Source: an optimization exercise on an open RTL-to-GDS flow (aim: small area and a short achievable clock period). Production flows keep margins and buffers that such runs may drop.
At most, simulation tests tie the RTL to the original design; equivalence was not proved.
The series may have gaps, and a smaller design here may also do less where the tests do not look.
Function not checked in runs 2, 3, 5 and 6: the RTL went through the layout flow alone.

==> run_1/chip.png <==
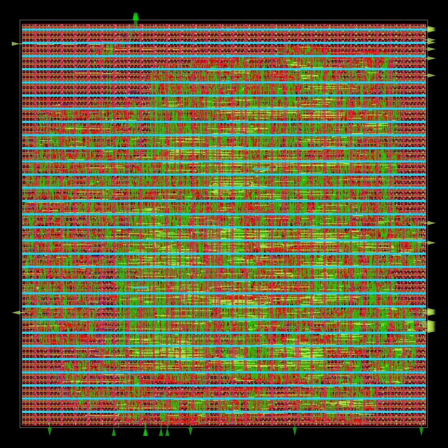
==> run_1/layer_met2.png <==
Drawn at 1 px/um.
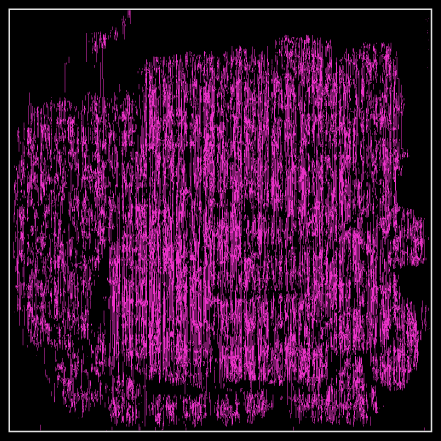
==> run_1/layer_met1.png <==
Drawn at 1.5 px/um. Supply wires on this layer in gray.
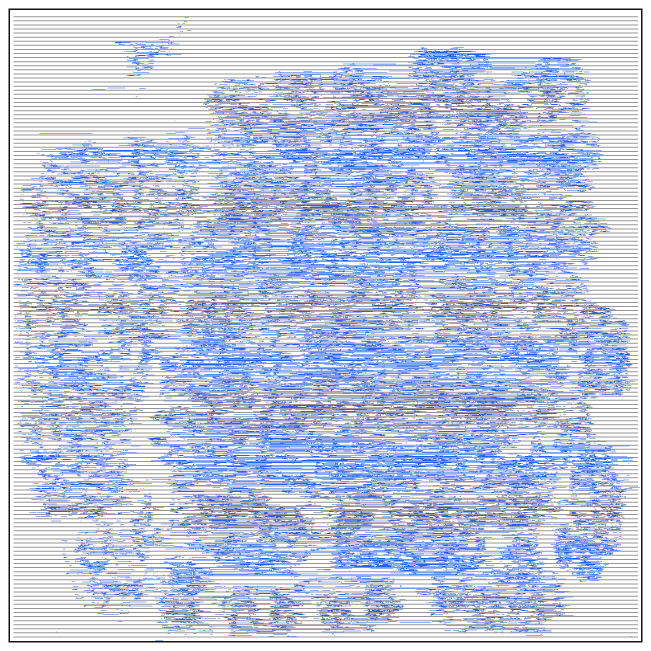
==> design/flow/run.sh <==
#!/bin/bash
# synth_recipe.tcl (not shown) runs the flow's synth.tcl, then flattens the netlist and writes it again
# the make line also repeats each setting of config.mk as NAME=value (left out here)
make -C /OpenROAD-flow-scripts/flow DESIGN_CONFIG=/design/flow/config.mk WORK_HOME=/design/flow/orfs CLKGATE_MAP_FILE= SYNTH_SCRIPT=/design/flow/synth_recipe.tcl finish
==> design/flow/constraint.sdc <==
create_clock -name core_clock -period 30.0 [get_ports {ClkPort}]
set_input_delay 6.0000 -clock core_clock [delete_from_list [all_inputs] [get_ports {ClkPort}]]
set_output_delay 6.0000 -clock core_clock [all_outputs]
set_load 0.01 [all_outputs]
==> design/flow/design.v <==
module ee201_debouncer(CLK, RESET, PB, DPB, SCEN, MCEN, CCEN);
input	CLK, RESET;
input PB;
output DPB;
output SCEN, MCEN, CCEN;
parameter N_dc = 5;
(* fsm_encoding = "user" *)
reg [5:0] state;
reg [N_dc-1:0] debounce_count;
reg [3:0] MCEN_count;
assign {DPB, SCEN, MCEN, CCEN} = state[5:2];
localparam
 INI        = 6'b000000,
 WQ         = 6'b000001,
 SCEN_st    = 6'b111100,
 WH         = 6'b100000,
 MCEN_st    = 6'b101100,
 CCEN_st    = 6'b100100,
 MCEN_cont  = 6'b101101,
 CCR        = 6'b100001,
 WFCR       = 6'b100010;
always @ (posedge CLK)
	begin : State_Machine
		if (RESET)
		   begin
		      state <= INI;
		      debounce_count <= 0;
		      MCEN_count <= 4'd0;
		   end
		else 
		   begin
			   case (state)
				   INI: begin					
					     debounce_count <= 0;
					     MCEN_count <= 0;  
					     if (PB)
						   begin
							   state <= WQ;
						   end
			            end
			       WQ: begin
					   debounce_count <= debounce_count + 1;
			           if (!PB)
			             begin
			                state <= INI;
			             end
				       else if (debounce_count[N_dc-2])  
				         begin
				             state <= SCEN_st;
				         end
				      end
				   SCEN_st: begin
					  debounce_count <= 0;
				      MCEN_count <= MCEN_count + 1;
				      state <= WH;
				      end
				   WH: begin
					  debounce_count <= debounce_count + 1;
				      if (!PB)
				         begin
								state <= CCR;
							end	
				      else if (debounce_count[N_dc-1])  
				         begin
								state <= MCEN_st;
							end
				      end
				   MCEN_st: begin
					  debounce_count <= 0;
				      MCEN_count <= MCEN_count + 1;
				      state <= CCEN_st;
				      end
				   CCEN_st: begin
					  debounce_count <= debounce_count + 1;
				      if (!PB)
				        begin
							state <= CCR;
						end
				      else if (debounce_count[N_dc-2])  
				        begin
				            if (MCEN_count == 50'd100000000)
				                begin
									state <= MCEN_cont;
								end
				            else
				                begin
									state <= MCEN_st;
								end
				        end
				      end
				   MCEN_cont: begin  
					  if (!PB)
				         begin
								state <= CCR;
						 end
				      end
				   CCR: begin
					  debounce_count <= 0;
				      MCEN_count <= 0;
				      state <= WFCR;
				      end
				   WFCR: begin
					  debounce_count <= debounce_count + 1;
				      if (PB)
				         begin
								state <= WH;
							end
				      else if (debounce_count[N_dc-2]) 
				         begin
								state <= INI;
							end
				      end
				endcase		    
	      end
	end  
endmodule  
`timescale 1ns / 1ps
module game_logic (
    input clk,
	input BtnR,
	input BtnL,
	input BtnC,
    input Reset,
    input rst,
	output reg[9:0]x_position_player,
	output reg[9:0]ben_v,
	output reg[9:0]ben_x,
	output reg collision,
	output reg [9:0] enemy1_x,
	output reg [9:0] enemy1_y,
	output reg [9:0] enemy1_bx,
	output reg [9:0] enemy1_by,
	output reg       enemy1_d,
	output reg       enemy1_c,
	output reg game_over,
    output reg [9:0] enemy2_by,
    output reg [9:0] enemy2_bx,
    output reg [9:0] enemy3_by,
    output reg [9:0] enemy3_bx,
    output reg [9:0] enemy4_by,
    output reg [9:0] enemy4_bx,
    output reg [9:0] enemy5_by,
    output reg [9:0] enemy5_bx,
    output reg [9:0] enemy6_by,
    output reg [9:0] enemy6_bx,
    output reg [9:0] enemy7_by,
    output reg [9:0] enemy7_bx,
    output reg [9:0] enemy8_by,
    output reg [9:0] enemy8_bx,
    output reg [9:0] enemy9_by,
    output reg [9:0] enemy9_bx,
    output reg       enemy_BL,
    output reg       enemy_BR,
    output reg       enemy_MM,
    output reg       enemy_ML,
    output reg       enemy_MR,
    output reg       enemy_TM,
    output reg       enemy_TL,
    output reg       enemy_TR,
    output reg       splash_screen);
    wire o_CCEN;
    wire L_MCEN;
    wire C_MCEN;
    reg[49:0] div_clk;  
    reg[49:0] div_clk2;  
    reg[49:0] div_clk3;  
    reg[49:0] div_clk4;  
    reg[49:0] div_clk5;  
    reg[49:0] movement_speed_wave_input;  
    reg[49:0] bullet_speed_wave_input;
    reg[4:0] enemy_movement_clock;
    reg ben;
    reg bounce;
    reg boundary;
    reg enable_enemybullet;
    reg enable_enemybullet2;
    reg enable_enemybullet3;
    reg enable_enemybullet4;
    reg enable_enemybullet5;
    reg enable_enemybullet6;
    reg enable_enemybullet7;
    reg enable_enemybullet8;
    reg enable_enemybullet9;
    reg[2:0] random_number;
    reg benflag;
ee201_debouncer #(.N_dc(12)) ee201_debouncer_1 
        (.CLK(clk), .RESET(Reset | rst), .PB(BtnR), .DPB( ), .SCEN( ), .MCEN(o_CCEN), .CCEN());
ee201_debouncer #(.N_dc(12)) ffee201_debouncer_2 
        (.CLK(clk), .RESET(Reset | rst), .PB(BtnL), .DPB( ), .SCEN( ), .MCEN(L_MCEN), .CCEN());
ee201_debouncer #(.N_dc(12)) ggee201_debouncer_3 
        (.CLK(clk), .RESET(Reset | rst), .PB(BtnC), .DPB( ), .SCEN( ), .MCEN(C_MCEN), .CCEN());
    always@ (posedge clk) begin
      if (rst) begin
		x_position_player = 10'd340;
		ben_v = 10'd0;
		ben_x = 10'd0;
		collision = 0;
		enemy1_x = 10'd340;
		enemy1_y = 10'd84;
		enemy1_bx = 10'd0;
		enemy1_by = 10'd0;
		enemy1_d = 0;
		enemy1_c = 0;
		game_over = 0;
		enemy2_bx = 10'd0; enemy2_by = 10'd0;
		enemy3_bx = 10'd0; enemy3_by = 10'd0;
		enemy4_bx = 10'd0; enemy4_by = 10'd0;
		enemy5_bx = 10'd0; enemy5_by = 10'd0;
		enemy6_bx = 10'd0; enemy6_by = 10'd0;
		enemy7_bx = 10'd0; enemy7_by = 10'd0;
		enemy8_bx = 10'd0; enemy8_by = 10'd0;
		enemy9_bx = 10'd0; enemy9_by = 10'd0;
		enemy_BL = 0;
		enemy_BR = 0;
		enemy_MM = 0;
		enemy_ML = 0;
		enemy_MR = 0;
		enemy_TM = 0;
		enemy_TL = 0;
		enemy_TR = 0;
		splash_screen = 0;
		div_clk = 50'd0;
		div_clk2 = 50'd0;
		div_clk3 = 50'd0;
		div_clk4 = 50'd0;
		div_clk5 = 50'd0;
		bullet_speed_wave_input = 50'd200000;     
		movement_speed_wave_input = 50'd200;      
		enemy_movement_clock = 5'd0;
		ben = 0;
		bounce = 1;
		boundary = 0;
		enable_enemybullet = 0;
		enable_enemybullet2 = 0;
		enable_enemybullet3 = 0;
		enable_enemybullet4 = 0;
		enable_enemybullet5 = 0;
		enable_enemybullet6 = 0;
		enable_enemybullet7 = 0;
		enable_enemybullet8 = 0;
		enable_enemybullet9 = 0;
		random_number = 1;
		benflag = 0;
      end
      else begin
        if (o_CCEN)begin
            if (x_position_player >= 10'd744)begin
                x_position_player = x_position_player; end
            else begin
                x_position_player = x_position_player + 10'd10; end
        end
        else if (L_MCEN)begin
            if (x_position_player <= 10'd144)begin                 
                x_position_player = x_position_player; end         
            else begin                                             
                x_position_player = x_position_player - 10'd10; end
        end
        else if (C_MCEN && (benflag == 0))begin
            ben = 1;
            benflag = 1;
            ben_v = 10'd400;
            ben_x = x_position_player + 10'd15;
        end           
        if (ben)begin
            div_clk = div_clk + 50'd1;
                if (div_clk >= 50'd50)begin
                    div_clk = 50'd0;
                    ben_v = ben_v - 10'd1; end
                if (ben_v <= 10'd34)begin
                    ben_v = 10'd400;
                    ben = 0;
                    benflag = 0;
                end
        end
        if ((ben_x >= enemy1_x) & (ben_x <= enemy1_x+ 10'd20) & (ben_v == enemy1_y + 10'd20) & ~enemy1_c)begin
            enemy1_c = 1;
            ben = 0;
            benflag = 0;
            ben_v = 10'd400;
            ben_x = x_position_player + 10'd15;
            end
            if ((ben_x >= enemy1_x -10'd25) & (ben_x <= enemy1_x - 10'd5) & (ben_v == enemy1_y + 10'd20) & ~enemy_BL)begin
            enemy_BL = 1;
            ben = 0;
            benflag = 0;
            ben_v = 10'd400;
            ben_x = x_position_player + 10'd15;
            end
            if ((ben_x >= enemy1_x + 10'd25) & (ben_x <= enemy1_x + 10'd45) & (ben_v == enemy1_y + 10'd20) & ~enemy_BR)begin
            enemy_BR = 1;
            ben = 0;
            benflag = 0;
            ben_v = 10'd400;
            ben_x = x_position_player + 10'd15;
            end
        if ((ben_x >= enemy1_x) & (ben_x <= enemy1_x+ 10'd20) & (ben_v == enemy1_y - 10'd25) & ~enemy_MM)begin
            enemy_MM = 1;
            ben = 0;
            benflag = 0;
            ben_v = 10'd400;
            ben_x = x_position_player + 10'd15;
            end
            if ((ben_x >= enemy1_x -10'd25) & (ben_x <= enemy1_x - 10'd5) & (ben_v == enemy1_y - 10'd25) & ~enemy_ML)begin
            enemy_ML = 1;
            ben = 0;
            benflag = 0;
            ben_v = 10'd400;
            ben_x = x_position_player + 10'd15;
            end
            if ((ben_x >= enemy1_x + 10'd25) & (ben_x <= enemy1_x + 10'd45) & (ben_v == enemy1_y - 10'd25) & ~enemy_MR)begin
            enemy_MR = 1;
            ben = 0;
            benflag = 0;
            ben_v = 10'd400;
            ben_x = x_position_player + 10'd15;
            end
        if ((ben_x >= enemy1_x) & (ben_x <= enemy1_x+ 10'd20) & (ben_v == enemy1_y - 10'd50) & ~enemy_TM)begin
            enemy_TM = 1;
            ben = 0;
            benflag = 0;
            ben_v = 10'd400;
            ben_x = x_position_player + 10'd15;
            end
            if ((ben_x >= enemy1_x -10'd25) & (ben_x <= enemy1_x - 10'd5) & (ben_v == enemy1_y - 10'd50) & ~enemy_TL)begin
            enemy_TL = 1;
            ben = 0;
            benflag = 0;
            ben_v = 10'd400;
            ben_x = x_position_player + 10'd15;
            end
            if ((ben_x >= enemy1_x + 10'd25) & (ben_x <= enemy1_x + 10'd45) & (ben_v == enemy1_y - 10'd50) & ~enemy_TR)begin
            enemy_TR = 1;
            ben = 0;
            benflag = 0;
            ben_v = 10'd400;
            ben_x = x_position_player + 10'd15;
            end
            div_clk2 = div_clk2+ 50'd1;
        if (div_clk2 >= movement_speed_wave_input)begin
            div_clk2 = 50'd0;
            enemy_movement_clock = enemy_movement_clock + 5'd1;
            if (bounce)begin
                enemy1_y = enemy1_y + 10'd10;
                bounce = 0;
                boundary = ~boundary;
                end
            if (boundary)begin
                enemy1_x = enemy1_x + 10'd1;
                if (enemy1_x >= 10'd764)begin
                    bounce = 1;
                    enemy1_x = enemy1_x;
                    end                    
            end
            if (boundary == 0)begin
                enemy1_x = enemy1_x - 10'd1;
                if (enemy1_x <= 10'd144)begin
                    bounce = 1;
                    enemy1_x = enemy1_x;
                    end
            end   
        end
    div_clk3 = div_clk3 + 50'd1;
    if (div_clk3 >= 50'd75)begin
        div_clk3 =0;
        if (enable_enemybullet) begin
            if(enemy1_by >=516)begin
                enemy1_by = enemy1_by;
                enable_enemybullet = 0;
            end
            else
                enemy1_by = enemy1_by + 10'd1;
        end
        if (enable_enemybullet2) begin
            if(enemy2_by >=516)begin
                enemy2_by = enemy2_by;
                enable_enemybullet2 = 0;
            end
            else
                enemy2_by = enemy2_by + 10'd1;
        end
        if (enable_enemybullet3) begin
            if(enemy3_by >=516)begin
                enemy3_by = enemy3_by;
                enable_enemybullet3 = 0;
            end
            else
                enemy3_by = enemy3_by + 10'd1;
        end
        if (enable_enemybullet4) begin
            if(enemy4_by >=516)begin
                enemy4_by = enemy4_by;
                enable_enemybullet4 = 0;
            end
            else
                enemy4_by = enemy4_by + 10'd1;
        end
        if (enable_enemybullet5) begin
            if(enemy5_by >=516)begin
                enemy5_by = enemy5_by;
                enable_enemybullet5 = 0;
            end
            else
                enemy5_by = enemy5_by + 10'd1;
        end
        if (enable_enemybullet6) begin
            if(enemy6_by >=516)begin
                enemy6_by = enemy6_by;
                enable_enemybullet6 = 0;
            end
            else
                enemy6_by = enemy6_by + 10'd1;
        end
        if (enable_enemybullet7) begin
            if(enemy7_by >=516)begin
                enemy7_by = enemy7_by;
                enable_enemybullet7 = 0;
            end
            else
                enemy7_by = enemy7_by + 10'd1;
        end
        if (enable_enemybullet8) begin
            if(enemy8_by >=516)begin
                enemy8_by = enemy8_by;
                enable_enemybullet8 = 0;
            end
            else
                enemy8_by = enemy8_by + 10'd1;
        end
        if (enable_enemybullet9) begin
            if(enemy9_by >=516)begin
                enemy9_by = enemy9_by;
                enable_enemybullet9 = 0;
            end
            else
                enemy9_by = enemy9_by + 10'd1;
        end
    end  
    div_clk4 = div_clk4 + 50'd1;
    if (div_clk4 >= bullet_speed_wave_input)begin
    random_number = {random_number[1:0], random_number[2] ^ random_number[1]};
    div_clk4 = 0;  
    if (~enemy1_c & (random_number == 1))begin
    enable_enemybullet = 1;
    enemy1_bx = enemy1_x + 10'd8;
    enemy1_by = enemy1_y;
    end
    if (~enemy_BL & (random_number == 1))begin
    enable_enemybullet2 = 1;
    enemy2_bx = enemy1_x -10'd13;
    enemy2_by = enemy1_y;
    end
    if (~enemy_BR & (random_number == 2))begin
    enable_enemybullet3 = 1;
    enemy3_bx = enemy1_x + 10'd33;
    enemy3_by = enemy1_y;
    end
    if (~enemy_MM & (random_number == 3))begin
    enable_enemybullet4 = 1;
    enemy4_bx = enemy1_x + 10'd8;
    enemy4_by = enemy1_y - 10'd25;
    end    
    if (~enemy_ML & (random_number == 4))begin
    enable_enemybullet5 = 1;
    enemy5_bx = enemy1_x - 10'd13;
    enemy5_by = enemy1_y - 10'd25;
    end
    if (~enemy_MR & (random_number == 5))begin
    enable_enemybullet6 = 1;
    enemy6_bx = enemy1_x + 10'd33;
    enemy6_by = enemy1_y - 10'd25;
    end
    if (~enemy_TM & (random_number == 6))begin
    enable_enemybullet7 = 1;
    enemy7_bx = enemy1_x + 10'd8;
    enemy7_by = enemy1_y - 10'd50;
    end   
    if (~enemy_TL & (random_number == 7))begin
    enable_enemybullet8 = 1;
    enemy8_bx = enemy1_x - 10'd13;
    enemy8_by = enemy1_y - 10'd50;
    end   
    if (~enemy_TR & (random_number == 7))begin
    enable_enemybullet9 = 1;
    enemy9_bx = enemy1_x + 10'd33;  
    enemy9_by = enemy1_y - 10'd50;
    end   
    end  
    if ((enemy1_bx >= x_position_player - 10'd5) & (enemy1_bx <= x_position_player + 10'd40) & (enemy1_by >= 10'd390) & (enemy1_by <= 10'd440)) begin
        game_over =1;
        enable_enemybullet = 0;
        end
    if ((enemy2_bx >= x_position_player - 10'd5) & (enemy2_bx <= x_position_player + 10'd40) & (enemy2_by >= 10'd390) & (enemy2_by <= 10'd440)) begin
        game_over =1;
        enable_enemybullet2 = 0;
        end
    if ((enemy3_bx >= x_position_player - 10'd5) & (enemy3_bx <= x_position_player + 10'd40) & (enemy3_by >= 10'd390) & (enemy3_by <= 10'd440)) begin
        game_over =1;
        enable_enemybullet3 = 0;
        end
    if ((enemy4_bx >= x_position_player - 10'd5) & (enemy4_bx <= x_position_player + 10'd40) & (enemy4_by >= 10'd390) & (enemy4_by <= 10'd440)) begin
        game_over =1;
        enable_enemybullet4 = 0;
        end
    if ((enemy5_bx >= x_position_player - 10'd5) & (enemy5_bx <= x_position_player + 10'd40) & (enemy5_by >= 10'd390) & (enemy5_by <= 10'd440)) begin
        game_over =1;
        enable_enemybullet5 = 0;
        end
    if ((enemy6_bx >= x_position_player - 10'd5) & (enemy6_bx <= x_position_player + 10'd40) & (enemy6_by >= 10'd390) & (enemy6_by <= 10'd440)) begin
        game_over =1;
        enable_enemybullet6 = 0;
        end    
    if ((enemy7_bx >= x_position_player - 10'd5) & (enemy7_bx <= x_position_player + 10'd40) & (enemy7_by >= 10'd390) & (enemy7_by <= 10'd440)) begin
        game_over =1;
        enable_enemybullet7 = 0;
        end
    if ((enemy8_bx >= x_position_player - 10'd5) & (enemy8_bx <= x_position_player + 10'd40) & (enemy8_by >= 10'd390) & (enemy8_by <= 10'd440)) begin
        game_over =1;
        enable_enemybullet8 = 0;
        end
    if ((enemy9_bx >= x_position_player - 10'd5) & (enemy9_bx <= x_position_player + 10'd40) & (enemy9_by >= 10'd390) & (enemy9_by <= 10'd440)) begin
        game_over =1;
        enable_enemybullet9 = 0;
        end    
if (enemy1_c & enemy_BL & enemy_BR & enemy_MM & enemy_ML & enemy_MR & enemy_TR & enemy_TM & enemy_TL)begin
    splash_screen =1;
    div_clk5 = div_clk5 + 50'd1;
    if (div_clk5 >= 5000)begin
    splash_screen =0;
    div_clk5 = 0;
    movement_speed_wave_input = movement_speed_wave_input - 50'd25;
    bullet_speed_wave_input = bullet_speed_wave_input - 50'd50000;
    enemy1_c = 0;
    enemy_BL = 0;
    enemy_BR = 0;
    enemy_MM = 0;
    enemy_ML = 0;
    enemy_MR = 0;
    enemy_TR = 0;
    enemy_TM = 0;
    enemy_TL = 0;
    x_position_player = 10'd340;
	enemy1_x = 10'd340;
	enemy1_y = 10'd84;
	bounce = 1;
	end 
    end  
    end  
    end  
endmodule
`timescale 1ns / 1ps
module display_controller(
	input clk,
	input rst,
	output hSync, vSync,
	output reg bright,
	output reg[9:0] hCount, 
	output reg [9:0] vCount  
	);
	reg [1:0] div;
	wire clk25_en = (div == 2'd0);
	always @(posedge clk)
		if (rst)
			div <= 2'd0;
		else
			div <= div + 2'd1;
	always @ (posedge clk)
		if (rst)
			begin
			hCount <= 0;
			vCount <= 0;
			end
		else if (clk25_en)
		begin
		if (hCount < 10'd799)
			begin
			hCount <= hCount + 1;
			end
		else if (vCount < 10'd524)
			begin
			hCount <= 0;
			vCount <= vCount + 1;
			end
		else
			begin
			hCount <= 0;
			vCount <= 0;
			end
		end
	assign hSync = (hCount < 96) ? 1:0;
	assign vSync = (vCount < 2) ? 1:0;
	always @(posedge clk)
		if (rst)
			bright <= 0;
		else if (clk25_en)
		begin
		if(hCount > 10'd143 && hCount < 10'd784 && vCount > 10'd34 && vCount < 10'd516)
			bright <= 1;
		else
			bright <= 0;
		end	
endmodule
`timescale 1ns / 1ps
module vga_bitchange(
	input clk,
	input rst,
	input bright,
	input BtnC,
	input button,
	input BtnR,
	input BtnL,
	input [9:0] hCount, vCount,
	output reg [11:0] rgb,
	output [15:0] score
   );
	parameter BLACK = 12'b0000_0000_0000;
	parameter WHITE = 12'b1111_1111_1111;
	parameter RED   = 12'b1111_0000_0000;
	parameter GREEN = 12'b0000_1111_0000;
	parameter BLUE = 12'b0000_0000_1111;
	parameter PINK = 12'b1111_1100_1101;
	wire whiteZone;
	reg reset;
    reg[9:0] ox_position_player;
    wire player;
    reg[49:0] x_clk;
    wire fenemy;
	wire [9:0] x_position_player;
	wire [9:0] ben_v;
    wire [9:0] ben_x;
    wire bullet;
    wire collision;
    wire stars;
    wire [9:0] enemy1_x;
    wire [9:0] enemy1_y;
    wire [9:0] enemy1_bx;
    wire [9:0] enemy1_by;
    wire       enemy1_d;
    wire       enemy1_c;
    wire game_over;
    wire enemy1bullet;  
	wire enemy2bullet;
	wire enemy3bullet;
	wire enemy4bullet;
	wire enemy5bullet;
	wire enemy6bullet;
	wire enemy7bullet;
	wire enemy8bullet;
	wire enemy9bullet;
	wire [9:0] enemy2_bx;
    wire [9:0] enemy2_by;
	wire [9:0] enemy3_bx;
    wire [9:0] enemy3_by;
	wire [9:0] enemy4_bx;
    wire [9:0] enemy4_by;
	wire [9:0] enemy5_bx;
    wire [9:0] enemy5_by;
	wire [9:0] enemy6_bx;
    wire [9:0] enemy6_by;		
	wire [9:0] enemy7_bx;
    wire [9:0] enemy7_by;
	wire [9:0] enemy8_bx;
    wire [9:0] enemy8_by;
	wire [9:0] enemy9_bx;
    wire [9:0] enemy9_by;
	wire enemy_BL;  
	wire enemy_BR;
	wire enemy2_d;  
	wire enemy3_d;
	wire enemy4_d;
	wire enemy5_d;
	wire enemy6_d;
	wire enemy7_d;
	wire enemy8_d;
	wire enemy9_d;
	wire splash_screen;
	wire enemy_MM, enemy_ML, enemy_MR, enemy_TM, enemy_TL, enemy_TR;
	assign score = 16'd0;
	game_logic gl(.clk(clk), .rst(rst), .BtnR(BtnR), .BtnL(BtnL), .BtnC(BtnC), .Reset(button), .x_position_player(x_position_player), .ben_v(ben_v), .ben_x(ben_x), .collision(collision),
	 .enemy1_x(enemy1_x), .enemy1_y(enemy1_y),
	  .enemy1_bx(enemy1_bx), .enemy1_by(enemy1_by),
	   .enemy1_d(), .enemy1_c(enemy1_c),
	    .game_over(game_over),
	 .enemy2_by(enemy2_by), .enemy2_bx(enemy2_bx),
	  .enemy3_by(enemy3_by), .enemy3_bx(enemy3_bx),
	  .enemy4_by(enemy4_by), .enemy4_bx(enemy4_bx),
	  .enemy5_by(enemy5_by), .enemy5_bx(enemy5_bx),
	  .enemy6_by(enemy6_by), .enemy6_bx(enemy6_bx),
	  .enemy7_by(enemy7_by), .enemy7_bx(enemy7_bx),
	  .enemy8_by(enemy8_by), .enemy8_bx(enemy8_bx),
	  .enemy9_by(enemy9_by), .enemy9_bx(enemy9_bx),
	   .enemy_BL(enemy_BL), .enemy_BR(enemy_BR),
	   .enemy_MM(enemy_MM), .enemy_ML(enemy_ML), .enemy_MR(enemy_MR),
	   .enemy_TM(enemy_TM), .enemy_TL(enemy_TL), .enemy_TR(enemy_TR), .splash_screen(splash_screen));
	always@ (*) begin 
    	if (~bright)
		rgb = BLACK;  
	 else if (game_over ==1)
	       rgb = PINK;
	 else if (splash_screen == 1)
	   rgb = GREEN;
	  else if (player == 1)
	   rgb = BLUE;
	 else if (bullet ==1)begin
	 	if (ben_v >=10'd399)
			rgb = BLACK;
	   	else
			rgb = RED;
	end
	else if (enemy1_d == 1)begin
	   if (enemy1_c)
	       rgb = BLACK;
	   else
	       rgb = GREEN;
	end
	else if (enemy2_d ==1)begin
		if (enemy_BL ==1)
			rgb = BLACK;
		else
			rgb = WHITE;
	end
	else if (enemy3_d ==1)begin
		if (enemy_BR ==1)
			rgb = BLACK;
		else
			rgb = WHITE;
	end
	else if (enemy4_d ==1)begin
		if (enemy_MM ==1)
			rgb = BLACK;
		else
			rgb = WHITE;
	end
	else if (enemy5_d ==1)begin
		if (enemy_ML ==1)
			rgb = BLACK;
		else
			rgb = WHITE;
	end
	else if (enemy6_d ==1)begin
		if (enemy_MR ==1)
			rgb = BLACK;
		else
			rgb = WHITE;
	end
	else if (enemy7_d ==1)begin
		if (enemy_TM ==1)
			rgb = BLACK;
		else
			rgb = WHITE;
	end
	else if (enemy8_d ==1)begin
		if (enemy_TL ==1)
			rgb = BLACK;
		else
			rgb = WHITE;
	end
	else if(enemy9_d ==1)begin
		if (enemy_TR ==1)
			rgb = BLACK;
		else
			rgb = WHITE;
	end
	else if (enemy1bullet == 1)begin
		if (enemy1_c)
			rgb = BLACK;
		else
			rgb = WHITE;
	end
	else if (enemy2bullet == 1)begin
		if(enemy_BL)
			rgb = BLACK;
		else
			rgb = WHITE;
	end
	else if (enemy3bullet == 1)begin
		if(enemy_BR)
			rgb =BLACK;
		else
			rgb = WHITE;
	end
	else if (enemy4bullet == 1)begin
		if(enemy_MM)
			rgb = BLACK;
		else
			rgb = WHITE;
	end
	else if (enemy5bullet == 1)begin
		if(enemy_ML)
			rgb = BLACK;
		else
			rgb = WHITE;
	end
	else if (enemy6bullet == 1)begin
		if(enemy_MR)
			rgb = BLACK;
		else
			rgb = WHITE;
	end
	else if (enemy7bullet == 1)begin
		if(enemy_TM)
			rgb = BLACK;
		else
			rgb = WHITE;
	end
	else if (enemy8bullet == 1)begin
		if(enemy_TL)
			rgb = BLACK;
		else
			rgb = WHITE;
	end
	else if (enemy9bullet == 1)begin
		if(enemy_TR)
			rgb = BLACK;
		else
			rgb = WHITE;
	end
    else if (stars == 1)
	   rgb = WHITE;
	 else if (whiteZone == 1)
		rgb = BLACK;  
	 else
		rgb = BLACK;  
	end
	assign whiteZone = ((hCount >= 10'd144) && (hCount <= 10'd784)) && ((vCount >= 10'd400) && (vCount <= 10'd475)) ? 1 : 0;
    assign stars = ((hCount + vCount)%17 == 0) && (vCount%13 == 0)? 1 : 0;
    assign player = (
                   ((hCount >= x_position_player) && (hCount < x_position_player + 10'd40)) &&
				   ((vCount >= 10'd420) && (vCount <= 10'd440)) 
				   || 
				   ((hCount >= x_position_player + + 10'd10) && (hCount < x_position_player + 10'd30)) &&
				   ((vCount >= 10'd400) && (vCount <= 10'd410))
				   ||
				   ((hCount >= x_position_player + + 10'd15) && (hCount < x_position_player + 10'd25)) &&
				   ((vCount >= 10'd410) && (vCount <= 10'd420))
				   )? 1 : 0;
	assign bullet = (
	               ((hCount >= ben_x + 10'd4) && (hCount < ben_x + 10'd6)) &&
				   ((vCount >= ben_v +10'd12) && (vCount <= ben_v + 10'd20))
				   ||
				   ((hCount >= ben_x + 10'd2) && (hCount < ben_x + 10'd8)) &&
				   ((vCount >= ben_v +10'd6) && (vCount <= ben_v + 10'd12))
				   ||
				   ((hCount >= ben_x) && (hCount < ben_x + 10'd10)) &&
				   ((vCount >= ben_v) && (vCount <= ben_v + 10'd6))
				   ||
				   ((hCount >= ben_x + 10'd2) && (hCount < ben_x + 10'd8)) &&
				   ((vCount >= ben_v - 10'd2) && (vCount <= ben_v))
				   )
				    ? 1 : 0;
	assign enemy1_d = (
	                  (((hCount >= enemy1_x) && (hCount <= enemy1_x + 10'd20)) &&
				      ((vCount >= enemy1_y) && (vCount <= enemy1_y + 10'd20)))
				   )
				    ? 1 : 0;
	assign enemy2_d = ((hCount >= (enemy1_x -10'd25)) && (hCount <= enemy1_x - 10'd5)) &&
				   ((vCount >= enemy1_y) && (vCount <= enemy1_y + 10'd20)) ? 1 : 0;
	assign enemy3_d = ((hCount >= (enemy1_x + 10'd25)) && (hCount <= enemy1_x + 10'd45)) &&
				   ((vCount >= enemy1_y) && (vCount <= enemy1_y + 10'd20)) ? 1 : 0;
	assign enemy4_d = ((hCount >= enemy1_x) && (hCount <= enemy1_x + 10'd20)) &&
				   ((vCount >= enemy1_y - 10'd25) && (vCount <= enemy1_y - 10'd5)) ? 1 : 0;
	assign enemy5_d = ((hCount >= (enemy1_x -10'd25)) && (hCount <= enemy1_x - 10'd5)) &&
				   ((vCount >= enemy1_y - 10'd25) && (vCount <= enemy1_y - 10'd5)) ? 1 : 0;
	assign enemy6_d = ((hCount >= (enemy1_x + 10'd25)) && (hCount <= enemy1_x + 10'd45)) &&
				   ((vCount >= enemy1_y - 10'd25) && (vCount <= enemy1_y - 10'd5)) ? 1 : 0;
	assign enemy7_d = ((hCount >= enemy1_x) && (hCount <= enemy1_x + 10'd20)) &&
				   ((vCount >= enemy1_y - 10'd50) && (vCount <= enemy1_y - 10'd30)) ? 1 : 0;
	assign enemy8_d = ((hCount >= (enemy1_x -10'd25)) && (hCount <= enemy1_x - 10'd5)) &&
				   ((vCount >= enemy1_y - 10'd50) && (vCount <= enemy1_y - 10'd30)) ? 1 : 0;
	assign enemy9_d = ((hCount >= (enemy1_x + 10'd25)) && (hCount <= enemy1_x + 10'd45)) &&
				   ((vCount >= enemy1_y - 10'd50) && (vCount <= enemy1_y - 10'd30)) ? 1 : 0;
	assign enemy1bullet = ((hCount >= enemy1_bx) && (hCount <= enemy1_bx + 10'd5)) &&
				   ((vCount >= enemy1_by) && (vCount <= enemy1_by + 10'd5)) ? 1 : 0;
	assign enemy2bullet = ((hCount >= enemy2_bx) && (hCount <= enemy2_bx + 10'd5)) &&
				   ((vCount >= enemy2_by) && (vCount <= enemy2_by + 10'd5)) ? 1 : 0;
	assign enemy3bullet = ((hCount >= enemy3_bx) && (hCount <= enemy3_bx + 10'd5)) &&
				   ((vCount >= enemy3_by) && (vCount <= enemy3_by + 10'd5)) ? 1 : 0;
	assign enemy4bullet = ((hCount >= enemy4_bx) && (hCount <= enemy4_bx + 10'd5)) &&
				   ((vCount >= enemy4_by) && (vCount <= enemy4_by + 10'd5)) ? 1 : 0;
	assign enemy5bullet = ((hCount >= enemy5_bx) && (hCount <= enemy5_bx + 10'd5)) &&
				   ((vCount >= enemy5_by) && (vCount <= enemy5_by + 10'd5)) ? 1 : 0;
	assign enemy6bullet = ((hCount >= enemy6_bx) && (hCount <= enemy6_bx + 10'd5)) &&
				   ((vCount >= enemy6_by) && (vCount <= enemy6_by + 10'd5)) ? 1 : 0;
	assign enemy7bullet = ((hCount >= enemy7_bx) && (hCount <= enemy7_bx + 10'd5)) &&
				   ((vCount >= enemy7_by) && (vCount <= enemy7_by + 10'd5)) ? 1 : 0;
	assign enemy8bullet = ((hCount >= enemy8_bx) && (hCount <= enemy8_bx + 10'd5)) &&
				   ((vCount >= enemy8_by) && (vCount <= enemy8_by + 10'd5)) ? 1 : 0;
	assign enemy9bullet = ((hCount >= enemy9_bx) && (hCount <= enemy9_bx + 10'd5)) &&
				   ((vCount >= enemy9_by) && (vCount <= enemy9_by + 10'd5)) ? 1 : 0;
endmodule
`timescale 1ns / 1ps
module counter(
	input clk,
	input rst,
	input[15:0] displayNumber,
	output reg [3:0] anode,
	output reg [6:0] ssdOut	
    );
	reg [10:0] refresh;  
	reg [3:0] LEDNumber;
	wire [1:0] LEDCounter;
	always @ (posedge clk)
	begin
		if (rst)
			refresh <= 11'd0;
		else
			refresh <= refresh + 11'd1;
	end
	assign LEDCounter = refresh[10:9];
	always @ (*)
	 begin
		case (LEDCounter)
		2'b00: begin
			anode = 4'b0111;
			LEDNumber = displayNumber/1000;
				end
		2'b01: begin
			anode = 4'b1011;
			LEDNumber = (displayNumber % 1000)/100;
				end
		2'b10: begin
			anode = 4'b1101;
			LEDNumber = ((displayNumber % 1000)%100)/10;
				end
		2'b11: begin
			anode = 4'b1110;
			LEDNumber = ((displayNumber % 1000)%100)%10;
				end		
		endcase
	end
	always @ (*)
    begin
        case (LEDNumber)
        4'b0000: ssdOut = 7'b0000001;     
        4'b0001: ssdOut = 7'b1001111; 
        4'b0010: ssdOut = 7'b0010010; 
        4'b0011: ssdOut = 7'b0000110;  
        4'b0100: ssdOut = 7'b1001100;  
        4'b0101: ssdOut = 7'b0100100; 
        4'b0110: ssdOut = 7'b0100000;  
        4'b0111: ssdOut = 7'b0001111;  
        4'b1000: ssdOut = 7'b0000000;     
        4'b1001: ssdOut = 7'b0000100; 
        default: ssdOut = 7'b0000001; 
        endcase
    end
endmodule
`timescale 1ns / 1ps
module vga_top(
	input ClkPort,
	input Reset,
	input BtnC,
	input BtnU,
	input BtnR,
	input BtnL,
	output hSync, vSync,
	output [3:0] vgaR, vgaG, vgaB,
	output An0, An1, An2, An3, An4, An5, An6, An7,
	output Ca, Cb, Cc, Cd, Ce, Cf, Cg, Dp,
	output QuadSpiFlashCS
	);
	wire bright;
	wire[9:0] hc, vc;
	wire[15:0] score;
	wire [6:0] ssdOut;
	wire [3:0] anode;
	wire [11:0] rgb;
	display_controller dc(.clk(ClkPort), .rst(Reset), .hSync(hSync), .vSync(vSync), .bright(bright), .hCount(hc), .vCount(vc));
	vga_bitchange vbc(.clk(ClkPort), .rst(Reset), .bright(bright), .BtnC(BtnC), .button(BtnU), .BtnR(BtnR), .BtnL(BtnL), .hCount(hc), .vCount(vc), .rgb(rgb), .score(score));
	counter cnt(.clk(ClkPort), .rst(Reset), .displayNumber(score), .anode(anode), .ssdOut(ssdOut));
	assign Dp = 1;
	assign {Ca, Cb, Cc, Cd, Ce, Cf, Cg} = ssdOut[6 : 0];
    assign {An7, An6, An5, An4, An3, An2, An1, An0} = {4'b1111, anode};
	assign vgaR = rgb[11 : 8];
	assign vgaG = rgb[7  : 4];
	assign vgaB = rgb[3  : 0];
	assign {QuadSpiFlashCS} = 1'b1;
endmodule
==> design/flow/config.mk <==
export PLATFORM = sky130hd
export DESIGN_NAME = vga_top
export DESIGN_NICKNAME = vga_top
export VERILOG_FILES = /design/flow/design.v
export SDC_FILE = /design/flow/constraint.sdc
export NUM_CORES = 4
export LEC_CHECK = 0
export CAP_MARGIN = 20
export CORE_MARGIN = 2
export CORE_UTILIZATION = 40
export SLEW_MARGIN = 20
==> impl_results.md, run 1 <==
- # port buffers: 23
- GR met2 Demand/Resource: 0.4166
- Min Tclk post-route: 28.29 ns
- Cell mode on critical path: a21oi_1
- Hold_sp: dc.div[0]
- M1 WL: 107400 um
- Tapcells: 2310
- Final GP Congestion: 0.9953
- Largest area contributor in the netlist: ha_1
- Iteration-0 DRC Markers: 5422
- Multi-input logic area: 53090 um^2
- Core area: 172100 um^2
- Worst Tran Pin Value: 1.119 ns
- HP Class: reg -> reg
- Cells after Synth: 8965
- CTS Buffer Depth: 3
- Reg2reg path depth: 158
- Post-synthesis adder-cell area fraction: 0.2064
- Die area: 177000 um^2
- Drt first pass iters: 6
- Top-area cell type share of the netlist area: 0.2056
- Final setup TNS: 0 ns
- Arr. time, crit path: 28.92 ns
- Avg WL per Cell: 20.52 um
- Synthesized-area fraction occupied by xor and xnor cells: 0.09269
- First-pass GRT wire length: 360400 um
- Startpoint Class: flip-flop
- Nonclk inv count: 513
- Multi-input logic portion of the cell area: 0.6885
- Final period utilization: 0.9429
- Final Hold Fails: 0
- Hold slack: 0.4195 ns
- Clock latency on the worst-skew pair: 0.73 ns
- CP top delay family: compound AO/OA/AOI/OAI gates
- Ys async rst share: 0
- Worst reg2reg path endpoint: vbc.gl.game_over
- H-tree Lvls: 3
- Synth top area cells: ha_1 (21%), dfxtp_1 (20%), xnor2_1 (7.5%)
- DR DRC count: 0
- # clk buffers: 114
- Worst-path clk slew: 0.06 ns
- Slew margin rel.: 0.2540
- Tot GR Track Use: 0.2565
- Met2 WL post-DR: 104700 um
- Overflow after GRT: 0
- Number of post-CTS setup repair buffers: 0
- Mux cell area share after synthesis: 0.02223
- Clk root buf: clkbuf_16
- Nonclk buf count: 300
- Number of global-route vias before repair: 62190
- Sequential share of cell area: 0.1795
- Crit path buffers/inverters: 9
- Worst-path maximum fanout: 15
- Seq. cell area: 13840 um^2
- Pre-CTS setup slack: -0.1189 ns
- Multi-In Gates: 7482
- Worst clock skew: 0.03416 ns
- Antenna violations before repair: 5
- CP Data Required Time: 30.63 ns
- Clock-cell share: 0.03863
- Syn avg cell area: 7.747 um^2
- Met3 usage: 0.03398
- ANT cells: 2
- CTS buffer count: 86
- Crit end category: flip-flop
- Combinational family with the most area after synthesis: simple AND/OR/NAND/NOR gates
- Seq_cells: 689
- Worst Slack Setup Final: 1.714 ns
- Critical path depth: 158
- Unique masters post-synth: 111
- ANT nets after route: 0
- Clock sinks: 689
- Share of cells above drive strength 1: 0.07647
- Buffering overhead: 0.03070
- Setup crit end: vbc.gl.game_over
- Post-synth EDFFs: 0
- Simple logic cell fraction of the synthesized area: 0.2517
- Status: timing/DRC/antenna clean
- Area after DPL: 73430 um^2
- # fillers: 17220
- Worst Hold End: dc.div[0]
- Max-slew violations: 0
- Number of synthesized register bits: 689
Notes on chip.png above:
die height: 420.7 um
row count: 152
die width: 420.7 um
Final Util: 0.4480
Boundary Pins: 37

Notes on layer_met2.png above:
The layer holds 45% of the routed length. The wires run mostly vertical. 8243 nets have wire on it.

Notes on layer_met1.png above:
The layer carries 107 mm of wire. The wires run mostly horizontal. The layer holds 46% of the routed length. 9701 nets have wire on it. The longest straight run is 119 um.
via count: 66480
met1 Use GR: 0.3490
Post-Route WL: 235000 um

## run 1: placed cells by master (no fill, tap or decap), types with 86 or more instances in the layout
| cell | count |
|---|---|
| nor2_1 | 824 |
| nor2b_1 | 226 |
| buf_4 | 266 |
| o21ai_0 | 478 |
| dfxtp_1 | 656 |
| a21oi_1 | 657 |
| nand3_1 | 258 |
| nor3_1 | 202 |
| nor4_1 | 93 |
| inv_1 | 489 |
| and2_1 | 141 |
| and3_1 | 265 |
| a21o_1 | 182 |
| nand4_1 | 274 |
| xnor2_1 | 592 |
| nand2_1 | 576 |
| clkbuf_16 | 86 |
| nand2b_1 | 199 |
| xor2_1 | 135 |
| ha_1 | 1139 |
| or3_1 | 86 |
## run 1: state kept, by name, indices dropped and copies added (netlist names), 46 cells and up
register,count
vbc.gl.bullet_speed_wave_input,46
vbc.gl.div_clk,50
vbc.gl.div_clk2,50
vbc.gl.div_clk3,50
vbc.gl.div_clk4,50
vbc.gl.div_clk5,50
vbc.gl.movement_speed_wave_input,50
==> run_1/ir_drop.png <==
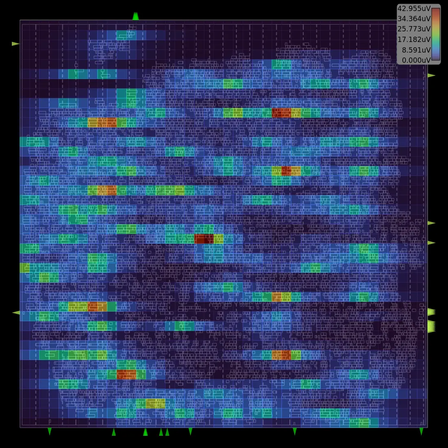

## Run 2: files that changed since run 1, shown whole
==> design/flow/design.v <==
module ee201_debouncer(CLK, RESET, PB, MCEN);
input CLK, RESET;
input PB;
output MCEN;
parameter N_dc = 5;
localparam
 INI     = 3'd0,
 WQ      = 3'd1,
 WH      = 3'd2,
 CCEN_st = 3'd3,
 CCR     = 3'd4,
 WFCR    = 3'd5,
 SCEN_st = 3'd6,
 MCEN_st = 3'd7;
reg [2:0] state;
reg [N_dc-1:0] debounce_count;
assign MCEN = state[2] & state[1];
always @(posedge CLK) begin
	case (state)
	INI, SCEN_st, MCEN_st, CCR: debounce_count <= 0;
	default: debounce_count <= debounce_count + 1;
	endcase
	if (RESET)
		state <= INI;
	else
		case (state)
		INI:     if (PB) state <= WQ;
		WQ:      if (!PB) state <= INI;
		         else if (debounce_count[N_dc-2]) state <= SCEN_st;
		SCEN_st: state <= WH;
		WH:      if (!PB) state <= CCR;
		         else if (debounce_count[N_dc-1]) state <= MCEN_st;
		MCEN_st: state <= CCEN_st;
		CCEN_st: if (!PB) state <= CCR;
		         else if (debounce_count[N_dc-2]) state <= MCEN_st;
		CCR:     state <= WFCR;
		WFCR:    if (PB) state <= WH;
		         else if (debounce_count[N_dc-2]) state <= INI;
		endcase
end
endmodule
`timescale 1ns / 1ps
module game_logic (
	input clk,
	input BtnR,
	input BtnL,
	input BtnC,
	input Reset,
	input rst,
	output reg [9:0] x_position_player,
	output reg [9:0] ben_v,
	output reg [9:0] ben_x,
	output reg [9:0] enemy1_x,
	output reg [9:0] enemy1_y,
	output reg [9:0] enemy1_bx, output reg [9:0] enemy1_by,
	output reg [9:0] enemy2_bx, output reg [9:0] enemy2_by,
	output reg [9:0] enemy3_bx, output reg [9:0] enemy3_by,
	output reg [9:0] enemy4_bx, output reg [9:0] enemy4_by,
	output reg [9:0] enemy5_bx, output reg [9:0] enemy5_by,
	output reg [9:0] enemy6_bx, output reg [9:0] enemy6_by,
	output reg [9:0] enemy7_bx, output reg [9:0] enemy7_by,
	output reg [9:0] enemy8_bx, output reg [9:0] enemy8_by,
	output reg [9:0] enemy9_bx, output reg [9:0] enemy9_by,
	output reg       enemy1_c,
	output reg       enemy_BL,
	output reg       enemy_BR,
	output reg       enemy_MM,
	output reg       enemy_ML,
	output reg       enemy_MR,
	output reg       enemy_TM,
	output reg       enemy_TL,
	output reg       enemy_TR,
	output reg       game_over,
	output reg       splash_screen);
	wire o_CCEN, L_MCEN, C_MCEN;
	reg [5:0]  div_clk;    
	reg [7:0]  div_clk2;   
	reg [6:0]  div_clk3;   
	reg [17:0] div_clk4;   
	reg [12:0] div_clk5;   
	reg [3:0]  wave;       
	reg ben;               
	reg bounce;
	reg boundary;
	reg [9:1] en;          
	reg [2:0] random_number;
	ee201_debouncer #(.N_dc(12)) ee201_debouncer_1
		(.CLK(clk), .RESET(Reset | rst), .PB(BtnR), .MCEN(o_CCEN));
	ee201_debouncer #(.N_dc(12)) ffee201_debouncer_2
		(.CLK(clk), .RESET(Reset | rst), .PB(BtnL), .MCEN(L_MCEN));
	ee201_debouncer #(.N_dc(12)) ggee201_debouncer_3
		(.CLK(clk), .RESET(Reset | rst), .PB(BtnC), .MCEN(C_MCEN));
	reg [7:0]  move_period;
	reg [17:0] fire_period;
	always @(*) begin
		case (wave)
		4'd0: move_period = 8'd200;
		4'd1: move_period = 8'd175;
		4'd2: move_period = 8'd150;
		4'd3: move_period = 8'd125;
		4'd4: move_period = 8'd100;
		4'd5: move_period = 8'd75;
		4'd6: move_period = 8'd50;
		4'd7: move_period = 8'd25;
		default: move_period = 8'd0;
		endcase
		case (wave)
		4'd0: fire_period = 18'd200000;
		4'd1: fire_period = 18'd150000;
		4'd2: fire_period = 18'd100000;
		4'd3: fire_period = 18'd50000;
		default: fire_period = 18'd0;
		endcase
	end
	wire move_live = (wave <= 4'd8);
	wire fire_live = (wave <= 4'd4);
	wire [7:0]  div_clk2_inc = div_clk2 + 8'd1;
	wire [17:0] div_clk4_inc = div_clk4 + 18'd1;
	reg [9:0] n_x_position_player;
	reg [9:0] n_ben_v;
	reg [9:0] n_ben_x;
	reg [9:0] n_enemy1_x;
	reg [9:0] n_enemy1_y;
	reg [9:0] n_enemy1_bx;
	reg [9:0] n_enemy1_by;
	reg [9:0] n_enemy2_bx;
	reg [9:0] n_enemy2_by;
	reg [9:0] n_enemy3_bx;
	reg [9:0] n_enemy3_by;
	reg [9:0] n_enemy4_bx;
	reg [9:0] n_enemy4_by;
	reg [9:0] n_enemy5_bx;
	reg [9:0] n_enemy5_by;
	reg [9:0] n_enemy6_bx;
	reg [9:0] n_enemy6_by;
	reg [9:0] n_enemy7_bx;
	reg [9:0] n_enemy7_by;
	reg [9:0] n_enemy8_bx;
	reg [9:0] n_enemy8_by;
	reg [9:0] n_enemy9_bx;
	reg [9:0] n_enemy9_by;
	reg n_enemy1_c;
	reg n_enemy_BL;
	reg n_enemy_BR;
	reg n_enemy_MM;
	reg n_enemy_ML;
	reg n_enemy_MR;
	reg n_enemy_TM;
	reg n_enemy_TL;
	reg n_enemy_TR;
	reg n_game_over;
	reg n_splash_screen;
	reg n_ben;
	reg n_bounce;
	reg n_boundary;
	reg [5:0] n_div_clk;
	reg [7:0] n_div_clk2;
	reg [6:0] n_div_clk3;
	reg [17:0] n_div_clk4;
	reg [12:0] n_div_clk5;
	reg [3:0] n_wave;
	reg [9:1] n_en;
	reg [2:0] n_random_number;
	always @(*) begin
		n_x_position_player = x_position_player;
		n_ben_v = ben_v;
		n_ben_x = ben_x;
		n_enemy1_x = enemy1_x;
		n_enemy1_y = enemy1_y;
		n_enemy1_bx = enemy1_bx;
		n_enemy1_by = enemy1_by;
		n_enemy2_bx = enemy2_bx;
		n_enemy2_by = enemy2_by;
		n_enemy3_bx = enemy3_bx;
		n_enemy3_by = enemy3_by;
		n_enemy4_bx = enemy4_bx;
		n_enemy4_by = enemy4_by;
		n_enemy5_bx = enemy5_bx;
		n_enemy5_by = enemy5_by;
		n_enemy6_bx = enemy6_bx;
		n_enemy6_by = enemy6_by;
		n_enemy7_bx = enemy7_bx;
		n_enemy7_by = enemy7_by;
		n_enemy8_bx = enemy8_bx;
		n_enemy8_by = enemy8_by;
		n_enemy9_bx = enemy9_bx;
		n_enemy9_by = enemy9_by;
		n_enemy1_c = enemy1_c;
		n_enemy_BL = enemy_BL;
		n_enemy_BR = enemy_BR;
		n_enemy_MM = enemy_MM;
		n_enemy_ML = enemy_ML;
		n_enemy_MR = enemy_MR;
		n_enemy_TM = enemy_TM;
		n_enemy_TL = enemy_TL;
		n_enemy_TR = enemy_TR;
		n_game_over = game_over;
		n_splash_screen = splash_screen;
		n_ben = ben;
		n_bounce = bounce;
		n_boundary = boundary;
		n_div_clk = div_clk;
		n_div_clk2 = div_clk2;
		n_div_clk3 = div_clk3;
		n_div_clk4 = div_clk4;
		n_div_clk5 = div_clk5;
		n_wave = wave;
		n_en = en;
		n_random_number = random_number;
			if (o_CCEN) begin
				if (n_x_position_player < 10'd744)
					n_x_position_player = n_x_position_player + 10'd10;
			end else if (L_MCEN) begin
				if (n_x_position_player > 10'd144)
					n_x_position_player = n_x_position_player - 10'd10;
			end else if (C_MCEN && !n_ben) begin
				n_ben = 1;
				n_ben_v = 10'd400;
				n_ben_x = n_x_position_player + 10'd15;
			end
			if (n_ben) begin
				n_div_clk = n_div_clk + 6'd1;
				if (n_div_clk >= 6'd50) begin
					n_div_clk = 0;
					n_ben_v = n_ben_v - 10'd1;
				end
				if (n_ben_v <= 10'd34) begin
					n_ben_v = 10'd400;
					n_ben = 0;
				end
			end
			if ((n_ben_x >= n_enemy1_x) & (n_ben_x <= n_enemy1_x + 10'd20) & (n_ben_v == n_enemy1_y + 10'd20) & ~n_enemy1_c) begin
				n_enemy1_c = 1; n_ben = 0; n_ben_v = 10'd400; n_ben_x = n_x_position_player + 10'd15;
			end
			if ((n_ben_x >= n_enemy1_x - 10'd25) & (n_ben_x <= n_enemy1_x - 10'd5) & (n_ben_v == n_enemy1_y + 10'd20) & ~n_enemy_BL) begin
				n_enemy_BL = 1; n_ben = 0; n_ben_v = 10'd400; n_ben_x = n_x_position_player + 10'd15;
			end
			if ((n_ben_x >= n_enemy1_x + 10'd25) & (n_ben_x <= n_enemy1_x + 10'd45) & (n_ben_v == n_enemy1_y + 10'd20) & ~n_enemy_BR) begin
				n_enemy_BR = 1; n_ben = 0; n_ben_v = 10'd400; n_ben_x = n_x_position_player + 10'd15;
			end
			if ((n_ben_x >= n_enemy1_x) & (n_ben_x <= n_enemy1_x + 10'd20) & (n_ben_v == n_enemy1_y - 10'd25) & ~n_enemy_MM) begin
				n_enemy_MM = 1; n_ben = 0; n_ben_v = 10'd400; n_ben_x = n_x_position_player + 10'd15;
			end
			if ((n_ben_x >= n_enemy1_x - 10'd25) & (n_ben_x <= n_enemy1_x - 10'd5) & (n_ben_v == n_enemy1_y - 10'd25) & ~n_enemy_ML) begin
				n_enemy_ML = 1; n_ben = 0; n_ben_v = 10'd400; n_ben_x = n_x_position_player + 10'd15;
			end
			if ((n_ben_x >= n_enemy1_x + 10'd25) & (n_ben_x <= n_enemy1_x + 10'd45) & (n_ben_v == n_enemy1_y - 10'd25) & ~n_enemy_MR) begin
				n_enemy_MR = 1; n_ben = 0; n_ben_v = 10'd400; n_ben_x = n_x_position_player + 10'd15;
			end
			if ((n_ben_x >= n_enemy1_x) & (n_ben_x <= n_enemy1_x + 10'd20) & (n_ben_v == n_enemy1_y - 10'd50) & ~n_enemy_TM) begin
				n_enemy_TM = 1; n_ben = 0; n_ben_v = 10'd400; n_ben_x = n_x_position_player + 10'd15;
			end
			if ((n_ben_x >= n_enemy1_x - 10'd25) & (n_ben_x <= n_enemy1_x - 10'd5) & (n_ben_v == n_enemy1_y - 10'd50) & ~n_enemy_TL) begin
				n_enemy_TL = 1; n_ben = 0; n_ben_v = 10'd400; n_ben_x = n_x_position_player + 10'd15;
			end
			if ((n_ben_x >= n_enemy1_x + 10'd25) & (n_ben_x <= n_enemy1_x + 10'd45) & (n_ben_v == n_enemy1_y - 10'd50) & ~n_enemy_TR) begin
				n_enemy_TR = 1; n_ben = 0; n_ben_v = 10'd400; n_ben_x = n_x_position_player + 10'd15;
			end
			if (move_live && div_clk2_inc >= move_period) begin
				n_div_clk2 = 0;
				if (n_bounce) begin
					n_enemy1_y = n_enemy1_y + 10'd10;
					n_bounce = 0;
					n_boundary = ~n_boundary;
				end
				if (n_boundary) begin
					n_enemy1_x = n_enemy1_x + 10'd1;
					if (n_enemy1_x >= 10'd764) n_bounce = 1;
				end else begin
					n_enemy1_x = n_enemy1_x - 10'd1;
					if (n_enemy1_x <= 10'd144) n_bounce = 1;
				end
			end else
				n_div_clk2 = div_clk2_inc;
			if (n_div_clk3 >= 7'd74) begin
				n_div_clk3 = 0;
				if (n_en[1]) begin if (n_enemy1_by >= 10'd516) n_en[1] = 0; else n_enemy1_by = n_enemy1_by + 10'd1; end
				if (n_en[2]) begin if (n_enemy2_by >= 10'd516) n_en[2] = 0; else n_enemy2_by = n_enemy2_by + 10'd1; end
				if (n_en[3]) begin if (n_enemy3_by >= 10'd516) n_en[3] = 0; else n_enemy3_by = n_enemy3_by + 10'd1; end
				if (n_en[4]) begin if (n_enemy4_by >= 10'd516) n_en[4] = 0; else n_enemy4_by = n_enemy4_by + 10'd1; end
				if (n_en[5]) begin if (n_enemy5_by >= 10'd516) n_en[5] = 0; else n_enemy5_by = n_enemy5_by + 10'd1; end
				if (n_en[6]) begin if (n_enemy6_by >= 10'd516) n_en[6] = 0; else n_enemy6_by = n_enemy6_by + 10'd1; end
				if (n_en[7]) begin if (n_enemy7_by >= 10'd516) n_en[7] = 0; else n_enemy7_by = n_enemy7_by + 10'd1; end
				if (n_en[8]) begin if (n_enemy8_by >= 10'd516) n_en[8] = 0; else n_enemy8_by = n_enemy8_by + 10'd1; end
				if (n_en[9]) begin if (n_enemy9_by >= 10'd516) n_en[9] = 0; else n_enemy9_by = n_enemy9_by + 10'd1; end
			end else
				n_div_clk3 = n_div_clk3 + 7'd1;
			if (fire_live && div_clk4_inc >= fire_period) begin
				n_div_clk4 = 0;
				n_random_number = {n_random_number[1:0], n_random_number[2] ^ n_random_number[1]};
				if (~n_enemy1_c & (n_random_number == 3'd1)) begin n_en[1] = 1; n_enemy1_bx = n_enemy1_x + 10'd8;  n_enemy1_by = n_enemy1_y; end
				if (~n_enemy_BL & (n_random_number == 3'd1)) begin n_en[2] = 1; n_enemy2_bx = n_enemy1_x - 10'd13; n_enemy2_by = n_enemy1_y; end
				if (~n_enemy_BR & (n_random_number == 3'd2)) begin n_en[3] = 1; n_enemy3_bx = n_enemy1_x + 10'd33; n_enemy3_by = n_enemy1_y; end
				if (~n_enemy_MM & (n_random_number == 3'd3)) begin n_en[4] = 1; n_enemy4_bx = n_enemy1_x + 10'd8;  n_enemy4_by = n_enemy1_y - 10'd25; end
				if (~n_enemy_ML & (n_random_number == 3'd4)) begin n_en[5] = 1; n_enemy5_bx = n_enemy1_x - 10'd13; n_enemy5_by = n_enemy1_y - 10'd25; end
				if (~n_enemy_MR & (n_random_number == 3'd5)) begin n_en[6] = 1; n_enemy6_bx = n_enemy1_x + 10'd33; n_enemy6_by = n_enemy1_y - 10'd25; end
				if (~n_enemy_TM & (n_random_number == 3'd6)) begin n_en[7] = 1; n_enemy7_bx = n_enemy1_x + 10'd8;  n_enemy7_by = n_enemy1_y - 10'd50; end
				if (~n_enemy_TL & (n_random_number == 3'd7)) begin n_en[8] = 1; n_enemy8_bx = n_enemy1_x - 10'd13; n_enemy8_by = n_enemy1_y - 10'd50; end
				if (~n_enemy_TR & (n_random_number == 3'd7)) begin n_en[9] = 1; n_enemy9_bx = n_enemy1_x + 10'd33; n_enemy9_by = n_enemy1_y - 10'd50; end
			end else
				n_div_clk4 = div_clk4_inc;
			if ((n_enemy1_bx >= n_x_position_player - 10'd5) & (n_enemy1_bx <= n_x_position_player + 10'd40) & (n_enemy1_by >= 10'd390) & (n_enemy1_by <= 10'd440)) n_game_over = 1;
			if ((n_enemy2_bx >= n_x_position_player - 10'd5) & (n_enemy2_bx <= n_x_position_player + 10'd40) & (n_enemy2_by >= 10'd390) & (n_enemy2_by <= 10'd440)) n_game_over = 1;
			if ((n_enemy3_bx >= n_x_position_player - 10'd5) & (n_enemy3_bx <= n_x_position_player + 10'd40) & (n_enemy3_by >= 10'd390) & (n_enemy3_by <= 10'd440)) n_game_over = 1;
			if ((n_enemy4_bx >= n_x_position_player - 10'd5) & (n_enemy4_bx <= n_x_position_player + 10'd40) & (n_enemy4_by >= 10'd390) & (n_enemy4_by <= 10'd440)) n_game_over = 1;
			if ((n_enemy5_bx >= n_x_position_player - 10'd5) & (n_enemy5_bx <= n_x_position_player + 10'd40) & (n_enemy5_by >= 10'd390) & (n_enemy5_by <= 10'd440)) n_game_over = 1;
			if ((n_enemy6_bx >= n_x_position_player - 10'd5) & (n_enemy6_bx <= n_x_position_player + 10'd40) & (n_enemy6_by >= 10'd390) & (n_enemy6_by <= 10'd440)) n_game_over = 1;
			if ((n_enemy7_bx >= n_x_position_player - 10'd5) & (n_enemy7_bx <= n_x_position_player + 10'd40) & (n_enemy7_by >= 10'd390) & (n_enemy7_by <= 10'd440)) n_game_over = 1;
			if ((n_enemy8_bx >= n_x_position_player - 10'd5) & (n_enemy8_bx <= n_x_position_player + 10'd40) & (n_enemy8_by >= 10'd390) & (n_enemy8_by <= 10'd440)) n_game_over = 1;
			if ((n_enemy9_bx >= n_x_position_player - 10'd5) & (n_enemy9_bx <= n_x_position_player + 10'd40) & (n_enemy9_by >= 10'd390) & (n_enemy9_by <= 10'd440)) n_game_over = 1;
			if (n_enemy1_c & n_enemy_BL & n_enemy_BR & n_enemy_MM & n_enemy_ML & n_enemy_MR & n_enemy_TR & n_enemy_TM & n_enemy_TL) begin
				n_splash_screen = 1;
				if (n_div_clk5 >= 13'd4999) begin
					n_splash_screen = 0;
					n_div_clk5 = 0;
					if (n_wave != 4'd9) n_wave = n_wave + 4'd1;
					n_enemy1_c = 0;
					n_enemy_BL = 0; n_enemy_BR = 0;
					n_enemy_MM = 0; n_enemy_ML = 0; n_enemy_MR = 0;
					n_enemy_TR = 0; n_enemy_TM = 0; n_enemy_TL = 0;
					n_x_position_player = 10'd340;
					n_enemy1_x = 10'd340;
					n_enemy1_y = 10'd84;
					n_bounce = 1;
				end else
					n_div_clk5 = n_div_clk5 + 13'd1;
			end
	end
	always @(posedge clk) begin
		if (rst) begin
			x_position_player <= 10'd340;
			ben_v <= 10'd0;
			ben_x <= 10'd0;
			enemy1_x <= 10'd340;
			enemy1_y <= 10'd84;
			enemy1_bx <= 10'd0; enemy1_by <= 10'd0;
			enemy2_bx <= 10'd0; enemy2_by <= 10'd0;
			enemy3_bx <= 10'd0; enemy3_by <= 10'd0;
			enemy4_bx <= 10'd0; enemy4_by <= 10'd0;
			enemy5_bx <= 10'd0; enemy5_by <= 10'd0;
			enemy6_bx <= 10'd0; enemy6_by <= 10'd0;
			enemy7_bx <= 10'd0; enemy7_by <= 10'd0;
			enemy8_bx <= 10'd0; enemy8_by <= 10'd0;
			enemy9_bx <= 10'd0; enemy9_by <= 10'd0;
			enemy1_c <= 0;
			enemy_BL <= 0; enemy_BR <= 0;
			enemy_MM <= 0; enemy_ML <= 0; enemy_MR <= 0;
			enemy_TM <= 0; enemy_TL <= 0; enemy_TR <= 0;
			game_over <= 0;
			splash_screen <= 0;
			div_clk <= 0;
			div_clk2 <= 0;
			div_clk3 <= 0;
			div_clk4 <= 0;
			div_clk5 <= 0;
			wave <= 0;
			ben <= 0;
			bounce <= 1;
			boundary <= 0;
			en <= 9'd0;
			random_number <= 3'd1;
		end else begin
			x_position_player <= n_x_position_player;
			ben_v <= n_ben_v;
			ben_x <= n_ben_x;
			enemy1_x <= n_enemy1_x;
			enemy1_y <= n_enemy1_y;
			enemy1_bx <= n_enemy1_bx;
			enemy1_by <= n_enemy1_by;
			enemy2_bx <= n_enemy2_bx;
			enemy2_by <= n_enemy2_by;
			enemy3_bx <= n_enemy3_bx;
			enemy3_by <= n_enemy3_by;
			enemy4_bx <= n_enemy4_bx;
			enemy4_by <= n_enemy4_by;
			enemy5_bx <= n_enemy5_bx;
			enemy5_by <= n_enemy5_by;
			enemy6_bx <= n_enemy6_bx;
			enemy6_by <= n_enemy6_by;
			enemy7_bx <= n_enemy7_bx;
			enemy7_by <= n_enemy7_by;
			enemy8_bx <= n_enemy8_bx;
			enemy8_by <= n_enemy8_by;
			enemy9_bx <= n_enemy9_bx;
			enemy9_by <= n_enemy9_by;
			enemy1_c <= n_enemy1_c;
			enemy_BL <= n_enemy_BL;
			enemy_BR <= n_enemy_BR;
			enemy_MM <= n_enemy_MM;
			enemy_ML <= n_enemy_ML;
			enemy_MR <= n_enemy_MR;
			enemy_TM <= n_enemy_TM;
			enemy_TL <= n_enemy_TL;
			enemy_TR <= n_enemy_TR;
			game_over <= n_game_over;
			splash_screen <= n_splash_screen;
			ben <= n_ben;
			bounce <= n_bounce;
			boundary <= n_boundary;
			div_clk <= n_div_clk;
			div_clk2 <= n_div_clk2;
			div_clk3 <= n_div_clk3;
			div_clk4 <= n_div_clk4;
			div_clk5 <= n_div_clk5;
			wave <= n_wave;
			en <= n_en;
			random_number <= n_random_number;
		end
	end
endmodule
module display_controller(
	input clk,
	input rst,
	output hSync, vSync,
	output reg bright,
	output reg [9:0] hCount,
	output reg [9:0] vCount,
	output [1:0] div_out,
	output stars
	);
	reg [1:0] div;
	wire clk25_en = (div == 2'd0);
	assign div_out = div;
	reg [4:0] s17, v17;
	reg [3:0] v13;
	always @(posedge clk)
		if (rst)
			div <= 2'd0;
		else
			div <= div + 2'd1;
	wire [4:0] v17_inc = (v17 == 5'd16) ? 5'd0 : v17 + 5'd1;
	always @(posedge clk)
		if (rst) begin
			hCount <= 0;
			vCount <= 0;
			s17 <= 0;
			v17 <= 0;
			v13 <= 0;
		end else if (clk25_en) begin
			if (hCount < 10'd799) begin
				hCount <= hCount + 1;
				s17 <= (s17 == 5'd16) ? 5'd0 : s17 + 5'd1;
			end else if (vCount < 10'd524) begin
				hCount <= 0;
				vCount <= vCount + 1;
				v17 <= v17_inc;
				s17 <= v17_inc;
				v13 <= (v13 == 4'd12) ? 4'd0 : v13 + 4'd1;
			end else begin
				hCount <= 0;
				vCount <= 0;
				s17 <= 0;
				v17 <= 0;
				v13 <= 0;
			end
		end
	assign hSync = (hCount < 96) ? 1 : 0;
	assign vSync = (vCount < 2) ? 1 : 0;
	assign stars = (s17 == 5'd0) && (v13 == 4'd0);
	always @(posedge clk)
		if (rst)
			bright <= 0;
		else if (clk25_en)
			bright <= (hCount > 10'd143 && hCount < 10'd784 && vCount > 10'd34 && vCount < 10'd516);
endmodule
`timescale 1ns / 1ps
module vga_bitchange(
	input clk,
	input rst,
	input bright,
	input BtnC,
	input button,
	input BtnR,
	input BtnL,
	input [9:0] hCount, vCount,
	input stars,
	output reg [11:0] rgb,
	output [15:0] score
	);
	parameter BLACK = 12'b0000_0000_0000;
	parameter WHITE = 12'b1111_1111_1111;
	parameter RED   = 12'b1111_0000_0000;
	parameter GREEN = 12'b0000_1111_0000;
	parameter BLUE  = 12'b0000_0000_1111;
	parameter PINK  = 12'b1111_1100_1101;
	wire [9:0] x_position_player, ben_v, ben_x, enemy1_x, enemy1_y;
	wire [9:0] enemy1_bx, enemy1_by, enemy2_bx, enemy2_by, enemy3_bx, enemy3_by;
	wire [9:0] enemy4_bx, enemy4_by, enemy5_bx, enemy5_by, enemy6_bx, enemy6_by;
	wire [9:0] enemy7_bx, enemy7_by, enemy8_bx, enemy8_by, enemy9_bx, enemy9_by;
	wire enemy1_c, enemy_BL, enemy_BR, enemy_MM, enemy_ML, enemy_MR, enemy_TM, enemy_TL, enemy_TR;
	wire game_over, splash_screen;
	assign score = 16'd0;
	game_logic gl(.clk(clk), .rst(rst), .BtnR(BtnR), .BtnL(BtnL), .BtnC(BtnC), .Reset(button),
		.x_position_player(x_position_player), .ben_v(ben_v), .ben_x(ben_x),
		.enemy1_x(enemy1_x), .enemy1_y(enemy1_y),
		.enemy1_bx(enemy1_bx), .enemy1_by(enemy1_by),
		.enemy2_bx(enemy2_bx), .enemy2_by(enemy2_by),
		.enemy3_bx(enemy3_bx), .enemy3_by(enemy3_by),
		.enemy4_bx(enemy4_bx), .enemy4_by(enemy4_by),
		.enemy5_bx(enemy5_bx), .enemy5_by(enemy5_by),
		.enemy6_bx(enemy6_bx), .enemy6_by(enemy6_by),
		.enemy7_bx(enemy7_bx), .enemy7_by(enemy7_by),
		.enemy8_bx(enemy8_bx), .enemy8_by(enemy8_by),
		.enemy9_bx(enemy9_bx), .enemy9_by(enemy9_by),
		.enemy1_c(enemy1_c), .enemy_BL(enemy_BL), .enemy_BR(enemy_BR),
		.enemy_MM(enemy_MM), .enemy_ML(enemy_ML), .enemy_MR(enemy_MR),
		.enemy_TM(enemy_TM), .enemy_TL(enemy_TL), .enemy_TR(enemy_TR),
		.game_over(game_over), .splash_screen(splash_screen));
	function inbox;
		input [9:0] pix, p;
		input [9:0] c;
		reg [10:0] d;
		begin
			d = {1'b0, pix} - {1'b0, p};
			inbox = ~d[10] & (d[9:0] <= c);
		end
	endfunction
	wire player =
		(inbox(hCount, x_position_player, 10'd39) && vCount >= 10'd420 && vCount <= 10'd440) ||
		(inbox(hCount, x_position_player + 10'd10, 10'd19) && vCount >= 10'd400 && vCount <= 10'd410) ||
		(inbox(hCount, x_position_player + 10'd15, 10'd9) && vCount >= 10'd410 && vCount <= 10'd420);
	wire bullet =
		((hCount >= ben_x + 10'd4) && (hCount < ben_x + 10'd6) && (vCount >= ben_v + 10'd12) && (vCount <= ben_v + 10'd20)) ||
		((hCount >= ben_x + 10'd2) && (hCount < ben_x + 10'd8) && (vCount >= ben_v + 10'd6) && (vCount <= ben_v + 10'd12)) ||
		((hCount >= ben_x) && (hCount < ben_x + 10'd10) && (vCount >= ben_v) && (vCount <= ben_v + 10'd6)) ||
		((hCount >= ben_x + 10'd2) && (hCount < ben_x + 10'd8) && (vCount >= ben_v - 10'd2) && (vCount <= ben_v));
	wire colL = inbox(hCount, enemy1_x - 10'd25, 10'd20);
	wire colM = inbox(hCount, enemy1_x, 10'd20);
	wire colR = inbox(hCount, enemy1_x + 10'd25, 10'd20);
	wire rowB = inbox(vCount, enemy1_y, 10'd20);
	wire rowM = inbox(vCount, enemy1_y - 10'd25, 10'd20);
	wire rowT = inbox(vCount, enemy1_y - 10'd50, 10'd20);
	wire e1 = colM & rowB, e2 = colL & rowB, e3 = colR & rowB;
	wire e4 = colM & rowM, e5 = colL & rowM, e6 = colR & rowM;
	wire e7 = colM & rowT, e8 = colL & rowT, e9 = colR & rowT;
	wire b1 = inbox(hCount, enemy1_bx, 10'd5) & inbox(vCount, enemy1_by, 10'd5);
	wire b2 = inbox(hCount, enemy2_bx, 10'd5) & inbox(vCount, enemy2_by, 10'd5);
	wire b3 = inbox(hCount, enemy3_bx, 10'd5) & inbox(vCount, enemy3_by, 10'd5);
	wire b4 = inbox(hCount, enemy4_bx, 10'd5) & inbox(vCount, enemy4_by, 10'd5);
	wire b5 = inbox(hCount, enemy5_bx, 10'd5) & inbox(vCount, enemy5_by, 10'd5);
	wire b6 = inbox(hCount, enemy6_bx, 10'd5) & inbox(vCount, enemy6_by, 10'd5);
	wire b7 = inbox(hCount, enemy7_bx, 10'd5) & inbox(vCount, enemy7_by, 10'd5);
	wire b8 = inbox(hCount, enemy8_bx, 10'd5) & inbox(vCount, enemy8_by, 10'd5);
	wire b9 = inbox(hCount, enemy9_bx, 10'd5) & inbox(vCount, enemy9_by, 10'd5);
	always @(*) begin
		if (~bright) rgb = BLACK;
		else if (game_over) rgb = PINK;
		else if (splash_screen) rgb = GREEN;
		else if (player) rgb = BLUE;
		else if (bullet) rgb = (ben_v >= 10'd399) ? BLACK : RED;
		else if (e1) rgb = enemy1_c ? BLACK : GREEN;
		else if (e2) rgb = enemy_BL ? BLACK : WHITE;
		else if (e3) rgb = enemy_BR ? BLACK : WHITE;
		else if (e4) rgb = enemy_MM ? BLACK : WHITE;
		else if (e5) rgb = enemy_ML ? BLACK : WHITE;
		else if (e6) rgb = enemy_MR ? BLACK : WHITE;
		else if (e7) rgb = enemy_TM ? BLACK : WHITE;
		else if (e8) rgb = enemy_TL ? BLACK : WHITE;
		else if (e9) rgb = enemy_TR ? BLACK : WHITE;
		else if (b1) rgb = enemy1_c ? BLACK : WHITE;
		else if (b2) rgb = enemy_BL ? BLACK : WHITE;
		else if (b3) rgb = enemy_BR ? BLACK : WHITE;
		else if (b4) rgb = enemy_MM ? BLACK : WHITE;
		else if (b5) rgb = enemy_ML ? BLACK : WHITE;
		else if (b6) rgb = enemy_MR ? BLACK : WHITE;
		else if (b7) rgb = enemy_TM ? BLACK : WHITE;
		else if (b8) rgb = enemy_TL ? BLACK : WHITE;
		else if (b9) rgb = enemy_TR ? BLACK : WHITE;
		else if (stars) rgb = WHITE;
		else rgb = BLACK;
	end
endmodule
module counter(
	input clk,
	input rst,
	input [15:0] displayNumber,
	input [1:0] low,             
	output reg [3:0] anode,
	output [6:0] ssdOut
	);
	reg [8:0] refresh_hi;        
	always @(posedge clk)
		if (rst)
			refresh_hi <= 9'd0;
		else if (low == 2'b11)
			refresh_hi <= refresh_hi + 9'd1;
	always @(*)
		case (refresh_hi[8:7])
		2'b00: anode = 4'b0111;
		2'b01: anode = 4'b1011;
		2'b10: anode = 4'b1101;
		2'b11: anode = 4'b1110;
		endcase
	assign ssdOut = 7'b0000001;
endmodule
`timescale 1ns / 1ps
module vga_top(
	input ClkPort,
	input Reset,
	input BtnC,
	input BtnU,
	input BtnR,
	input BtnL,
	output hSync, vSync,
	output [3:0] vgaR, vgaG, vgaB,
	output An0, An1, An2, An3, An4, An5, An6, An7,
	output Ca, Cb, Cc, Cd, Ce, Cf, Cg, Dp,
	output QuadSpiFlashCS
	);
	wire bright;
	wire [9:0] hc, vc;
	wire [15:0] score;
	wire [6:0] ssdOut;
	wire [3:0] anode;
	wire [11:0] rgb;
	wire [1:0] div;
	wire stars;
	display_controller dc(.clk(ClkPort), .rst(Reset), .hSync(hSync), .vSync(vSync), .bright(bright),
		.hCount(hc), .vCount(vc), .div_out(div), .stars(stars));
	vga_bitchange vbc(.clk(ClkPort), .rst(Reset), .bright(bright), .BtnC(BtnC), .button(BtnU), .BtnR(BtnR), .BtnL(BtnL),
		.hCount(hc), .vCount(vc), .stars(stars), .rgb(rgb), .score(score));
	counter cnt(.clk(ClkPort), .rst(Reset), .displayNumber(score), .low(div), .anode(anode), .ssdOut(ssdOut));
	assign Dp = 1;
	assign {Ca, Cb, Cc, Cd, Ce, Cf, Cg} = ssdOut[6:0];
	assign {An7, An6, An5, An4, An3, An2, An1, An0} = {4'b1111, anode};
	assign vgaR = rgb[11:8];
	assign vgaG = rgb[7:4];
	assign vgaB = rgb[3:0];
	assign QuadSpiFlashCS = 1'b1;
endmodule
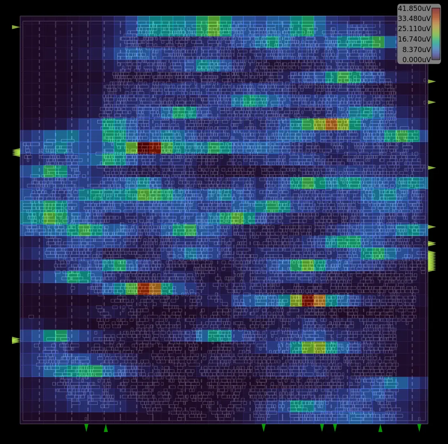
(run_2/ir_drop.png)

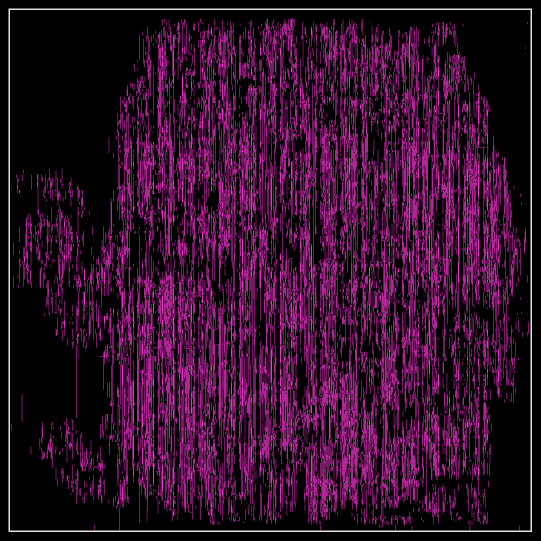
(run_2/layer_met2.png)
Drawn at 1.5 px/um.
The layer carries 76.5 mm of wire. The layer holds 43% of the routed length.

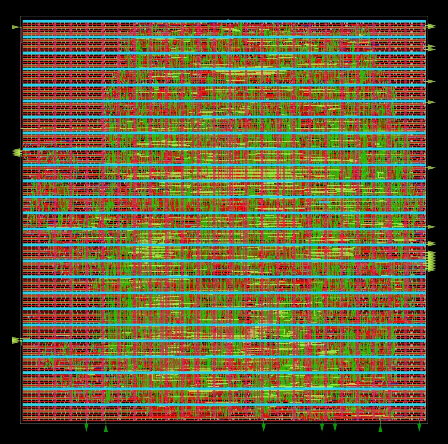
(run_2/chip.png)
fin area: 53330 um^2
Post-Route WL: 179000 um
Final Util: 0.4577
fin cells: 7908
die area: 120400 um^2

==> run 2 against run 1 <==
Final cell count is 31% lower. Sequential cell count is 280 lower. Register-to-register slack worse by 0.58 ns.
==> impl_results.md, run 2 <==
- Syn avg cell area: 7.713 um^2
- Slew margin rel.: 0.1189
- Final period utilization: 0.9622
- Final Hold Fails: 0
- ANT nets after route: 0
- Setup crit end: vbc.gl.game_over
- Antenna violations before repair: 4
- Cell mode on critical path: a21o_1
- Tot GR Track Use: 0.2875
- Share of cells above drive strength 1: 0.1005
- Largest register FFs: 18
- Worst reg2reg path endpoint: vbc.gl.game_over
- Most flop-heavy register: vbc.gl.div_clk4
- Reg2reg path depth: 167
- Overflow after GRT: 0
- Row count: 125
- Max-slew violations: 0
- Crit path buffers/inverters: 19
- Largest area contributor in the netlist: ha_1
- CP top delay family: compound AO/OA/AOI/OAI gates
- Drt first pass iters: 8
- Post-synth EDFFs: 0
- Multi-In Gates: 5067
- Arr. time, crit path: 29.41 ns
- Worst Hold End: dc.div[0]
- Clock sinks: 409
- Pre-CTS setup slack: -0.1377 ns
- Clock-cell share: 0.03522
- Status: timing/DRC/antenna clean
- Multi-input logic portion of the cell area: 0.6907
- Avg WL per Cell: 22.64 um
- Cells after Synth: 6103
- Final setup TNS: 0 ns
- Clk root buf: clkbuf_16
- Crit end category: flip-flop
- DR DRC count: 0
- Most common cell after layout, fill and taps aside: ha_1
- CP Data Required Time: 30.55 ns
- Startpoint Class: flip-flop
- # fillers: 11580
- Biggest regs: vbc.gl.div_clk4 (18), vbc.gl.div_clk5 (13)
- Nonclk inv count: 436
- Area after DPL: 50880 um^2
- Worst Tran Pin Value: 1.314 ns
- Seq_cells: 409
- Critical path depth: 167
- Number of post-CTS setup repair buffers: 0
- Hold slack: 0.4452 ns
- Synth top area cells: ha_1 (21%), dfxtp_1 (17%), xnor2_1 (6.4%)
- Final GP Congestion: 1.028
- Top-area cell type share of the netlist area: 0.2108
- Number of global-route vias before repair: 43040
- Min Tclk post-route: 28.86 ns
- Clock latency on the worst-skew pair: 0.68 ns
- Via count: 45960
- Die width: 347.0 um
- First-pass GRT wire length: 267100 um
- Worst clock skew: 0.04389 ns
- # port buffers: 23
- Nonclk buf count: 369
- Hold_sp: dc.div[0]
- # clk buffers: 69
- CTS buffer count: 55
- Number of synthesized register bits: 409
## run 2: cell types whose count changed after synthesis, sizes merged, moves of 75 or more
| cell | delta |
|---|---|
| a21oi | -244 |
| and3 | -191 |
| clkbuf | -127 |
| dfxtp | -280 |
| ha | -348 |
| nand2 | -174 |
| nand2b | -75 |
| nand3 | -103 |
| nand4 | -147 |
| nor2 | -236 |
| nor2b | -96 |
| o21ai | -132 |
| xnor2 | -251 |
## run 2: cell families after synthesis
kind of cell               count (synthesis)  share of synthesized area
DFF                                      409                     0.1739
adders and majority gates                820                     0.2223
AOI/OAI and AO/OA                       1513                     0.2065
and+or+nand+nor                         2103                     0.2247
muxes                                    108                    0.02443
buffers and inverters                    642                    0.05340
other                                      2                  0.0001595
xor gates and xnor gates                 506                    0.09460
## run 2: routing by layer
layer  GRT usage  wire, um  vias to the layer above
met2      0.4488     76500                     1668
met5           0         7                        -
met4      0.1199      7860                        2
li1            -         -                    22170
met3     0.03514     12620                      344
met1      0.3982     82050                    21770
==> run_2/sizes.png <==
Drawn at 1.5 px/um.
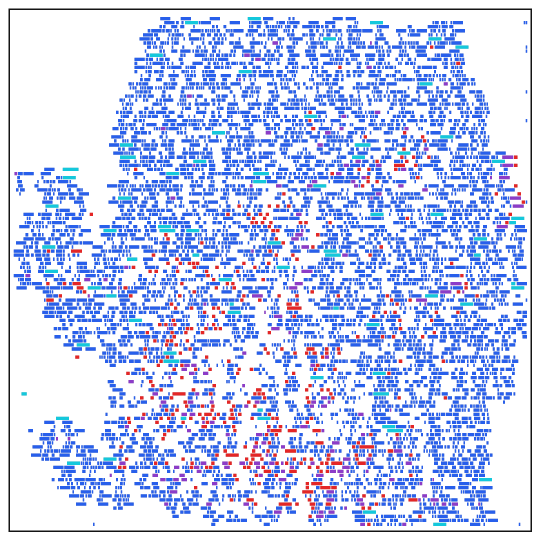

==> run 3: a larger rewrite; changed files in full <==
==> design/flow/design.v <==
module ee201_debouncer(CLK, RESET, PB, MCEN);
input CLK, RESET;
input PB;
output MCEN;
parameter N_dc = 12;
localparam
 INI     = 3'd0,
 WQ      = 3'd1,
 WH      = 3'd2,
 CCEN_st = 3'd3,
 CCR     = 3'd4,
 WFCR    = 3'd5,
 SCEN_st = 3'd6,
 MCEN_st = 3'd7;
reg [2:0] state;
reg [11:0] debounce_count;
assign MCEN = state[2] & state[1];
wire t_quarter = (debounce_count == 12'h352);
wire t_half    = (debounce_count == 12'hc83);
always @(posedge CLK) begin
	case (state)
	INI, SCEN_st, MCEN_st, CCR: debounce_count <= 12'h001;
	default: debounce_count <= {debounce_count[10:0],
		debounce_count[11] ^ debounce_count[5] ^ debounce_count[3] ^ debounce_count[0]};
	endcase
	if (RESET)
		state <= INI;
	else
		case (state)
		INI:     if (PB) state <= WQ;
		WQ:      if (!PB) state <= INI;
		         else if (t_quarter) state <= SCEN_st;
		SCEN_st: state <= WH;
		WH:      if (!PB) state <= CCR;
		         else if (t_half) state <= MCEN_st;
		MCEN_st: state <= CCEN_st;
		CCEN_st: if (!PB) state <= CCR;
		         else if (t_quarter) state <= MCEN_st;
		CCR:     state <= WFCR;
		WFCR:    if (PB) state <= WH;
		         else if (t_quarter) state <= INI;
		endcase
end
endmodule
`timescale 1ns / 1ps
module game_logic (
	input clk,
	input BtnR,
	input BtnL,
	input BtnC,
	input Reset,
	input rst,
	output reg [5:0] k,           
	output reg [5:0] bk,          
	output reg bvalid,
	output reg [9:0] ben_v,
	output reg [6:0] eq,          
	output reg [3:0] er,
	output [9:0] enemy1_y,
	output [63:0] bq_all,         
	output [35:0] br_all,
	output [89:0] by_all,
	output [8:0] en_all,
	output [8:0] dead_all,        
	output reg game_over,
	output splash_screen);
	wire o_CCEN, L_MCEN, C_MCEN;
	ee201_debouncer #(.N_dc(12)) ee201_debouncer_1
		(.CLK(clk), .RESET(Reset | rst), .PB(BtnR), .MCEN(o_CCEN));
	ee201_debouncer #(.N_dc(12)) ffee201_debouncer_2
		(.CLK(clk), .RESET(Reset | rst), .PB(BtnL), .MCEN(L_MCEN));
	ee201_debouncer #(.N_dc(12)) ggee201_debouncer_3
		(.CLK(clk), .RESET(Reset | rst), .PB(BtnC), .MCEN(C_MCEN));
	reg [9:1] ey;
	reg [9:1] dead;
	reg [5:0]  div_clk;    
	reg [7:0]  div_clk2;   
	reg [6:0]  div_clk3;   
	reg [17:0] div_clk4;   
	reg g1, g2, g3;        
	reg [12:0] div_clk5;   
	reg [3:0]  wave;       
	reg ben;
	reg bounce;
	reg boundary;
	reg [9:1] en;
	reg [2:0] random_number;
	reg [6:0] bq [1:9];
	reg [3:0] br [1:9];
	reg [9:0] by [1:9];
	assign enemy1_y = {ey, 1'b0};
	assign dead_all = dead;
	assign en_all = en;
	assign splash_screen = &dead;
	genvar gi;
	generate for (gi = 1; gi <= 9; gi = gi + 1) begin : outs
		assign bq_all[7*gi-1 -: 7] = bq[gi];
		assign br_all[4*gi-1 -: 4] = br[gi];
		assign by_all[10*gi-1 -: 10] = by[gi];
	end endgenerate
	wire mvR = o_CCEN;
	wire mvL = ~o_CCEN & L_MCEN;
	wire fire = ~o_CCEN & ~L_MCEN & C_MCEN & ~ben;
	wire kup = mvR & (k <= 6'd60);         
	wire kdn = mvL & (k >= 6'd1);          
	wire [5:0] k1 = kup ? k + 6'd1 : kdn ? k - 6'd1 : k;
	wire ben1 = ben | fire;
	wire tick1 = ben1 & (div_clk == 6'h1a);           
	wire [5:0] div_clk_n = ~ben1 ? div_clk : tick1 ? 6'h01 : {div_clk[4:0], div_clk[5] ^ div_clk[4]};
	wire lost = tick1 & ~fire & (ben_v == 10'd35);
	wire [9:0] bv2 = (fire | lost) ? (tick1 & ~lost ? 10'd399 : 10'd400) :
	                 tick1 ? ben_v - 10'd1 : ben_v;
	wire ben2 = ben1 & ~lost;
	function [2:0] cols;   
		input [5:0] b;
		input [6:0] q;
		input [3:0] r;
		reg [7:0] dq;
		reg signed [7:0] d;
		begin
			dq = {2'b0, b} + 8'd15 - {1'b0, q};
			d = $signed({dq[3:0], 3'b0}) + $signed({dq[3:0], 1'b0}) + 8'sd5 - $signed({4'b0, r});
			if ($signed(dq) < -3 || $signed(dq) > 4) cols = 3'b000;
			else begin
				cols[0] = (d >= 0) && (d <= 20);
				cols[1] = (d >= -25) && (d <= -5);
				cols[2] = (d >= 25) && (d <= 45);
			end
		end
	endfunction
	function [2:0] rows;   
		input [9:0] d;     
		begin
			rows[0] = (d == 10'd20);
			rows[1] = (d == 10'd999);
			rows[2] = (d == 10'd974);
		end
	endfunction
	wire [2:0] oc = (fire | bvalid) ? cols(fire ? k : bk, eq, er) : 3'b000;
	wire [2:0] orw = rows(bv2 - enemy1_y);
	wire [2:0] ac = cols(k1, eq, er);
	wire [2:0] arw = rows(10'd400 - enemy1_y);
	wire [9:1] hit_o, hit_a;
	generate for (gi = 0; gi < 9; gi = gi + 1) begin : hits
		assign hit_o[gi+1] = oc[gi % 3] & orw[gi / 3] & ~dead[gi+1];
		assign hit_a[gi+1] = ac[gi % 3] & arw[gi / 3] & ~dead[gi+1];
	end endgenerate
	wire [9:1] prior;    
	assign prior[1] = 1'b0;
	generate for (gi = 2; gi <= 9; gi = gi + 1) begin : pre
		assign prior[gi] = prior[gi-1] | hit_o[gi-1];
	end endgenerate
	wire [9:1] killed = (prior & hit_a) | (~prior & hit_o);
	wire any_hit = |hit_o;
	wire [9:1] dead3 = dead | killed;
	reg move_due;
	always @(*)
		case (wave)
		4'd0: move_due = div_clk2 >= 8'd199;
		4'd1: move_due = div_clk2 >= 8'd174;
		4'd2: move_due = div_clk2 >= 8'd149;
		4'd3: move_due = div_clk2 >= 8'd124;
		4'd4: move_due = div_clk2 >= 8'd99;
		4'd5: move_due = div_clk2 >= 8'd74;
		4'd6: move_due = div_clk2 >= 8'd49;
		4'd7: move_due = div_clk2 >= 8'd24;
		4'd8: move_due = 1'b1;
		default: move_due = 1'b0;
		endcase
	wire [7:0] div_clk2_n = move_due ? 8'd0 : div_clk2 + 8'd1;
	wire turn = move_due & bounce;
	wire bnd4 = turn ? ~boundary : boundary;
	wire [9:1] ey4 = turn ? ey + 9'd5 : ey;
	wire [9:0] y4 = {ey4, 1'b0};
	wire at_right = (eq > 7'd76) || (eq == 7'd76 && er >= 4'd3);    
	wire at_left  = (eq < 7'd14) || (eq == 7'd14 && er <= 4'd5);    
	reg [6:0] eq4;
	reg [3:0] er4;
	always @(*)
		if (~move_due) begin
			eq4 = eq; er4 = er;
		end else if (bnd4) begin
			if (er == 4'd9) begin eq4 = eq + 7'd1; er4 = 4'd0; end
			else begin eq4 = eq; er4 = er + 4'd1; end
		end else begin
			if (er == 4'd0) begin eq4 = eq - 7'd1; er4 = 4'd9; end
			else begin eq4 = eq; er4 = er - 4'd1; end
		end
	wire bounce4 = ~move_due ? bounce : bnd4 ? at_right : at_left;
	wire tick3 = (div_clk3 == 7'h35);                  
	wire [6:0] div_clk3_n = tick3 ? 7'h01 : {div_clk3[5:0], div_clk3[6] ^ div_clk3[5]};
	wire c49 = (div_clk4 == 18'h0a1a4), c99 = (div_clk4 == 18'h3aa71);
	wire c149 = (div_clk4 == 18'h08d32), c199 = (div_clk4 == 18'h39925);
	reg fire_due;
	always @(*)
		case (wave)
		4'd0: fire_due = c199;
		4'd1: fire_due = c149 | g3;
		4'd2: fire_due = c99 | g2;
		4'd3: fire_due = c49 | g1;
		4'd4: fire_due = 1'b1;
		default: fire_due = 1'b0;
		endcase
	wire [17:0] div_clk4_n = fire_due ? 18'h00001 : {div_clk4[16:0], div_clk4[17] ^ div_clk4[10]};
	wire [2:0] rn = fire_due ? {random_number[1:0], random_number[2] ^ random_number[1]} : random_number;
	wire [9:1] sel = {rn == 3'd7, rn == 3'd7, rn == 3'd6, rn == 3'd5, rn == 3'd4, rn == 3'd3, rn == 3'd2, rn == 3'd1, rn == 3'd1};
	wire [9:1] shoot = {9{fire_due}} & ~dead3 & sel;
	wire [6:0] fq_M = (er4 >= 4'd2) ? eq4 + 7'd1 : eq4;
	wire [3:0] fr_M = (er4 >= 4'd2) ? er4 - 4'd2 : er4 + 4'd8;
	wire [6:0] fq_L = (er4 >= 4'd3) ? eq4 - 7'd1 : eq4 - 7'd2;
	wire [3:0] fr_L = (er4 >= 4'd3) ? er4 - 4'd3 : er4 + 4'd7;
	wire [6:0] fq_R = (er4 >= 4'd7) ? eq4 + 7'd4 : eq4 + 7'd3;
	wire [3:0] fr_R = (er4 >= 4'd7) ? er4 - 4'd7 : er4 + 4'd3;
	wire [9:0] fy_B = y4, fy_M = y4 - 10'd25, fy_T = y4 - 10'd50;
	wire [6:0] kp = {1'b0, k1} + 7'd14;
	function pwin;
		input [6:0] q;
		input [3:0] r;
		input [6:0] kp;
		reg [6:0] e;
		begin
			e = q - kp;
			pwin = (e <= 7'd3) || (e == 7'd4 && r == 4'd0) || (e == 7'h7f && r >= 4'd5);
		end
	endfunction
	function yhit;
		input [9:0] y;
		yhit = (y >= 10'd390) && (y <= 10'd440);
	endfunction
	wire [2:0] xf = {pwin(fq_R, fr_R, kp), pwin(fq_L, fr_L, kp), pwin(fq_M, fr_M, kp)};
	wire [2:0] yf = {yhit(fy_T), yhit(fy_M), yhit(fy_B)};
	wire [9:1] en_n, phit;
	wire [6:0] bq_n [1:9];
	wire [3:0] br_n [1:9];
	wire [9:0] by_n [1:9];
	generate for (gi = 1; gi <= 9; gi = gi + 1) begin : eb
		localparam C = (gi - 1) % 3, R = (gi - 1) / 3;
		wire step = tick3 & en[gi];
		wire stop = step & (by[gi] >= 10'd516);
		wire mv = step & ~stop;
		wire [9:0] by5 = mv ? by[gi] + 10'd1 : by[gi];
		assign bq_n[gi] = ~shoot[gi] ? bq[gi] : (C == 0) ? fq_M : (C == 1) ? fq_L : fq_R;
		assign br_n[gi] = ~shoot[gi] ? br[gi] : (C == 0) ? fr_M : (C == 1) ? fr_L : fr_R;
		assign by_n[gi] = ~shoot[gi] ? by5 : (R == 0) ? fy_B : (R == 1) ? fy_M : fy_T;
		assign en_n[gi] = shoot[gi] | (en[gi] & ~stop);
		wire vh = mv ? (by[gi] >= 10'd389) && (by[gi] <= 10'd439) : yhit(by[gi]);
		assign phit[gi] = shoot[gi] ? (xf[C] & yf[R]) : (en[gi] & vh & pwin(bq[gi], br[gi], kp));
	end endgenerate
	wire all_dead = &dead3;
	wire wave_end = (div_clk5 == 13'h0b43);
	wire [12:0] div_clk5_n = wave_end ? 13'h0001 : ~all_dead ? div_clk5 :
		{div_clk5[11:0], div_clk5[12] ^ div_clk5[3] ^ div_clk5[2] ^ div_clk5[0]};
	integer i;
	always @(posedge clk) begin
		for (i = 1; i <= 9; i = i + 1) begin
			bq[i] <= bq_n[i];
			br[i] <= br_n[i];
			by[i] <= by_n[i];
		end
		if (rst) begin
			k <= 6'd20;             
			bk <= 6'd0;
			bvalid <= 1'b0;
			ben_v <= 10'd0;
			eq <= 7'd34;            
			er <= 4'd0;
			ey <= 9'd42;            
			dead <= 9'd0;
			game_over <= 1'b0;
			div_clk <= 6'h01;
			div_clk2 <= 8'd0;
			div_clk3 <= 7'h01;
			div_clk4 <= 18'h00001;
			g1 <= 1'b0; g2 <= 1'b0; g3 <= 1'b0;
			div_clk5 <= 13'h0001;
			wave <= 4'd0;
			ben <= 1'b0;
			bounce <= 1'b1;
			boundary <= 1'b0;
			en <= 9'd0;
			random_number <= 3'd1;
		end else begin
			ben_v <= any_hit ? 10'd400 : bv2;
			if (any_hit) begin
				bk <= k1; bvalid <= 1'b1;
			end else if (fire) begin
				bk <= k; bvalid <= 1'b1;
			end
			ben <= ben2 & ~any_hit;
			div_clk <= div_clk_n;
			div_clk2 <= div_clk2_n;
			div_clk3 <= div_clk3_n;
			div_clk4 <= div_clk4_n;
			g1 <= ~fire_due & (g1 | c49);
			g2 <= ~fire_due & (g2 | c99);
			g3 <= ~fire_due & (g3 | c149);
			div_clk5 <= div_clk5_n;
			random_number <= rn;
			boundary <= bnd4;
			en <= en_n;
			game_over <= game_over | (|phit);
			if (wave_end) begin
				if (wave != 4'd9) wave <= wave + 4'd1;
				dead <= 9'd0;
				k <= 6'd20;
				eq <= 7'd34;
				er <= 4'd0;
				ey <= 9'd42;
				bounce <= 1'b1;
			end else begin
				dead <= dead3;
				k <= k1;
				eq <= eq4;
				er <= er4;
				ey <= ey4;
				bounce <= bounce4;
			end
		end
	end
endmodule
module display_controller(
	input clk,
	input rst,
	output hSync, vSync,
	output reg bright,
	output reg [6:0] hq,
	output reg [3:0] hr,
	output reg [9:0] vCount,
	output [1:0] div_out,
	output stars
	);
	reg [1:0] div;
	wire clk25_en = (div == 2'd0);
	assign div_out = div;
	reg [4:0] s17, v17;
	reg [3:0] v13;
	always @(posedge clk)
		if (rst)
			div <= 2'd0;
		else
			div <= div + 2'd1;
	wire h_end = (hq == 7'd79) && (hr == 4'd9);       
	wire [4:0] v17_inc = (v17 == 5'd16) ? 5'd0 : v17 + 5'd1;
	always @(posedge clk)
		if (rst) begin
			hq <= 0;
			hr <= 0;
			vCount <= 0;
			s17 <= 0;
			v17 <= 0;
			v13 <= 0;
		end else if (clk25_en) begin
			if (!h_end) begin
				if (hr == 4'd9) begin
					hr <= 0;
					hq <= hq + 7'd1;
				end else
					hr <= hr + 4'd1;
				s17 <= (s17 == 5'd16) ? 5'd0 : s17 + 5'd1;
			end else if (vCount < 10'd524) begin
				hq <= 0;
				hr <= 0;
				vCount <= vCount + 1;
				v17 <= v17_inc;
				s17 <= v17_inc;
				v13 <= (v13 == 4'd12) ? 4'd0 : v13 + 4'd1;
			end else begin
				hq <= 0;
				hr <= 0;
				vCount <= 0;
				s17 <= 0;
				v17 <= 0;
				v13 <= 0;
			end
		end
	assign hSync = (hq < 7'd9) || (hq == 7'd9 && hr < 4'd6);    
	assign vSync = (vCount < 2) ? 1 : 0;
	assign stars = (s17 == 5'd0) && (v13 == 4'd0);
	wire h_vis = ((hq > 7'd14) || (hq == 7'd14 && hr > 4'd3)) &&
	             ((hq < 7'd78) || (hq == 7'd78 && hr < 4'd4));
	always @(posedge clk)
		if (rst)
			bright <= 0;
		else if (clk25_en)
			bright <= h_vis && vCount > 10'd34 && vCount < 10'd516;
endmodule
`timescale 1ns / 1ps
module vga_bitchange(
	input clk,
	input rst,
	input bright,
	input BtnC,
	input button,
	input BtnR,
	input BtnL,
	input [6:0] hq,
	input [3:0] hr,
	input [9:0] vCount,
	input stars,
	output reg [11:0] rgb,
	output [15:0] score
	);
	parameter BLACK = 12'b0000_0000_0000;
	parameter WHITE = 12'b1111_1111_1111;
	parameter RED   = 12'b1111_0000_0000;
	parameter GREEN = 12'b0000_1111_0000;
	parameter BLUE  = 12'b0000_0000_1111;
	parameter PINK  = 12'b1111_1100_1101;
	wire [5:0] k, bk;
	wire bvalid;
	wire [9:0] ben_v, enemy1_y;
	wire [6:0] eq;
	wire [3:0] er;
	wire [63:0] bq_all;
	wire [35:0] br_all;
	wire [89:0] by_all;
	wire [8:0] en_all, dead;
	wire game_over, splash_screen;
	assign score = 16'd0;
	game_logic gl(.clk(clk), .rst(rst), .BtnR(BtnR), .BtnL(BtnL), .BtnC(BtnC), .Reset(button),
		.k(k), .bk(bk), .bvalid(bvalid), .ben_v(ben_v), .eq(eq), .er(er), .enemy1_y(enemy1_y),
		.bq_all(bq_all), .br_all(br_all), .by_all(by_all), .en_all(en_all), .dead_all(dead),
		.game_over(game_over), .splash_screen(splash_screen));
	wire [9:0] v = vCount;
	wire [7:0] dp = {1'b0, hq} - 8'd14 - {2'b0, k};
	wire player =
		((dp <= 8'd3) && v >= 10'd420 && v <= 10'd440) ||
		((dp == 8'd1 || dp == 8'd2) && v >= 10'd400 && v <= 10'd410) ||
		(((dp == 8'd1 && hr >= 4'd5) || (dp == 8'd2 && hr <= 4'd4)) && v >= 10'd410 && v <= 10'd420);
	wire [7:0] db = {1'b0, hq} - 8'd15 - {2'b0, bk};
	wire [4:0] dxb = (db == 8'd0) ? {1'b0, hr} - 5'd5 : (db == 8'd1) ? {1'b0, hr} + 5'd5 : 5'b11111;
	wire signed [10:0] dvb = {1'b0, v} - {1'b0, ben_v};
	wire bullet = bvalid && (
		((dxb >= 5'd4) && (dxb <= 5'd5) && (dvb >= 12) && (dvb <= 20)) ||
		((dxb >= 5'd2) && (dxb <= 5'd7) && (dvb >= 6) && (dvb <= 12)) ||
		((dxb <= 5'd9) && (dvb >= 0) && (dvb <= 6)) ||
		((dxb >= 5'd2) && (dxb <= 5'd7) && (dvb >= -2) && (dvb <= 0)));
	wire [7:0] de = {1'b0, hq} - {1'b0, eq};
	wire signed [7:0] dxe = $signed({de[3:0], 3'b0}) + $signed({de[3:0], 1'b0}) + $signed({4'b0, hr}) - $signed({4'b0, er});
	wire de_ok = ($signed(de) >= -3) && ($signed(de) <= 5);
	wire colM = de_ok && (dxe >= 0) && (dxe <= 20);
	wire colL = de_ok && (dxe >= -25) && (dxe <= -5);
	wire colR = de_ok && (dxe >= 25) && (dxe <= 45);
	wire signed [10:0] dye = {1'b0, v} - {1'b0, enemy1_y};
	wire rowB = (dye >= 0) && (dye <= 20);
	wire rowM = (dye >= -25) && (dye <= -5);
	wire rowT = (dye >= -50) && (dye <= -30);
	wire e1 = colM & rowB, e2 = colL & rowB, e3 = colR & rowB;
	wire e4 = colM & rowM, e5 = colL & rowM, e6 = colR & rowM;
	wire e7 = colM & rowT, e8 = colL & rowT, e9 = colR & rowT;
	wire [6:0] hq1 = hq - 7'd1;
	wire [6:0] va = v[9:3], va1 = v[9:3] - 7'd1;
	wire [2:0] vb = v[2:0];
	function ebox;
		input [6:0] hq, hq1;
		input [3:0] hr;
		input [6:0] va, va1;
		input [2:0] vb;
		input [6:0] q;
		input [3:0] r;
		input [9:0] y;
		reg hin, vin;
		begin
			hin = ((hq == q) && (hr >= r) && (hr <= r + 4'd5)) ||
			      ((hq1 == q) && (r >= hr + 4'd5));
			vin = ((va == y[9:3]) && (vb >= y[2:0]) && ({1'b0, vb} <= {1'b0, y[2:0]} + 4'd5)) ||
			      ((va1 == y[9:3]) && ({1'b0, y[2:0]} >= {1'b0, vb} + 4'd3));
			ebox = hin && vin;
		end
	endfunction
	wire [9:1] b;
	genvar gi;
	generate for (gi = 1; gi <= 9; gi = gi + 1) begin : eb
		assign b[gi] = en_all[gi-1] && ebox(hq, hq1, hr, va, va1, vb,
			bq_all[7*gi-1 -: 7], br_all[4*gi-1 -: 4], by_all[10*gi-1 -: 10]);
	end endgenerate
	always @(*) begin
		if (~bright) rgb = BLACK;
		else if (game_over) rgb = PINK;
		else if (splash_screen) rgb = GREEN;
		else if (player) rgb = BLUE;
		else if (bullet) rgb = (ben_v >= 10'd399) ? BLACK : RED;
		else if (e1) rgb = dead[0] ? BLACK : GREEN;
		else if (e2) rgb = dead[1] ? BLACK : WHITE;
		else if (e3) rgb = dead[2] ? BLACK : WHITE;
		else if (e4) rgb = dead[3] ? BLACK : WHITE;
		else if (e5) rgb = dead[4] ? BLACK : WHITE;
		else if (e6) rgb = dead[5] ? BLACK : WHITE;
		else if (e7) rgb = dead[6] ? BLACK : WHITE;
		else if (e8) rgb = dead[7] ? BLACK : WHITE;
		else if (e9) rgb = dead[8] ? BLACK : WHITE;
		else if (b[1]) rgb = dead[0] ? BLACK : WHITE;
		else if (b[2]) rgb = dead[1] ? BLACK : WHITE;
		else if (b[3]) rgb = dead[2] ? BLACK : WHITE;
		else if (b[4]) rgb = dead[3] ? BLACK : WHITE;
		else if (b[5]) rgb = dead[4] ? BLACK : WHITE;
		else if (b[6]) rgb = dead[5] ? BLACK : WHITE;
		else if (b[7]) rgb = dead[6] ? BLACK : WHITE;
		else if (b[8]) rgb = dead[7] ? BLACK : WHITE;
		else if (b[9]) rgb = dead[8] ? BLACK : WHITE;
		else if (stars) rgb = WHITE;
		else rgb = BLACK;
	end
endmodule
module counter(
	input clk,
	input rst,
	input [15:0] displayNumber,
	input [1:0] low,             
	output reg [3:0] anode,
	output [6:0] ssdOut
	);
	reg [8:0] refresh_hi;        
	always @(posedge clk)
		if (rst)
			refresh_hi <= 9'd0;
		else if (low == 2'b11)
			refresh_hi <= refresh_hi + 9'd1;
	always @(*)
		case (refresh_hi[8:7])
		2'b00: anode = 4'b0111;
		2'b01: anode = 4'b1011;
		2'b10: anode = 4'b1101;
		2'b11: anode = 4'b1110;
		endcase
	assign ssdOut = 7'b0000001;
endmodule
`timescale 1ns / 1ps
module vga_top(
	input ClkPort,
	input Reset,
	input BtnC,
	input BtnU,
	input BtnR,
	input BtnL,
	output hSync, vSync,
	output [3:0] vgaR, vgaG, vgaB,
	output An0, An1, An2, An3, An4, An5, An6, An7,
	output Ca, Cb, Cc, Cd, Ce, Cf, Cg, Dp,
	output QuadSpiFlashCS
	);
	wire bright;
	wire [6:0] hq;
	wire [3:0] hr;
	wire [9:0] vc;
	wire [15:0] score;
	wire [6:0] ssdOut;
	wire [3:0] anode;
	wire [11:0] rgb;
	wire [1:0] div;
	wire stars;
	display_controller dc(.clk(ClkPort), .rst(Reset), .hSync(hSync), .vSync(vSync), .bright(bright),
		.hq(hq), .hr(hr), .vCount(vc), .div_out(div), .stars(stars));
	vga_bitchange vbc(.clk(ClkPort), .rst(Reset), .bright(bright), .BtnC(BtnC), .button(BtnU), .BtnR(BtnR), .BtnL(BtnL),
		.hq(hq), .hr(hr), .vCount(vc), .stars(stars), .rgb(rgb), .score(score));
	counter cnt(.clk(ClkPort), .rst(Reset), .displayNumber(score), .low(div), .anode(anode), .ssdOut(ssdOut));
	assign Dp = 1;
	assign {Ca, Cb, Cc, Cd, Ce, Cf, Cg} = ssdOut[6:0];
	assign {An7, An6, An5, An4, An3, An2, An1, An0} = {4'b1111, anode};
	assign vgaR = rgb[11:8];
	assign vgaG = rgb[7:4];
	assign vgaB = rgb[3:0];
	assign QuadSpiFlashCS = 1'b1;
endmodule
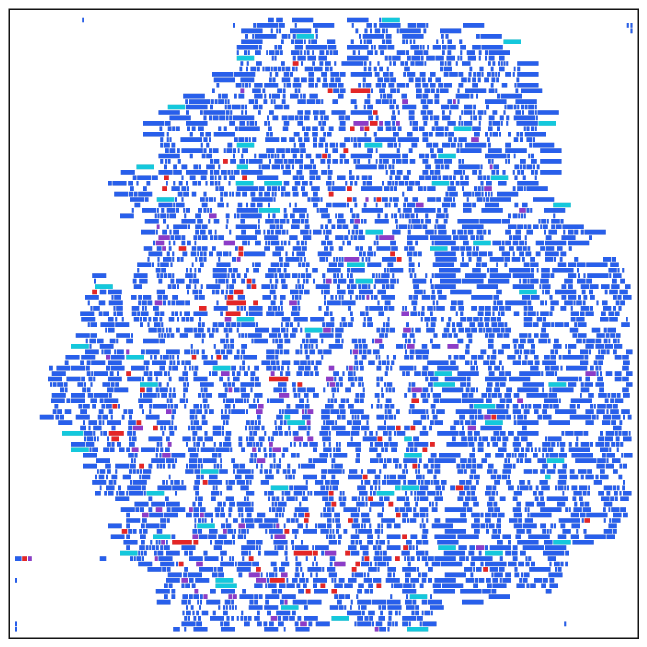
(run_3/sizes.png)
Drawn at 2 px/um.
Red is _3 and _4 cells, cells 86, share 1.9%. Blue is _0 and _1 cells, cells 4220, share 95%. Purple is _2 cells, cells 94, share 2.1%. Cyan is _6 and larger, cells 63, share 1.4%.
P&R area growth vs syn: 8.214%
nonclk buf count: 81
fin area: 41520 um^2
Worst Slack Setup Final: 17.20 ns

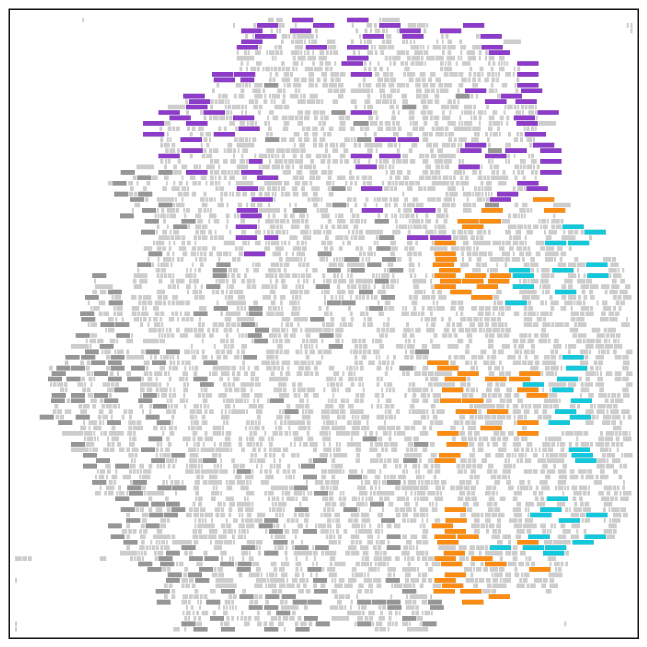
(run_3/flops_by_reg.png)
Drawn at 2 px/um. Other sequential cells in the stronger gray, the rest of the logic in the fainter gray.
Cyan is vbc.gl.br, flops 36. Purple is vbc.gl.by, flops 90. Orange is vbc.gl.bq, flops 63.
sequential share of cell area: 0.2416

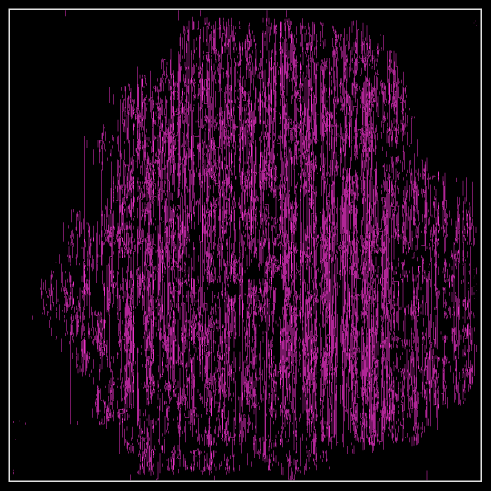
(run_3/layer_met2.png)
Drawn at 1.5 px/um.
The longest straight run is 114 um. The layer carries 51.9 mm of wire.
GR met2 Demand/Resource: 0.3745
Post-Route WL: 117700 um
via count: 32930

==> run 3 against run 2 <==
Largest cell class unchanged. Sequential share of layout area up 8.8 points. Via count down 28%. Die area is 18% lower. Fmax increased by 130%. Worst hold slack gained 0.0044 ns. Still clean on timing, DRC and antenna. First-iteration DRC count down 31%. Non-clock buffer count down 288. Clock-buffer cell count is 9 lower.
==> impl_results.md, run 3 <==
- Most common cell after layout, fill and taps aside: ha_1
- Startpoint Class: flip-flop
- Die area: 98420 um^2
- CTS Buffer Depth: 3
- Biggest regs: vbc.gl.by (90), vbc.gl.bq (63), vbc.gl.br (36)
- Buffering overhead: 0.01597
- Syn avg cell area: 8.548 um^2
- Drt first pass iters: 6
- Antenna violations before repair: 3
- Number of global-route vias before repair: 30570
- # clk buffers: 60
- Seq. cell area: 10030 um^2
- CP Data Required Time: 24.00 ns
- # fillers: 9419
- ANT cells: 1
- Sequential share of the synthesized area: 0.2614
- Worst Hold End: dc.div[0]
- Hold_sp: dc.div[0]
- Arr. time, crit path: 6.80 ns
- Slew margin rel.: 0.1151
- Worst-path maximum fanout: 6
- Status: timing/DRC/antenna clean
- Post-synth EDFFs: 186
- Multi-In Gates: 3545
- Die width: 313.7 um
- Cells after Synth: 4489
- Ys async rst share: 0
- Largest register FFs: 90
- WS Path Type: reg -> out
- Number of synthesized register bits: 408
- Pin count of the biggest net entering global routing: 55
- Nonclk inv count: 333
- Multi-input logic portion of the cell area: 0.6328
- Core area: 95010 um^2
- Top-area cell type share of the netlist area: 0.1624
- Final net count: 4953
- Synth Area in Compound Gates: 0.1670
- Clock-cell share: 0.04122
- Final Hold Fails: 0
- Hold slack: 0.4496 ns
- Post-synthesis adder-cell area fraction: 0.1775
- Final period utilization: 0.4265
- Number of post-CTS setup repair buffers: 0
- DR DRC count: 0
- Most common library cells after synthesis: ha_1 (498), xnor2_1 (339), inv_1 (324)
- Mux cell area share after synthesis: 0.01399
- Final setup TNS: 0 ns
- Worst Tran Pin Value: 1.315 ns
- Synth top area cells: ha_1 (16%), edfxtp_1 (15%), dfxtp_1 (12%)
- Crit path buffers/inverters: 3
- Most frequent cells in the layout: ha_1 (498), xnor2_1 (335), inv_1 (324), nand2_1 (292), nor2_1 (282)
- Iteration-0 DRC Markers: 2779
- Crit end category: output port
- ANT nets after route: 0
- Worst clock skew: 0.02871 ns
- Overflow after GRT: 0
- Avg WL per Cell: 20.55 um
- # port buffers: 23
- Cell mode on critical path: fa_1
- Final Util: 0.4370
- Multi-input logic area: 26270 um^2
- Min Tclk post-route: 12.80 ns
- CTS buffer count: 51
- Worst reg2reg path endpoint: vbc.gl.bq[9][2]
- Synthesized-area fraction occupied by xor and xnor cells: 0.1247
- HP Class: reg -> reg
- Largest area contributor in the netlist: ha_1
- Tapcells: 1265
- Final GP Congestion: 0.9862
- Share of cells above drive strength 1: 0.05445
- H-tree Lvls: 2
- Clock latency on the worst-skew pair: 0.64 ns
- Unique masters post-synth: 117
- First-pass GRT wire length: 181300 um
- Simple logic cell fraction of the synthesized area: 0.1981
- Clk root buf: clkbuf_16
- Worst-path clk slew: 0.07 ns
- CP top delay family: adder cells
- Row count: 113
- Die height: 313.7 um
- Most flop-heavy register: vbc.gl.by
- Seq_cells: 408
[run 3: changes by cell type after synthesis, moves of 147 or more]
cell / previous run / this run
nor2_1: 591 / 283
ha_1: 793 / 498
dfxtp_1: 409 / 222
edfxtp_1: 0 / 186
o21ai_0: 364 / 192
a21oi_1: 417 / 270
[run 3: metrics by stage]
step	area, um^2	std cells	worst slack, ns
after floorplan	38410	4500	18.03
after global placement	39800	5632	17.99
after detailed placement	39810	5632	17.90
after CTS	41520	5728	17.20
after global routing	41520	5728	16.70
final	41520	5729	17.20
[run 3: per-layer routing]
layer | track usage | vias to the layer above | part of all wire
met4 | 0.08667 | 2 | 0.041
met2 | 0.3745 | 1065 | 0.44
met1 | 0.3241 | 15740 | 0.45
li1 | - | 15930 | -
met5 | 0 | - | 0.00011
met3 | 0.02857 | 196 | 0.063
[run 3: worst max-delay path by stage]
stage	startpoint	end	depth (start not counted)
6_report	vbc.gl.eq[0]	vgaR[2]	21
5_1_grt	vbc.gl.eq[1]	vgaR[1]	25
4_1_cts	dc.hq[1]	vgaR[2]	17
3_5_place_dp	dc.hq[1]	vgaR[2]	17
3_3_place_gp	dc.hq[0]	vgaR[0]	22
2_1_floorplan	dc.hq[0]	vgaR[1]	24
==> run_3/chip.png <==
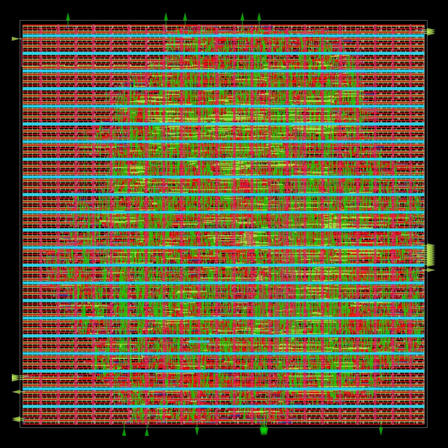

==> inputs of run 4 (changes only) <==
--- a/design/flow/design.v
+++ b/design/flow/design.v
@@ -115,16 +115,16 @@
 		input [5:0] b;
 		input [6:0] q;
 		input [3:0] r;
-		reg [7:0] dq;
-		reg signed [7:0] d;
+		reg [7:0] u;       
+		reg [6:0] t;       
 		begin
-			dq = {2'b0, b} + 8'd15 - {1'b0, q};
-			d = $signed({dq[3:0], 3'b0}) + $signed({dq[3:0], 1'b0}) + 8'sd5 - $signed({4'b0, r});
-			if ($signed(dq) < -3 || $signed(dq) > 4) cols = 3'b000;
+			u = {2'b0, b} + 8'd18 - {1'b0, q};
+			t = {u[2:0], 3'b0} + {u[2:0], 1'b0} + 7'd9 - {3'b0, r};
+			if (u > 8'd7) cols = 3'b000;
 			else begin
-				cols[0] = (d >= 0) && (d <= 20);
-				cols[1] = (d >= -25) && (d <= -5);
-				cols[2] = (d >= 25) && (d <= 45);
+				cols[0] = (t >= 7'd34) && (t <= 7'd54);
+				cols[1] = (t >= 7'd9) && (t <= 7'd29);
+				cols[2] = (t >= 7'd59) && (t <= 7'd79);
 			end
 		end
 	endfunction
@@ -435,12 +435,12 @@
 		((dxb >= 5'd2) && (dxb <= 5'd7) && (dvb >= 6) && (dvb <= 12)) ||
 		((dxb <= 5'd9) && (dvb >= 0) && (dvb <= 6)) ||
 		((dxb >= 5'd2) && (dxb <= 5'd7) && (dvb >= -2) && (dvb <= 0)));
-	wire [7:0] de = {1'b0, hq} - {1'b0, eq};
-	wire signed [7:0] dxe = $signed({de[3:0], 3'b0}) + $signed({de[3:0], 1'b0}) + $signed({4'b0, hr}) - $signed({4'b0, er});
-	wire de_ok = ($signed(de) >= -3) && ($signed(de) <= 5);
-	wire colM = de_ok && (dxe >= 0) && (dxe <= 20);
-	wire colL = de_ok && (dxe >= -25) && (dxe <= -5);
-	wire colR = de_ok && (dxe >= 25) && (dxe <= 45);
+	wire [7:0] u = {1'b0, hq} + 8'd3 - {1'b0, eq};
+	wire [6:0] te = {u[3:0], 3'b0} + {u[3:0], 1'b0} + {3'b0, hr} + 7'd9 - {3'b0, er};
+	wire de_ok = (u <= 8'd8);
+	wire colM = de_ok && (te >= 7'd39) && (te <= 7'd59);
+	wire colL = de_ok && (te >= 7'd14) && (te <= 7'd34);
+	wire colR = de_ok && (te >= 7'd64) && (te <= 7'd84);
 	wire signed [10:0] dye = {1'b0, v} - {1'b0, enemy1_y};
 	wire rowB = (dye >= 0) && (dye <= 20);
 	wire rowM = (dye >= -25) && (dye <= -5);
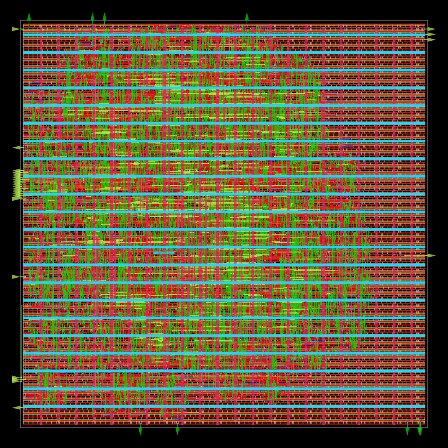
(run_4/chip.png)
die height: 313.0 um
fin cells: 5673
die width: 313.0 um
Post-Route WL: 118100 um

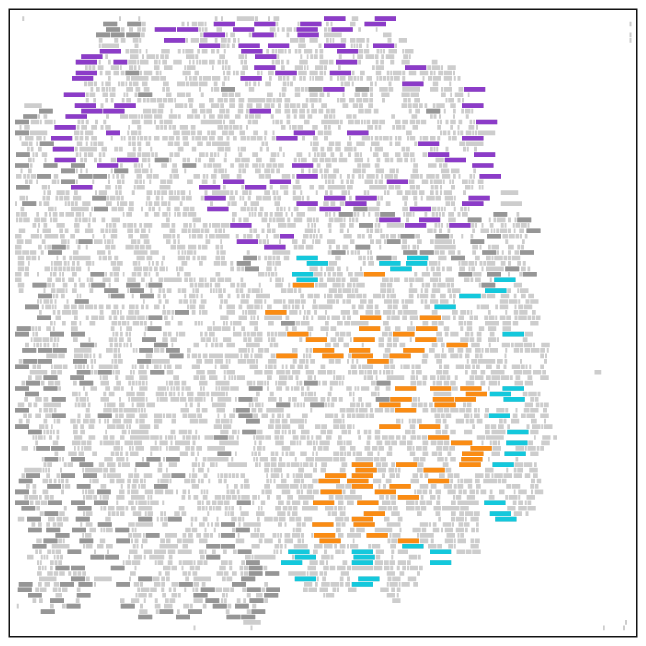
(run_4/flops_by_reg.png)
Drawn at 2 px/um. Other sequential cells in the stronger gray, the rest of the logic in the fainter gray.
Cyan is vbc.gl.br, flops 36. Purple is vbc.gl.by, flops 90. Orange is vbc.gl.bq, flops 63.
Another 219 sequential cells are not colored.
Seq. cell area: 10030 um^2

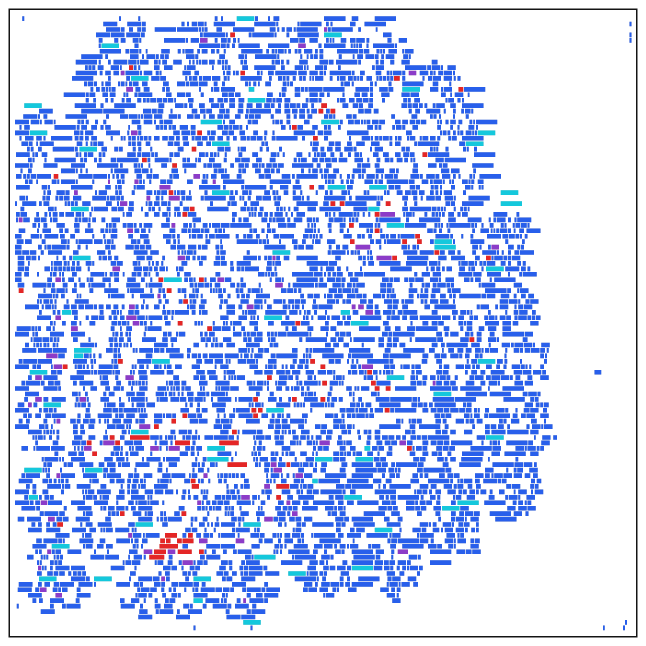
(run_4/sizes.png)
Drawn at 2 px/um.
Purple is _2 cells, cells 82, share 1.9%. Cyan is _6 and larger, cells 68, share 1.5%. Blue is _0 and _1 cells, cells 4167, share 95%. Red is _3 and _4 cells, cells 91, share 2.1%.
nonclk buf count: 92
fin area: 41370 um^2
Worst Slack Setup Final: 15.99 ns

==> run 4 against run 3 <==
Wire length up 0.33%. Clock-buffer cell count rose by 5. Design area fell by 0.37%. Critical path depth did not move. Sequential share of layout area grew 0.089 points. Register-to-register slack got worse by 0.36 ns. Largest cell class unchanged. Highest routed layer unchanged.
==> impl_results.md, run 4 <==
- Number of global-route vias before repair: 30860
- Largest area contributor in the netlist: ha_1
- Most frequent cells in the layout: ha_1 (496), xnor2_1 (339), inv_1 (330), nor2_1 (276), a21oi_1 (273)
- Post-synth EDFFs: 186
- Worst clock skew: 0.05357 ns
- Slew margin rel.: 0.1850
- Core area: 94870 um^2
- Overflow after GRT: 0
- Ys async rst share: 0
- Cells after Synth: 4439
- Avg WL per Cell: 20.82 um
- Worst-path clk slew: 0.06 ns
- Boundary Pins: 37
- Iteration-0 DRC Markers: 2816
- Pin count of the biggest net entering global routing: 45
- Arr. time, crit path: 8.01 ns
- Die area: 97980 um^2
- Largest register FFs: 90
- HP Class: reg -> reg
- Buffering overhead: 0.01803
- Tapcells: 1265
- Final setup TNS: 0 ns
- Drt first pass iters: 5
- Min Tclk post-route: 14.01 ns
- Synth top area cells: ha_1 (16%), edfxtp_1 (15%), dfxtp_1 (12%)
- ANT cells: 0
- CP Data Required Time: 24.00 ns
- Mux cell area share after synthesis: 0.01264
- Tot GR Track Use: 0.2369
- H-tree Lvls: 2
- Worst Tran Pin Value: 1.211 ns
- Multi-input logic portion of the cell area: 0.6279
- Final Util: 0.4361
- Combinational family with the most area after synthesis: simple AND/OR/NAND/NOR gates
- Final setup violation count: 0
- Share of cells above drive strength 1: 0.05467
- Startpoint Class: flip-flop
- P&R area growth vs syn: 8.304%
- # fillers: 9364
- Via count: 32590
- Simple logic cell fraction of the synthesized area: 0.1889
- Sequential share of the synthesized area: 0.2626
- Pre-CTS setup slack: 16.86 ns
- Final net count: 4897
- Number of synthesized register bits: 408
- Biggest regs: vbc.gl.by (90), vbc.gl.bq (63), vbc.gl.br (36)
- Number of post-CTS setup repair buffers: 0
- Row count: 113
- CTS Buffer Depth: 3
- Hold slack: 0.4424 ns
- Placed Cells incl. Taps: 5579
- Vias per cell: 5.745
- Crit end category: output port
- # port buffers: 23
- Max cap viols: 0
- Seq_cells: 408
- Most flop-heavy register: vbc.gl.by
- Final GP Congestion: 0.9464
- Clock-cell share: 0.04258
- Clock latency on the worst-skew pair: 0.65 ns
- Final Hold Fails: 0
- Max-slew violations: 0
- Post-synthesis adder-cell area fraction: 0.1777
- Top-area cell type share of the netlist area: 0.1625
- Sequential share of cell area: 0.2425
- Final period utilization: 0.4669
- Most common cell after layout, fill and taps aside: ha_1
- Area after DPL: 39610 um^2
- Synth Area in Compound Gates: 0.1714
- WS Path Type: reg -> out
- Syn avg cell area: 8.605 um^2
- Multi-input logic area: 25970 um^2
- First-pass GRT wire length: 182700 um
- Clk root buf: clkbuf_16
- Most common library cells after synthesis: ha_1 (496), xnor2_1 (341), inv_1 (330)
- CTS buffer count: 50
- Unique masters post-synth: 110
- Nonclk inv count: 338
- Cell mode on critical path: fa_1
- Clock sinks: 408
- DR DRC count: 0
- Antenna violations before repair: 4
- Multi-In Gates: 3476
- ANT nets after route: 0
- Synthesized-area fraction occupied by xor and xnor cells: 0.1273
- Status: timing/DRC/antenna clean
- # clk buffers: 65
- Worst-path maximum fanout: 9
## run 4: worst max-delay path, delay by kind of cell, from the launching register on
kind                       cells  cell delay, ns
adders and majority gates      7            2.77
and+or+nand+nor                2            0.71
DFF                            1            0.46
buffers and inverters          4            0.90
AOI/OAI and AO/OA              8            2.48
## run 4: worst paths after layout
check | to | slack [ns] | startpoint | depth (start not counted)
worst min register to register | dc.div[0] | 0.44 | dc.div[0] | 1
worst max-delay path | vgaB[2] | 15.99 | vbc.gl.eq[1] | 21
worst min-delay path | dc.div[0] | 0.44 | dc.div[0] | 1
worst max register to register | vbc.gl.by[3][1] | 21.14 | vbc.gl.k[1] | 26
## run 4: layer usage
metal / wire length, um / GRT usage / vias to the layer above
met1: 53060 / 0.3286 / 15490
met4: 5310 / 0.09809 / 2
li1: - / - / 15770
met5: 13 / 0 / -
met3: 8277 / 0.03275 / 226
met2: 51460 / 0.3697 / 1100
## run 4: cells by family (layout without fill, tap and decap cells)
group,after synthesis,count (layout)
mux,47,47
buf+inv,566,524
xor+xnor,542,542
other cells,2,13
simple gates,1364,1364
fa+ha+maj,525,525
flops,408,408
compound gates,985,985
==> run_4/logic_types.png <==
Drawn at 1.5 px/um.
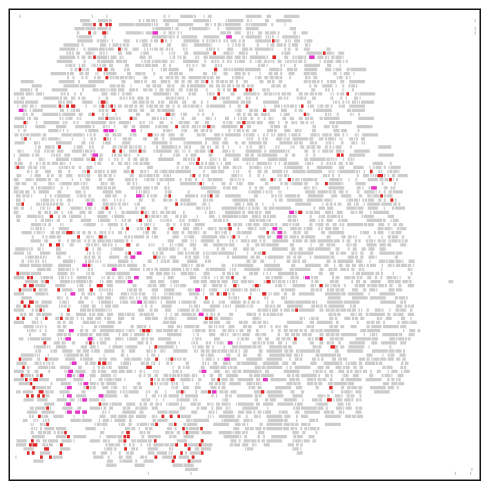

--- run 5 (changed files replaced; the others as in run 4) ---
==> design/flow/design.v <==
module ee201_debouncer(CLK, RESET, PB, MCEN);
input CLK, RESET;
input PB;
output MCEN;
parameter N_dc = 12;
localparam
 INI     = 3'd0,
 WQ      = 3'd1,
 WH      = 3'd2,
 CCEN_st = 3'd3,
 CCR     = 3'd4,
 WFCR    = 3'd5,
 SCEN_st = 3'd6,
 MCEN_st = 3'd7;
reg [2:0] state;
reg [11:0] debounce_count;
assign MCEN = state[2] & state[1];
wire t_quarter = (debounce_count == 12'h352);
wire t_half    = (debounce_count == 12'hc83);
always @(posedge CLK) begin
	case (state)
	INI, SCEN_st, MCEN_st, CCR: debounce_count <= 12'h001;
	default: debounce_count <= {debounce_count[10:0],
		debounce_count[11] ^ debounce_count[5] ^ debounce_count[3] ^ debounce_count[0]};
	endcase
	if (RESET)
		state <= INI;
	else
		case (state)
		INI:     if (PB) state <= WQ;
		WQ:      if (!PB) state <= INI;
		         else if (t_quarter) state <= SCEN_st;
		SCEN_st: state <= WH;
		WH:      if (!PB) state <= CCR;
		         else if (t_half) state <= MCEN_st;
		MCEN_st: state <= CCEN_st;
		CCEN_st: if (!PB) state <= CCR;
		         else if (t_quarter) state <= MCEN_st;
		CCR:     state <= WFCR;
		WFCR:    if (PB) state <= WH;
		         else if (t_quarter) state <= INI;
		endcase
end
endmodule
`timescale 1ns / 1ps
module game_logic (
	input clk,
	input BtnR,
	input BtnL,
	input BtnC,
	input Reset,
	input rst,
	input [6:0] hq_n,             
	input [3:0] hr_n,
	input [9:0] v_n,
	output reg player_f,          
	output reg bullet_f,
	output reg bullet_black_f,    
	output reg [2:0] col_f,       
	output reg [2:0] row_f,       
	output reg [9:1] eb_f,        
	output reg [5:0] k,           
	output reg [5:0] bk,          
	output reg bvalid,
	output reg [9:0] ben_v,
	output reg [6:0] eq,          
	output reg [3:0] er,
	output [9:0] enemy1_y,
	output [63:0] bq_all,         
	output [35:0] br_all,
	output [89:0] by_all,
	output [8:0] en_all,
	output [8:0] dead_all,        
	output reg game_over,
	output splash_screen);
	wire o_CCEN, L_MCEN, C_MCEN;
	ee201_debouncer #(.N_dc(12)) ee201_debouncer_1
		(.CLK(clk), .RESET(Reset | rst), .PB(BtnR), .MCEN(o_CCEN));
	ee201_debouncer #(.N_dc(12)) ffee201_debouncer_2
		(.CLK(clk), .RESET(Reset | rst), .PB(BtnL), .MCEN(L_MCEN));
	ee201_debouncer #(.N_dc(12)) ggee201_debouncer_3
		(.CLK(clk), .RESET(Reset | rst), .PB(BtnC), .MCEN(C_MCEN));
	reg [9:1] ey;
	reg [9:1] dead;
	reg [5:0]  div_clk;    
	reg [7:0]  div_clk2;   
	reg [6:0]  div_clk3;   
	reg [17:0] div_clk4;   
	reg g1, g2, g3;        
	reg [12:0] div_clk5;   
	reg [3:0]  wave;       
	reg ben;
	reg bounce;
	reg boundary;
	reg [9:1] en;
	reg [2:0] random_number;
	reg [6:0] bq [1:9];
	reg [3:0] br [1:9];
	reg [9:0] by [1:9];
	assign enemy1_y = {ey, 1'b0};
	assign dead_all = dead;
	assign en_all = en;
	assign splash_screen = &dead;
	genvar gi;
	generate for (gi = 1; gi <= 9; gi = gi + 1) begin : outs
		assign bq_all[7*gi-1 -: 7] = bq[gi];
		assign br_all[4*gi-1 -: 4] = br[gi];
		assign by_all[10*gi-1 -: 10] = by[gi];
	end endgenerate
	wire mvR = o_CCEN;
	wire mvL = ~o_CCEN & L_MCEN;
	wire fire = ~o_CCEN & ~L_MCEN & C_MCEN & ~ben;
	wire kup = mvR & (k <= 6'd60);         
	wire kdn = mvL & (k >= 6'd1);          
	wire [5:0] k1 = kup ? k + 6'd1 : kdn ? k - 6'd1 : k;
	wire ben1 = ben | fire;
	wire tick1 = ben1 & (div_clk == 6'h1a);           
	wire [5:0] div_clk_n = ~ben1 ? div_clk : tick1 ? 6'h01 : {div_clk[4:0], div_clk[5] ^ div_clk[4]};
	wire lost = tick1 & ~fire & (ben_v == 10'd35);
	wire [9:0] bv2 = (fire | lost) ? (tick1 & ~lost ? 10'd399 : 10'd400) :
	                 tick1 ? ben_v - 10'd1 : ben_v;
	wire ben2 = ben1 & ~lost;
	function [2:0] cols;   
		input [5:0] b;
		input [6:0] q;
		input [3:0] r;
		reg [7:0] u;       
		reg [6:0] t;       
		begin
			u = {2'b0, b} + 8'd18 - {1'b0, q};
			t = {u[2:0], 3'b0} + {u[2:0], 1'b0} + 7'd9 - {3'b0, r};
			if (u > 8'd7) cols = 3'b000;
			else begin
				cols[0] = (t >= 7'd34) && (t <= 7'd54);
				cols[1] = (t >= 7'd9) && (t <= 7'd29);
				cols[2] = (t >= 7'd59) && (t <= 7'd79);
			end
		end
	endfunction
	function [2:0] rows;   
		input [9:0] d;     
		begin
			rows[0] = (d == 10'd20);
			rows[1] = (d == 10'd999);
			rows[2] = (d == 10'd974);
		end
	endfunction
	wire [2:0] oc_bk = bvalid ? cols(bk, eq, er) : 3'b000;
	wire [2:0] oc_k = cols(k, eq, er);
	wire [2:0] oc = fire ? oc_k : oc_bk;
	wire [9:0] dvy = ben_v - enemy1_y;
	wire [2:0] rw_0 = rows(dvy);                     
	wire [2:0] rw_1 = rows(dvy - 10'd1);             
	wire [2:0] arw = rows(10'd400 - enemy1_y);
	wire [2:0] rw_399 = rows(10'd399 - enemy1_y);
	wire [2:0] orw = (fire | lost) ? (tick1 & ~lost ? rw_399 : arw) : tick1 ? rw_1 : rw_0;
	wire [2:0] ac = cols(k1, eq, er);
	wire [9:1] hit_o, hit_a;
	generate for (gi = 0; gi < 9; gi = gi + 1) begin : hits
		assign hit_o[gi+1] = oc[gi % 3] & orw[gi / 3] & ~dead[gi+1];
		assign hit_a[gi+1] = ac[gi % 3] & arw[gi / 3] & ~dead[gi+1];
	end endgenerate
	wire [9:1] prior;    
	assign prior[1] = 1'b0;
	generate for (gi = 2; gi <= 9; gi = gi + 1) begin : pre
		assign prior[gi] = prior[gi-1] | hit_o[gi-1];
	end endgenerate
	wire [9:1] killed = (prior & hit_a) | (~prior & hit_o);
	wire any_hit = |hit_o;
	wire [9:1] dead3 = dead | killed;
	reg move_due;
	always @(*)
		case (wave)
		4'd0: move_due = div_clk2 >= 8'd199;
		4'd1: move_due = div_clk2 >= 8'd174;
		4'd2: move_due = div_clk2 >= 8'd149;
		4'd3: move_due = div_clk2 >= 8'd124;
		4'd4: move_due = div_clk2 >= 8'd99;
		4'd5: move_due = div_clk2 >= 8'd74;
		4'd6: move_due = div_clk2 >= 8'd49;
		4'd7: move_due = div_clk2 >= 8'd24;
		4'd8: move_due = 1'b1;
		default: move_due = 1'b0;
		endcase
	wire [7:0] div_clk2_n = move_due ? 8'd0 : div_clk2 + 8'd1;
	wire turn = move_due & bounce;
	wire bnd4 = turn ? ~boundary : boundary;
	wire [9:1] ey4 = turn ? ey + 9'd5 : ey;
	wire [9:0] y4 = {ey4, 1'b0};
	wire at_right = (eq > 7'd76) || (eq == 7'd76 && er >= 4'd3);    
	wire at_left  = (eq < 7'd14) || (eq == 7'd14 && er <= 4'd5);    
	reg [6:0] eq4;
	reg [3:0] er4;
	always @(*)
		if (~move_due) begin
			eq4 = eq; er4 = er;
		end else if (bnd4) begin
			if (er == 4'd9) begin eq4 = eq + 7'd1; er4 = 4'd0; end
			else begin eq4 = eq; er4 = er + 4'd1; end
		end else begin
			if (er == 4'd0) begin eq4 = eq - 7'd1; er4 = 4'd9; end
			else begin eq4 = eq; er4 = er - 4'd1; end
		end
	wire bounce4 = ~move_due ? bounce : bnd4 ? at_right : at_left;
	wire tick3 = (div_clk3 == 7'h35);                  
	wire [6:0] div_clk3_n = tick3 ? 7'h01 : {div_clk3[5:0], div_clk3[6] ^ div_clk3[5]};
	wire c49 = (div_clk4 == 18'h0a1a4), c99 = (div_clk4 == 18'h3aa71);
	wire c149 = (div_clk4 == 18'h08d32), c199 = (div_clk4 == 18'h39925);
	reg fire_due;
	always @(*)
		case (wave)
		4'd0: fire_due = c199;
		4'd1: fire_due = c149 | g3;
		4'd2: fire_due = c99 | g2;
		4'd3: fire_due = c49 | g1;
		4'd4: fire_due = 1'b1;
		default: fire_due = 1'b0;
		endcase
	wire [17:0] div_clk4_n = fire_due ? 18'h00001 : {div_clk4[16:0], div_clk4[17] ^ div_clk4[10]};
	wire [2:0] rn = fire_due ? {random_number[1:0], random_number[2] ^ random_number[1]} : random_number;
	wire [9:1] sel = {rn == 3'd7, rn == 3'd7, rn == 3'd6, rn == 3'd5, rn == 3'd4, rn == 3'd3, rn == 3'd2, rn == 3'd1, rn == 3'd1};
	wire [9:1] shootA = {9{fire_due}} & ~dead & sel;
	wire [9:1] shoot = shootA & ~killed;
	wire [6:0] fq_M = (er4 >= 4'd2) ? eq4 + 7'd1 : eq4;
	wire [3:0] fr_M = (er4 >= 4'd2) ? er4 - 4'd2 : er4 + 4'd8;
	wire [6:0] fq_L = (er4 >= 4'd3) ? eq4 - 7'd1 : eq4 - 7'd2;
	wire [3:0] fr_L = (er4 >= 4'd3) ? er4 - 4'd3 : er4 + 4'd7;
	wire [6:0] fq_R = (er4 >= 4'd7) ? eq4 + 7'd4 : eq4 + 7'd3;
	wire [3:0] fr_R = (er4 >= 4'd7) ? er4 - 4'd7 : er4 + 4'd3;
	wire [9:0] fy_B = y4, fy_M = y4 - 10'd25, fy_T = y4 - 10'd50;
	wire [6:0] kp = {1'b0, k1} + 7'd14;
	function pwin;
		input [6:0] q;
		input [3:0] r;
		input [6:0] kp;
		reg [6:0] e;
		begin
			e = q - kp;
			pwin = (e <= 7'd3) || (e == 7'd4 && r == 4'd0) || (e == 7'h7f && r >= 4'd5);
		end
	endfunction
	function yhit;
		input [9:0] y;
		yhit = (y >= 10'd390) && (y <= 10'd440);
	endfunction
	wire [2:0] xf = {pwin(fq_R, fr_R, kp), pwin(fq_L, fr_L, kp), pwin(fq_M, fr_M, kp)};
	wire [2:0] yf = {yhit(fy_T), yhit(fy_M), yhit(fy_B)};
	wire [9:1] en_n, phit, stop_v;
	wire [9:0] by5_v [1:9];
	wire [6:0] bq_n [1:9];
	wire [3:0] br_n [1:9];
	wire [9:0] by_n [1:9];
	generate for (gi = 1; gi <= 9; gi = gi + 1) begin : eb
		localparam C = (gi - 1) % 3, R = (gi - 1) / 3;
		wire step = tick3 & en[gi];
		wire stop = step & (by[gi] >= 10'd516);
		wire mv = step & ~stop;
		wire [9:0] by5 = mv ? by[gi] + 10'd1 : by[gi];
		assign stop_v[gi] = stop;
		assign by5_v[gi] = by5;
		assign bq_n[gi] = ~shoot[gi] ? bq[gi] : (C == 0) ? fq_M : (C == 1) ? fq_L : fq_R;
		assign br_n[gi] = ~shoot[gi] ? br[gi] : (C == 0) ? fr_M : (C == 1) ? fr_L : fr_R;
		assign by_n[gi] = ~shoot[gi] ? by5 : (R == 0) ? fy_B : (R == 1) ? fy_M : fy_T;
		assign en_n[gi] = shoot[gi] | (en[gi] & ~stop);
		wire vh = mv ? (by[gi] >= 10'd389) && (by[gi] <= 10'd439) : yhit(by[gi]);
		assign phit[gi] = shoot[gi] ? (xf[C] & yf[R]) : (en[gi] & vh & pwin(bq[gi], br[gi], kp));
	end endgenerate
	wire all_dead = &dead3;
	wire wave_end = (div_clk5 == 13'h0b43);
	wire [12:0] div_clk5_n = wave_end ? 13'h0001 : ~all_dead ? div_clk5 :
		{div_clk5[11:0], div_clk5[12] ^ div_clk5[3] ^ div_clk5[2] ^ div_clk5[0]};
	function t_player;    
		input [6:0] hq;
		input [3:0] hr;
		input [9:0] v;
		input [5:0] k;
		reg [7:0] dp;
		begin
			dp = {1'b0, hq} - 8'd14 - {2'b0, k};
			t_player =
				((dp <= 8'd3) && v >= 10'd420 && v <= 10'd440) ||
				((dp == 8'd1 || dp == 8'd2) && v >= 10'd400 && v <= 10'd410) ||
				(((dp == 8'd1 && hr >= 4'd5) || (dp == 8'd2 && hr <= 4'd4)) && v >= 10'd410 && v <= 10'd420);
		end
	endfunction
	function t_bullet;    
		input [6:0] hq;
		input [3:0] hr;
		input [9:0] v;
		input valid;
		input [5:0] b;
		input [9:0] bv;
		reg [7:0] db;
		reg [4:0] dx;
		reg [10:0] dv;    
		begin
			db = {1'b0, hq} - 8'd15 - {2'b0, b};
			dx = (db == 8'd0) ? {1'b0, hr} - 5'd5 : (db == 8'd1) ? {1'b0, hr} + 5'd5 : 5'b11111;
			dv = {1'b0, v} - {1'b0, bv};
			t_bullet = valid && (
				((dx >= 5'd4) && (dx <= 5'd5) && (dv >= 11'd12) && (dv <= 11'd20) && ~dv[10]) ||
				((dx >= 5'd2) && (dx <= 5'd7) && (dv >= 11'd6) && (dv <= 11'd12) && ~dv[10]) ||
				((dx <= 5'd9) && (dv <= 11'd6)) ||
				((dx >= 5'd2) && (dx <= 5'd7) && ((dv >= 11'h7fe) || (dv == 11'd0))));
		end
	endfunction
	function [2:0] t_cols;    
		input [6:0] hq;
		input [3:0] hr;
		input [6:0] q;
		input [3:0] r;
		reg [7:0] u;        
		reg [6:0] t;        
		begin
			u = {1'b0, hq} + 8'd3 - {1'b0, q};
			t = {u[3:0], 3'b0} + {u[3:0], 1'b0} + {3'b0, hr} + 7'd9 - {3'b0, r};
			t_cols[0] = (u <= 8'd8) && (t >= 7'd39) && (t <= 7'd59);
			t_cols[1] = (u <= 8'd8) && (t >= 7'd14) && (t <= 7'd34);
			t_cols[2] = (u <= 8'd8) && (t >= 7'd64) && (t <= 7'd84);
		end
	endfunction
	function [2:0] t_rows;    
		input [9:0] v;        
		input [9:0] y;
		reg [10:0] d;
		begin
			d = {1'b0, v} - {1'b0, y};
			t_rows[0] = ~d[10] && (d <= 11'd20);
			t_rows[1] = (d >= 11'h7e7) && (d <= 11'h7fb);    
			t_rows[2] = (d >= 11'h7ce) && (d <= 11'h7e2);    
		end
	endfunction
	function t_hin;
		input [6:0] hq, hq1;
		input [3:0] hr;
		input [6:0] q;
		input [3:0] r;
		reg [4:0] dh;
		begin
			dh = {1'b0, hr} - {1'b0, r};
			t_hin = (~dh[4] & (dh[3:0] <= 4'd5) & (hq == q)) |
			        (dh[4] & (dh[3:0] >= 4'd6) & (dh[3:0] <= 4'd11) & (hq1 == q));
		end
	endfunction
	function t_vin;
		input [6:0] va, va1;
		input [2:0] vb;
		input [9:0] y;
		reg [3:0] dv;
		begin
			dv = {1'b0, vb} - {1'b0, y[2:0]};
			t_vin = (dv[2:0] <= 3'd5) & (dv[3] ? (va1 == y[9:3]) : (va == y[9:3]));
		end
	endfunction
	wire [6:0] hq1_n = hq_n - 7'd1;
	wire [6:0] va_n = v_n[9:3], va1_n = v_n[9:3] - 7'd1;
	wire [5:0] k_n = wave_end ? 6'd20 : k1;
	wire [6:0] eq_n = wave_end ? 7'd34 : eq4;
	wire [3:0] er_n = wave_end ? 4'd0 : er4;
	wire [9:0] y_n = wave_end ? 10'd84 : y4;
	wire bul_alt = t_bullet(hq_n, hr_n, v_n, 1'b1, k1, 10'd400);
	wire bul_org = t_bullet(hq_n, hr_n, v_n, fire | bvalid, fire ? k : bk, bv2);
	wire [2:0] xin_f = {t_hin(hq_n, hq1_n, hr_n, fq_R, fr_R), t_hin(hq_n, hq1_n, hr_n, fq_L, fr_L), t_hin(hq_n, hq1_n, hr_n, fq_M, fr_M)};
	wire [2:0] yin_f = {t_vin(va_n, va1_n, v_n[2:0], fy_T), t_vin(va_n, va1_n, v_n[2:0], fy_M), t_vin(va_n, va1_n, v_n[2:0], fy_B)};
	wire [9:1] eb_hold, eb_fire;
	generate for (gi = 1; gi <= 9; gi = gi + 1) begin : ebf
		localparam C = (gi - 1) % 3, R = (gi - 1) / 3;
		assign eb_fire[gi] = xin_f[C] & yin_f[R];
		assign eb_hold[gi] = en[gi] & ~stop_v[gi] & t_hin(hq_n, hq1_n, hr_n, bq[gi], br[gi]) &
		                     t_vin(va_n, va1_n, v_n[2:0], by5_v[gi]);
	end endgenerate
	always @(posedge clk) begin
		player_f <= t_player(hq_n, hr_n, v_n, k_n);
		bullet_f <= any_hit ? bul_alt : bul_org;
		bullet_black_f <= any_hit | (bv2 >= 10'd399);
		col_f <= t_cols(hq_n, hr_n, eq_n, er_n);
		row_f <= t_rows(v_n, y_n);
		eb_f <= (shoot & eb_fire) | (~shoot & eb_hold);
	end
	integer i;
	always @(posedge clk) begin
		for (i = 1; i <= 9; i = i + 1) begin
			bq[i] <= bq_n[i];
			br[i] <= br_n[i];
			by[i] <= by_n[i];
		end
		if (rst) begin
			k <= 6'd20;             
			bk <= 6'd0;
			bvalid <= 1'b0;
			ben_v <= 10'd0;
			eq <= 7'd34;            
			er <= 4'd0;
			ey <= 9'd42;            
			dead <= 9'd0;
			game_over <= 1'b0;
			div_clk <= 6'h01;
			div_clk2 <= 8'd0;
			div_clk3 <= 7'h01;
			div_clk4 <= 18'h00001;
			g1 <= 1'b0; g2 <= 1'b0; g3 <= 1'b0;
			div_clk5 <= 13'h0001;
			wave <= 4'd0;
			ben <= 1'b0;
			bounce <= 1'b1;
			boundary <= 1'b0;
			en <= 9'd0;
			random_number <= 3'd1;
		end else begin
			ben_v <= any_hit ? 10'd400 : bv2;
			if (any_hit) begin
				bk <= k1; bvalid <= 1'b1;
			end else if (fire) begin
				bk <= k; bvalid <= 1'b1;
			end
			ben <= ben2 & ~any_hit;
			div_clk <= div_clk_n;
			div_clk2 <= div_clk2_n;
			div_clk3 <= div_clk3_n;
			div_clk4 <= div_clk4_n;
			g1 <= ~fire_due & (g1 | c49);
			g2 <= ~fire_due & (g2 | c99);
			g3 <= ~fire_due & (g3 | c149);
			div_clk5 <= div_clk5_n;
			random_number <= rn;
			boundary <= bnd4;
			en <= en_n;
			game_over <= game_over | (|phit);
			if (wave_end) begin
				if (wave != 4'd9) wave <= wave + 4'd1;
				dead <= 9'd0;
				k <= 6'd20;
				eq <= 7'd34;
				er <= 4'd0;
				ey <= 9'd42;
				bounce <= 1'b1;
			end else begin
				dead <= dead3;
				k <= k1;
				eq <= eq4;
				er <= er4;
				ey <= ey4;
				bounce <= bounce4;
			end
		end
	end
endmodule
module display_controller(
	input clk,
	input rst,
	output hSync, vSync,
	output reg bright,
	output reg [6:0] hq,
	output reg [3:0] hr,
	output reg [9:0] vCount,
	output reg [6:0] hq_n,       
	output reg [3:0] hr_n,
	output reg [9:0] v_n,
	output [1:0] div_out,
	output stars
	);
	reg [1:0] div;
	wire clk25_en = (div == 2'd0);
	assign div_out = div;
	reg [4:0] s17, v17;
	reg [3:0] v13;
	always @(posedge clk)
		if (rst)
			div <= 2'd0;
		else
			div <= div + 2'd1;
	wire h_end = (hq == 7'd79) && (hr == 4'd9);       
	wire [4:0] v17_inc = (v17 == 5'd16) ? 5'd0 : v17 + 5'd1;
	always @(posedge clk) begin
		hq <= hq_n;
		hr <= hr_n;
		vCount <= v_n;
		if (rst) begin
			s17 <= 0;
			v17 <= 0;
			v13 <= 0;
		end else if (clk25_en) begin
			if (!h_end)
				s17 <= (s17 == 5'd16) ? 5'd0 : s17 + 5'd1;
			else if (vCount < 10'd524) begin
				v17 <= v17_inc;
				s17 <= v17_inc;
				v13 <= (v13 == 4'd12) ? 4'd0 : v13 + 4'd1;
			end else begin
				s17 <= 0;
				v17 <= 0;
				v13 <= 0;
			end
		end
	end
	always @(*) begin
		hq_n = hq; hr_n = hr; v_n = vCount;
		if (rst) begin
			hq_n = 0; hr_n = 0; v_n = 0;
		end else if (clk25_en) begin
			if (!h_end) begin
				if (hr == 4'd9) begin hr_n = 0; hq_n = hq + 7'd1; end
				else hr_n = hr + 4'd1;
			end else begin
				hq_n = 0; hr_n = 0;
				v_n = (vCount < 10'd524) ? vCount + 10'd1 : 10'd0;
			end
		end
	end
	assign hSync = (hq < 7'd9) || (hq == 7'd9 && hr < 4'd6);    
	assign vSync = (vCount < 2) ? 1 : 0;
	assign stars = (s17 == 5'd0) && (v13 == 4'd0);
	wire h_vis = ((hq > 7'd14) || (hq == 7'd14 && hr > 4'd3)) &&
	             ((hq < 7'd78) || (hq == 7'd78 && hr < 4'd4));
	always @(posedge clk)
		if (rst)
			bright <= 0;
		else if (clk25_en)
			bright <= h_vis && vCount > 10'd34 && vCount < 10'd516;
endmodule
`timescale 1ns / 1ps
module vga_bitchange(
	input clk,
	input rst,
	input bright,
	input BtnC,
	input button,
	input BtnR,
	input BtnL,
	input [6:0] hq_n,
	input [3:0] hr_n,
	input [9:0] v_n,
	input stars,
	output reg [11:0] rgb,
	output [15:0] score
	);
	parameter BLACK = 12'b0000_0000_0000;
	parameter WHITE = 12'b1111_1111_1111;
	parameter RED   = 12'b1111_0000_0000;
	parameter GREEN = 12'b0000_1111_0000;
	parameter BLUE  = 12'b0000_0000_1111;
	parameter PINK  = 12'b1111_1100_1101;
	wire player_f, bullet_f, bullet_black_f;
	wire [2:0] col_f, row_f;
	wire [9:1] b;
	wire [8:0] dead;
	wire game_over, splash_screen;
	assign score = 16'd0;
	game_logic gl(.clk(clk), .rst(rst), .BtnR(BtnR), .BtnL(BtnL), .BtnC(BtnC), .Reset(button),
		.hq_n(hq_n), .hr_n(hr_n), .v_n(v_n),
		.player_f(player_f), .bullet_f(bullet_f), .bullet_black_f(bullet_black_f),
		.col_f(col_f), .row_f(row_f), .eb_f(b),
		.k(), .bk(), .bvalid(), .ben_v(), .eq(), .er(), .enemy1_y(),
		.bq_all(), .br_all(), .by_all(), .en_all(), .dead_all(dead),
		.game_over(game_over), .splash_screen(splash_screen));
	wire player = player_f, bullet = bullet_f;
	wire colM = col_f[0], colL = col_f[1], colR = col_f[2];
	wire rowB = row_f[0], rowM = row_f[1], rowT = row_f[2];
	wire e1 = colM & rowB, e2 = colL & rowB, e3 = colR & rowB;
	wire e4 = colM & rowM, e5 = colL & rowM, e6 = colR & rowM;
	wire e7 = colM & rowT, e8 = colL & rowT, e9 = colR & rowT;
	always @(*) begin
		if (~bright) rgb = BLACK;
		else if (game_over) rgb = PINK;
		else if (splash_screen) rgb = GREEN;
		else if (player) rgb = BLUE;
		else if (bullet) rgb = bullet_black_f ? BLACK : RED;
		else if (e1) rgb = dead[0] ? BLACK : GREEN;
		else if (e2) rgb = dead[1] ? BLACK : WHITE;
		else if (e3) rgb = dead[2] ? BLACK : WHITE;
		else if (e4) rgb = dead[3] ? BLACK : WHITE;
		else if (e5) rgb = dead[4] ? BLACK : WHITE;
		else if (e6) rgb = dead[5] ? BLACK : WHITE;
		else if (e7) rgb = dead[6] ? BLACK : WHITE;
		else if (e8) rgb = dead[7] ? BLACK : WHITE;
		else if (e9) rgb = dead[8] ? BLACK : WHITE;
		else if (b[1]) rgb = dead[0] ? BLACK : WHITE;
		else if (b[2]) rgb = dead[1] ? BLACK : WHITE;
		else if (b[3]) rgb = dead[2] ? BLACK : WHITE;
		else if (b[4]) rgb = dead[3] ? BLACK : WHITE;
		else if (b[5]) rgb = dead[4] ? BLACK : WHITE;
		else if (b[6]) rgb = dead[5] ? BLACK : WHITE;
		else if (b[7]) rgb = dead[6] ? BLACK : WHITE;
		else if (b[8]) rgb = dead[7] ? BLACK : WHITE;
		else if (b[9]) rgb = dead[8] ? BLACK : WHITE;
		else if (stars) rgb = WHITE;
		else rgb = BLACK;
	end
endmodule
module counter(
	input clk,
	input rst,
	input [15:0] displayNumber,
	input [1:0] low,             
	output reg [3:0] anode,
	output [6:0] ssdOut
	);
	reg [8:0] refresh_hi;        
	always @(posedge clk)
		if (rst)
			refresh_hi <= 9'd0;
		else if (low == 2'b11)
			refresh_hi <= refresh_hi + 9'd1;
	always @(*)
		case (refresh_hi[8:7])
		2'b00: anode = 4'b0111;
		2'b01: anode = 4'b1011;
		2'b10: anode = 4'b1101;
		2'b11: anode = 4'b1110;
		endcase
	assign ssdOut = 7'b0000001;
endmodule
`timescale 1ns / 1ps
module vga_top(
	input ClkPort,
	input Reset,
	input BtnC,
	input BtnU,
	input BtnR,
	input BtnL,
	output hSync, vSync,
	output [3:0] vgaR, vgaG, vgaB,
	output An0, An1, An2, An3, An4, An5, An6, An7,
	output Ca, Cb, Cc, Cd, Ce, Cf, Cg, Dp,
	output QuadSpiFlashCS
	);
	wire bright;
	wire [6:0] hq, hq_n;
	wire [3:0] hr, hr_n;
	wire [9:0] vc, v_n;
	wire [15:0] score;
	wire [6:0] ssdOut;
	wire [3:0] anode;
	wire [11:0] rgb;
	wire [1:0] div;
	wire stars;
	display_controller dc(.clk(ClkPort), .rst(Reset), .hSync(hSync), .vSync(vSync), .bright(bright),
		.hq(hq), .hr(hr), .vCount(vc), .hq_n(hq_n), .hr_n(hr_n), .v_n(v_n), .div_out(div), .stars(stars));
	vga_bitchange vbc(.clk(ClkPort), .rst(Reset), .bright(bright), .BtnC(BtnC), .button(BtnU), .BtnR(BtnR), .BtnL(BtnL),
		.hq_n(hq_n), .hr_n(hr_n), .v_n(v_n), .stars(stars), .rgb(rgb), .score(score));
	counter cnt(.clk(ClkPort), .rst(Reset), .displayNumber(score), .low(div), .anode(anode), .ssdOut(ssdOut));
	assign Dp = 1;
	assign {Ca, Cb, Cc, Cd, Ce, Cf, Cg} = ssdOut[6:0];
	assign {An7, An6, An5, An4, An3, An2, An1, An0} = {4'b1111, anode};
	assign vgaR = rgb[11:8];
	assign vgaG = rgb[7:4];
	assign vgaB = rgb[3:0];
	assign QuadSpiFlashCS = 1'b1;
endmodule
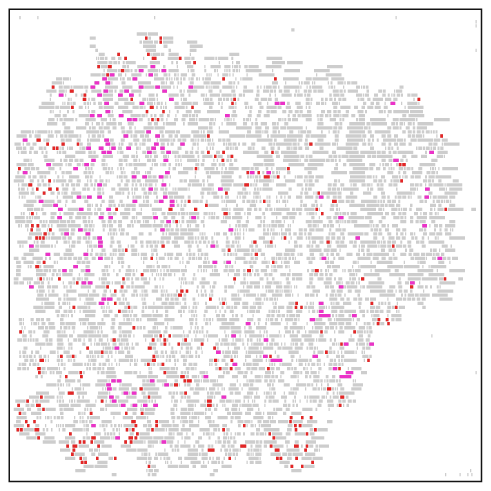
(run_5/logic_types.png)
Drawn at 1.5 px/um.
Red is and/or cells, cells 255, most used and2_1, where spread over the die. Magenta is mux cells, cells 160, most used mux2i_1.

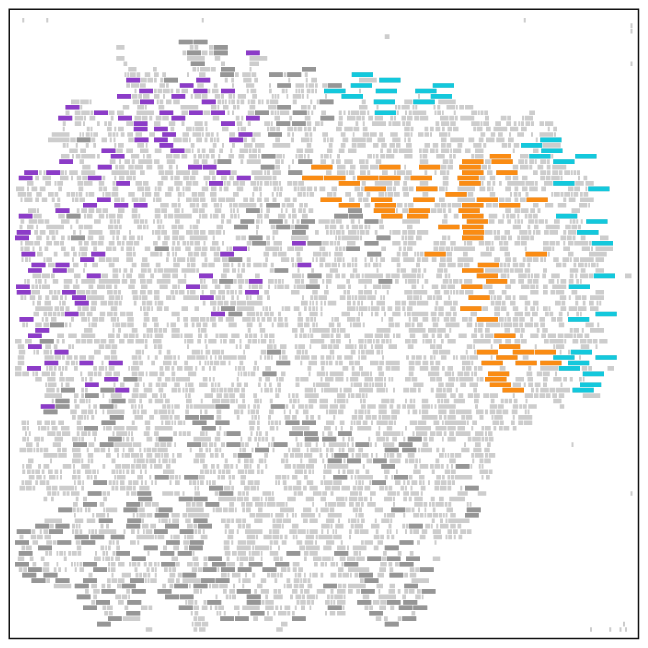
(run_5/flops_by_reg.png)
Drawn at 2 px/um. Other sequential cells in the stronger gray, the rest of the logic in the fainter gray.
Cyan is vbc.gl.br, flops 36. Purple is vbc.gl.by, flops 90. Orange is vbc.gl.bq, flops 63.

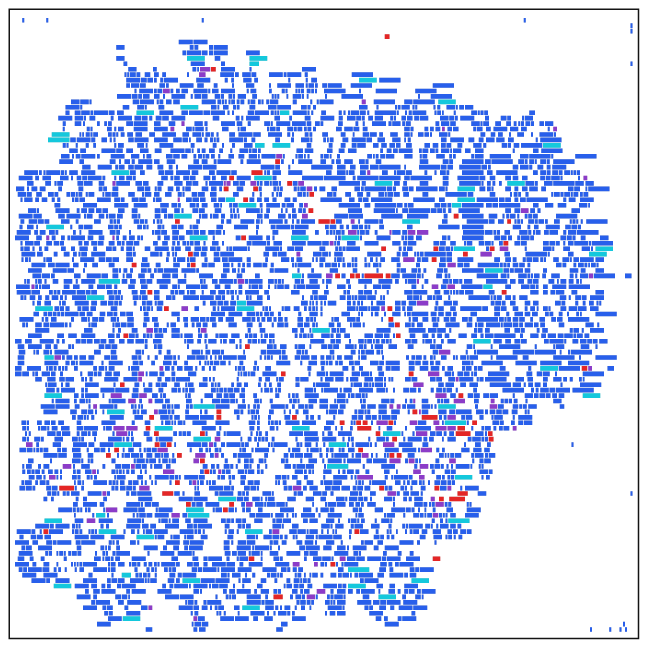
(run_5/sizes.png)
Drawn at 2 px/um.
Blue is _0 and _1 cells, cells 4191, share 93%. Purple is _2 cells, cells 124, share 2.8%. Cyan is _6 and larger, cells 75, share 1.7%. Red is _3 and _4 cells, cells 93, share 2.1%.
P&R area growth vs syn: 9.527%
Worst Slack Setup Final: 18.95 ns
fin area: 42060 um^2

==> run 5 against run 4 <==
Final cell count is 1.4% higher. Non-clock buffer count is 3 higher. Clock-buffer cell count is 11 higher. Highest routed layer unchanged. Still clean on timing, DRC and antenna. Core utilization is 0.66 points higher. Register-to-register slack better by 1.0 ns. Sequential cell count is 18 higher. Critical endpoint unchanged. Synthesized cell count is 0.45% higher.
==> impl_results.md, run 5 <==
- Avg WL per Cell: 20.54 um
- Sequential share of the synthesized area: 0.2479
- Number of global-route vias before repair: 30650
- Number of post-CTS setup repair buffers: 0
- Ys async rst share: 0
- First-pass GRT wire length: 182300 um
- Number of synthesized register bits: 426
- Cell mode on critical path: o21ai_0
- Most common library cells after synthesis: ha_1 (408), xnor2_1 (376), inv_1 (333)
- Reg2reg path depth: 25
- Worst-path maximum fanout: 4
- Most common cell after layout, fill and taps aside: ha_1
- Final setup violation count: 0
- Status: timing/DRC/antenna clean
- Top sig layer: met5
- Worst clock skew: 0.04939 ns
- Met1 Use GR: 0.3243
- Worst reg2reg path endpoint: vbc.gl.game_over
- CTS hold repair buffers: 0
- Overflow after GRT: 0
- Largest area contributor in the netlist: dfxtp_1
- Fin cells: 5751
- Crit end category: output port
- CP top delay family: compound AO/OA/AOI/OAI gates
- Via count: 32360
- Worst-path clk slew: 0.06 ns
- CTS Buffer Depth: 3
- Biggest regs: vbc.gl.by (90), vbc.gl.bq (63), vbc.gl.br (36)
- R2R setup slack: 22.14 ns
- Iteration-0 DRC Markers: 2511
- Combinational family with the most area after synthesis: simple AND/OR/NAND/NOR gates
- DR DRC count: 0
- Worst Tran Pin Value: 1.137 ns
- Tot GR Track Use: 0.2365
- Count leader, synth: ha_1
- Pin count of the biggest net entering global routing: 54
- Most frequent cells in the layout: ha_1 (408), xnor2_1 (370), inv_1 (333), dfxtp_1 (327), nor2_1 (289)
- Share of cells above drive strength 1: 0.06513
- Critical path depth: 16
- CP Launch Point: dc.v13[0]
- Post-synth EDFFs: 99
- Slew margin rel.: 0.2363
- HP Class: reg -> reg
- Synthesized-area fraction occupied by xor and xnor cells: 0.1486
- Vias per cell: 5.627
- Final net count: 4911
- Cells after Synth: 4459
- Startpoint Class: flip-flop
- Setup crit end: vgaB[2]
- Core area: 95010 um^2
- Final period utilization: 0.3684
- Syn avg cell area: 8.612 um^2
- M1 WL: 53920 um
- GR met2 Demand/Resource: 0.3751
- Row count: 113
- FMAX: 90.48 MHz
- CTS buffer count: 54
- Arr. time, crit path: 5.05 ns
- Boundary Pins: 37
- Post-Route WL: 118100 um
- Min Tclk post-route: 11.05 ns
- CP Data Required Time: 24.00 ns
- Most flop-heavy register: vbc.gl.by
- Reg2Reg Launch Point: vbc.gl.div_clk2[1]
- Final setup TNS: 0 ns
- Synth Area in Compound Gates: 0.1539
- Final GP Congestion: 0.9350
- Clock latency on the worst-skew pair: 0.66 ns
- Antenna violations before repair: 8
- Die height: 313.8 um
- H-tree Lvls: 2
- Crit path buffers/inverters: 2
- Met3 wire len: 7967 um
- # fillers: 9411
- Area after DPL: 40120 um^2
- # port buffers: 23
- Mux cell area share after synthesis: 0.04301
- Hold slack: 0.4361 ns
- Simple logic cell fraction of the synthesized area: 0.1870
- Max-slew violations: 0
- Max cap viols: 0
- Final Util: 0.4427
- Post-synthesis adder-cell area fraction: 0.1635
- Met3 usage: 0.03648
- Die area: 98500 um^2
- Hold Path Stages: 1
- Largest register FFs: 90
- Clk root buf: clkbuf_16
- Unique masters post-synth: 116
- Gr busiest metal: met2
- Die width: 313.8 um
- ANT nets after route: 0
- Top-area cell type share of the netlist area: 0.1705
- Pre-CTS setup slack: 18.92 ns
- Synth top area cells: dfxtp_1 (17%), ha_1 (13%), xnor2_1 (8.6%)
- Met2 WL post-DR: 51630 um
run 5: cell types whose count changed after synthesis, sizes merged, moves of 58 or more:
cell / delta
dfxtp: +105
edfxtp: -87
mux2i: +115
nand3: -58
ha: -88
clkbuf: -59
run 5: final cells by class:
type	count	area, um^2	share of cell area
Inverter	348	1308	0.03109
Multi-Input combinational cell	3515	26950	0.6408
Clock buffer	76	1565	0.03722
Clock inverter	23	359.1	0.008538
Tap cell	1265	1583	0.03763
Antenna cell	3	7.507	0.0001785
Sequential cell	426	9519	0.2263
Timing Repair Buffer	95	768.2	0.01827
run 5: worst min path at each step:
stage                      to  slack [ns]       from
finish              dc.div[0]        0.44  dc.div[0]
global route        dc.div[0]        0.45  dc.div[0]
CTS                 dc.div[0]        0.44  dc.div[0]
detailed placement  dc.div[0]        0.43  dc.div[0]
global placement    dc.div[0]        0.42  dc.div[0]
floorplan           dc.div[0]        0.40  dc.div[0]
==> run_5/layer_met2.png <==
Drawn at 1.5 px/um.
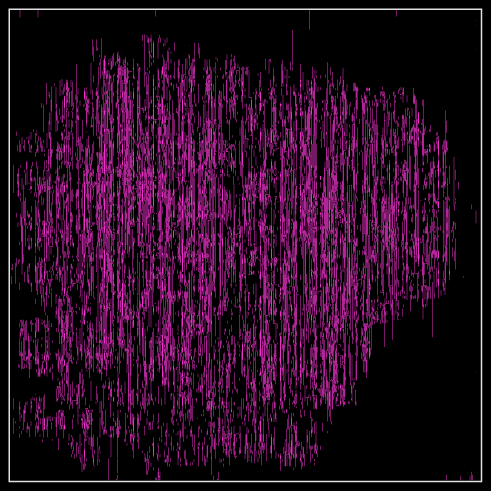

==> inputs of run 6 (changes only) <==
--- a/design/flow/design.v
+++ b/design/flow/design.v
@@ -53,12 +53,9 @@
 	input [6:0] hq_n,             
 	input [3:0] hr_n,
 	input [9:0] v_n,
-	output reg player_f,          
-	output reg bullet_f,
-	output reg bullet_black_f,    
-	output reg [2:0] col_f,       
-	output reg [2:0] row_f,       
-	output reg [9:1] eb_f,        
+	input bright_n,
+	input stars_n,
+	output reg [4:0] colour,      
 	output reg [5:0] k,           
 	output reg [5:0] bk,          
 	output reg bvalid,
@@ -369,14 +366,40 @@
 		assign eb_hold[gi] = en[gi] & ~stop_v[gi] & t_hin(hq_n, hq1_n, hr_n, bq[gi], br[gi]) &
 		                     t_vin(va_n, va1_n, v_n[2:0], by5_v[gi]);
 	end endgenerate
-	always @(posedge clk) begin
-		player_f <= t_player(hq_n, hr_n, v_n, k_n);
-		bullet_f <= any_hit ? bul_alt : bul_org;
-		bullet_black_f <= any_hit | (bv2 >= 10'd399);
-		col_f <= t_cols(hq_n, hr_n, eq_n, er_n);
-		row_f <= t_rows(v_n, y_n);
-		eb_f <= (shoot & eb_fire) | (~shoot & eb_hold);
-	end
+	wire p_n = t_player(hq_n, hr_n, v_n, k_n);
+	wire bu_n = any_hit ? bul_alt : bul_org;
+	wire bb_n = any_hit | (bv2 >= 10'd399);
+	wire [2:0] c_n = t_cols(hq_n, hr_n, eq_n, er_n);
+	wire [2:0] r_n = t_rows(v_n, y_n);
+	wire [9:1] e_n = {c_n[2] & r_n[2], c_n[1] & r_n[2], c_n[0] & r_n[2],
+	                  c_n[2] & r_n[1], c_n[1] & r_n[1], c_n[0] & r_n[1],
+	                  c_n[2] & r_n[0], c_n[1] & r_n[0], c_n[0] & r_n[0]};
+	wire [9:1] b_n = (shoot & eb_fire) | (~shoot & eb_hold);
+	wire [9:1] dead_n = wave_end ? 9'd0 : dead3;
+	wire go_n = game_over | (|phit);
+	wire splash_n = &dead_n;
+	wire e_any = |e_n;
+	wire e_white = |(e_n & ~dead_n & 9'b111111110);
+	wire e_green = e_n[1] & ~dead_n[1];
+	wire [9:1] b_first;
+	assign b_first[1] = b_n[1];
+	generate for (gi = 2; gi <= 9; gi = gi + 1) begin : bf
+		assign b_first[gi] = b_n[gi] & ~|b_n[gi-1:1];
+	end endgenerate
+	wire b_any = |b_n;
+	wire b_white = |(b_first & ~dead_n);
+	wire low_white = e_any ? e_white : b_any ? b_white : stars_n;
+	wire low_green = e_any & e_green;
+	wire [4:0] col_n =
+		~bright_n ? 5'b00000 :
+		go_n ? 5'b11010 :
+		splash_n ? 5'b01100 :
+		p_n ? 5'b00011 :
+		bu_n ? (bb_n ? 5'b00000 : 5'b10000) :
+		low_green ? 5'b01100 :
+		low_white ? 5'b11111 : 5'b00000;
+	always @(posedge clk)
+		colour <= col_n;
 	integer i;
 	always @(posedge clk) begin
 		for (i = 1; i <= 9; i = i + 1) begin
@@ -456,6 +479,8 @@
 	output reg [6:0] hq_n,       
 	output reg [3:0] hr_n,
 	output reg [9:0] v_n,
+	output reg bright_n,         
+	output stars_n,              
 	output [1:0] div_out,
 	output stars
 	);
@@ -507,22 +532,44 @@
 			end
 		end
 	end
+	reg [4:0] s17_n;
+	reg [3:0] v13_n;
+	always @(*) begin
+		s17_n = s17; v13_n = v13;
+		if (rst) begin
+			s17_n = 0; v13_n = 0;
+		end else if (clk25_en) begin
+			if (!h_end)
+				s17_n = (s17 == 5'd16) ? 5'd0 : s17 + 5'd1;
+			else if (vCount < 10'd524) begin
+				s17_n = v17_inc;
+				v13_n = (v13 == 4'd12) ? 4'd0 : v13 + 4'd1;
+			end else begin
+				s17_n = 0; v13_n = 0;
+			end
+		end
+	end
+	assign stars_n = (s17_n == 5'd0) && (v13_n == 4'd0);
 	assign hSync = (hq < 7'd9) || (hq == 7'd9 && hr < 4'd6);    
 	assign vSync = (vCount < 2) ? 1 : 0;
 	assign stars = (s17 == 5'd0) && (v13 == 4'd0);
 	wire h_vis = ((hq > 7'd14) || (hq == 7'd14 && hr > 4'd3)) &&
 	             ((hq < 7'd78) || (hq == 7'd78 && hr < 4'd4));
-	always @(posedge clk)
+	always @(*)
 		if (rst)
-			bright <= 0;
+			bright_n = 0;
 		else if (clk25_en)
-			bright <= h_vis && vCount > 10'd34 && vCount < 10'd516;
+			bright_n = h_vis && vCount > 10'd34 && vCount < 10'd516;
+		else
+			bright_n = bright;
+	always @(posedge clk)
+		bright <= bright_n;
 endmodule
 `timescale 1ns / 1ps
 module vga_bitchange(
 	input clk,
 	input rst,
-	input bright,
+	input bright_n,
 	input BtnC,
 	input button,
 	input BtnR,
@@ -530,7 +577,7 @@
 	input [6:0] hq_n,
 	input [3:0] hr_n,
 	input [9:0] v_n,
-	input stars,
+	input stars_n,
 	output reg [11:0] rgb,
 	output [15:0] score
 	);
@@ -540,52 +587,18 @@
 	parameter GREEN = 12'b0000_1111_0000;
 	parameter BLUE  = 12'b0000_0000_1111;
 	parameter PINK  = 12'b1111_1100_1101;
-	wire player_f, bullet_f, bullet_black_f;
-	wire [2:0] col_f, row_f;
-	wire [9:1] b;
-	wire [8:0] dead;
+	wire [4:0] colour;
 	wire game_over, splash_screen;
+	wire [8:0] dead;
 	assign score = 16'd0;
 	game_logic gl(.clk(clk), .rst(rst), .BtnR(BtnR), .BtnL(BtnL), .BtnC(BtnC), .Reset(button),
-		.hq_n(hq_n), .hr_n(hr_n), .v_n(v_n),
-		.player_f(player_f), .bullet_f(bullet_f), .bullet_black_f(bullet_black_f),
-		.col_f(col_f), .row_f(row_f), .eb_f(b),
+		.hq_n(hq_n), .hr_n(hr_n), .v_n(v_n), .bright_n(bright_n), .stars_n(stars_n),
+		.colour(colour),
 		.k(), .bk(), .bvalid(), .ben_v(), .eq(), .er(), .enemy1_y(),
 		.bq_all(), .br_all(), .by_all(), .en_all(), .dead_all(dead),
 		.game_over(game_over), .splash_screen(splash_screen));
-	wire player = player_f, bullet = bullet_f;
-	wire colM = col_f[0], colL = col_f[1], colR = col_f[2];
-	wire rowB = row_f[0], rowM = row_f[1], rowT = row_f[2];
-	wire e1 = colM & rowB, e2 = colL & rowB, e3 = colR & rowB;
-	wire e4 = colM & rowM, e5 = colL & rowM, e6 = colR & rowM;
-	wire e7 = colM & rowT, e8 = colL & rowT, e9 = colR & rowT;
-	always @(*) begin
-		if (~bright) rgb = BLACK;
-		else if (game_over) rgb = PINK;
-		else if (splash_screen) rgb = GREEN;
-		else if (player) rgb = BLUE;
-		else if (bullet) rgb = bullet_black_f ? BLACK : RED;
-		else if (e1) rgb = dead[0] ? BLACK : GREEN;
-		else if (e2) rgb = dead[1] ? BLACK : WHITE;
-		else if (e3) rgb = dead[2] ? BLACK : WHITE;
-		else if (e4) rgb = dead[3] ? BLACK : WHITE;
-		else if (e5) rgb = dead[4] ? BLACK : WHITE;
-		else if (e6) rgb = dead[5] ? BLACK : WHITE;
-		else if (e7) rgb = dead[6] ? BLACK : WHITE;
-		else if (e8) rgb = dead[7] ? BLACK : WHITE;
-		else if (e9) rgb = dead[8] ? BLACK : WHITE;
-		else if (b[1]) rgb = dead[0] ? BLACK : WHITE;
-		else if (b[2]) rgb = dead[1] ? BLACK : WHITE;
-		else if (b[3]) rgb = dead[2] ? BLACK : WHITE;
-		else if (b[4]) rgb = dead[3] ? BLACK : WHITE;
-		else if (b[5]) rgb = dead[4] ? BLACK : WHITE;
-		else if (b[6]) rgb = dead[5] ? BLACK : WHITE;
-		else if (b[7]) rgb = dead[6] ? BLACK : WHITE;
-		else if (b[8]) rgb = dead[7] ? BLACK : WHITE;
-		else if (b[9]) rgb = dead[8] ? BLACK : WHITE;
-		else if (stars) rgb = WHITE;
-		else rgb = BLACK;
-	end
+	always @(*)
+		rgb = {{4{colour[4]}}, {2{colour[3]}}, {2{colour[2]}}, {2{colour[1]}}, colour[0], colour[1]};
 endmodule
 module counter(
 	input clk,
@@ -633,11 +646,11 @@
 	wire [3:0] anode;
 	wire [11:0] rgb;
 	wire [1:0] div;
-	wire stars;
+	wire stars, bright_n, stars_n;
 	display_controller dc(.clk(ClkPort), .rst(Reset), .hSync(hSync), .vSync(vSync), .bright(bright),
-		.hq(hq), .hr(hr), .vCount(vc), .hq_n(hq_n), .hr_n(hr_n), .v_n(v_n), .div_out(div), .stars(stars));
-	vga_bitchange vbc(.clk(ClkPort), .rst(Reset), .bright(bright), .BtnC(BtnC), .button(BtnU), .BtnR(BtnR), .BtnL(BtnL),
-		.hq_n(hq_n), .hr_n(hr_n), .v_n(v_n), .stars(stars), .rgb(rgb), .score(score));
+		.hq(hq), .hr(hr), .vCount(vc), .hq_n(hq_n), .hr_n(hr_n), .v_n(v_n), .bright_n(bright_n), .stars_n(stars_n), .div_out(div), .stars(stars));
+	vga_bitchange vbc(.clk(ClkPort), .rst(Reset), .bright_n(bright_n), .BtnC(BtnC), .button(BtnU), .BtnR(BtnR), .BtnL(BtnL),
+		.hq_n(hq_n), .hr_n(hr_n), .v_n(v_n), .stars_n(stars_n), .rgb(rgb), .score(score));
 	counter cnt(.clk(ClkPort), .rst(Reset), .displayNumber(score), .low(div), .anode(anode), .ssdOut(ssdOut));
 	assign Dp = 1;
 	assign {Ca, Cb, Cc, Cd, Ce, Cf, Cg} = ssdOut[6:0];
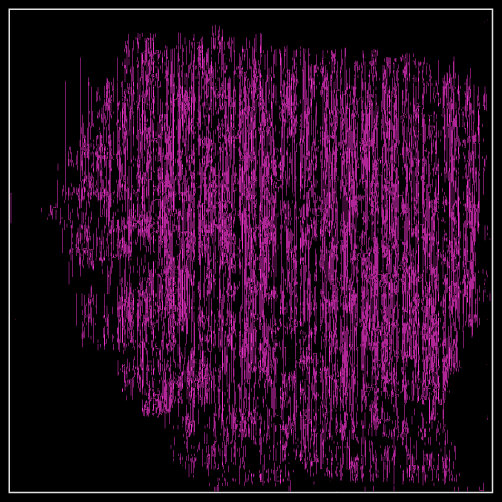
(run_6/layer_met2.png)
Drawn at 1.5 px/um.
The wires run mostly vertical. 4255 nets have wire on it. The layer carries 59.8 mm of wire. The longest straight run is 92.6 um.

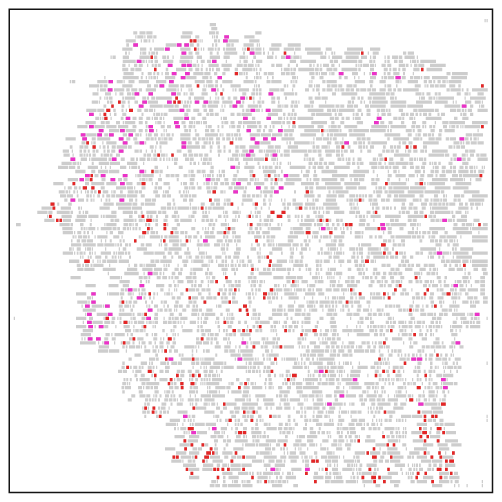
(run_6/logic_types.png)
Drawn at 1.5 px/um.
Red is and/or cells, cells 273, most used and2_1. Magenta is mux cells, cells 142, most used mux2i_1.

==> run 6 against run 5 <==
Still clean. Clock-buffer cell count decreased by 14. Critical path depth increased by 11. Sequential share of layout area decreased by 1.5 points. Critical endpoint is now vbc.gl.colour[0]. Highest routed layer unchanged. Fmax decreased by 9.3%. Non-clock buffer count increased by 18. Clock skew decreased by 0.0017 ns.
==> impl_results.md, run 6 <==
- Gr busiest metal: met2
- CTS hold repair buffers: 0
- Multi-input logic area: 28930 um^2
- CP Data Required Time: 30.57 ns
- Seq. cell area: 9259 um^2
- Simple logic cell fraction of the synthesized area: 0.2021
- Status: timing/DRC/antenna clean
- Worst-path maximum fanout: 39
- M1 WL: 57810 um
- CTS buffer count: 52
- Biggest regs: vbc.gl.by (90), vbc.gl.bq (63), vbc.gl.br (36)
- Syn avg cell area: 8.398 um^2
- Row count: 116
- Hold slack: 0.4397 ns
- First-pass GRT wire length: 205100 um
- Fin area: 43810 um^2
- Antenna violations before repair: 3
- Worst Slack Setup Final: 17.82 ns
- Min Tclk post-route: 12.18 ns
- Clock latency on the worst-skew pair: 0.65 ns
- Die width: 321.2 um
- Met2 WL post-DR: 59830 um
- Tot GR Track Use: 0.2548
- Clock sinks: 413
- Die area: 103200 um^2
- Iteration-0 DRC Markers: 3333
- Core area: 99860 um^2
- Met1 Use GR: 0.3355
- Cells after Synth: 4792
- HP Class: reg -> reg
- Most frequent cells in the layout: xnor2_1 (437), ha_1 (410), inv_1 (326), nor2_1 (320), dfxtp_1 (314)
- Post-synthesis adder-cell area fraction: 0.1558
- Final period utilization: 0.4061
- Combinational family with the most area after synthesis: simple AND/OR/NAND/NOR gates
- Number of post-CTS setup repair buffers: 0
- Synthesized-area fraction occupied by xor and xnor cells: 0.1418
- Fin cells: 6108
- Top sig layer: met5
- Area after DPL: 42010 um^2
- Worst Tran Pin Value: 1.136 ns
- Startpoint Class: input port
- Final Util: 0.4387
- Final Hold Fails: 0
- Avg WL per Cell: 21.98 um
- Most common cell after layout, fill and taps aside: xnor2_1
- CTS Buffer Depth: 3
- Top-area cell type share of the netlist area: 0.1562
- Max cap viols: 0
- Cell mode on critical path: inv_1
- WS Path Type: in -> reg
- Share of cells above drive strength 1: 0.05989
- ANT nets after route: 0
- Pin count of the biggest net entering global routing: 52
- Arr. time, crit path: 12.75 ns
- Synth top area cells: dfxtp_1 (16%), ha_1 (13%), xnor2_1 (9.6%)
- Final net count: 5241
- GR met2 Demand/Resource: 0.4141
- # port buffers: 23
- Via count: 36340
- FMAX: 82.08 MHz
- Post-Route WL: 134300 um
- Sequential share of the synthesized area: 0.2301
- Mux cell area share after synthesis: 0.03548
- Crit end category: flip-flop
- Most flop-heavy register: vbc.gl.by
- Vias per cell: 5.950
- Met3 usage: 0.04030
- Count leader, synth: xnor2_1
- CP top delay family: adder cells
- # fillers: 9921
- Final setup violation count: 0
- Most common library cells after synthesis: xnor2_1 (440), ha_1 (410), inv_1 (326)
- Met3 wire len: 10400 um
- Worst-path clk slew: 0.06 ns
- Unique masters post-synth: 120
- Drt first pass iters: 5
- Largest area contributor in the netlist: dfxtp_1
- Largest register FFs: 90
- Number of synthesized register bits: 413
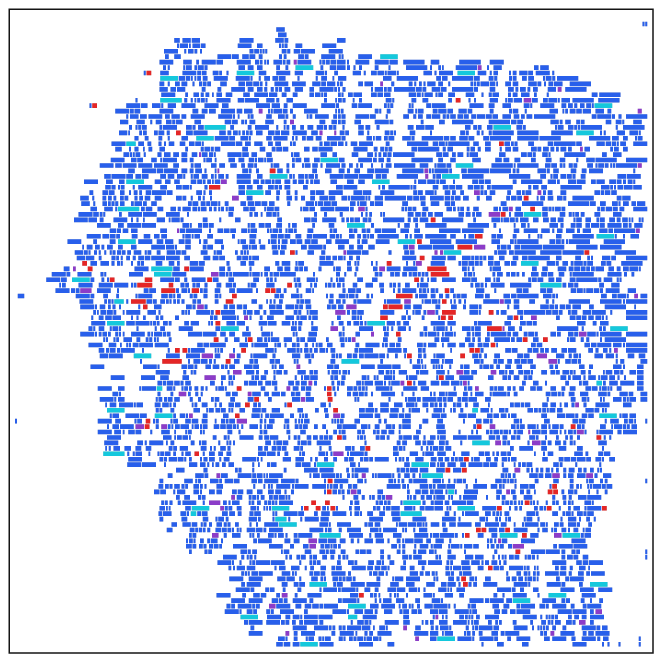
(run_6/sizes.png)
Drawn at 2 px/um.
Blue is _0 and _1 cells, cells 4521, share 94%. Red is _3 and _4 cells, cells 113, share 2.3%. Cyan is _6 and larger, cells 70, share 1.5%. Purple is _2 cells, cells 105, share 2.2%.
nonclk buf count: 113
P&R area growth vs syn: 8.871%

-- run 6: cell count changes after synthesis, sizes merged, moves of 16 or more --
cell / previous run / this run
a211oi: 24 / 40
o211ai: 19 / 35
nand2: 255 / 283
nor3: 115 / 137
xor2: 238 / 187
nand3: 107 / 139
nand4: 74 / 92
nor2: 296 / 325
nor4: 57 / 90
xnor2: 385 / 442
-- run 6: final timing paths --
path | end | depth (start not counted) | startpoint | slack, ns
max reg2reg | vbc.gl.colour[2] | 31 | vbc.gl.k[0] | 20.42
min reg2reg | dc.div[0] | 1 | dc.div[0] | 0.44
max | vbc.gl.colour[0] | 27 | Reset | 17.82
min | dc.div[0] | 1 | dc.div[0] | 0.44
-- run 6: area by class of cell --
| class | instances | area share |
|---|---|---|
| Sequential cell | 413 | 0.2113 |
| Inverter | 343 | 0.02942 |
| Timing Repair Buffer | 113 | 0.02062 |
| Clock inverter | 33 | 0.009853 |
| Antenna cell | 1 | 0.00005712 |
| Clock buffer | 62 | 0.03124 |
| Tap cell | 1298 | 0.03707 |
| Multi-Input combinational cell | 3845 | 0.6604 |
==> run_6/chip.png <==
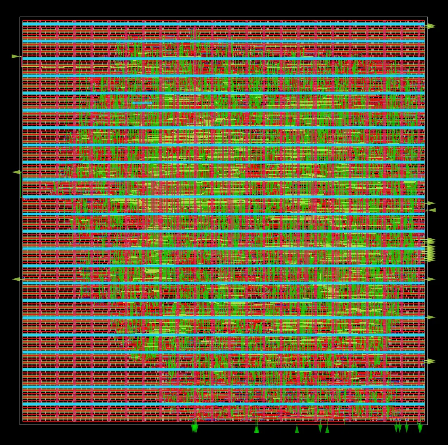

==> inputs of run 7 (changes only) <==
--- a/design/flow/design.v
+++ b/design/flow/design.v
@@ -366,11 +366,110 @@
 		assign eb_hold[gi] = en[gi] & ~stop_v[gi] & t_hin(hq_n, hq1_n, hr_n, bq[gi], br[gi]) &
 		                     t_vin(va_n, va1_n, v_n[2:0], by5_v[gi]);
 	end endgenerate
-	wire p_n = t_player(hq_n, hr_n, v_n, k_n);
-	wire bu_n = any_hit ? bul_alt : bul_org;
-	wire bb_n = any_hit | (bv2 >= 10'd399);
-	wire [2:0] c_n = t_cols(hq_n, hr_n, eq_n, er_n);
-	wire [2:0] r_n = t_rows(v_n, y_n);
+	function in8;           
+		input [7:0] x;
+		input integer off, lo, hi;
+		integer j;
+		begin
+			in8 = 1'b0;
+			for (j = lo; j <= hi; j = j + 1)
+				if (x == ((j + off) & 255)) in8 = 1'b1;
+		end
+	endfunction
+	function sin11;         
+		input [10:0] d;
+		input integer lo, hi;
+		reg [10:0] x;
+		begin
+			x = d ^ 11'h400;
+			sin11 = (x >= ((lo + 1024) & 2047)) && (x <= ((hi + 1024) & 2047));
+		end
+	endfunction
+	function t_pl;          
+		input [7:0] dp;
+		input integer off;
+		input [3:0] hr;
+		input [9:0] v;
+		t_pl = (in8(dp, off, 0, 3) && v >= 10'd420 && v <= 10'd440) ||
+		       (in8(dp, off, 1, 2) && v >= 10'd400 && v <= 10'd410) ||
+		       (((in8(dp, off, 1, 1) && hr >= 4'd5) || (in8(dp, off, 2, 2) && hr <= 4'd4)) && v >= 10'd410 && v <= 10'd420);
+	endfunction
+	wire [7:0] dp0 = {1'b0, hq_n} - 8'd14 - {2'b0, k};
+	wire [7:0] dpw = {1'b0, hq_n} - 8'd34;
+	wire p_n = wave_end ? t_pl(dpw, 0, hr_n, v_n) : kup ? t_pl(dp0, 1, hr_n, v_n) :
+	           kdn ? t_pl(dp0, -1, hr_n, v_n) : t_pl(dp0, 0, hr_n, v_n);
+	function [2:0] t_bx;
+		input [7:0] db;
+		input integer off;
+		input [3:0] hr;
+		begin
+			t_bx[2] = (in8(db, off, 0, 0) && hr >= 4'd5) || (in8(db, off, 1, 1) && hr <= 4'd4);
+			t_bx[1] = (in8(db, off, 0, 0) && hr >= 4'd7) || (in8(db, off, 1, 1) && hr <= 4'd2);
+			t_bx[0] = in8(db, off, 0, 0) && hr == 4'd9 || in8(db, off, 1, 1) && hr == 4'd0;
+		end
+	endfunction
+	function [3:0] t_by;
+		input [10:0] d;     
+		input integer adj;
+		begin
+			t_by[3] = sin11(d, 12 + adj, 20 + adj);
+			t_by[2] = sin11(d, 6 + adj, 12 + adj);
+			t_by[1] = sin11(d, 0 + adj, 6 + adj);
+			t_by[0] = sin11(d, -2 + adj, 0 + adj);
+		end
+	endfunction
+	function [3:0] t_byc;   
+		input [9:0] v;
+		input [9:0] y;
+		begin
+			t_byc[3] = v >= y + 10'd12 && v <= y + 10'd20;
+			t_byc[2] = v >= y + 10'd6 && v <= y + 10'd12;
+			t_byc[1] = v >= y && v <= y + 10'd6;
+			t_byc[0] = v >= y - 10'd2 && v <= y;
+		end
+	endfunction
+	function t_bul;
+		input [2:0] x;
+		input [3:0] y;
+		t_bul = (x[0] & y[3]) | (x[1] & y[2]) | (x[2] & y[1]) | (x[1] & y[0]);
+	endfunction
+	wire [7:0] dbk = {1'b0, hq_n} - 8'd15 - {2'b0, bk};
+	wire [7:0] dbs = {1'b0, hq_n} - 8'd15 - {2'b0, k};
+	wire [10:0] dvb = {1'b0, v_n} - {1'b0, ben_v};
+	wire [2:0] bx_bk = t_bx(dbk, 0, hr_n), bx_k = t_bx(dbs, 0, hr_n);
+	wire [2:0] bx_kp = t_bx(dbs, 1, hr_n), bx_km = t_bx(dbs, -1, hr_n);
+	wire [3:0] by_0 = t_by(dvb, 0), by_1 = t_by(dvb, -1);
+	wire [3:0] by_400 = t_byc(v_n, 10'd400), by_399 = t_byc(v_n, 10'd399);
+	wire [2:0] bx_o = fire ? bx_k : bx_bk;
+	wire [3:0] by_o = (fire | lost) ? (tick1 & ~lost ? by_399 : by_400) : tick1 ? by_1 : by_0;
+	wire [2:0] bx_a = kup ? bx_kp : kdn ? bx_km : bx_k;
+	wire bu_n = any_hit ? t_bul(bx_a, by_400) : ((fire | bvalid) & t_bul(bx_o, by_o));
+	wire bb_n = any_hit | fire | lost | (tick1 ? ben_v >= 10'd400 : ben_v >= 10'd399);
+	function [2:0] t_cl;
+		input [7:0] u;
+		input [6:0] te;
+		input integer s;    
+		begin
+			t_cl[0] = (u <= 8'd8) && (te >= 7'd39 + s) && (te <= 7'd59 + s);
+			t_cl[1] = (u <= 8'd8) && (te >= 7'd14 + s) && (te <= 7'd34 + s);
+			t_cl[2] = (u <= 8'd8) && (te >= 7'd64 + s) && (te <= 7'd84 + s);
+		end
+	endfunction
+	wire [7:0] ue = {1'b0, hq_n} + 8'd3 - {1'b0, eq};
+	wire [6:0] te = {ue[3:0], 3'b0} + {ue[3:0], 1'b0} + {3'b0, hr_n} + 7'd9 - {3'b0, er};
+	wire [2:0] c_n = wave_end ? t_cols(hq_n, hr_n, 7'd34, 4'd0) : ~move_due ? t_cl(ue, te, 0) :
+	                 bnd4 ? t_cl(ue, te, 1) : t_cl(ue, te, -1);
+	function [2:0] t_rw;
+		input [10:0] d;
+		input integer sh;
+		begin
+			t_rw[0] = sin11(d, 0 + sh, 20 + sh);
+			t_rw[1] = sin11(d, -25 + sh, -5 + sh);
+			t_rw[2] = sin11(d, -50 + sh, -30 + sh);
+		end
+	endfunction
+	wire [10:0] dye = {1'b0, v_n} - {1'b0, enemy1_y};
+	wire [2:0] r_n = wave_end ? t_rows(v_n, 10'd84) : turn ? t_rw(dye, 10) : t_rw(dye, 0);
 	wire [9:1] e_n = {c_n[2] & r_n[2], c_n[1] & r_n[2], c_n[0] & r_n[2],
 	                  c_n[2] & r_n[1], c_n[1] & r_n[1], c_n[0] & r_n[1],
 	                  c_n[2] & r_n[0], c_n[1] & r_n[0], c_n[0] & r_n[0]};
@@ -471,67 +570,69 @@
 module display_controller(
 	input clk,
 	input rst,
-	output hSync, vSync,
+	output reg hSync, vSync,
 	output reg bright,
-	output reg [6:0] hq,
-	output reg [3:0] hr,
-	output reg [9:0] vCount,
 	output reg [6:0] hq_n,       
 	output reg [3:0] hr_n,
 	output reg [9:0] v_n,
 	output reg bright_n,         
 	output stars_n,              
-	output [1:0] div_out,
-	output stars
+	output [1:0] div_out
 	);
 	reg [1:0] div;
 	wire clk25_en = (div == 2'd0);
 	assign div_out = div;
 	reg [4:0] s17, v17;
 	reg [3:0] v13;
+	reg h_end;       
+	reg v_more;      
+	reg h_vis;       
 	always @(posedge clk)
 		if (rst)
 			div <= 2'd0;
 		else
 			div <= div + 2'd1;
-	wire h_end = (hq == 7'd79) && (hr == 4'd9);       
-	wire [4:0] v17_inc = (v17 == 5'd16) ? 5'd0 : v17 + 5'd1;
+	wire n_end = (hq_n == 7'd79) && (hr_n == 4'd9);
+	reg [6:0] hq_s;
+	reg [3:0] hr_s;
+	reg [9:0] v_s;
+	always @(*) begin
+		hq_s = hq_n; hr_s = hr_n; v_s = v_n;
+		if (!n_end) begin
+			if (hr_n == 4'd9) begin hr_s = 0; hq_s = hq_n + 7'd1; end
+			else hr_s = hr_n + 4'd1;
+		end else begin
+			hq_s = 0; hr_s = 0;
+			v_s = (v_n < 10'd524) ? v_n + 10'd1 : 10'd0;
+		end
+	end
 	always @(posedge clk) begin
-		hq <= hq_n;
-		hr <= hr_n;
-		vCount <= v_n;
 		if (rst) begin
-			s17 <= 0;
-			v17 <= 0;
-			v13 <= 0;
-		end else if (clk25_en) begin
-			if (!h_end)
-				s17 <= (s17 == 5'd16) ? 5'd0 : s17 + 5'd1;
-			else if (vCount < 10'd524) begin
-				v17 <= v17_inc;
-				s17 <= v17_inc;
-				v13 <= (v13 == 4'd12) ? 4'd0 : v13 + 4'd1;
-			end else begin
-				s17 <= 0;
-				v17 <= 0;
-				v13 <= 0;
-			end
+			hq_n <= 7'd0;
+			hr_n <= 4'd1;
+			v_n <= 10'd0;
+		end else if (div == 2'd3) begin
+			hq_n <= hq_s;
+			hr_n <= hr_s;
+			v_n <= v_s;
 		end
-	end
-	always @(*) begin
-		hq_n = hq; hr_n = hr; v_n = vCount;
 		if (rst) begin
-			hq_n = 0; hr_n = 0; v_n = 0;
-		end else if (clk25_en) begin
-			if (!h_end) begin
-				if (hr == 4'd9) begin hr_n = 0; hq_n = hq + 7'd1; end
-				else hr_n = hr + 4'd1;
-			end else begin
-				hq_n = 0; hr_n = 0;
-				v_n = (vCount < 10'd524) ? vCount + 10'd1 : 10'd0;
-			end
+			hSync <= 1'b1;
+			vSync <= 1'b1;
+			h_end <= 1'b0;
+			v_more <= 1'b1;
+			h_vis <= 1'b0;
+		end else if (div == 2'd0) begin
+			hSync <= (hq_n < 7'd9) || (hq_n == 7'd9 && hr_n < 4'd6);    
+			vSync <= v_n < 10'd2;
+			h_end <= n_end;
+			v_more <= v_n < 10'd524;
+			h_vis <= ((hq_n > 7'd14) || (hq_n == 7'd14 && hr_n > 4'd3)) &&
+			         ((hq_n < 7'd78) || (hq_n == 7'd78 && hr_n < 4'd4)) &&
+			         v_n > 10'd34 && v_n < 10'd516;
 		end
 	end
+	wire [4:0] v17_inc = (v17 == 5'd16) ? 5'd0 : v17 + 5'd1;
 	reg [4:0] s17_n;
 	reg [3:0] v13_n;
 	always @(*) begin
@@ -541,7 +642,7 @@
 		end else if (clk25_en) begin
 			if (!h_end)
 				s17_n = (s17 == 5'd16) ? 5'd0 : s17 + 5'd1;
-			else if (vCount < 10'd524) begin
+			else if (v_more) begin
 				s17_n = v17_inc;
 				v13_n = (v13 == 4'd12) ? 4'd0 : v13 + 4'd1;
 			end else begin
@@ -550,16 +651,19 @@
 		end
 	end
 	assign stars_n = (s17_n == 5'd0) && (v13_n == 4'd0);
-	assign hSync = (hq < 7'd9) || (hq == 7'd9 && hr < 4'd6);    
-	assign vSync = (vCount < 2) ? 1 : 0;
-	assign stars = (s17 == 5'd0) && (v13 == 4'd0);
-	wire h_vis = ((hq > 7'd14) || (hq == 7'd14 && hr > 4'd3)) &&
-	             ((hq < 7'd78) || (hq == 7'd78 && hr < 4'd4));
+	always @(posedge clk) begin
+		s17 <= s17_n;
+		v13 <= v13_n;
+		if (rst)
+			v17 <= 0;
+		else if (clk25_en && h_end)
+			v17 <= v_more ? v17_inc : 5'd0;
+	end
 	always @(*)
 		if (rst)
 			bright_n = 0;
 		else if (clk25_en)
-			bright_n = h_vis && vCount > 10'd34 && vCount < 10'd516;
+			bright_n = h_vis;
 		else
 			bright_n = bright;
 	always @(posedge clk)
@@ -638,17 +742,17 @@
 	output QuadSpiFlashCS
 	);
 	wire bright;
-	wire [6:0] hq, hq_n;
-	wire [3:0] hr, hr_n;
-	wire [9:0] vc, v_n;
+	wire [6:0] hq_n;
+	wire [3:0] hr_n;
+	wire [9:0] v_n;
 	wire [15:0] score;
 	wire [6:0] ssdOut;
 	wire [3:0] anode;
 	wire [11:0] rgb;
 	wire [1:0] div;
-	wire stars, bright_n, stars_n;
+	wire bright_n, stars_n;
 	display_controller dc(.clk(ClkPort), .rst(Reset), .hSync(hSync), .vSync(vSync), .bright(bright),
-		.hq(hq), .hr(hr), .vCount(vc), .hq_n(hq_n), .hr_n(hr_n), .v_n(v_n), .bright_n(bright_n), .stars_n(stars_n), .div_out(div), .stars(stars));
+		.hq_n(hq_n), .hr_n(hr_n), .v_n(v_n), .bright_n(bright_n), .stars_n(stars_n), .div_out(div));
 	vga_bitchange vbc(.clk(ClkPort), .rst(Reset), .bright_n(bright_n), .BtnC(BtnC), .button(BtnU), .BtnR(BtnR), .BtnL(BtnL),
 		.hq_n(hq_n), .hr_n(hr_n), .v_n(v_n), .stars_n(stars_n), .rgb(rgb), .score(score));
 	counter cnt(.clk(ClkPort), .rst(Reset), .displayNumber(score), .low(div), .anode(anode), .ssdOut(ssdOut));
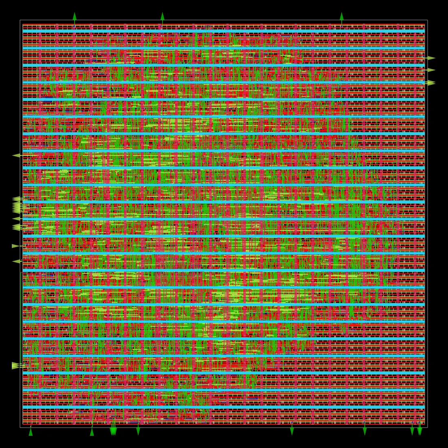
(run_7/chip.png)
row count: 117
fin area: 44640 um^2
fin cells: 6329
die width: 324.4 um

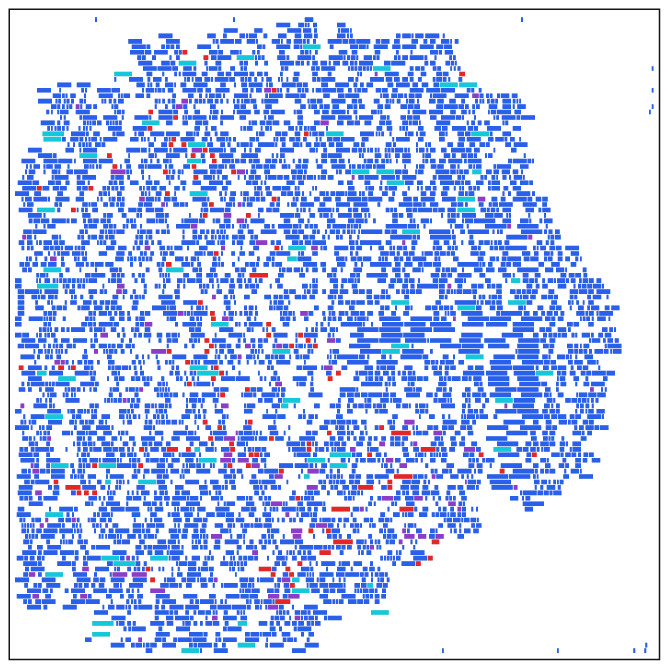
(run_7/sizes.png)
Drawn at 2 px/um.
Red is _3 and _4 cells, cells 113, share 2.3%. Cyan is _6 and larger, cells 72, share 1.5%. Blue is _0 and _1 cells, cells 4662, share 94%. Purple is _2 cells, cells 114, share 2.3%.
P&R area growth vs syn: 8.719%
Worst Slack Setup Final: 21.04 ns

==> run 7 against run 6 <==
Wire length increased by 1.1%. Clock-buffer cell count rose by 5. Via count grew 1.4%. Setup slack better by 3.2 ns. Non-clock buffer count unchanged. Critical endpoint unchanged. Highest routed layer is now met4.
==> impl_results.md, run 7 <==
- CP Launch Point: vbc.gl.k[1]
- Clock sinks: 418
- Area after DPL: 42830 um^2
- Met1 Use GR: 0.3425
- WS Path Type: reg -> reg
- CTS hold repair buffers: 0
- Arr. time, crit path: 9.52 ns
- Met3 wire len: 9937 um
- Worst Hold End: dc.div[0]
- Antenna violations before repair: 1
- Nonclk buf count: 113
- Number of global-route vias before repair: 34670
- Reg2reg path depth: 32
- Largest area contributor in the netlist: dfxtp_1
- CTS Buffer Depth: 3
- Post-Route WL: 135800 um
- Largest register FFs: 90
- Status: timing/DRC/antenna clean
- Worst-path maximum fanout: 24
- Hold slack: 0.4281 ns
- Synthesized-area fraction occupied by xor and xnor cells: 0.1450
- Seq_cells: 418
- R2R setup slack: 21.04 ns
- Biggest regs: vbc.gl.by (90), vbc.gl.bq (63), vbc.gl.br (36)
- Combinational family with the most area after synthesis: simple AND/OR/NAND/NOR gates
- ANT cells: 0
- CTS buffer count: 51
- # port buffers: 23
- Core area: 101700 um^2
- Clock latency on the worst-skew pair: 0.66 ns
- Crit end category: flip-flop
- Pre-CTS setup slack: 21.10 ns
- Buffering overhead: 0.02024
- Met3 usage: 0.03456
- Cell mode on critical path: inv_1
- M1 WL: 60640 um
- Simple logic cell fraction of the synthesized area: 0.1995
- Pin count of the biggest net entering global routing: 53
- Number of synthesized register bits: 418
- Hold Path Stages: 1
- Boundary Pins: 37
- # fillers: 10140
- Most flop-heavy register: vbc.gl.by
- Tot GR Track Use: 0.2493
- Most common cell after layout, fill and taps aside: xnor2_1
- Placed Cells incl. Taps: 6234
- FMAX: 111.6 MHz
- Worst Tran Pin Value: 1.187 ns
- HP Class: reg -> reg
- Final setup TNS: 0 ns
- Worst clock skew: 0.04166 ns
- Min Tclk post-route: 8.964 ns
- ANT nets after route: 0
- Cells after Synth: 4964
- Count leader, synth: xnor2_1
- Post-synthesis adder-cell area fraction: 0.1557
- Final GP Congestion: 0.9602
- Tapcells: 1368
- Met2 WL post-DR: 59800 um
- Syn avg cell area: 8.271 um^2
- Iteration-0 DRC Markers: 3116
- Overflow after GRT: 0
- Max-slew violations: 0
- Slew margin rel.: 0.2059
- Worst reg2reg path endpoint: vbc.gl.colour[0]
- First-pass GRT wire length: 207300 um
- Drt first pass iters: 7
- Top-area cell type share of the netlist area: 0.1555
- Post-synth EDFFs: 99
- Multi-input logic portion of the cell area: 0.6610
- CP Data Required Time: 30.56 ns
- Synth Area in Compound Gates: 0.1842
- # clk buffers: 67
- Max-area cell class: multi-input gates
- Avg WL per Cell: 21.45 um
- Gr busiest metal: met2
- Most common library cells after synthesis: xnor2_1 (424), ha_1 (418), nor2_1 (353)
- Most frequent cells in the layout: xnor2_1 (420), ha_1 (418), nor2_1 (352), inv_1 (351), a21oi_1 (343)
- Synth top area cells: dfxtp_1 (16%), ha_1 (13%), xnor2_1 (9.0%)
- Nonclk inv count: 358
- Crit path buffers/inverters: 8
- Mux cell area share after synthesis: 0.03078
- Worst-path clk slew: 0.06 ns
- Hold_sp: dc.div[0]
- Die area: 105200 um^2
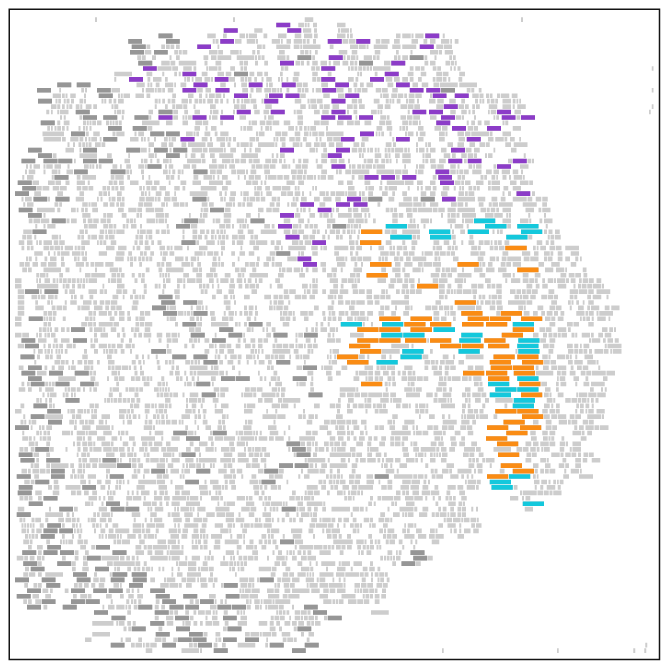
(run_7/flops_by_reg.png)
Drawn at 2 px/um. Other sequential cells in the stronger gray, the rest of the logic in the fainter gray.
Purple is vbc.gl.by, flops 90, where top center. Cyan is vbc.gl.br, flops 36, where middle right. Orange is vbc.gl.bq, flops 63, where middle right.
Another 229 sequential cells are not colored.
Final Util: 0.4387
sequential share of cell area: 0.2098
Seq. cell area: 9365 um^2

run 7: cell types whose count changed in the layout (fill, tap and decap cells not counted), moves of 25 or more:
cell     change
a21oi_1     +61
and2_1      -26
nor2_1      +32
xor2_1      +43
o21ai_0     +27
inv_1       +25
and3_1      +40
nand2_1     +53
run 7: logic make-up (layout without fill, tap and decap cells):
group	after synthesis	after routing
compound gates	1123	1123
xor+xnor	665	665
fa+ha+maj	476	476
buf+inv	580	566
flops	418	418
mux	125	125
other cells	2	13
simple gates	1575	1575
run 7: worst max-delay path by stage:
stage,endpoint,slack (ns),depth (start not counted)
floorplan,vbc.gl.colour[4],20.84,27
CTS,vbc.gl.colour[4],21.10,32
global route,vbc.gl.colour[0],20.27,32
finish,vbc.gl.colour[0],21.04,32
detailed placement,vbc.gl.colour[4],21.10,32
global placement,vbc.gl.colour[4],21.22,32
==> run_7/logic_types.png <==
Drawn at 1.5 px/um.
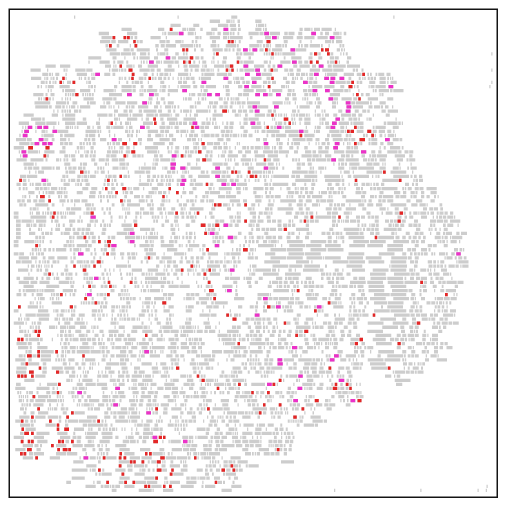

==> inputs of run 8 (changes only) <==
--- a/design/flow/design.v
+++ b/design/flow/design.v
@@ -53,7 +53,6 @@
 	input [6:0] hq_n,             
 	input [3:0] hr_n,
 	input [9:0] v_n,
-	input bright_n,
 	input stars_n,
 	output reg [4:0] colour,      
 	output reg [5:0] k,           
@@ -121,16 +120,23 @@
 		input [5:0] b;
 		input [6:0] q;
 		input [3:0] r;
+		cols = cols_c(b, 18, q, r);
+	endfunction
+	function [2:0] cols_c;   
+		input [5:0] b;
+		input integer c;
+		input [6:0] q;
+		input [3:0] r;
 		reg [7:0] u;       
 		reg [6:0] t;       
 		begin
-			u = {2'b0, b} + 8'd18 - {1'b0, q};
+			u = {2'b0, b} + c - {1'b0, q};
 			t = {u[2:0], 3'b0} + {u[2:0], 1'b0} + 7'd9 - {3'b0, r};
-			if (u > 8'd7) cols = 3'b000;
+			if (u > 8'd7) cols_c = 3'b000;
 			else begin
-				cols[0] = (t >= 7'd34) && (t <= 7'd54);
-				cols[1] = (t >= 7'd9) && (t <= 7'd29);
-				cols[2] = (t >= 7'd59) && (t <= 7'd79);
+				cols_c[0] = (t >= 7'd34) && (t <= 7'd54);
+				cols_c[1] = (t >= 7'd9) && (t <= 7'd29);
+				cols_c[2] = (t >= 7'd59) && (t <= 7'd79);
 			end
 		end
 	endfunction
@@ -151,7 +157,7 @@
 	wire [2:0] arw = rows(10'd400 - enemy1_y);
 	wire [2:0] rw_399 = rows(10'd399 - enemy1_y);
 	wire [2:0] orw = (fire | lost) ? (tick1 & ~lost ? rw_399 : arw) : tick1 ? rw_1 : rw_0;
-	wire [2:0] ac = cols(k1, eq, er);
+	wire [2:0] ac = kup ? cols_c(k, 19, eq, er) : kdn ? cols_c(k, 17, eq, er) : oc_k;
 	wire [9:1] hit_o, hit_a;
 	generate for (gi = 0; gi < 9; gi = gi + 1) begin : hits
 		assign hit_o[gi+1] = oc[gi % 3] & orw[gi / 3] & ~dead[gi+1];
@@ -225,22 +231,48 @@
 	wire [6:0] fq_R = (er4 >= 4'd7) ? eq4 + 7'd4 : eq4 + 7'd3;
 	wire [3:0] fr_R = (er4 >= 4'd7) ? er4 - 4'd7 : er4 + 4'd3;
 	wire [9:0] fy_B = y4, fy_M = y4 - 10'd25, fy_T = y4 - 10'd50;
-	wire [6:0] kp = {1'b0, k1} + 7'd14;
-	function pwin;
-		input [6:0] q;
+	function pw;
+		input [6:0] e0;     
+		input integer off;  
 		input [3:0] r;
-		input [6:0] kp;
-		reg [6:0] e;
+		integer j;
+		reg in03;
 		begin
-			e = q - kp;
-			pwin = (e <= 7'd3) || (e == 7'd4 && r == 4'd0) || (e == 7'h7f && r >= 4'd5);
+			in03 = 1'b0;
+			for (j = 0; j <= 3; j = j + 1)
+				if (e0 == ((j + off) & 127)) in03 = 1'b1;
+			pw = in03 || (e0 == ((4 + off) & 127) && r == 4'd0) ||
+			     (e0 == ((off - 1) & 127) && r >= 4'd5);
 		end
 	endfunction
 	function yhit;
 		input [9:0] y;
 		yhit = (y >= 10'd390) && (y <= 10'd440);
 	endfunction
-	wire [2:0] xf = {pwin(fq_R, fr_R, kp), pwin(fq_L, fr_L, kp), pwin(fq_M, fr_M, kp)};
+	function pwin3;     
+		input [6:0] e0;
+		input [3:0] r;
+		input up, dn;
+		reg ok;
+		reg [2:0] l;        
+		begin
+			ok = (e0[6:3] == 4'b0000 && e0[2:0] <= 3'd5) || (e0[6:1] == 6'b111111);
+			l = e0[2:0];
+			if (up)         
+				pwin3 = ok && ((l >= 3'd1 && l <= 3'd4) || (l == 3'd5 && r == 4'd0) || (l == 3'd0 && r >= 4'd5));
+			else if (dn)    
+				pwin3 = ok && ((l == 3'd7 || l <= 3'd2) || (l == 3'd3 && r == 4'd0) || (l == 3'd6 && r >= 4'd5));
+			else
+				pwin3 = ok && ((l <= 3'd3) || (l == 3'd4 && r == 4'd0) || (l == 3'd7 && r >= 4'd5));
+		end
+	endfunction
+	wire [6:0] kb = {1'b0, k} + 7'd14;
+	wire [6:0] base_e = eq - kb;
+	wire signed [2:0] m_e = ~move_due ? 3'sd0 : (bnd4 ? ((er == 4'd9) ? 3'sd1 : 3'sd0) : ((er == 4'd0) ? -3'sd1 : 3'sd0));
+	wire [6:0] e_M = base_e + {{4{m_e[2]}}, m_e} + ((er4 >= 4'd2) ? 7'd1 : 7'd0);
+	wire [6:0] e_L = base_e + {{4{m_e[2]}}, m_e} - ((er4 >= 4'd3) ? 7'd1 : 7'd2);
+	wire [6:0] e_R = base_e + {{4{m_e[2]}}, m_e} + ((er4 >= 4'd7) ? 7'd4 : 7'd3);
+	wire [2:0] xf = {pwin3(e_R, fr_R, kup, kdn), pwin3(e_L, fr_L, kup, kdn), pwin3(e_M, fr_M, kup, kdn)};
 	wire [2:0] yf = {yhit(fy_T), yhit(fy_M), yhit(fy_B)};
 	wire [9:1] en_n, phit, stop_v;
 	wire [9:0] by5_v [1:9];
@@ -260,7 +292,7 @@
 		assign by_n[gi] = ~shoot[gi] ? by5 : (R == 0) ? fy_B : (R == 1) ? fy_M : fy_T;
 		assign en_n[gi] = shoot[gi] | (en[gi] & ~stop);
 		wire vh = mv ? (by[gi] >= 10'd389) && (by[gi] <= 10'd439) : yhit(by[gi]);
-		assign phit[gi] = shoot[gi] ? (xf[C] & yf[R]) : (en[gi] & vh & pwin(bq[gi], br[gi], kp));
+		assign phit[gi] = shoot[gi] ? (xf[C] & yf[R]) : (en[gi] & vh & pwin3(bq[gi] - kb, br[gi], kup, kdn));
 	end endgenerate
 	wire all_dead = &dead3;
 	wire wave_end = (div_clk5 == 13'h0b43);
@@ -357,8 +389,7 @@
 	wire [9:0] y_n = wave_end ? 10'd84 : y4;
 	wire bul_alt = t_bullet(hq_n, hr_n, v_n, 1'b1, k1, 10'd400);
 	wire bul_org = t_bullet(hq_n, hr_n, v_n, fire | bvalid, fire ? k : bk, bv2);
-	wire [2:0] xin_f = {t_hin(hq_n, hq1_n, hr_n, fq_R, fr_R), t_hin(hq_n, hq1_n, hr_n, fq_L, fr_L), t_hin(hq_n, hq1_n, hr_n, fq_M, fr_M)};
-	wire [2:0] yin_f = {t_vin(va_n, va1_n, v_n[2:0], fy_T), t_vin(va_n, va1_n, v_n[2:0], fy_M), t_vin(va_n, va1_n, v_n[2:0], fy_B)};
+	wire [2:0] xin_f, yin_f;     
 	wire [9:1] eb_hold, eb_fire;
 	generate for (gi = 1; gi <= 9; gi = gi + 1) begin : ebf
 		localparam C = (gi - 1) % 3, R = (gi - 1) / 3;
@@ -470,6 +501,27 @@
 	endfunction
 	wire [10:0] dye = {1'b0, v_n} - {1'b0, enemy1_y};
 	wire [2:0] r_n = wave_end ? t_rows(v_n, 10'd84) : turn ? t_rw(dye, 10) : t_rw(dye, 0);
+	function [2:0] t_fx;    
+		input [7:0] u;
+		input [6:0] te;
+		input integer s;
+		begin
+			t_fx[0] = (u <= 8'd8) && (te >= 7'd47 + s) && (te <= 7'd52 + s);
+			t_fx[1] = (u <= 8'd8) && (te >= 7'd26 + s) && (te <= 7'd31 + s);
+			t_fx[2] = (u <= 8'd8) && (te >= 7'd72 + s) && (te <= 7'd77 + s);
+		end
+	endfunction
+	function [2:0] t_fy;    
+		input [10:0] d;
+		input integer sh;
+		begin
+			t_fy[0] = sin11(d, 0 + sh, 5 + sh);
+			t_fy[1] = sin11(d, -25 + sh, -20 + sh);
+			t_fy[2] = sin11(d, -50 + sh, -45 + sh);
+		end
+	endfunction
+	assign xin_f = ~move_due ? t_fx(ue, te, 0) : bnd4 ? t_fx(ue, te, 1) : t_fx(ue, te, -1);
+	assign yin_f = turn ? t_fy(dye, 10) : t_fy(dye, 0);
 	wire [9:1] e_n = {c_n[2] & r_n[2], c_n[1] & r_n[2], c_n[0] & r_n[2],
 	                  c_n[2] & r_n[1], c_n[1] & r_n[1], c_n[0] & r_n[1],
 	                  c_n[2] & r_n[0], c_n[1] & r_n[0], c_n[0] & r_n[0]};
@@ -490,7 +542,6 @@
 	wire low_white = e_any ? e_white : b_any ? b_white : stars_n;
 	wire low_green = e_any & e_green;
 	wire [4:0] col_n =
-		~bright_n ? 5'b00000 :
 		go_n ? 5'b11010 :
 		splash_n ? 5'b01100 :
 		p_n ? 5'b00011 :
@@ -637,9 +688,7 @@
 	reg [3:0] v13_n;
 	always @(*) begin
 		s17_n = s17; v13_n = v13;
-		if (rst) begin
-			s17_n = 0; v13_n = 0;
-		end else if (clk25_en) begin
+		if (clk25_en) begin
 			if (!h_end)
 				s17_n = (s17 == 5'd16) ? 5'd0 : s17 + 5'd1;
 			else if (v_more) begin
@@ -652,8 +701,8 @@
 	end
 	assign stars_n = (s17_n == 5'd0) && (v13_n == 4'd0);
 	always @(posedge clk) begin
-		s17 <= s17_n;
-		v13 <= v13_n;
+		s17 <= rst ? 5'd0 : s17_n;
+		v13 <= rst ? 4'd0 : v13_n;
 		if (rst)
 			v17 <= 0;
 		else if (clk25_en && h_end)
@@ -673,7 +722,7 @@
 module vga_bitchange(
 	input clk,
 	input rst,
-	input bright_n,
+	input bright,
 	input BtnC,
 	input button,
 	input BtnR,
@@ -696,13 +745,13 @@
 	wire [8:0] dead;
 	assign score = 16'd0;
 	game_logic gl(.clk(clk), .rst(rst), .BtnR(BtnR), .BtnL(BtnL), .BtnC(BtnC), .Reset(button),
-		.hq_n(hq_n), .hr_n(hr_n), .v_n(v_n), .bright_n(bright_n), .stars_n(stars_n),
+		.hq_n(hq_n), .hr_n(hr_n), .v_n(v_n), .stars_n(stars_n),
 		.colour(colour),
 		.k(), .bk(), .bvalid(), .ben_v(), .eq(), .er(), .enemy1_y(),
 		.bq_all(), .br_all(), .by_all(), .en_all(), .dead_all(dead),
 		.game_over(game_over), .splash_screen(splash_screen));
 	always @(*)
-		rgb = {{4{colour[4]}}, {2{colour[3]}}, {2{colour[2]}}, {2{colour[1]}}, colour[0], colour[1]};
+		rgb = {12{bright}} & {{4{colour[4]}}, {2{colour[3]}}, {2{colour[2]}}, {2{colour[1]}}, colour[0], colour[1]};
 endmodule
 module counter(
 	input clk,
@@ -713,18 +762,16 @@
 	output [6:0] ssdOut
 	);
 	reg [8:0] refresh_hi;        
-	always @(posedge clk)
-		if (rst)
-			refresh_hi <= 9'd0;
-		else if (low == 2'b11)
-			refresh_hi <= refresh_hi + 9'd1;
-	always @(*)
-		case (refresh_hi[8:7])
-		2'b00: anode = 4'b0111;
-		2'b01: anode = 4'b1011;
-		2'b10: anode = 4'b1101;
-		2'b11: anode = 4'b1110;
+	wire [8:0] refresh_n = rst ? 9'd0 : (low == 2'b11) ? refresh_hi + 9'd1 : refresh_hi;
+	always @(posedge clk) begin
+		refresh_hi <= refresh_n;
+		case (refresh_n[8:7])
+		2'b00: anode <= 4'b0111;
+		2'b01: anode <= 4'b1011;
+		2'b10: anode <= 4'b1101;
+		2'b11: anode <= 4'b1110;
 		endcase
+	end
 	assign ssdOut = 7'b0000001;
 endmodule
 `timescale 1ns / 1ps
@@ -753,7 +800,7 @@
 	wire bright_n, stars_n;
 	display_controller dc(.clk(ClkPort), .rst(Reset), .hSync(hSync), .vSync(vSync), .bright(bright),
 		.hq_n(hq_n), .hr_n(hr_n), .v_n(v_n), .bright_n(bright_n), .stars_n(stars_n), .div_out(div));
-	vga_bitchange vbc(.clk(ClkPort), .rst(Reset), .bright_n(bright_n), .BtnC(BtnC), .button(BtnU), .BtnR(BtnR), .BtnL(BtnL),
+	vga_bitchange vbc(.clk(ClkPort), .rst(Reset), .bright(bright), .BtnC(BtnC), .button(BtnU), .BtnR(BtnR), .BtnL(BtnL),
 		.hq_n(hq_n), .hr_n(hr_n), .v_n(v_n), .stars_n(stars_n), .rgb(rgb), .score(score));
 	counter cnt(.clk(ClkPort), .rst(Reset), .displayNumber(score), .low(div), .anode(anode), .ssdOut(ssdOut));
 	assign Dp = 1;
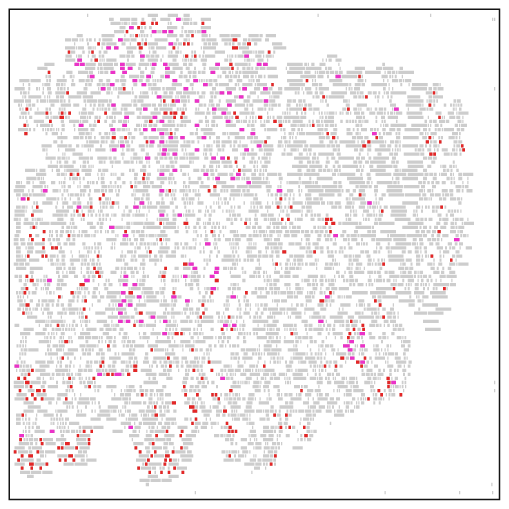
(run_8/logic_types.png)
Drawn at 1.5 px/um.
Magenta is mux cells, cells 152, most used mux2i_1. Red is and/or cells, cells 320, most used and2_1, where spread over the die.
fin cells: 6445
multi-input logic portion of the cell area: 0.6619

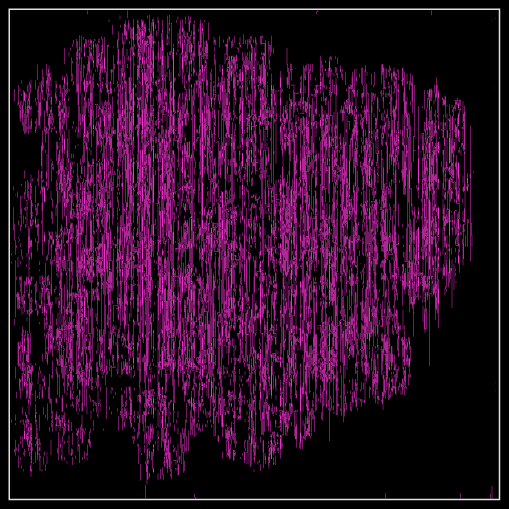
(run_8/layer_met2.png)
Drawn at 1.5 px/um.
The wires run mostly vertical. The layer carries 61.1 mm of wire.

==> run 8 against run 7 <==
Setup slack better by 1.1 ns. Critical path depth down 30. First-iteration DRC count up 6.5%.
==> impl_results.md, run 8 <==
- Top-area cell type share of the netlist area: 0.1560
- Top sig layer: met5
- Post-Route WL: 136300 um
- # port buffers: 23
- H-tree Lvls: 2
- M1 WL: 59390 um
- CTS hold repair buffers: 0
- ANT cells: 0
- Iteration-0 DRC Markers: 3317
- GR met2 Demand/Resource: 0.4068
- Worst-path clk slew: 0.06 ns
- Number of global-route vias before repair: 35610
- Max cap viols: 0
- Arr. time, crit path: 1.84 ns
- HP Class: reg -> reg
- Count leader, synth: ha_1
- DR DRC count: 0
- Post-synth EDFFs: 99
- Status: timing/DRC/antenna clean
- Met3 usage: 0.03788
- Tot GR Track Use: 0.2494
- Most common library cells after synthesis: ha_1 (403), nor2_1 (398), inv_1 (383)
- Antenna violations before repair: 5
- Reg2reg path depth: 23
- Clock sinks: 422
- Avg WL per Cell: 21.15 um
- Largest area contributor in the netlist: dfxtp_1
- Die area: 106200 um^2
- Met3 wire len: 10110 um
- Overflow after GRT: 0
- Multi-input logic area: 29740 um^2
- Gr busiest metal: met2
- Worst-path maximum fanout: 4
- First-pass GRT wire length: 208400 um
- Worst Hold End: dc.div[0]
- Share of cells above drive strength 1: 0.06140
- CP Data Required Time: 24.00 ns
- Reg2Reg Launch Point: vbc.gl.k[0]
- Synthesized-area fraction occupied by xor and xnor cells: 0.1202
- CTS Buffer Depth: 3
- Vias per cell: 5.855
- Hold slack: 0.4365 ns
- Worst clock skew: 0.05303 ns
- Final net count: 5496
- Cells after Synth: 5081
- Crit path buffers/inverters: 1
- Crit end category: output port
- Final Hold Fails: 0
- Most common cell after layout, fill and taps aside: ha_1
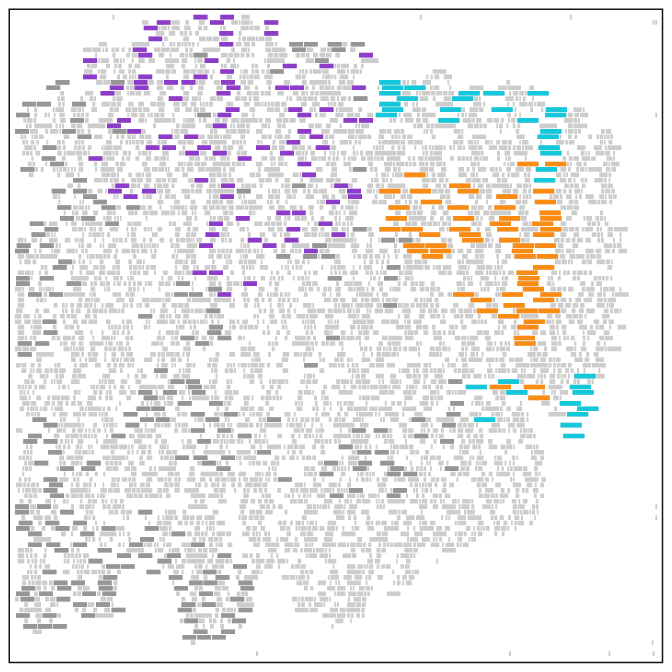
(run_8/flops_by_reg.png)
Drawn at 2 px/um. Other sequential cells in the stronger gray, the rest of the logic in the fainter gray.
Cyan is vbc.gl.br, flops 36. Orange is vbc.gl.bq, flops 63. Purple is vbc.gl.by, flops 90.
sequential share of cell area: 0.2101
Final Util: 0.4354
Seq. cell area: 9442 um^2

## run 8: cell types whose count changed in the layout (fill, tap and decap cells not counted), moves of 32 or more
cell and change:
a21o_1 -50, a21oi_1 -46, and2_1 +43, and3_1 -36, inv_1 +32, nand3_1 +38
nor2_1 +45, o21ai_0 +42, xnor2_1 -85
## run 8: worst reg2reg max path, cell delays in order (launching register included)
cell	delay, ns
dfxtp_1	0.30
buf_4	0.40
inv_1	0.20
ha_1	0.24
inv_1	0.06
ha_1	0.19
fa_1	0.48
fa_1	0.56
ha_1	0.18
inv_1	0.06
fa_1	0.37
xor2_1	0.26
nand2_1	0.09
or3_1	0.33
a2111oi_0	0.72
o21ai_0	0.25
a31oi_1	0.24
a31o_1	0.23
nor4_2	0.10
o21bai_4	0.57
inv_1	0.57
a221oi_1	0.47
o21ai_2	0.21
or3_1	0.42
## run 8: final cells by class
class | instances | share of cell area
clock buffer | 62 | 0.02974
clock inverter | 29 | 0.009134
inverter | 390 | 0.03269
multi-input combinational | 4062 | 0.6619
sequential | 422 | 0.2101
tap | 1380 | 0.03843
timing repair buffer | 100 | 0.01793
==> run_8/sizes.png <==
Drawn at 2 px/um.
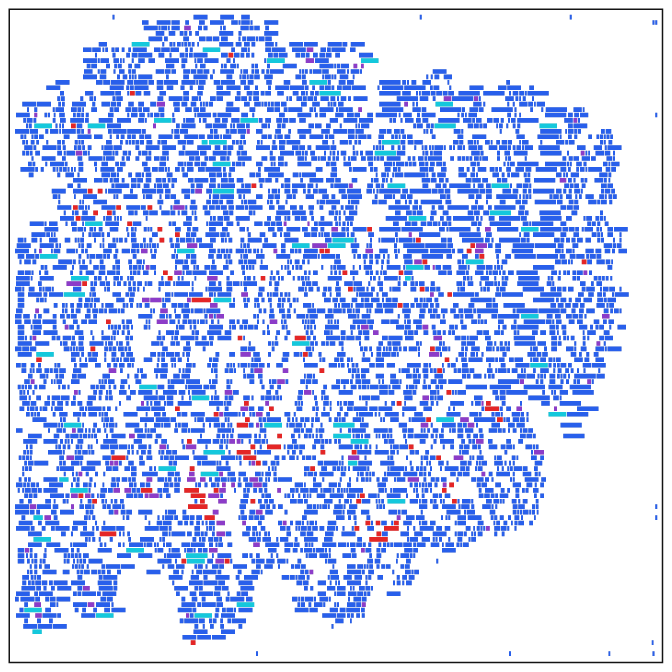

==> inputs of run 9 (changes only) <==
--- a/design/flow/design.v
+++ b/design/flow/design.v
@@ -53,6 +53,7 @@
 	input [6:0] hq_n,             
 	input [3:0] hr_n,
 	input [9:0] v_n,
+	input bright_n,              
 	input stars_n,
 	output reg [4:0] colour,      
 	output reg [5:0] k,           
@@ -542,6 +543,7 @@
 	wire low_white = e_any ? e_white : b_any ? b_white : stars_n;
 	wire low_green = e_any & e_green;
 	wire [4:0] col_n =
+		~bright_n ? 5'b00000 :
 		go_n ? 5'b11010 :
 		splash_n ? 5'b01100 :
 		p_n ? 5'b00011 :
@@ -549,7 +551,10 @@
 		low_green ? 5'b01100 :
 		low_white ? 5'b11111 : 5'b00000;
 	always @(posedge clk)
-		colour <= col_n;
+		if (rst)
+			colour <= 5'b00000;
+		else
+			colour <= col_n;
 	integer i;
 	always @(posedge clk) begin
 		for (i = 1; i <= 9; i = i + 1) begin
@@ -709,20 +714,18 @@
 			v17 <= v_more ? v17_inc : 5'd0;
 	end
 	always @(*)
-		if (rst)
-			bright_n = 0;
-		else if (clk25_en)
+		if (clk25_en)
 			bright_n = h_vis;
 		else
 			bright_n = bright;
 	always @(posedge clk)
-		bright <= bright_n;
+		bright <= rst ? 1'b0 : bright_n;
 endmodule
 `timescale 1ns / 1ps
 module vga_bitchange(
 	input clk,
 	input rst,
-	input bright,
+	input bright_n,
 	input BtnC,
 	input button,
 	input BtnR,
@@ -745,13 +748,13 @@
 	wire [8:0] dead;
 	assign score = 16'd0;
 	game_logic gl(.clk(clk), .rst(rst), .BtnR(BtnR), .BtnL(BtnL), .BtnC(BtnC), .Reset(button),
-		.hq_n(hq_n), .hr_n(hr_n), .v_n(v_n), .stars_n(stars_n),
+		.hq_n(hq_n), .hr_n(hr_n), .v_n(v_n), .bright_n(bright_n), .stars_n(stars_n),
 		.colour(colour),
 		.k(), .bk(), .bvalid(), .ben_v(), .eq(), .er(), .enemy1_y(),
 		.bq_all(), .br_all(), .by_all(), .en_all(), .dead_all(dead),
 		.game_over(game_over), .splash_screen(splash_screen));
 	always @(*)
-		rgb = {12{bright}} & {{4{colour[4]}}, {2{colour[3]}}, {2{colour[2]}}, {2{colour[1]}}, colour[0], colour[1]};
+		rgb = {{4{colour[4]}}, {2{colour[3]}}, {2{colour[2]}}, {2{colour[1]}}, colour[0], colour[1]};
 endmodule
 module counter(
 	input clk,
@@ -800,7 +803,7 @@
 	wire bright_n, stars_n;
 	display_controller dc(.clk(ClkPort), .rst(Reset), .hSync(hSync), .vSync(vSync), .bright(bright),
 		.hq_n(hq_n), .hr_n(hr_n), .v_n(v_n), .bright_n(bright_n), .stars_n(stars_n), .div_out(div));
-	vga_bitchange vbc(.clk(ClkPort), .rst(Reset), .bright(bright), .BtnC(BtnC), .button(BtnU), .BtnR(BtnR), .BtnL(BtnL),
+	vga_bitchange vbc(.clk(ClkPort), .rst(Reset), .bright_n(bright_n), .BtnC(BtnC), .button(BtnU), .BtnR(BtnR), .BtnL(BtnL),
 		.hq_n(hq_n), .hr_n(hr_n), .v_n(v_n), .stars_n(stars_n), .rgb(rgb), .score(score));
 	counter cnt(.clk(ClkPort), .rst(Reset), .displayNumber(score), .low(div), .anode(anode), .ssdOut(ssdOut));
 	assign Dp = 1;
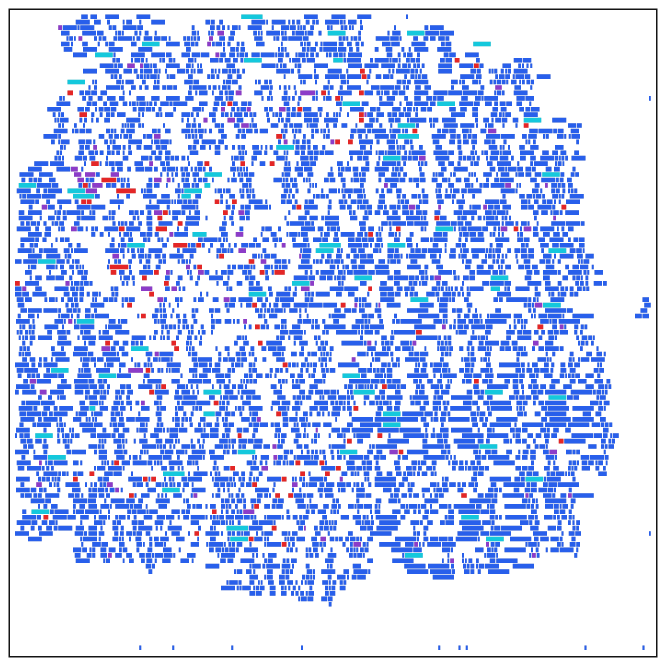
(run_9/sizes.png)
Drawn at 2 px/um.
Purple is _2 cells, cells 108, share 2.2%. Blue is _0 and _1 cells, cells 4734, share 94%. Red is _3 and _4 cells, cells 105, share 2.1%. Cyan is _6 and larger, cells 66, share 1.3%.

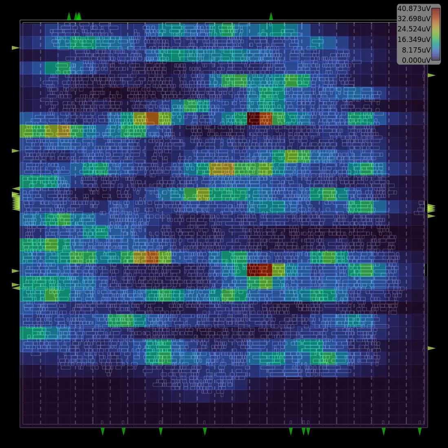
(run_9/ir_drop.png)

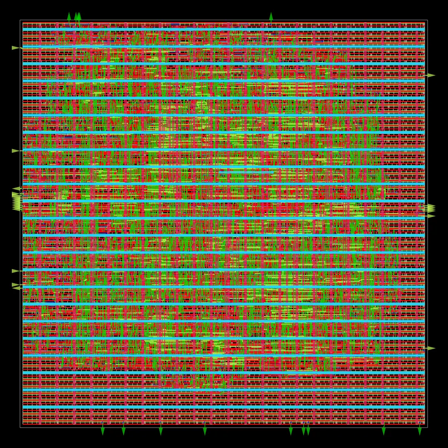
(run_9/chip.png)
die height: 323.0 um
die width: 323.0 um

==> run 9 against run 8 <==
Register-to-register slack worse by 0.55 ns. Highest routed layer unchanged. Sequential cell count stayed put. Global-route usage is 0.54 points higher. Sequential share of layout area is 0.31 points higher. Die area is 1.8% lower. Via count is 0.47% lower. Synthesized cell count is 1.6% lower.
==> impl_results.md, run 9 <==
- Die area: 104300 um^2
- Max cap viols: 0
- CTS buffer count: 52
- Synth top area cells: dfxtp_1 (16%), ha_1 (12%), xnor2_1 (7.4%)
- Antenna violations before repair: 4
- Crit path buffers/inverters: 3
- Nonclk inv count: 369
- Clock-cell share: 0.03982
- Final setup TNS: 0 ns
- Combinational family with the most area after synthesis: simple AND/OR/NAND/NOR gates
- Multi-input logic portion of the cell area: 0.6577
- Fin cells: 6381
- Post-synth EDFFs: 99
- Boundary Pins: 37
- Unique masters post-synth: 117
- Status: timing/DRC/antenna clean
- Number of synthesized register bits: 422
- Syn avg cell area: 8.140 um^2
- Avg WL per Cell: 21.46 um
- Sequential share of cell area: 0.2133
- Multi-In Gates: 4020
- Pin count of the biggest net entering global routing: 58
- # port buffers: 23
- Iteration-0 DRC Markers: 3441
- CP top delay family: adder cells
- Slew margin rel.: 0.1553
- Synthesized-area fraction occupied by xor and xnor cells: 0.1263
- Via count: 37560
- Max-area cell class: multi-input gates
- First-pass GRT wire length: 206600 um
- P&R area growth vs syn: 8.777%
- Share of cells above drive strength 1: 0.05566
- Biggest regs: vbc.gl.by (90), vbc.gl.bq (63), vbc.gl.br (36)
- Cells after Synth: 5000
- # clk buffers: 65
- Placed Cells incl. Taps: 6285
- CTS Buffer Depth: 3
- WS Path Type: reg -> reg
- Largest register FFs: 90
- Worst-path maximum fanout: 16
- Final period utilization: 0.2708
- Cell mode on critical path: ha_1
[run 9: cell count changes after synthesis, sizes merged, moves of 10 or more]
cell / delta
a21oi: +41
nor2: -30
a21o: +22
inv: -21
mux2i: -21
xor2: +14
o31ai: -13
a41oi: -10
[run 9: layer usage]
| layer | wire length, um | vias to the layer above | part of all wire |
|---|---|---|---|
| li1 | - | 17860 | - |
| met2 | 60210 | 1479 | 0.44 |
| met5 | 41 | - | 0.00030 |
| met3 | 10130 | 246 | 0.074 |
| met4 | 6349 | 2 | 0.046 |
| met1 | 60180 | 17980 | 0.44 |
[run 9: final timing paths]
path                                                                    from                                            to  slack (ns)  cells after the start
worst min-delay path            vbc.gl.ggee201_debouncer_3.debounce_count[1]  vbc.gl.ggee201_debouncer_3.debounce_count[2]        0.45                      1
worst max-delay path                                              dc.hq_n[1]                              vbc.gl.colour[2]       21.88                     28
worst max register to register                                    dc.hq_n[1]                              vbc.gl.colour[2]       21.88                     28
worst min register to register  vbc.gl.ggee201_debouncer_3.debounce_count[1]  vbc.gl.ggee201_debouncer_3.debounce_count[2]        0.45                      1
==> run_9/layer_met2.png <==
Drawn at 1.5 px/um.
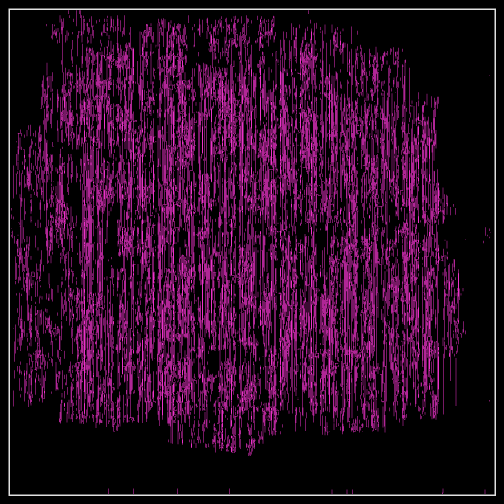

==> inputs of run 10 (changes only) <==
==> design/flow/flow/run.sh (new file) <==
#!/bin/bash
# The standard layout, with plain buffers (sky130_fd_sc_hd__buf_2) on the
# ports instead of the delay cells ORFS's port buffering picks by default.
# Everything else is the standard flow's own flow (standard.sh) unchanged.
set -euo pipefail
export BUFFER_PORTS_ARGS="-buffer_cell sky130_fd_sc_hd__buf_2"
bash standard.sh "BUFFER_PORTS_ARGS=${BUFFER_PORTS_ARGS}" finish > standard_flow.log 2>&1
==> design/flow/standard.sh (new file) <==
#!/bin/bash
# synth_recipe.tcl (not shown) runs the flow's synth.tcl, then flattens the netlist and writes it again
# the make line also repeats each setting of config.mk as NAME=value (left out here)
make -C /OpenROAD-flow-scripts/flow DESIGN_CONFIG=/design/flow/config.mk WORK_HOME=/design/flow/orfs CLKGATE_MAP_FILE= SYNTH_SCRIPT=/design/flow/synth_recipe.tcl "${@:-finish}"
removed: design/flow/run.sh
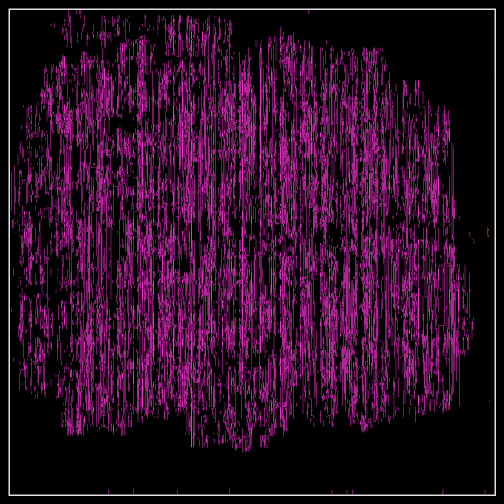
(run_10/layer_met2.png)
Drawn at 1.5 px/um.
4351 nets have wire on it. The wires run mostly vertical. The layer holds 43% of the routed length.

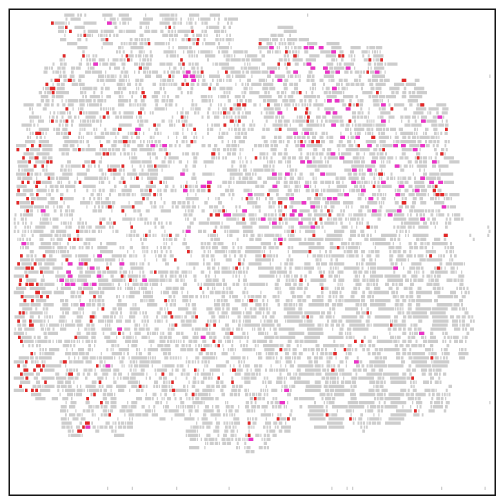
(run_10/logic_types.png)
Drawn at 1.5 px/um.
Magenta is mux cells, cells 124, most used mux2i_1. Red is and/or cells, cells 295, most used and2_1, where spread over the die.
most common cell after layout, fill and taps aside: ha_1
multi-input logic portion of the cell area: 0.6570
fin cells: 6382

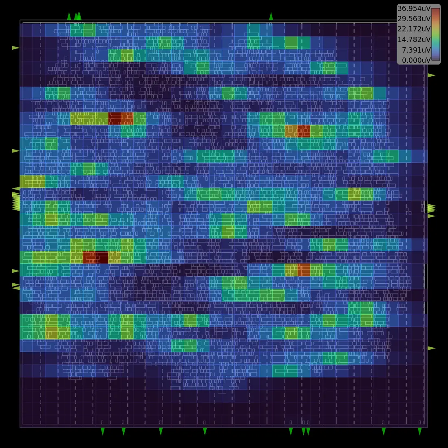
(run_10/ir_drop.png)

==> run 10 against run 9 <==
Highest routed layer is now met4. Non-clock buffer count is the same. Via count down 0.74%. Critical path type unchanged. Die area unchanged. Wire length grew 0.14%. Largest cell class unchanged.
==> impl_results.md, run 10 <==
- Status: timing/DRC/antenna clean
- Clock latency on the worst-skew pair: 0.63 ns
- Boundary Pins: 37
- Hold_sp: vbc.gl.ggee201_debouncer_3.debounce_count[1]
- Syn avg cell area: 8.140 um^2
- Reg2reg path depth: 28
- Unique masters post-synth: 117
- Die area: 104300 um^2
- Worst Hold End: vbc.gl.ggee201_debouncer_3.debounce_count[2]
- DR DRC count: 0
- Synth top area cells: dfxtp_1 (16%), ha_1 (12%), xnor2_1 (7.4%)
- Seq_cells: 422
- Crit end category: flip-flop
- Worst clock skew: 0.02731 ns
- Final setup violation count: 0
- CTS Buffer Depth: 3
- CP Data Required Time: 30.54 ns
- P&R area growth vs syn: 8.873%
- Final GP Congestion: 0.9533
- Final setup TNS: 0 ns
- Avg WL per Cell: 21.48 um
- Slew margin rel.: 0.2497
- Number of global-route vias before repair: 35030
- Final Hold Fails: 0
- Most flop-heavy register: vbc.gl.by
- Share of cells above drive strength 1: 0.06105
- Largest register FFs: 90
- Vias per cell: 5.842
- Pin count of the biggest net entering global routing: 54
- Worst Slack Setup Final: 21.93 ns
- Largest area contributor in the netlist: dfxtp_1
- Number of synthesized register bits: 422
- HP Class: reg -> reg
- H-tree Lvls: 2
- First-pass GRT wire length: 208800 um
- Worst reg2reg path endpoint: vbc.gl.colour[2]
- Most frequent cells in the layout: ha_1 (403), nor2_1 (371), inv_1 (359), xnor2_1 (345)
- Antenna violations before repair: 2
- Nonclk buf count: 106
- FMAX: 123.9 MHz
- Multi-In Gates: 4020
- Clk root buf: clkbuf_16
- Drt first pass iters: 8
- Overflow after GRT: 0
- Top-area cell type share of the netlist area: 0.1589
- Pre-CTS setup slack: 21.83 ns
- Fin area: 44310 um^2
- Clock sinks: 422
- # fillers: 10080
- Tapcells: 1368
- Iteration-0 DRC Markers: 3454
- Worst Tran Pin Value: 1.117 ns
- CP Launch Point: dc.hq_n[1]
- CTS hold repair buffers: 0
- Number of post-CTS setup repair buffers: 0
- Via count: 37280
- Post-synth EDFFs: 99
- Clock-cell share: 0.04318
- Seq. cell area: 9442 um^2
- Buffering overhead: 0.01672
- Area after DPL: 42380 um^2
- Core area: 101300 um^2
- Biggest regs: vbc.gl.by (90), vbc.gl.bq (63), vbc.gl.br (36)
- Hold Path Stages: 1
- ANT cells: 2
- Post-Route WL: 137100 um
- # clk buffers: 59
- Setup crit end: vbc.gl.colour[2]
- Cell mode on critical path: ha_1
- R2R setup slack: 21.93 ns
- Worst-path maximum fanout: 16
- Multi-input logic area: 29110 um^2
- Sequential share of cell area: 0.2131
- Min Tclk post-route: 8.070 ns
- Max-slew violations: 0
- Cells after Synth: 5000
- Final period utilization: 0.2690
- Worst-path clk slew: 0.07 ns
- WS Path Type: reg -> reg
- Max-area cell class: multi-input gates
- Arr. time, crit path: 8.61 ns
- # port buffers: 23
- Final Util: 0.4374
- Reg2Reg Launch Point: dc.hq_n[1]
- Nonclk inv count: 369
- Die width: 323.0 um
- Startpoint Class: flip-flop
- Max cap viols: 0
- Count leader, synth: ha_1
- Sequential share of the synthesized area: 0.2319
- CTS buffer count: 52
- Row count: 117
- Final net count: 5441
- Die height: 323.0 um
- Ys async rst share: 0
- Most common library cells after synthesis: ha_1 (403), nor2_1 (372), inv_1 (359)
- Tot GR Track Use: 0.2579
-- run 10: cell families (layout without fill, tap and decap cells) --
logic type	after synthesis	count (layout)	share of synthesized area
flops	422	422	0.2319
mux	124	124	0.03084
compound gates	1145	1145	0.1849
other cells	2	15	0.0001845
fa+ha+maj	466	466	0.1544
xor+xnor	578	578	0.1263
simple gates	1694	1694	0.2165
buf+inv	569	570	0.05491
-- run 10: routing by layer --
layer	up-vias	GRT usage	wire, um
met5	-	0	0
met4	0	0.1111	6421
met3	270	0.03030	9789
met2	1398	0.4034	59600
met1	17760	0.3573	61300
li1	17860	-	-
-- run 10: critical path: cells and delay by family, from the launching register on --
kind / cells / cell delay (ns)
XOR/XNOR: 2 / 0.81
adder cells (fa/ha/maj): 6 / 2.49
AO/OA/AOI/OAI: 9 / 1.31
AND/OR/NAND/NOR: 8 / 1.96
buffers and inverters: 3 / 0.48
flip-flops: 1 / 0.94
-- run 10: per-stage QoR --
| step | cells | hold WS [ns] |
|---|---|---|
| after floorplan | 5011 | 0.4019 |
| after global placement | 6285 | 0.4151 |
| after detailed placement | 6285 | 0.4283 |
| after CTS | 6380 | 0.4439 |
| after global routing | 6380 | 0.4682 |
| final | 6382 | 0.4402 |
==> run_10/chip.png <==
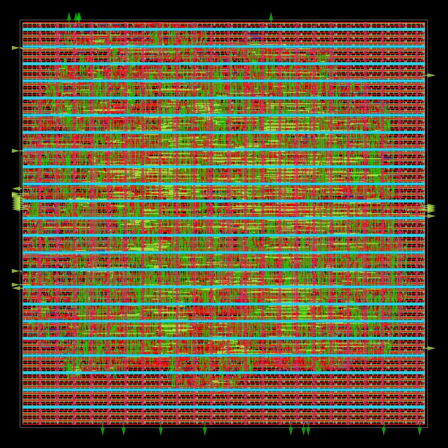

==> inputs of run 11 (changes only) <==
--- a/design/flow/design.v
+++ b/design/flow/design.v
@@ -117,6 +117,42 @@
 	wire [9:0] bv2 = (fire | lost) ? (tick1 & ~lost ? 10'd399 : 10'd400) :
 	                 tick1 ? ben_v - 10'd1 : ben_v;
 	wire ben2 = ben1 & ~lost;
+	function s5in;          
+		input [4:0] x;
+		input integer lo, hi;
+		reg [4:0] y;
+		begin
+			y = x ^ 5'h10;
+			s5in = (lo <= hi) && (y >= ((lo + 16) & 31)) && (y <= ((hi + 16) & 31));
+		end
+	endfunction
+	function dwin;
+		input [7:0] dq;
+		input integer qoff;
+		input [4:0] dr;
+		input integer lo, hi;
+		integer a, l, h;
+		begin
+			dwin = 1'b0;
+			for (a = -6; a <= 7; a = a + 1) begin
+				l = lo - 10*a; h = hi - 10*a;
+				if (l < -16) l = -16;
+				if (h > 15) h = 15;
+				if (l <= h) dwin = dwin | ((dq == ((a + qoff) & 255)) && s5in(dr, l, h));
+			end
+		end
+	endfunction
+	function [2:0] colw;
+		input [7:0] dq;
+		input integer qoff;
+		input [4:0] dr;
+		input integer sh;
+		begin
+			colw[0] = dwin(dq, qoff, dr, 0 + sh, 20 + sh);
+			colw[1] = dwin(dq, qoff, dr, -25 + sh, -5 + sh);
+			colw[2] = dwin(dq, qoff, dr, 25 + sh, 45 + sh);
+		end
+	endfunction
 	function [2:0] cols;   
 		input [5:0] b;
 		input [6:0] q;
@@ -149,8 +185,11 @@
 			rows[2] = (d == 10'd974);
 		end
 	endfunction
-	wire [2:0] oc_bk = bvalid ? cols(bk, eq, er) : 3'b000;
-	wire [2:0] oc_k = cols(k, eq, er);
+	wire [7:0] cq_bk = {2'b0, bk} - {1'b0, eq};
+	wire [7:0] cq_k = {2'b0, k} - {1'b0, eq};
+	wire [4:0] cr = 5'd5 - {1'b0, er};
+	wire [2:0] oc_bk = bvalid ? colw(cq_bk, -15, cr, 0) : 3'b000;
+	wire [2:0] oc_k = colw(cq_k, -15, cr, 0);
 	wire [2:0] oc = fire ? oc_k : oc_bk;
 	wire [9:0] dvy = ben_v - enemy1_y;
 	wire [2:0] rw_0 = rows(dvy);                     
@@ -158,7 +197,7 @@
 	wire [2:0] arw = rows(10'd400 - enemy1_y);
 	wire [2:0] rw_399 = rows(10'd399 - enemy1_y);
 	wire [2:0] orw = (fire | lost) ? (tick1 & ~lost ? rw_399 : arw) : tick1 ? rw_1 : rw_0;
-	wire [2:0] ac = kup ? cols_c(k, 19, eq, er) : kdn ? cols_c(k, 17, eq, er) : oc_k;
+	wire [2:0] ac = kup ? colw(cq_k, -16, cr, 0) : kdn ? colw(cq_k, -14, cr, 0) : oc_k;
 	wire [9:1] hit_o, hit_a;
 	generate for (gi = 0; gi < 9; gi = gi + 1) begin : hits
 		assign hit_o[gi+1] = oc[gi % 3] & orw[gi / 3] & ~dead[gi+1];
@@ -172,20 +211,23 @@
 	wire [9:1] killed = (prior & hit_a) | (~prior & hit_o);
 	wire any_hit = |hit_o;
 	wire [9:1] dead3 = dead | killed;
-	reg move_due;
-	always @(*)
-		case (wave)
-		4'd0: move_due = div_clk2 >= 8'd199;
-		4'd1: move_due = div_clk2 >= 8'd174;
-		4'd2: move_due = div_clk2 >= 8'd149;
-		4'd3: move_due = div_clk2 >= 8'd124;
-		4'd4: move_due = div_clk2 >= 8'd99;
-		4'd5: move_due = div_clk2 >= 8'd74;
-		4'd6: move_due = div_clk2 >= 8'd49;
-		4'd7: move_due = div_clk2 >= 8'd24;
-		4'd8: move_due = 1'b1;
-		default: move_due = 1'b0;
+	function md_of;
+		input [3:0] w;
+		input [7:0] d;
+		case (w)
+		4'd0: md_of = d >= 8'd199;
+		4'd1: md_of = d >= 8'd174;
+		4'd2: md_of = d >= 8'd149;
+		4'd3: md_of = d >= 8'd124;
+		4'd4: md_of = d >= 8'd99;
+		4'd5: md_of = d >= 8'd74;
+		4'd6: md_of = d >= 8'd49;
+		4'd7: md_of = d >= 8'd24;
+		4'd8: md_of = 1'b1;
+		default: md_of = 1'b0;
 		endcase
+	endfunction
+	reg move_due;
 	wire [7:0] div_clk2_n = move_due ? 8'd0 : div_clk2 + 8'd1;
 	wire turn = move_due & bounce;
 	wire bnd4 = turn ? ~boundary : boundary;
@@ -208,18 +250,26 @@
 	wire bounce4 = ~move_due ? bounce : bnd4 ? at_right : at_left;
 	wire tick3 = (div_clk3 == 7'h35);                  
 	wire [6:0] div_clk3_n = tick3 ? 7'h01 : {div_clk3[5:0], div_clk3[6] ^ div_clk3[5]};
-	wire c49 = (div_clk4 == 18'h0a1a4), c99 = (div_clk4 == 18'h3aa71);
-	wire c149 = (div_clk4 == 18'h08d32), c199 = (div_clk4 == 18'h39925);
-	reg fire_due;
-	always @(*)
-		case (wave)
-		4'd0: fire_due = c199;
-		4'd1: fire_due = c149 | g3;
-		4'd2: fire_due = c99 | g2;
-		4'd3: fire_due = c49 | g1;
-		4'd4: fire_due = 1'b1;
-		default: fire_due = 1'b0;
+	function [3:0] c4_of;    
+		input [17:0] c;
+		c4_of = {c == 18'h39925, c == 18'h08d32, c == 18'h3aa71, c == 18'h0a1a4};
+	endfunction
+	function fd_of;
+		input [3:0] w;
+		input [3:0] c;
+		input [3:1] g;
+		case (w)
+		4'd0: fd_of = c[3];
+		4'd1: fd_of = c[2] | g[3];
+		4'd2: fd_of = c[1] | g[2];
+		4'd3: fd_of = c[0] | g[1];
+		4'd4: fd_of = 1'b1;
+		default: fd_of = 1'b0;
 		endcase
+	endfunction
+	wire [3:0] c4 = c4_of(div_clk4);
+	wire c49 = c4[0], c99 = c4[1], c149 = c4[2], c199 = c4[3];
+	reg fire_due;
 	wire [17:0] div_clk4_n = fire_due ? 18'h00001 : {div_clk4[16:0], div_clk4[17] ^ div_clk4[10]};
 	wire [2:0] rn = fire_due ? {random_number[1:0], random_number[2] ^ random_number[1]} : random_number;
 	wire [9:1] sel = {rn == 3'd7, rn == 3'd7, rn == 3'd6, rn == 3'd5, rn == 3'd4, rn == 3'd3, rn == 3'd2, rn == 3'd1, rn == 3'd1};
@@ -274,7 +324,16 @@
 	wire [6:0] e_L = base_e + {{4{m_e[2]}}, m_e} - ((er4 >= 4'd3) ? 7'd1 : 7'd2);
 	wire [6:0] e_R = base_e + {{4{m_e[2]}}, m_e} + ((er4 >= 4'd7) ? 7'd4 : 7'd3);
 	wire [2:0] xf = {pwin3(e_R, fr_R, kup, kdn), pwin3(e_L, fr_L, kup, kdn), pwin3(e_M, fr_M, kup, kdn)};
-	wire [2:0] yf = {yhit(fy_T), yhit(fy_M), yhit(fy_B)};
+	function [2:0] yf_of;
+		input [9:0] y;
+		input integer sh;
+		begin
+			yf_of[0] = (y >= 10'd390 - sh) && (y <= 10'd440 - sh);
+			yf_of[1] = (y >= 10'd415 - sh) && (y <= 10'd465 - sh);
+			yf_of[2] = (y >= 10'd440 - sh) && (y <= 10'd490 - sh);
+		end
+	endfunction
+	wire [2:0] yf = turn ? yf_of(enemy1_y, 10) : yf_of(enemy1_y, 0);
 	wire [9:1] en_n, phit, stop_v;
 	wire [9:0] by5_v [1:9];
 	wire [6:0] bq_n [1:9];
@@ -297,6 +356,8 @@
 	end endgenerate
 	wire all_dead = &dead3;
 	wire wave_end = (div_clk5 == 13'h0b43);
+	wire [3:0] wave_n = (wave_end && wave != 4'd9) ? wave + 4'd1 : wave;
+	wire [3:1] g_n = {~fire_due & (g3 | c149), ~fire_due & (g2 | c99), ~fire_due & (g1 | c49)};
 	wire [12:0] div_clk5_n = wave_end ? 13'h0001 : ~all_dead ? div_clk5 :
 		{div_clk5[11:0], div_clk5[12] ^ div_clk5[3] ^ div_clk5[2] ^ div_clk5[0]};
 	function t_player;    
@@ -426,10 +487,10 @@
 		       (in8(dp, off, 1, 2) && v >= 10'd400 && v <= 10'd410) ||
 		       (((in8(dp, off, 1, 1) && hr >= 4'd5) || (in8(dp, off, 2, 2) && hr <= 4'd4)) && v >= 10'd410 && v <= 10'd420);
 	endfunction
-	wire [7:0] dp0 = {1'b0, hq_n} - 8'd14 - {2'b0, k};
-	wire [7:0] dpw = {1'b0, hq_n} - 8'd34;
-	wire p_n = wave_end ? t_pl(dpw, 0, hr_n, v_n) : kup ? t_pl(dp0, 1, hr_n, v_n) :
-	           kdn ? t_pl(dp0, -1, hr_n, v_n) : t_pl(dp0, 0, hr_n, v_n);
+	wire [7:0] dp0 = {1'b0, hq_n} - {2'b0, k};
+	wire [7:0] hq8 = {1'b0, hq_n};
+	wire p_n = wave_end ? t_pl(hq8, 34, hr_n, v_n) : kup ? t_pl(dp0, 15, hr_n, v_n) :
+	           kdn ? t_pl(dp0, 13, hr_n, v_n) : t_pl(dp0, 14, hr_n, v_n);
 	function [2:0] t_bx;
 		input [7:0] db;
 		input integer off;
@@ -465,11 +526,10 @@
 		input [3:0] y;
 		t_bul = (x[0] & y[3]) | (x[1] & y[2]) | (x[2] & y[1]) | (x[1] & y[0]);
 	endfunction
-	wire [7:0] dbk = {1'b0, hq_n} - 8'd15 - {2'b0, bk};
-	wire [7:0] dbs = {1'b0, hq_n} - 8'd15 - {2'b0, k};
+	wire [7:0] dbk = {1'b0, hq_n} - {2'b0, bk};     
 	wire [10:0] dvb = {1'b0, v_n} - {1'b0, ben_v};
-	wire [2:0] bx_bk = t_bx(dbk, 0, hr_n), bx_k = t_bx(dbs, 0, hr_n);
-	wire [2:0] bx_kp = t_bx(dbs, 1, hr_n), bx_km = t_bx(dbs, -1, hr_n);
+	wire [2:0] bx_bk = t_bx(dbk, 15, hr_n), bx_k = t_bx(dp0, 15, hr_n);
+	wire [2:0] bx_kp = t_bx(dp0, 16, hr_n), bx_km = t_bx(dp0, 14, hr_n);
 	wire [3:0] by_0 = t_by(dvb, 0), by_1 = t_by(dvb, -1);
 	wire [3:0] by_400 = t_byc(v_n, 10'd400), by_399 = t_byc(v_n, 10'd399);
 	wire [2:0] bx_o = fire ? bx_k : bx_bk;
@@ -477,20 +537,10 @@
 	wire [2:0] bx_a = kup ? bx_kp : kdn ? bx_km : bx_k;
 	wire bu_n = any_hit ? t_bul(bx_a, by_400) : ((fire | bvalid) & t_bul(bx_o, by_o));
 	wire bb_n = any_hit | fire | lost | (tick1 ? ben_v >= 10'd400 : ben_v >= 10'd399);
-	function [2:0] t_cl;
-		input [7:0] u;
-		input [6:0] te;
-		input integer s;    
-		begin
-			t_cl[0] = (u <= 8'd8) && (te >= 7'd39 + s) && (te <= 7'd59 + s);
-			t_cl[1] = (u <= 8'd8) && (te >= 7'd14 + s) && (te <= 7'd34 + s);
-			t_cl[2] = (u <= 8'd8) && (te >= 7'd64 + s) && (te <= 7'd84 + s);
-		end
-	endfunction
-	wire [7:0] ue = {1'b0, hq_n} + 8'd3 - {1'b0, eq};
-	wire [6:0] te = {ue[3:0], 3'b0} + {ue[3:0], 1'b0} + {3'b0, hr_n} + 7'd9 - {3'b0, er};
-	wire [2:0] c_n = wave_end ? t_cols(hq_n, hr_n, 7'd34, 4'd0) : ~move_due ? t_cl(ue, te, 0) :
-	                 bnd4 ? t_cl(ue, te, 1) : t_cl(ue, te, -1);
+	wire [7:0] dqe = {1'b0, hq_n} - {1'b0, eq};
+	wire [4:0] dre = {1'b0, hr_n} - {1'b0, er};
+	wire [2:0] c_n = wave_end ? t_cols(hq_n, hr_n, 7'd34, 4'd0) : ~move_due ? colw(dqe, 0, dre, 0) :
+	                 bnd4 ? colw(dqe, 0, dre, 1) : colw(dqe, 0, dre, -1);
 	function [2:0] t_rw;
 		input [10:0] d;
 		input integer sh;
@@ -503,13 +553,13 @@
 	wire [10:0] dye = {1'b0, v_n} - {1'b0, enemy1_y};
 	wire [2:0] r_n = wave_end ? t_rows(v_n, 10'd84) : turn ? t_rw(dye, 10) : t_rw(dye, 0);
 	function [2:0] t_fx;    
-		input [7:0] u;
-		input [6:0] te;
+		input [7:0] dq;
+		input [4:0] dr;
 		input integer s;
 		begin
-			t_fx[0] = (u <= 8'd8) && (te >= 7'd47 + s) && (te <= 7'd52 + s);
-			t_fx[1] = (u <= 8'd8) && (te >= 7'd26 + s) && (te <= 7'd31 + s);
-			t_fx[2] = (u <= 8'd8) && (te >= 7'd72 + s) && (te <= 7'd77 + s);
+			t_fx[0] = dwin(dq, 0, dr, 8 + s, 13 + s);
+			t_fx[1] = dwin(dq, 0, dr, -13 + s, -8 + s);
+			t_fx[2] = dwin(dq, 0, dr, 33 + s, 38 + s);
 		end
 	endfunction
 	function [2:0] t_fy;    
@@ -521,7 +571,7 @@
 			t_fy[2] = sin11(d, -50 + sh, -45 + sh);
 		end
 	endfunction
-	assign xin_f = ~move_due ? t_fx(ue, te, 0) : bnd4 ? t_fx(ue, te, 1) : t_fx(ue, te, -1);
+	assign xin_f = ~move_due ? t_fx(dqe, dre, 0) : bnd4 ? t_fx(dqe, dre, 1) : t_fx(dqe, dre, -1);
 	assign yin_f = turn ? t_fy(dye, 10) : t_fy(dye, 0);
 	wire [9:1] e_n = {c_n[2] & r_n[2], c_n[1] & r_n[2], c_n[0] & r_n[2],
 	                  c_n[2] & r_n[1], c_n[1] & r_n[1], c_n[0] & r_n[1],
@@ -574,6 +624,8 @@
 			game_over <= 1'b0;
 			div_clk <= 6'h01;
 			div_clk2 <= 8'd0;
+			move_due <= 1'b0;
+			fire_due <= 1'b0;
 			div_clk3 <= 7'h01;
 			div_clk4 <= 18'h00001;
 			g1 <= 1'b0; g2 <= 1'b0; g3 <= 1'b0;
@@ -594,18 +646,18 @@
 			ben <= ben2 & ~any_hit;
 			div_clk <= div_clk_n;
 			div_clk2 <= div_clk2_n;
+			move_due <= md_of(wave_n, div_clk2_n);
+			fire_due <= fd_of(wave_n, c4_of(div_clk4_n), g_n);
 			div_clk3 <= div_clk3_n;
 			div_clk4 <= div_clk4_n;
-			g1 <= ~fire_due & (g1 | c49);
-			g2 <= ~fire_due & (g2 | c99);
-			g3 <= ~fire_due & (g3 | c149);
+			{g3, g2, g1} <= g_n;
 			div_clk5 <= div_clk5_n;
 			random_number <= rn;
 			boundary <= bnd4;
 			en <= en_n;
 			game_over <= game_over | (|phit);
+			wave <= wave_n;
 			if (wave_end) begin
-				if (wave != 4'd9) wave <= wave + 4'd1;
 				dead <= 9'd0;
 				k <= 6'd20;
 				eq <= 7'd34;
@@ -765,16 +817,20 @@
 	output [6:0] ssdOut
 	);
 	reg [8:0] refresh_hi;        
-	wire [8:0] refresh_n = rst ? 9'd0 : (low == 2'b11) ? refresh_hi + 9'd1 : refresh_hi;
-	always @(posedge clk) begin
-		refresh_hi <= refresh_n;
-		case (refresh_n[8:7])
-		2'b00: anode <= 4'b0111;
-		2'b01: anode <= 4'b1011;
-		2'b10: anode <= 4'b1101;
-		2'b11: anode <= 4'b1110;
-		endcase
-	end
+	wire [8:0] refresh_n = (low == 2'b11) ? refresh_hi + 9'd1 : refresh_hi;
+	always @(posedge clk)
+		if (rst) begin
+			refresh_hi <= 9'd0;
+			anode <= 4'b0111;
+		end else begin
+			refresh_hi <= refresh_n;
+			case (refresh_n[8:7])
+			2'b00: anode <= 4'b0111;
+			2'b01: anode <= 4'b1011;
+			2'b10: anode <= 4'b1101;
+			2'b11: anode <= 4'b1110;
+			endcase
+		end
 	assign ssdOut = 7'b0000001;
 endmodule
 `timescale 1ns / 1ps
==> design/flow/run.sh (new file) <==
#!/bin/bash
# synth_recipe.tcl (not shown) runs the flow's synth.tcl, then flattens the netlist and writes it again
# the make line also repeats each setting of config.mk as NAME=value (left out here)
make -C /OpenROAD-flow-scripts/flow DESIGN_CONFIG=/design/flow/config.mk WORK_HOME=/design/flow/orfs CLKGATE_MAP_FILE= SYNTH_SCRIPT=/design/flow/synth_recipe.tcl finish
removed: design/flow/flow/run.sh
removed: design/flow/standard.sh
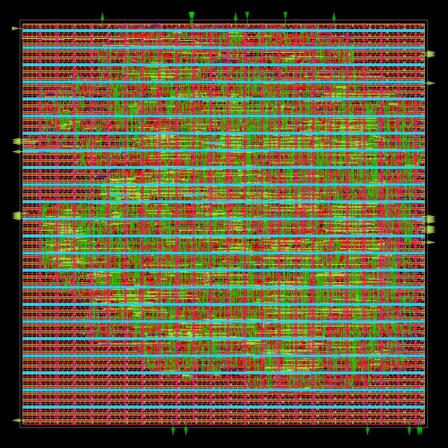
(run_11/chip.png)
die height: 323.9 um
Post-Route WL: 140000 um

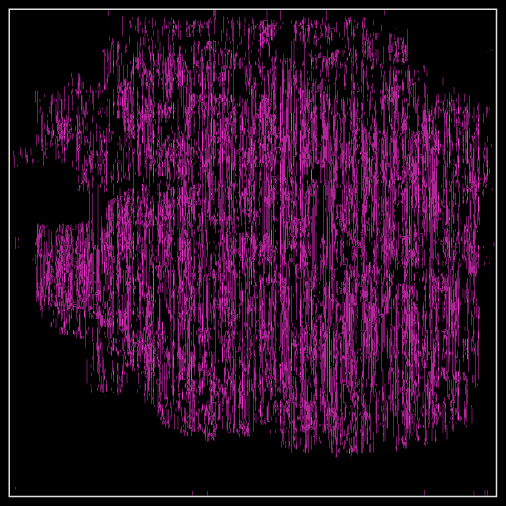
(run_11/layer_met2.png)
Drawn at 1.5 px/um.
The layer carries 61.2 mm of wire. The layer holds 44% of the routed length. The longest straight run is 105 um.

==> run 11 against run 10 <==
Still clean on timing, DRC and antenna. Core utilization down 0.11 points. Wire length up 2.1%. Design area about the same. Non-clock buffer count up 3. Synthesized cell count up 1.5%. Worst hold slack worse by 0.0082 ns. Register-to-register slack better by 1.2 ns. Critical path depth down 27. Global-route usage up 0.27 points. Synthesized area up 0.59%. Largest cell class unchanged.
==> impl_results.md, run 11 <==
- Number of synthesized register bits: 424
- HP Class: reg -> reg
- Reg2reg path depth: 24
- Tot GR Track Use: 0.2605
- H-tree Lvls: 2
- Pin count of the biggest net entering global routing: 48
- P&R area growth vs syn: 8.274%
- Worst Hold End: dc.div[0]
- # fillers: 10230
- Avg WL per Cell: 21.82 um
- Startpoint Class: flip-flop
- Most flop-heavy register: vbc.gl.by
- R2R setup slack: 23.17 ns
- Die area: 104900 um^2
- Status: timing/DRC/antenna clean
- # port buffers: 23
- Die width: 323.9 um
- Hold slack: 0.4320 ns
- Hold_sp: dc.div[0]
- Worst reg2reg path endpoint: vbc.gl.colour[0]
- Worst Slack Setup Final: 22.13 ns
- Overflow after GRT: 0
- Arr. time, crit path: 1.87 ns
- Max cap viols: 0
- Final Util: 0.4363
- Most common library cells after synthesis: nand2_1 (377), nor2_1 (376), xnor2_1 (335)
- Final GP Congestion: 0.9603
- M1 WL: 61080 um
- Biggest regs: vbc.gl.by (90), vbc.gl.bq (63), vbc.gl.br (36)
- Met3 usage: 0.03534
- Boundary Pins: 37
- CP Data Required Time: 24.00 ns
- Slew margin rel.: 0.2099
- Share of cells above drive strength 1: 0.06712
- Sequential share of the synthesized area: 0.2316
- Syn avg cell area: 8.066 um^2
- Vias per cell: 6.014
- CP top delay family: buffers and inverters
- Final net count: 5385
- Pre-CTS setup slack: 22.30 ns
- Top sig layer: met5
- Unique masters post-synth: 145
- Core area: 101600 um^2
- GR met2 Demand/Resource: 0.4113
- Setup crit end: vgaR[2]
- Worst-path maximum fanout: 4
- Most frequent cells in the layout: nand2_1 (377), nor2_1 (376), xnor2_1 (334), a21oi_1 (332), ha_1 (324)
- DR DRC count: 0
- Max-slew violations: 0
- Critical path depth: 1
- Simple logic cell fraction of the synthesized area: 0.2281
- ANT cells: 0
- Hold Path Stages: 1
- Antenna violations before repair: 2
- Via count: 38610
- Row count: 117
- Combinational family with the most area after synthesis: simple AND/OR/NAND/NOR gates
- Largest area contributor in the netlist: dfxtp_1
- FMAX: 127.0 MHz
- Area after DPL: 42530 um^2
- Min Tclk post-route: 7.871 ns
- Drt first pass iters: 6
- Worst-path clk slew: 0.06 ns
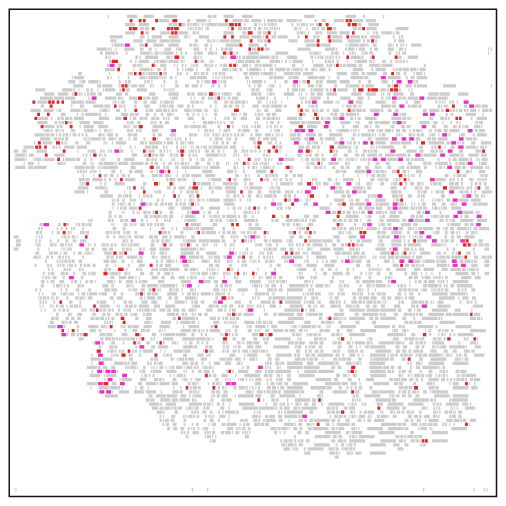
(run_11/logic_types.png)
Drawn at 1.5 px/um.
Red is and/or cells, cells 273, most used and2_1, where spread over the die. Magenta is mux cells, cells 137, most used mux2i_1.
most common cell after layout, fill and taps aside: nand2_1
multi-input logic portion of the cell area: 0.6628

==> run 11: cell types whose count changed in the layout (fill, tap and decap cells not counted), sizes merged, moves of 14 or more <==
cell | before | now
and2 | 93 | 74
a31oi | 68 | 87
inv | 370 | 293
nand2 | 340 | 382
nand2b | 53 | 68
ha | 403 | 324
buf | 106 | 86
clkdlybuf4s50 | 0 | 22
nand3 | 163 | 191
o31ai | 22 | 36
fa | 61 | 46
a211oi | 47 | 65
==> run 11: cell type report <==
class | count | area (um^2) | share of cell area
Multi-Input combinational cell | 4128 | 29380 | 0.6628
Inverter | 293 | 1104 | 0.02490
Timing Repair Buffer | 109 | 870.8 | 0.01965
Sequential cell | 424 | 9483 | 0.2139
Clock inverter | 36 | 382.9 | 0.008638
Tap cell | 1368 | 1712 | 0.03862
Clock buffer | 61 | 1396 | 0.03150

## Gallery

Logic cells by family.
Drawn at 1.5 px/um.
shot_01.png
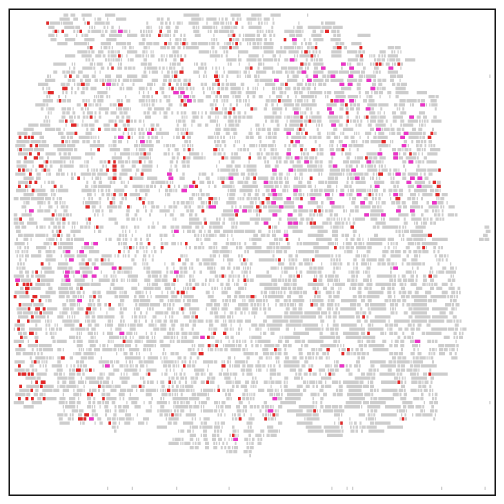
shot_02.png
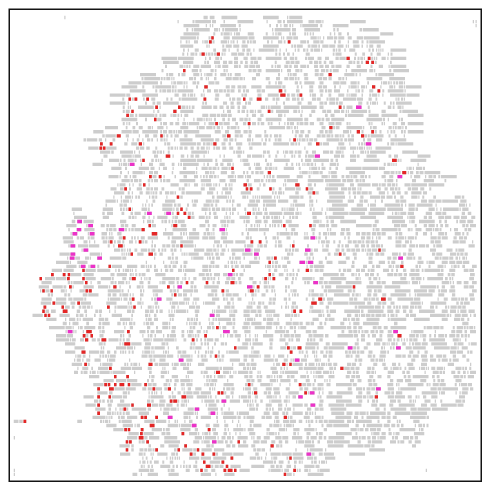
shot_03.png
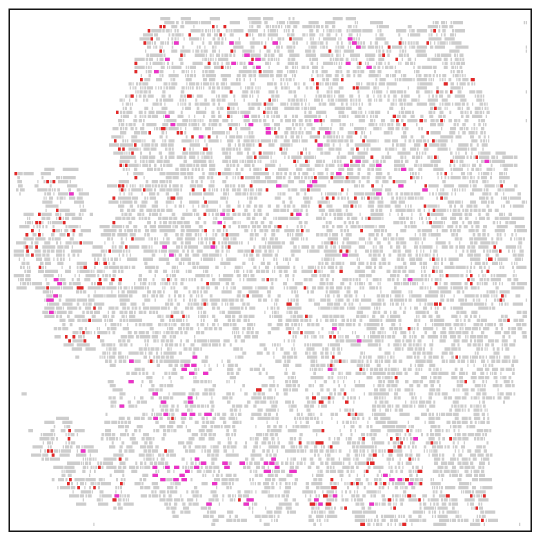
Of these, most cells: shot_03.png
Of these, largest die: shot_03.png
- run 3 = shot_02.png
- run 2 = shot_03.png
- run 9 = shot_01.png

Key to shot_03.png:
Red is and/or cells, cells 295, most used and2_1, where spread over the die. Magenta is mux cells, cells 108, most used mux2i_1.

-- static timing again, ports no longer ideal --
Ports are ideal in the flow. The routed layouts listed here were re-timed in OpenROAD.
Step 1 (the two cells are an assumption about what drives the block):
set clk [get_ports {ClkPort}]
set_driving_cell -lib_cell sky130_fd_sc_hd__clkbuf_16 $clk
set_driving_cell -lib_cell sky130_fd_sc_hd__buf_2 [delete_from_list [all_inputs] $clk]
Step 2, shift: input delay + t, output delay - t, t = (earliest + latest rising clock arrival at the registers) / 2. This alone moves slack from input paths to output paths.
Three values: no drivers, after step 1, after step 2; two values: the first two.
run	shift t [ns]	setup slack, ns	worst setup path at the end
run 1	0.792	1.714 / 1.714 / 1.714	register to register
run 2	0.735	1.135 / 1.135 / 1.135	register to register
run 3	0.692	17.205 / 17.135 / 17.826	register to output
run 4	0.695	15.994 / 15.925 / 16.619	register to output
run 5	0.702	18.948 / 18.880 / 18.824	input to register
run 6	0.701	17.816 / 17.780 / 17.079	input to register
run 7	0.710	21.036 / 21.036 / 21.036	register to register
run 8	0.692	22.156 / 22.082 / 21.951	input to register
run 9	0.682	21.876 / 21.876 / 21.799	input to register
run 10	0.688	21.931 / 21.931 / 21.822	input to register
run 11	0.705	22.129 / 22.060 / 22.282	input to register
After both steps every run listed still meets setup and hold. The setup slack of run 6, which loses most, moves by -0.036 ns with the drivers and by -0.737 ns with both steps.
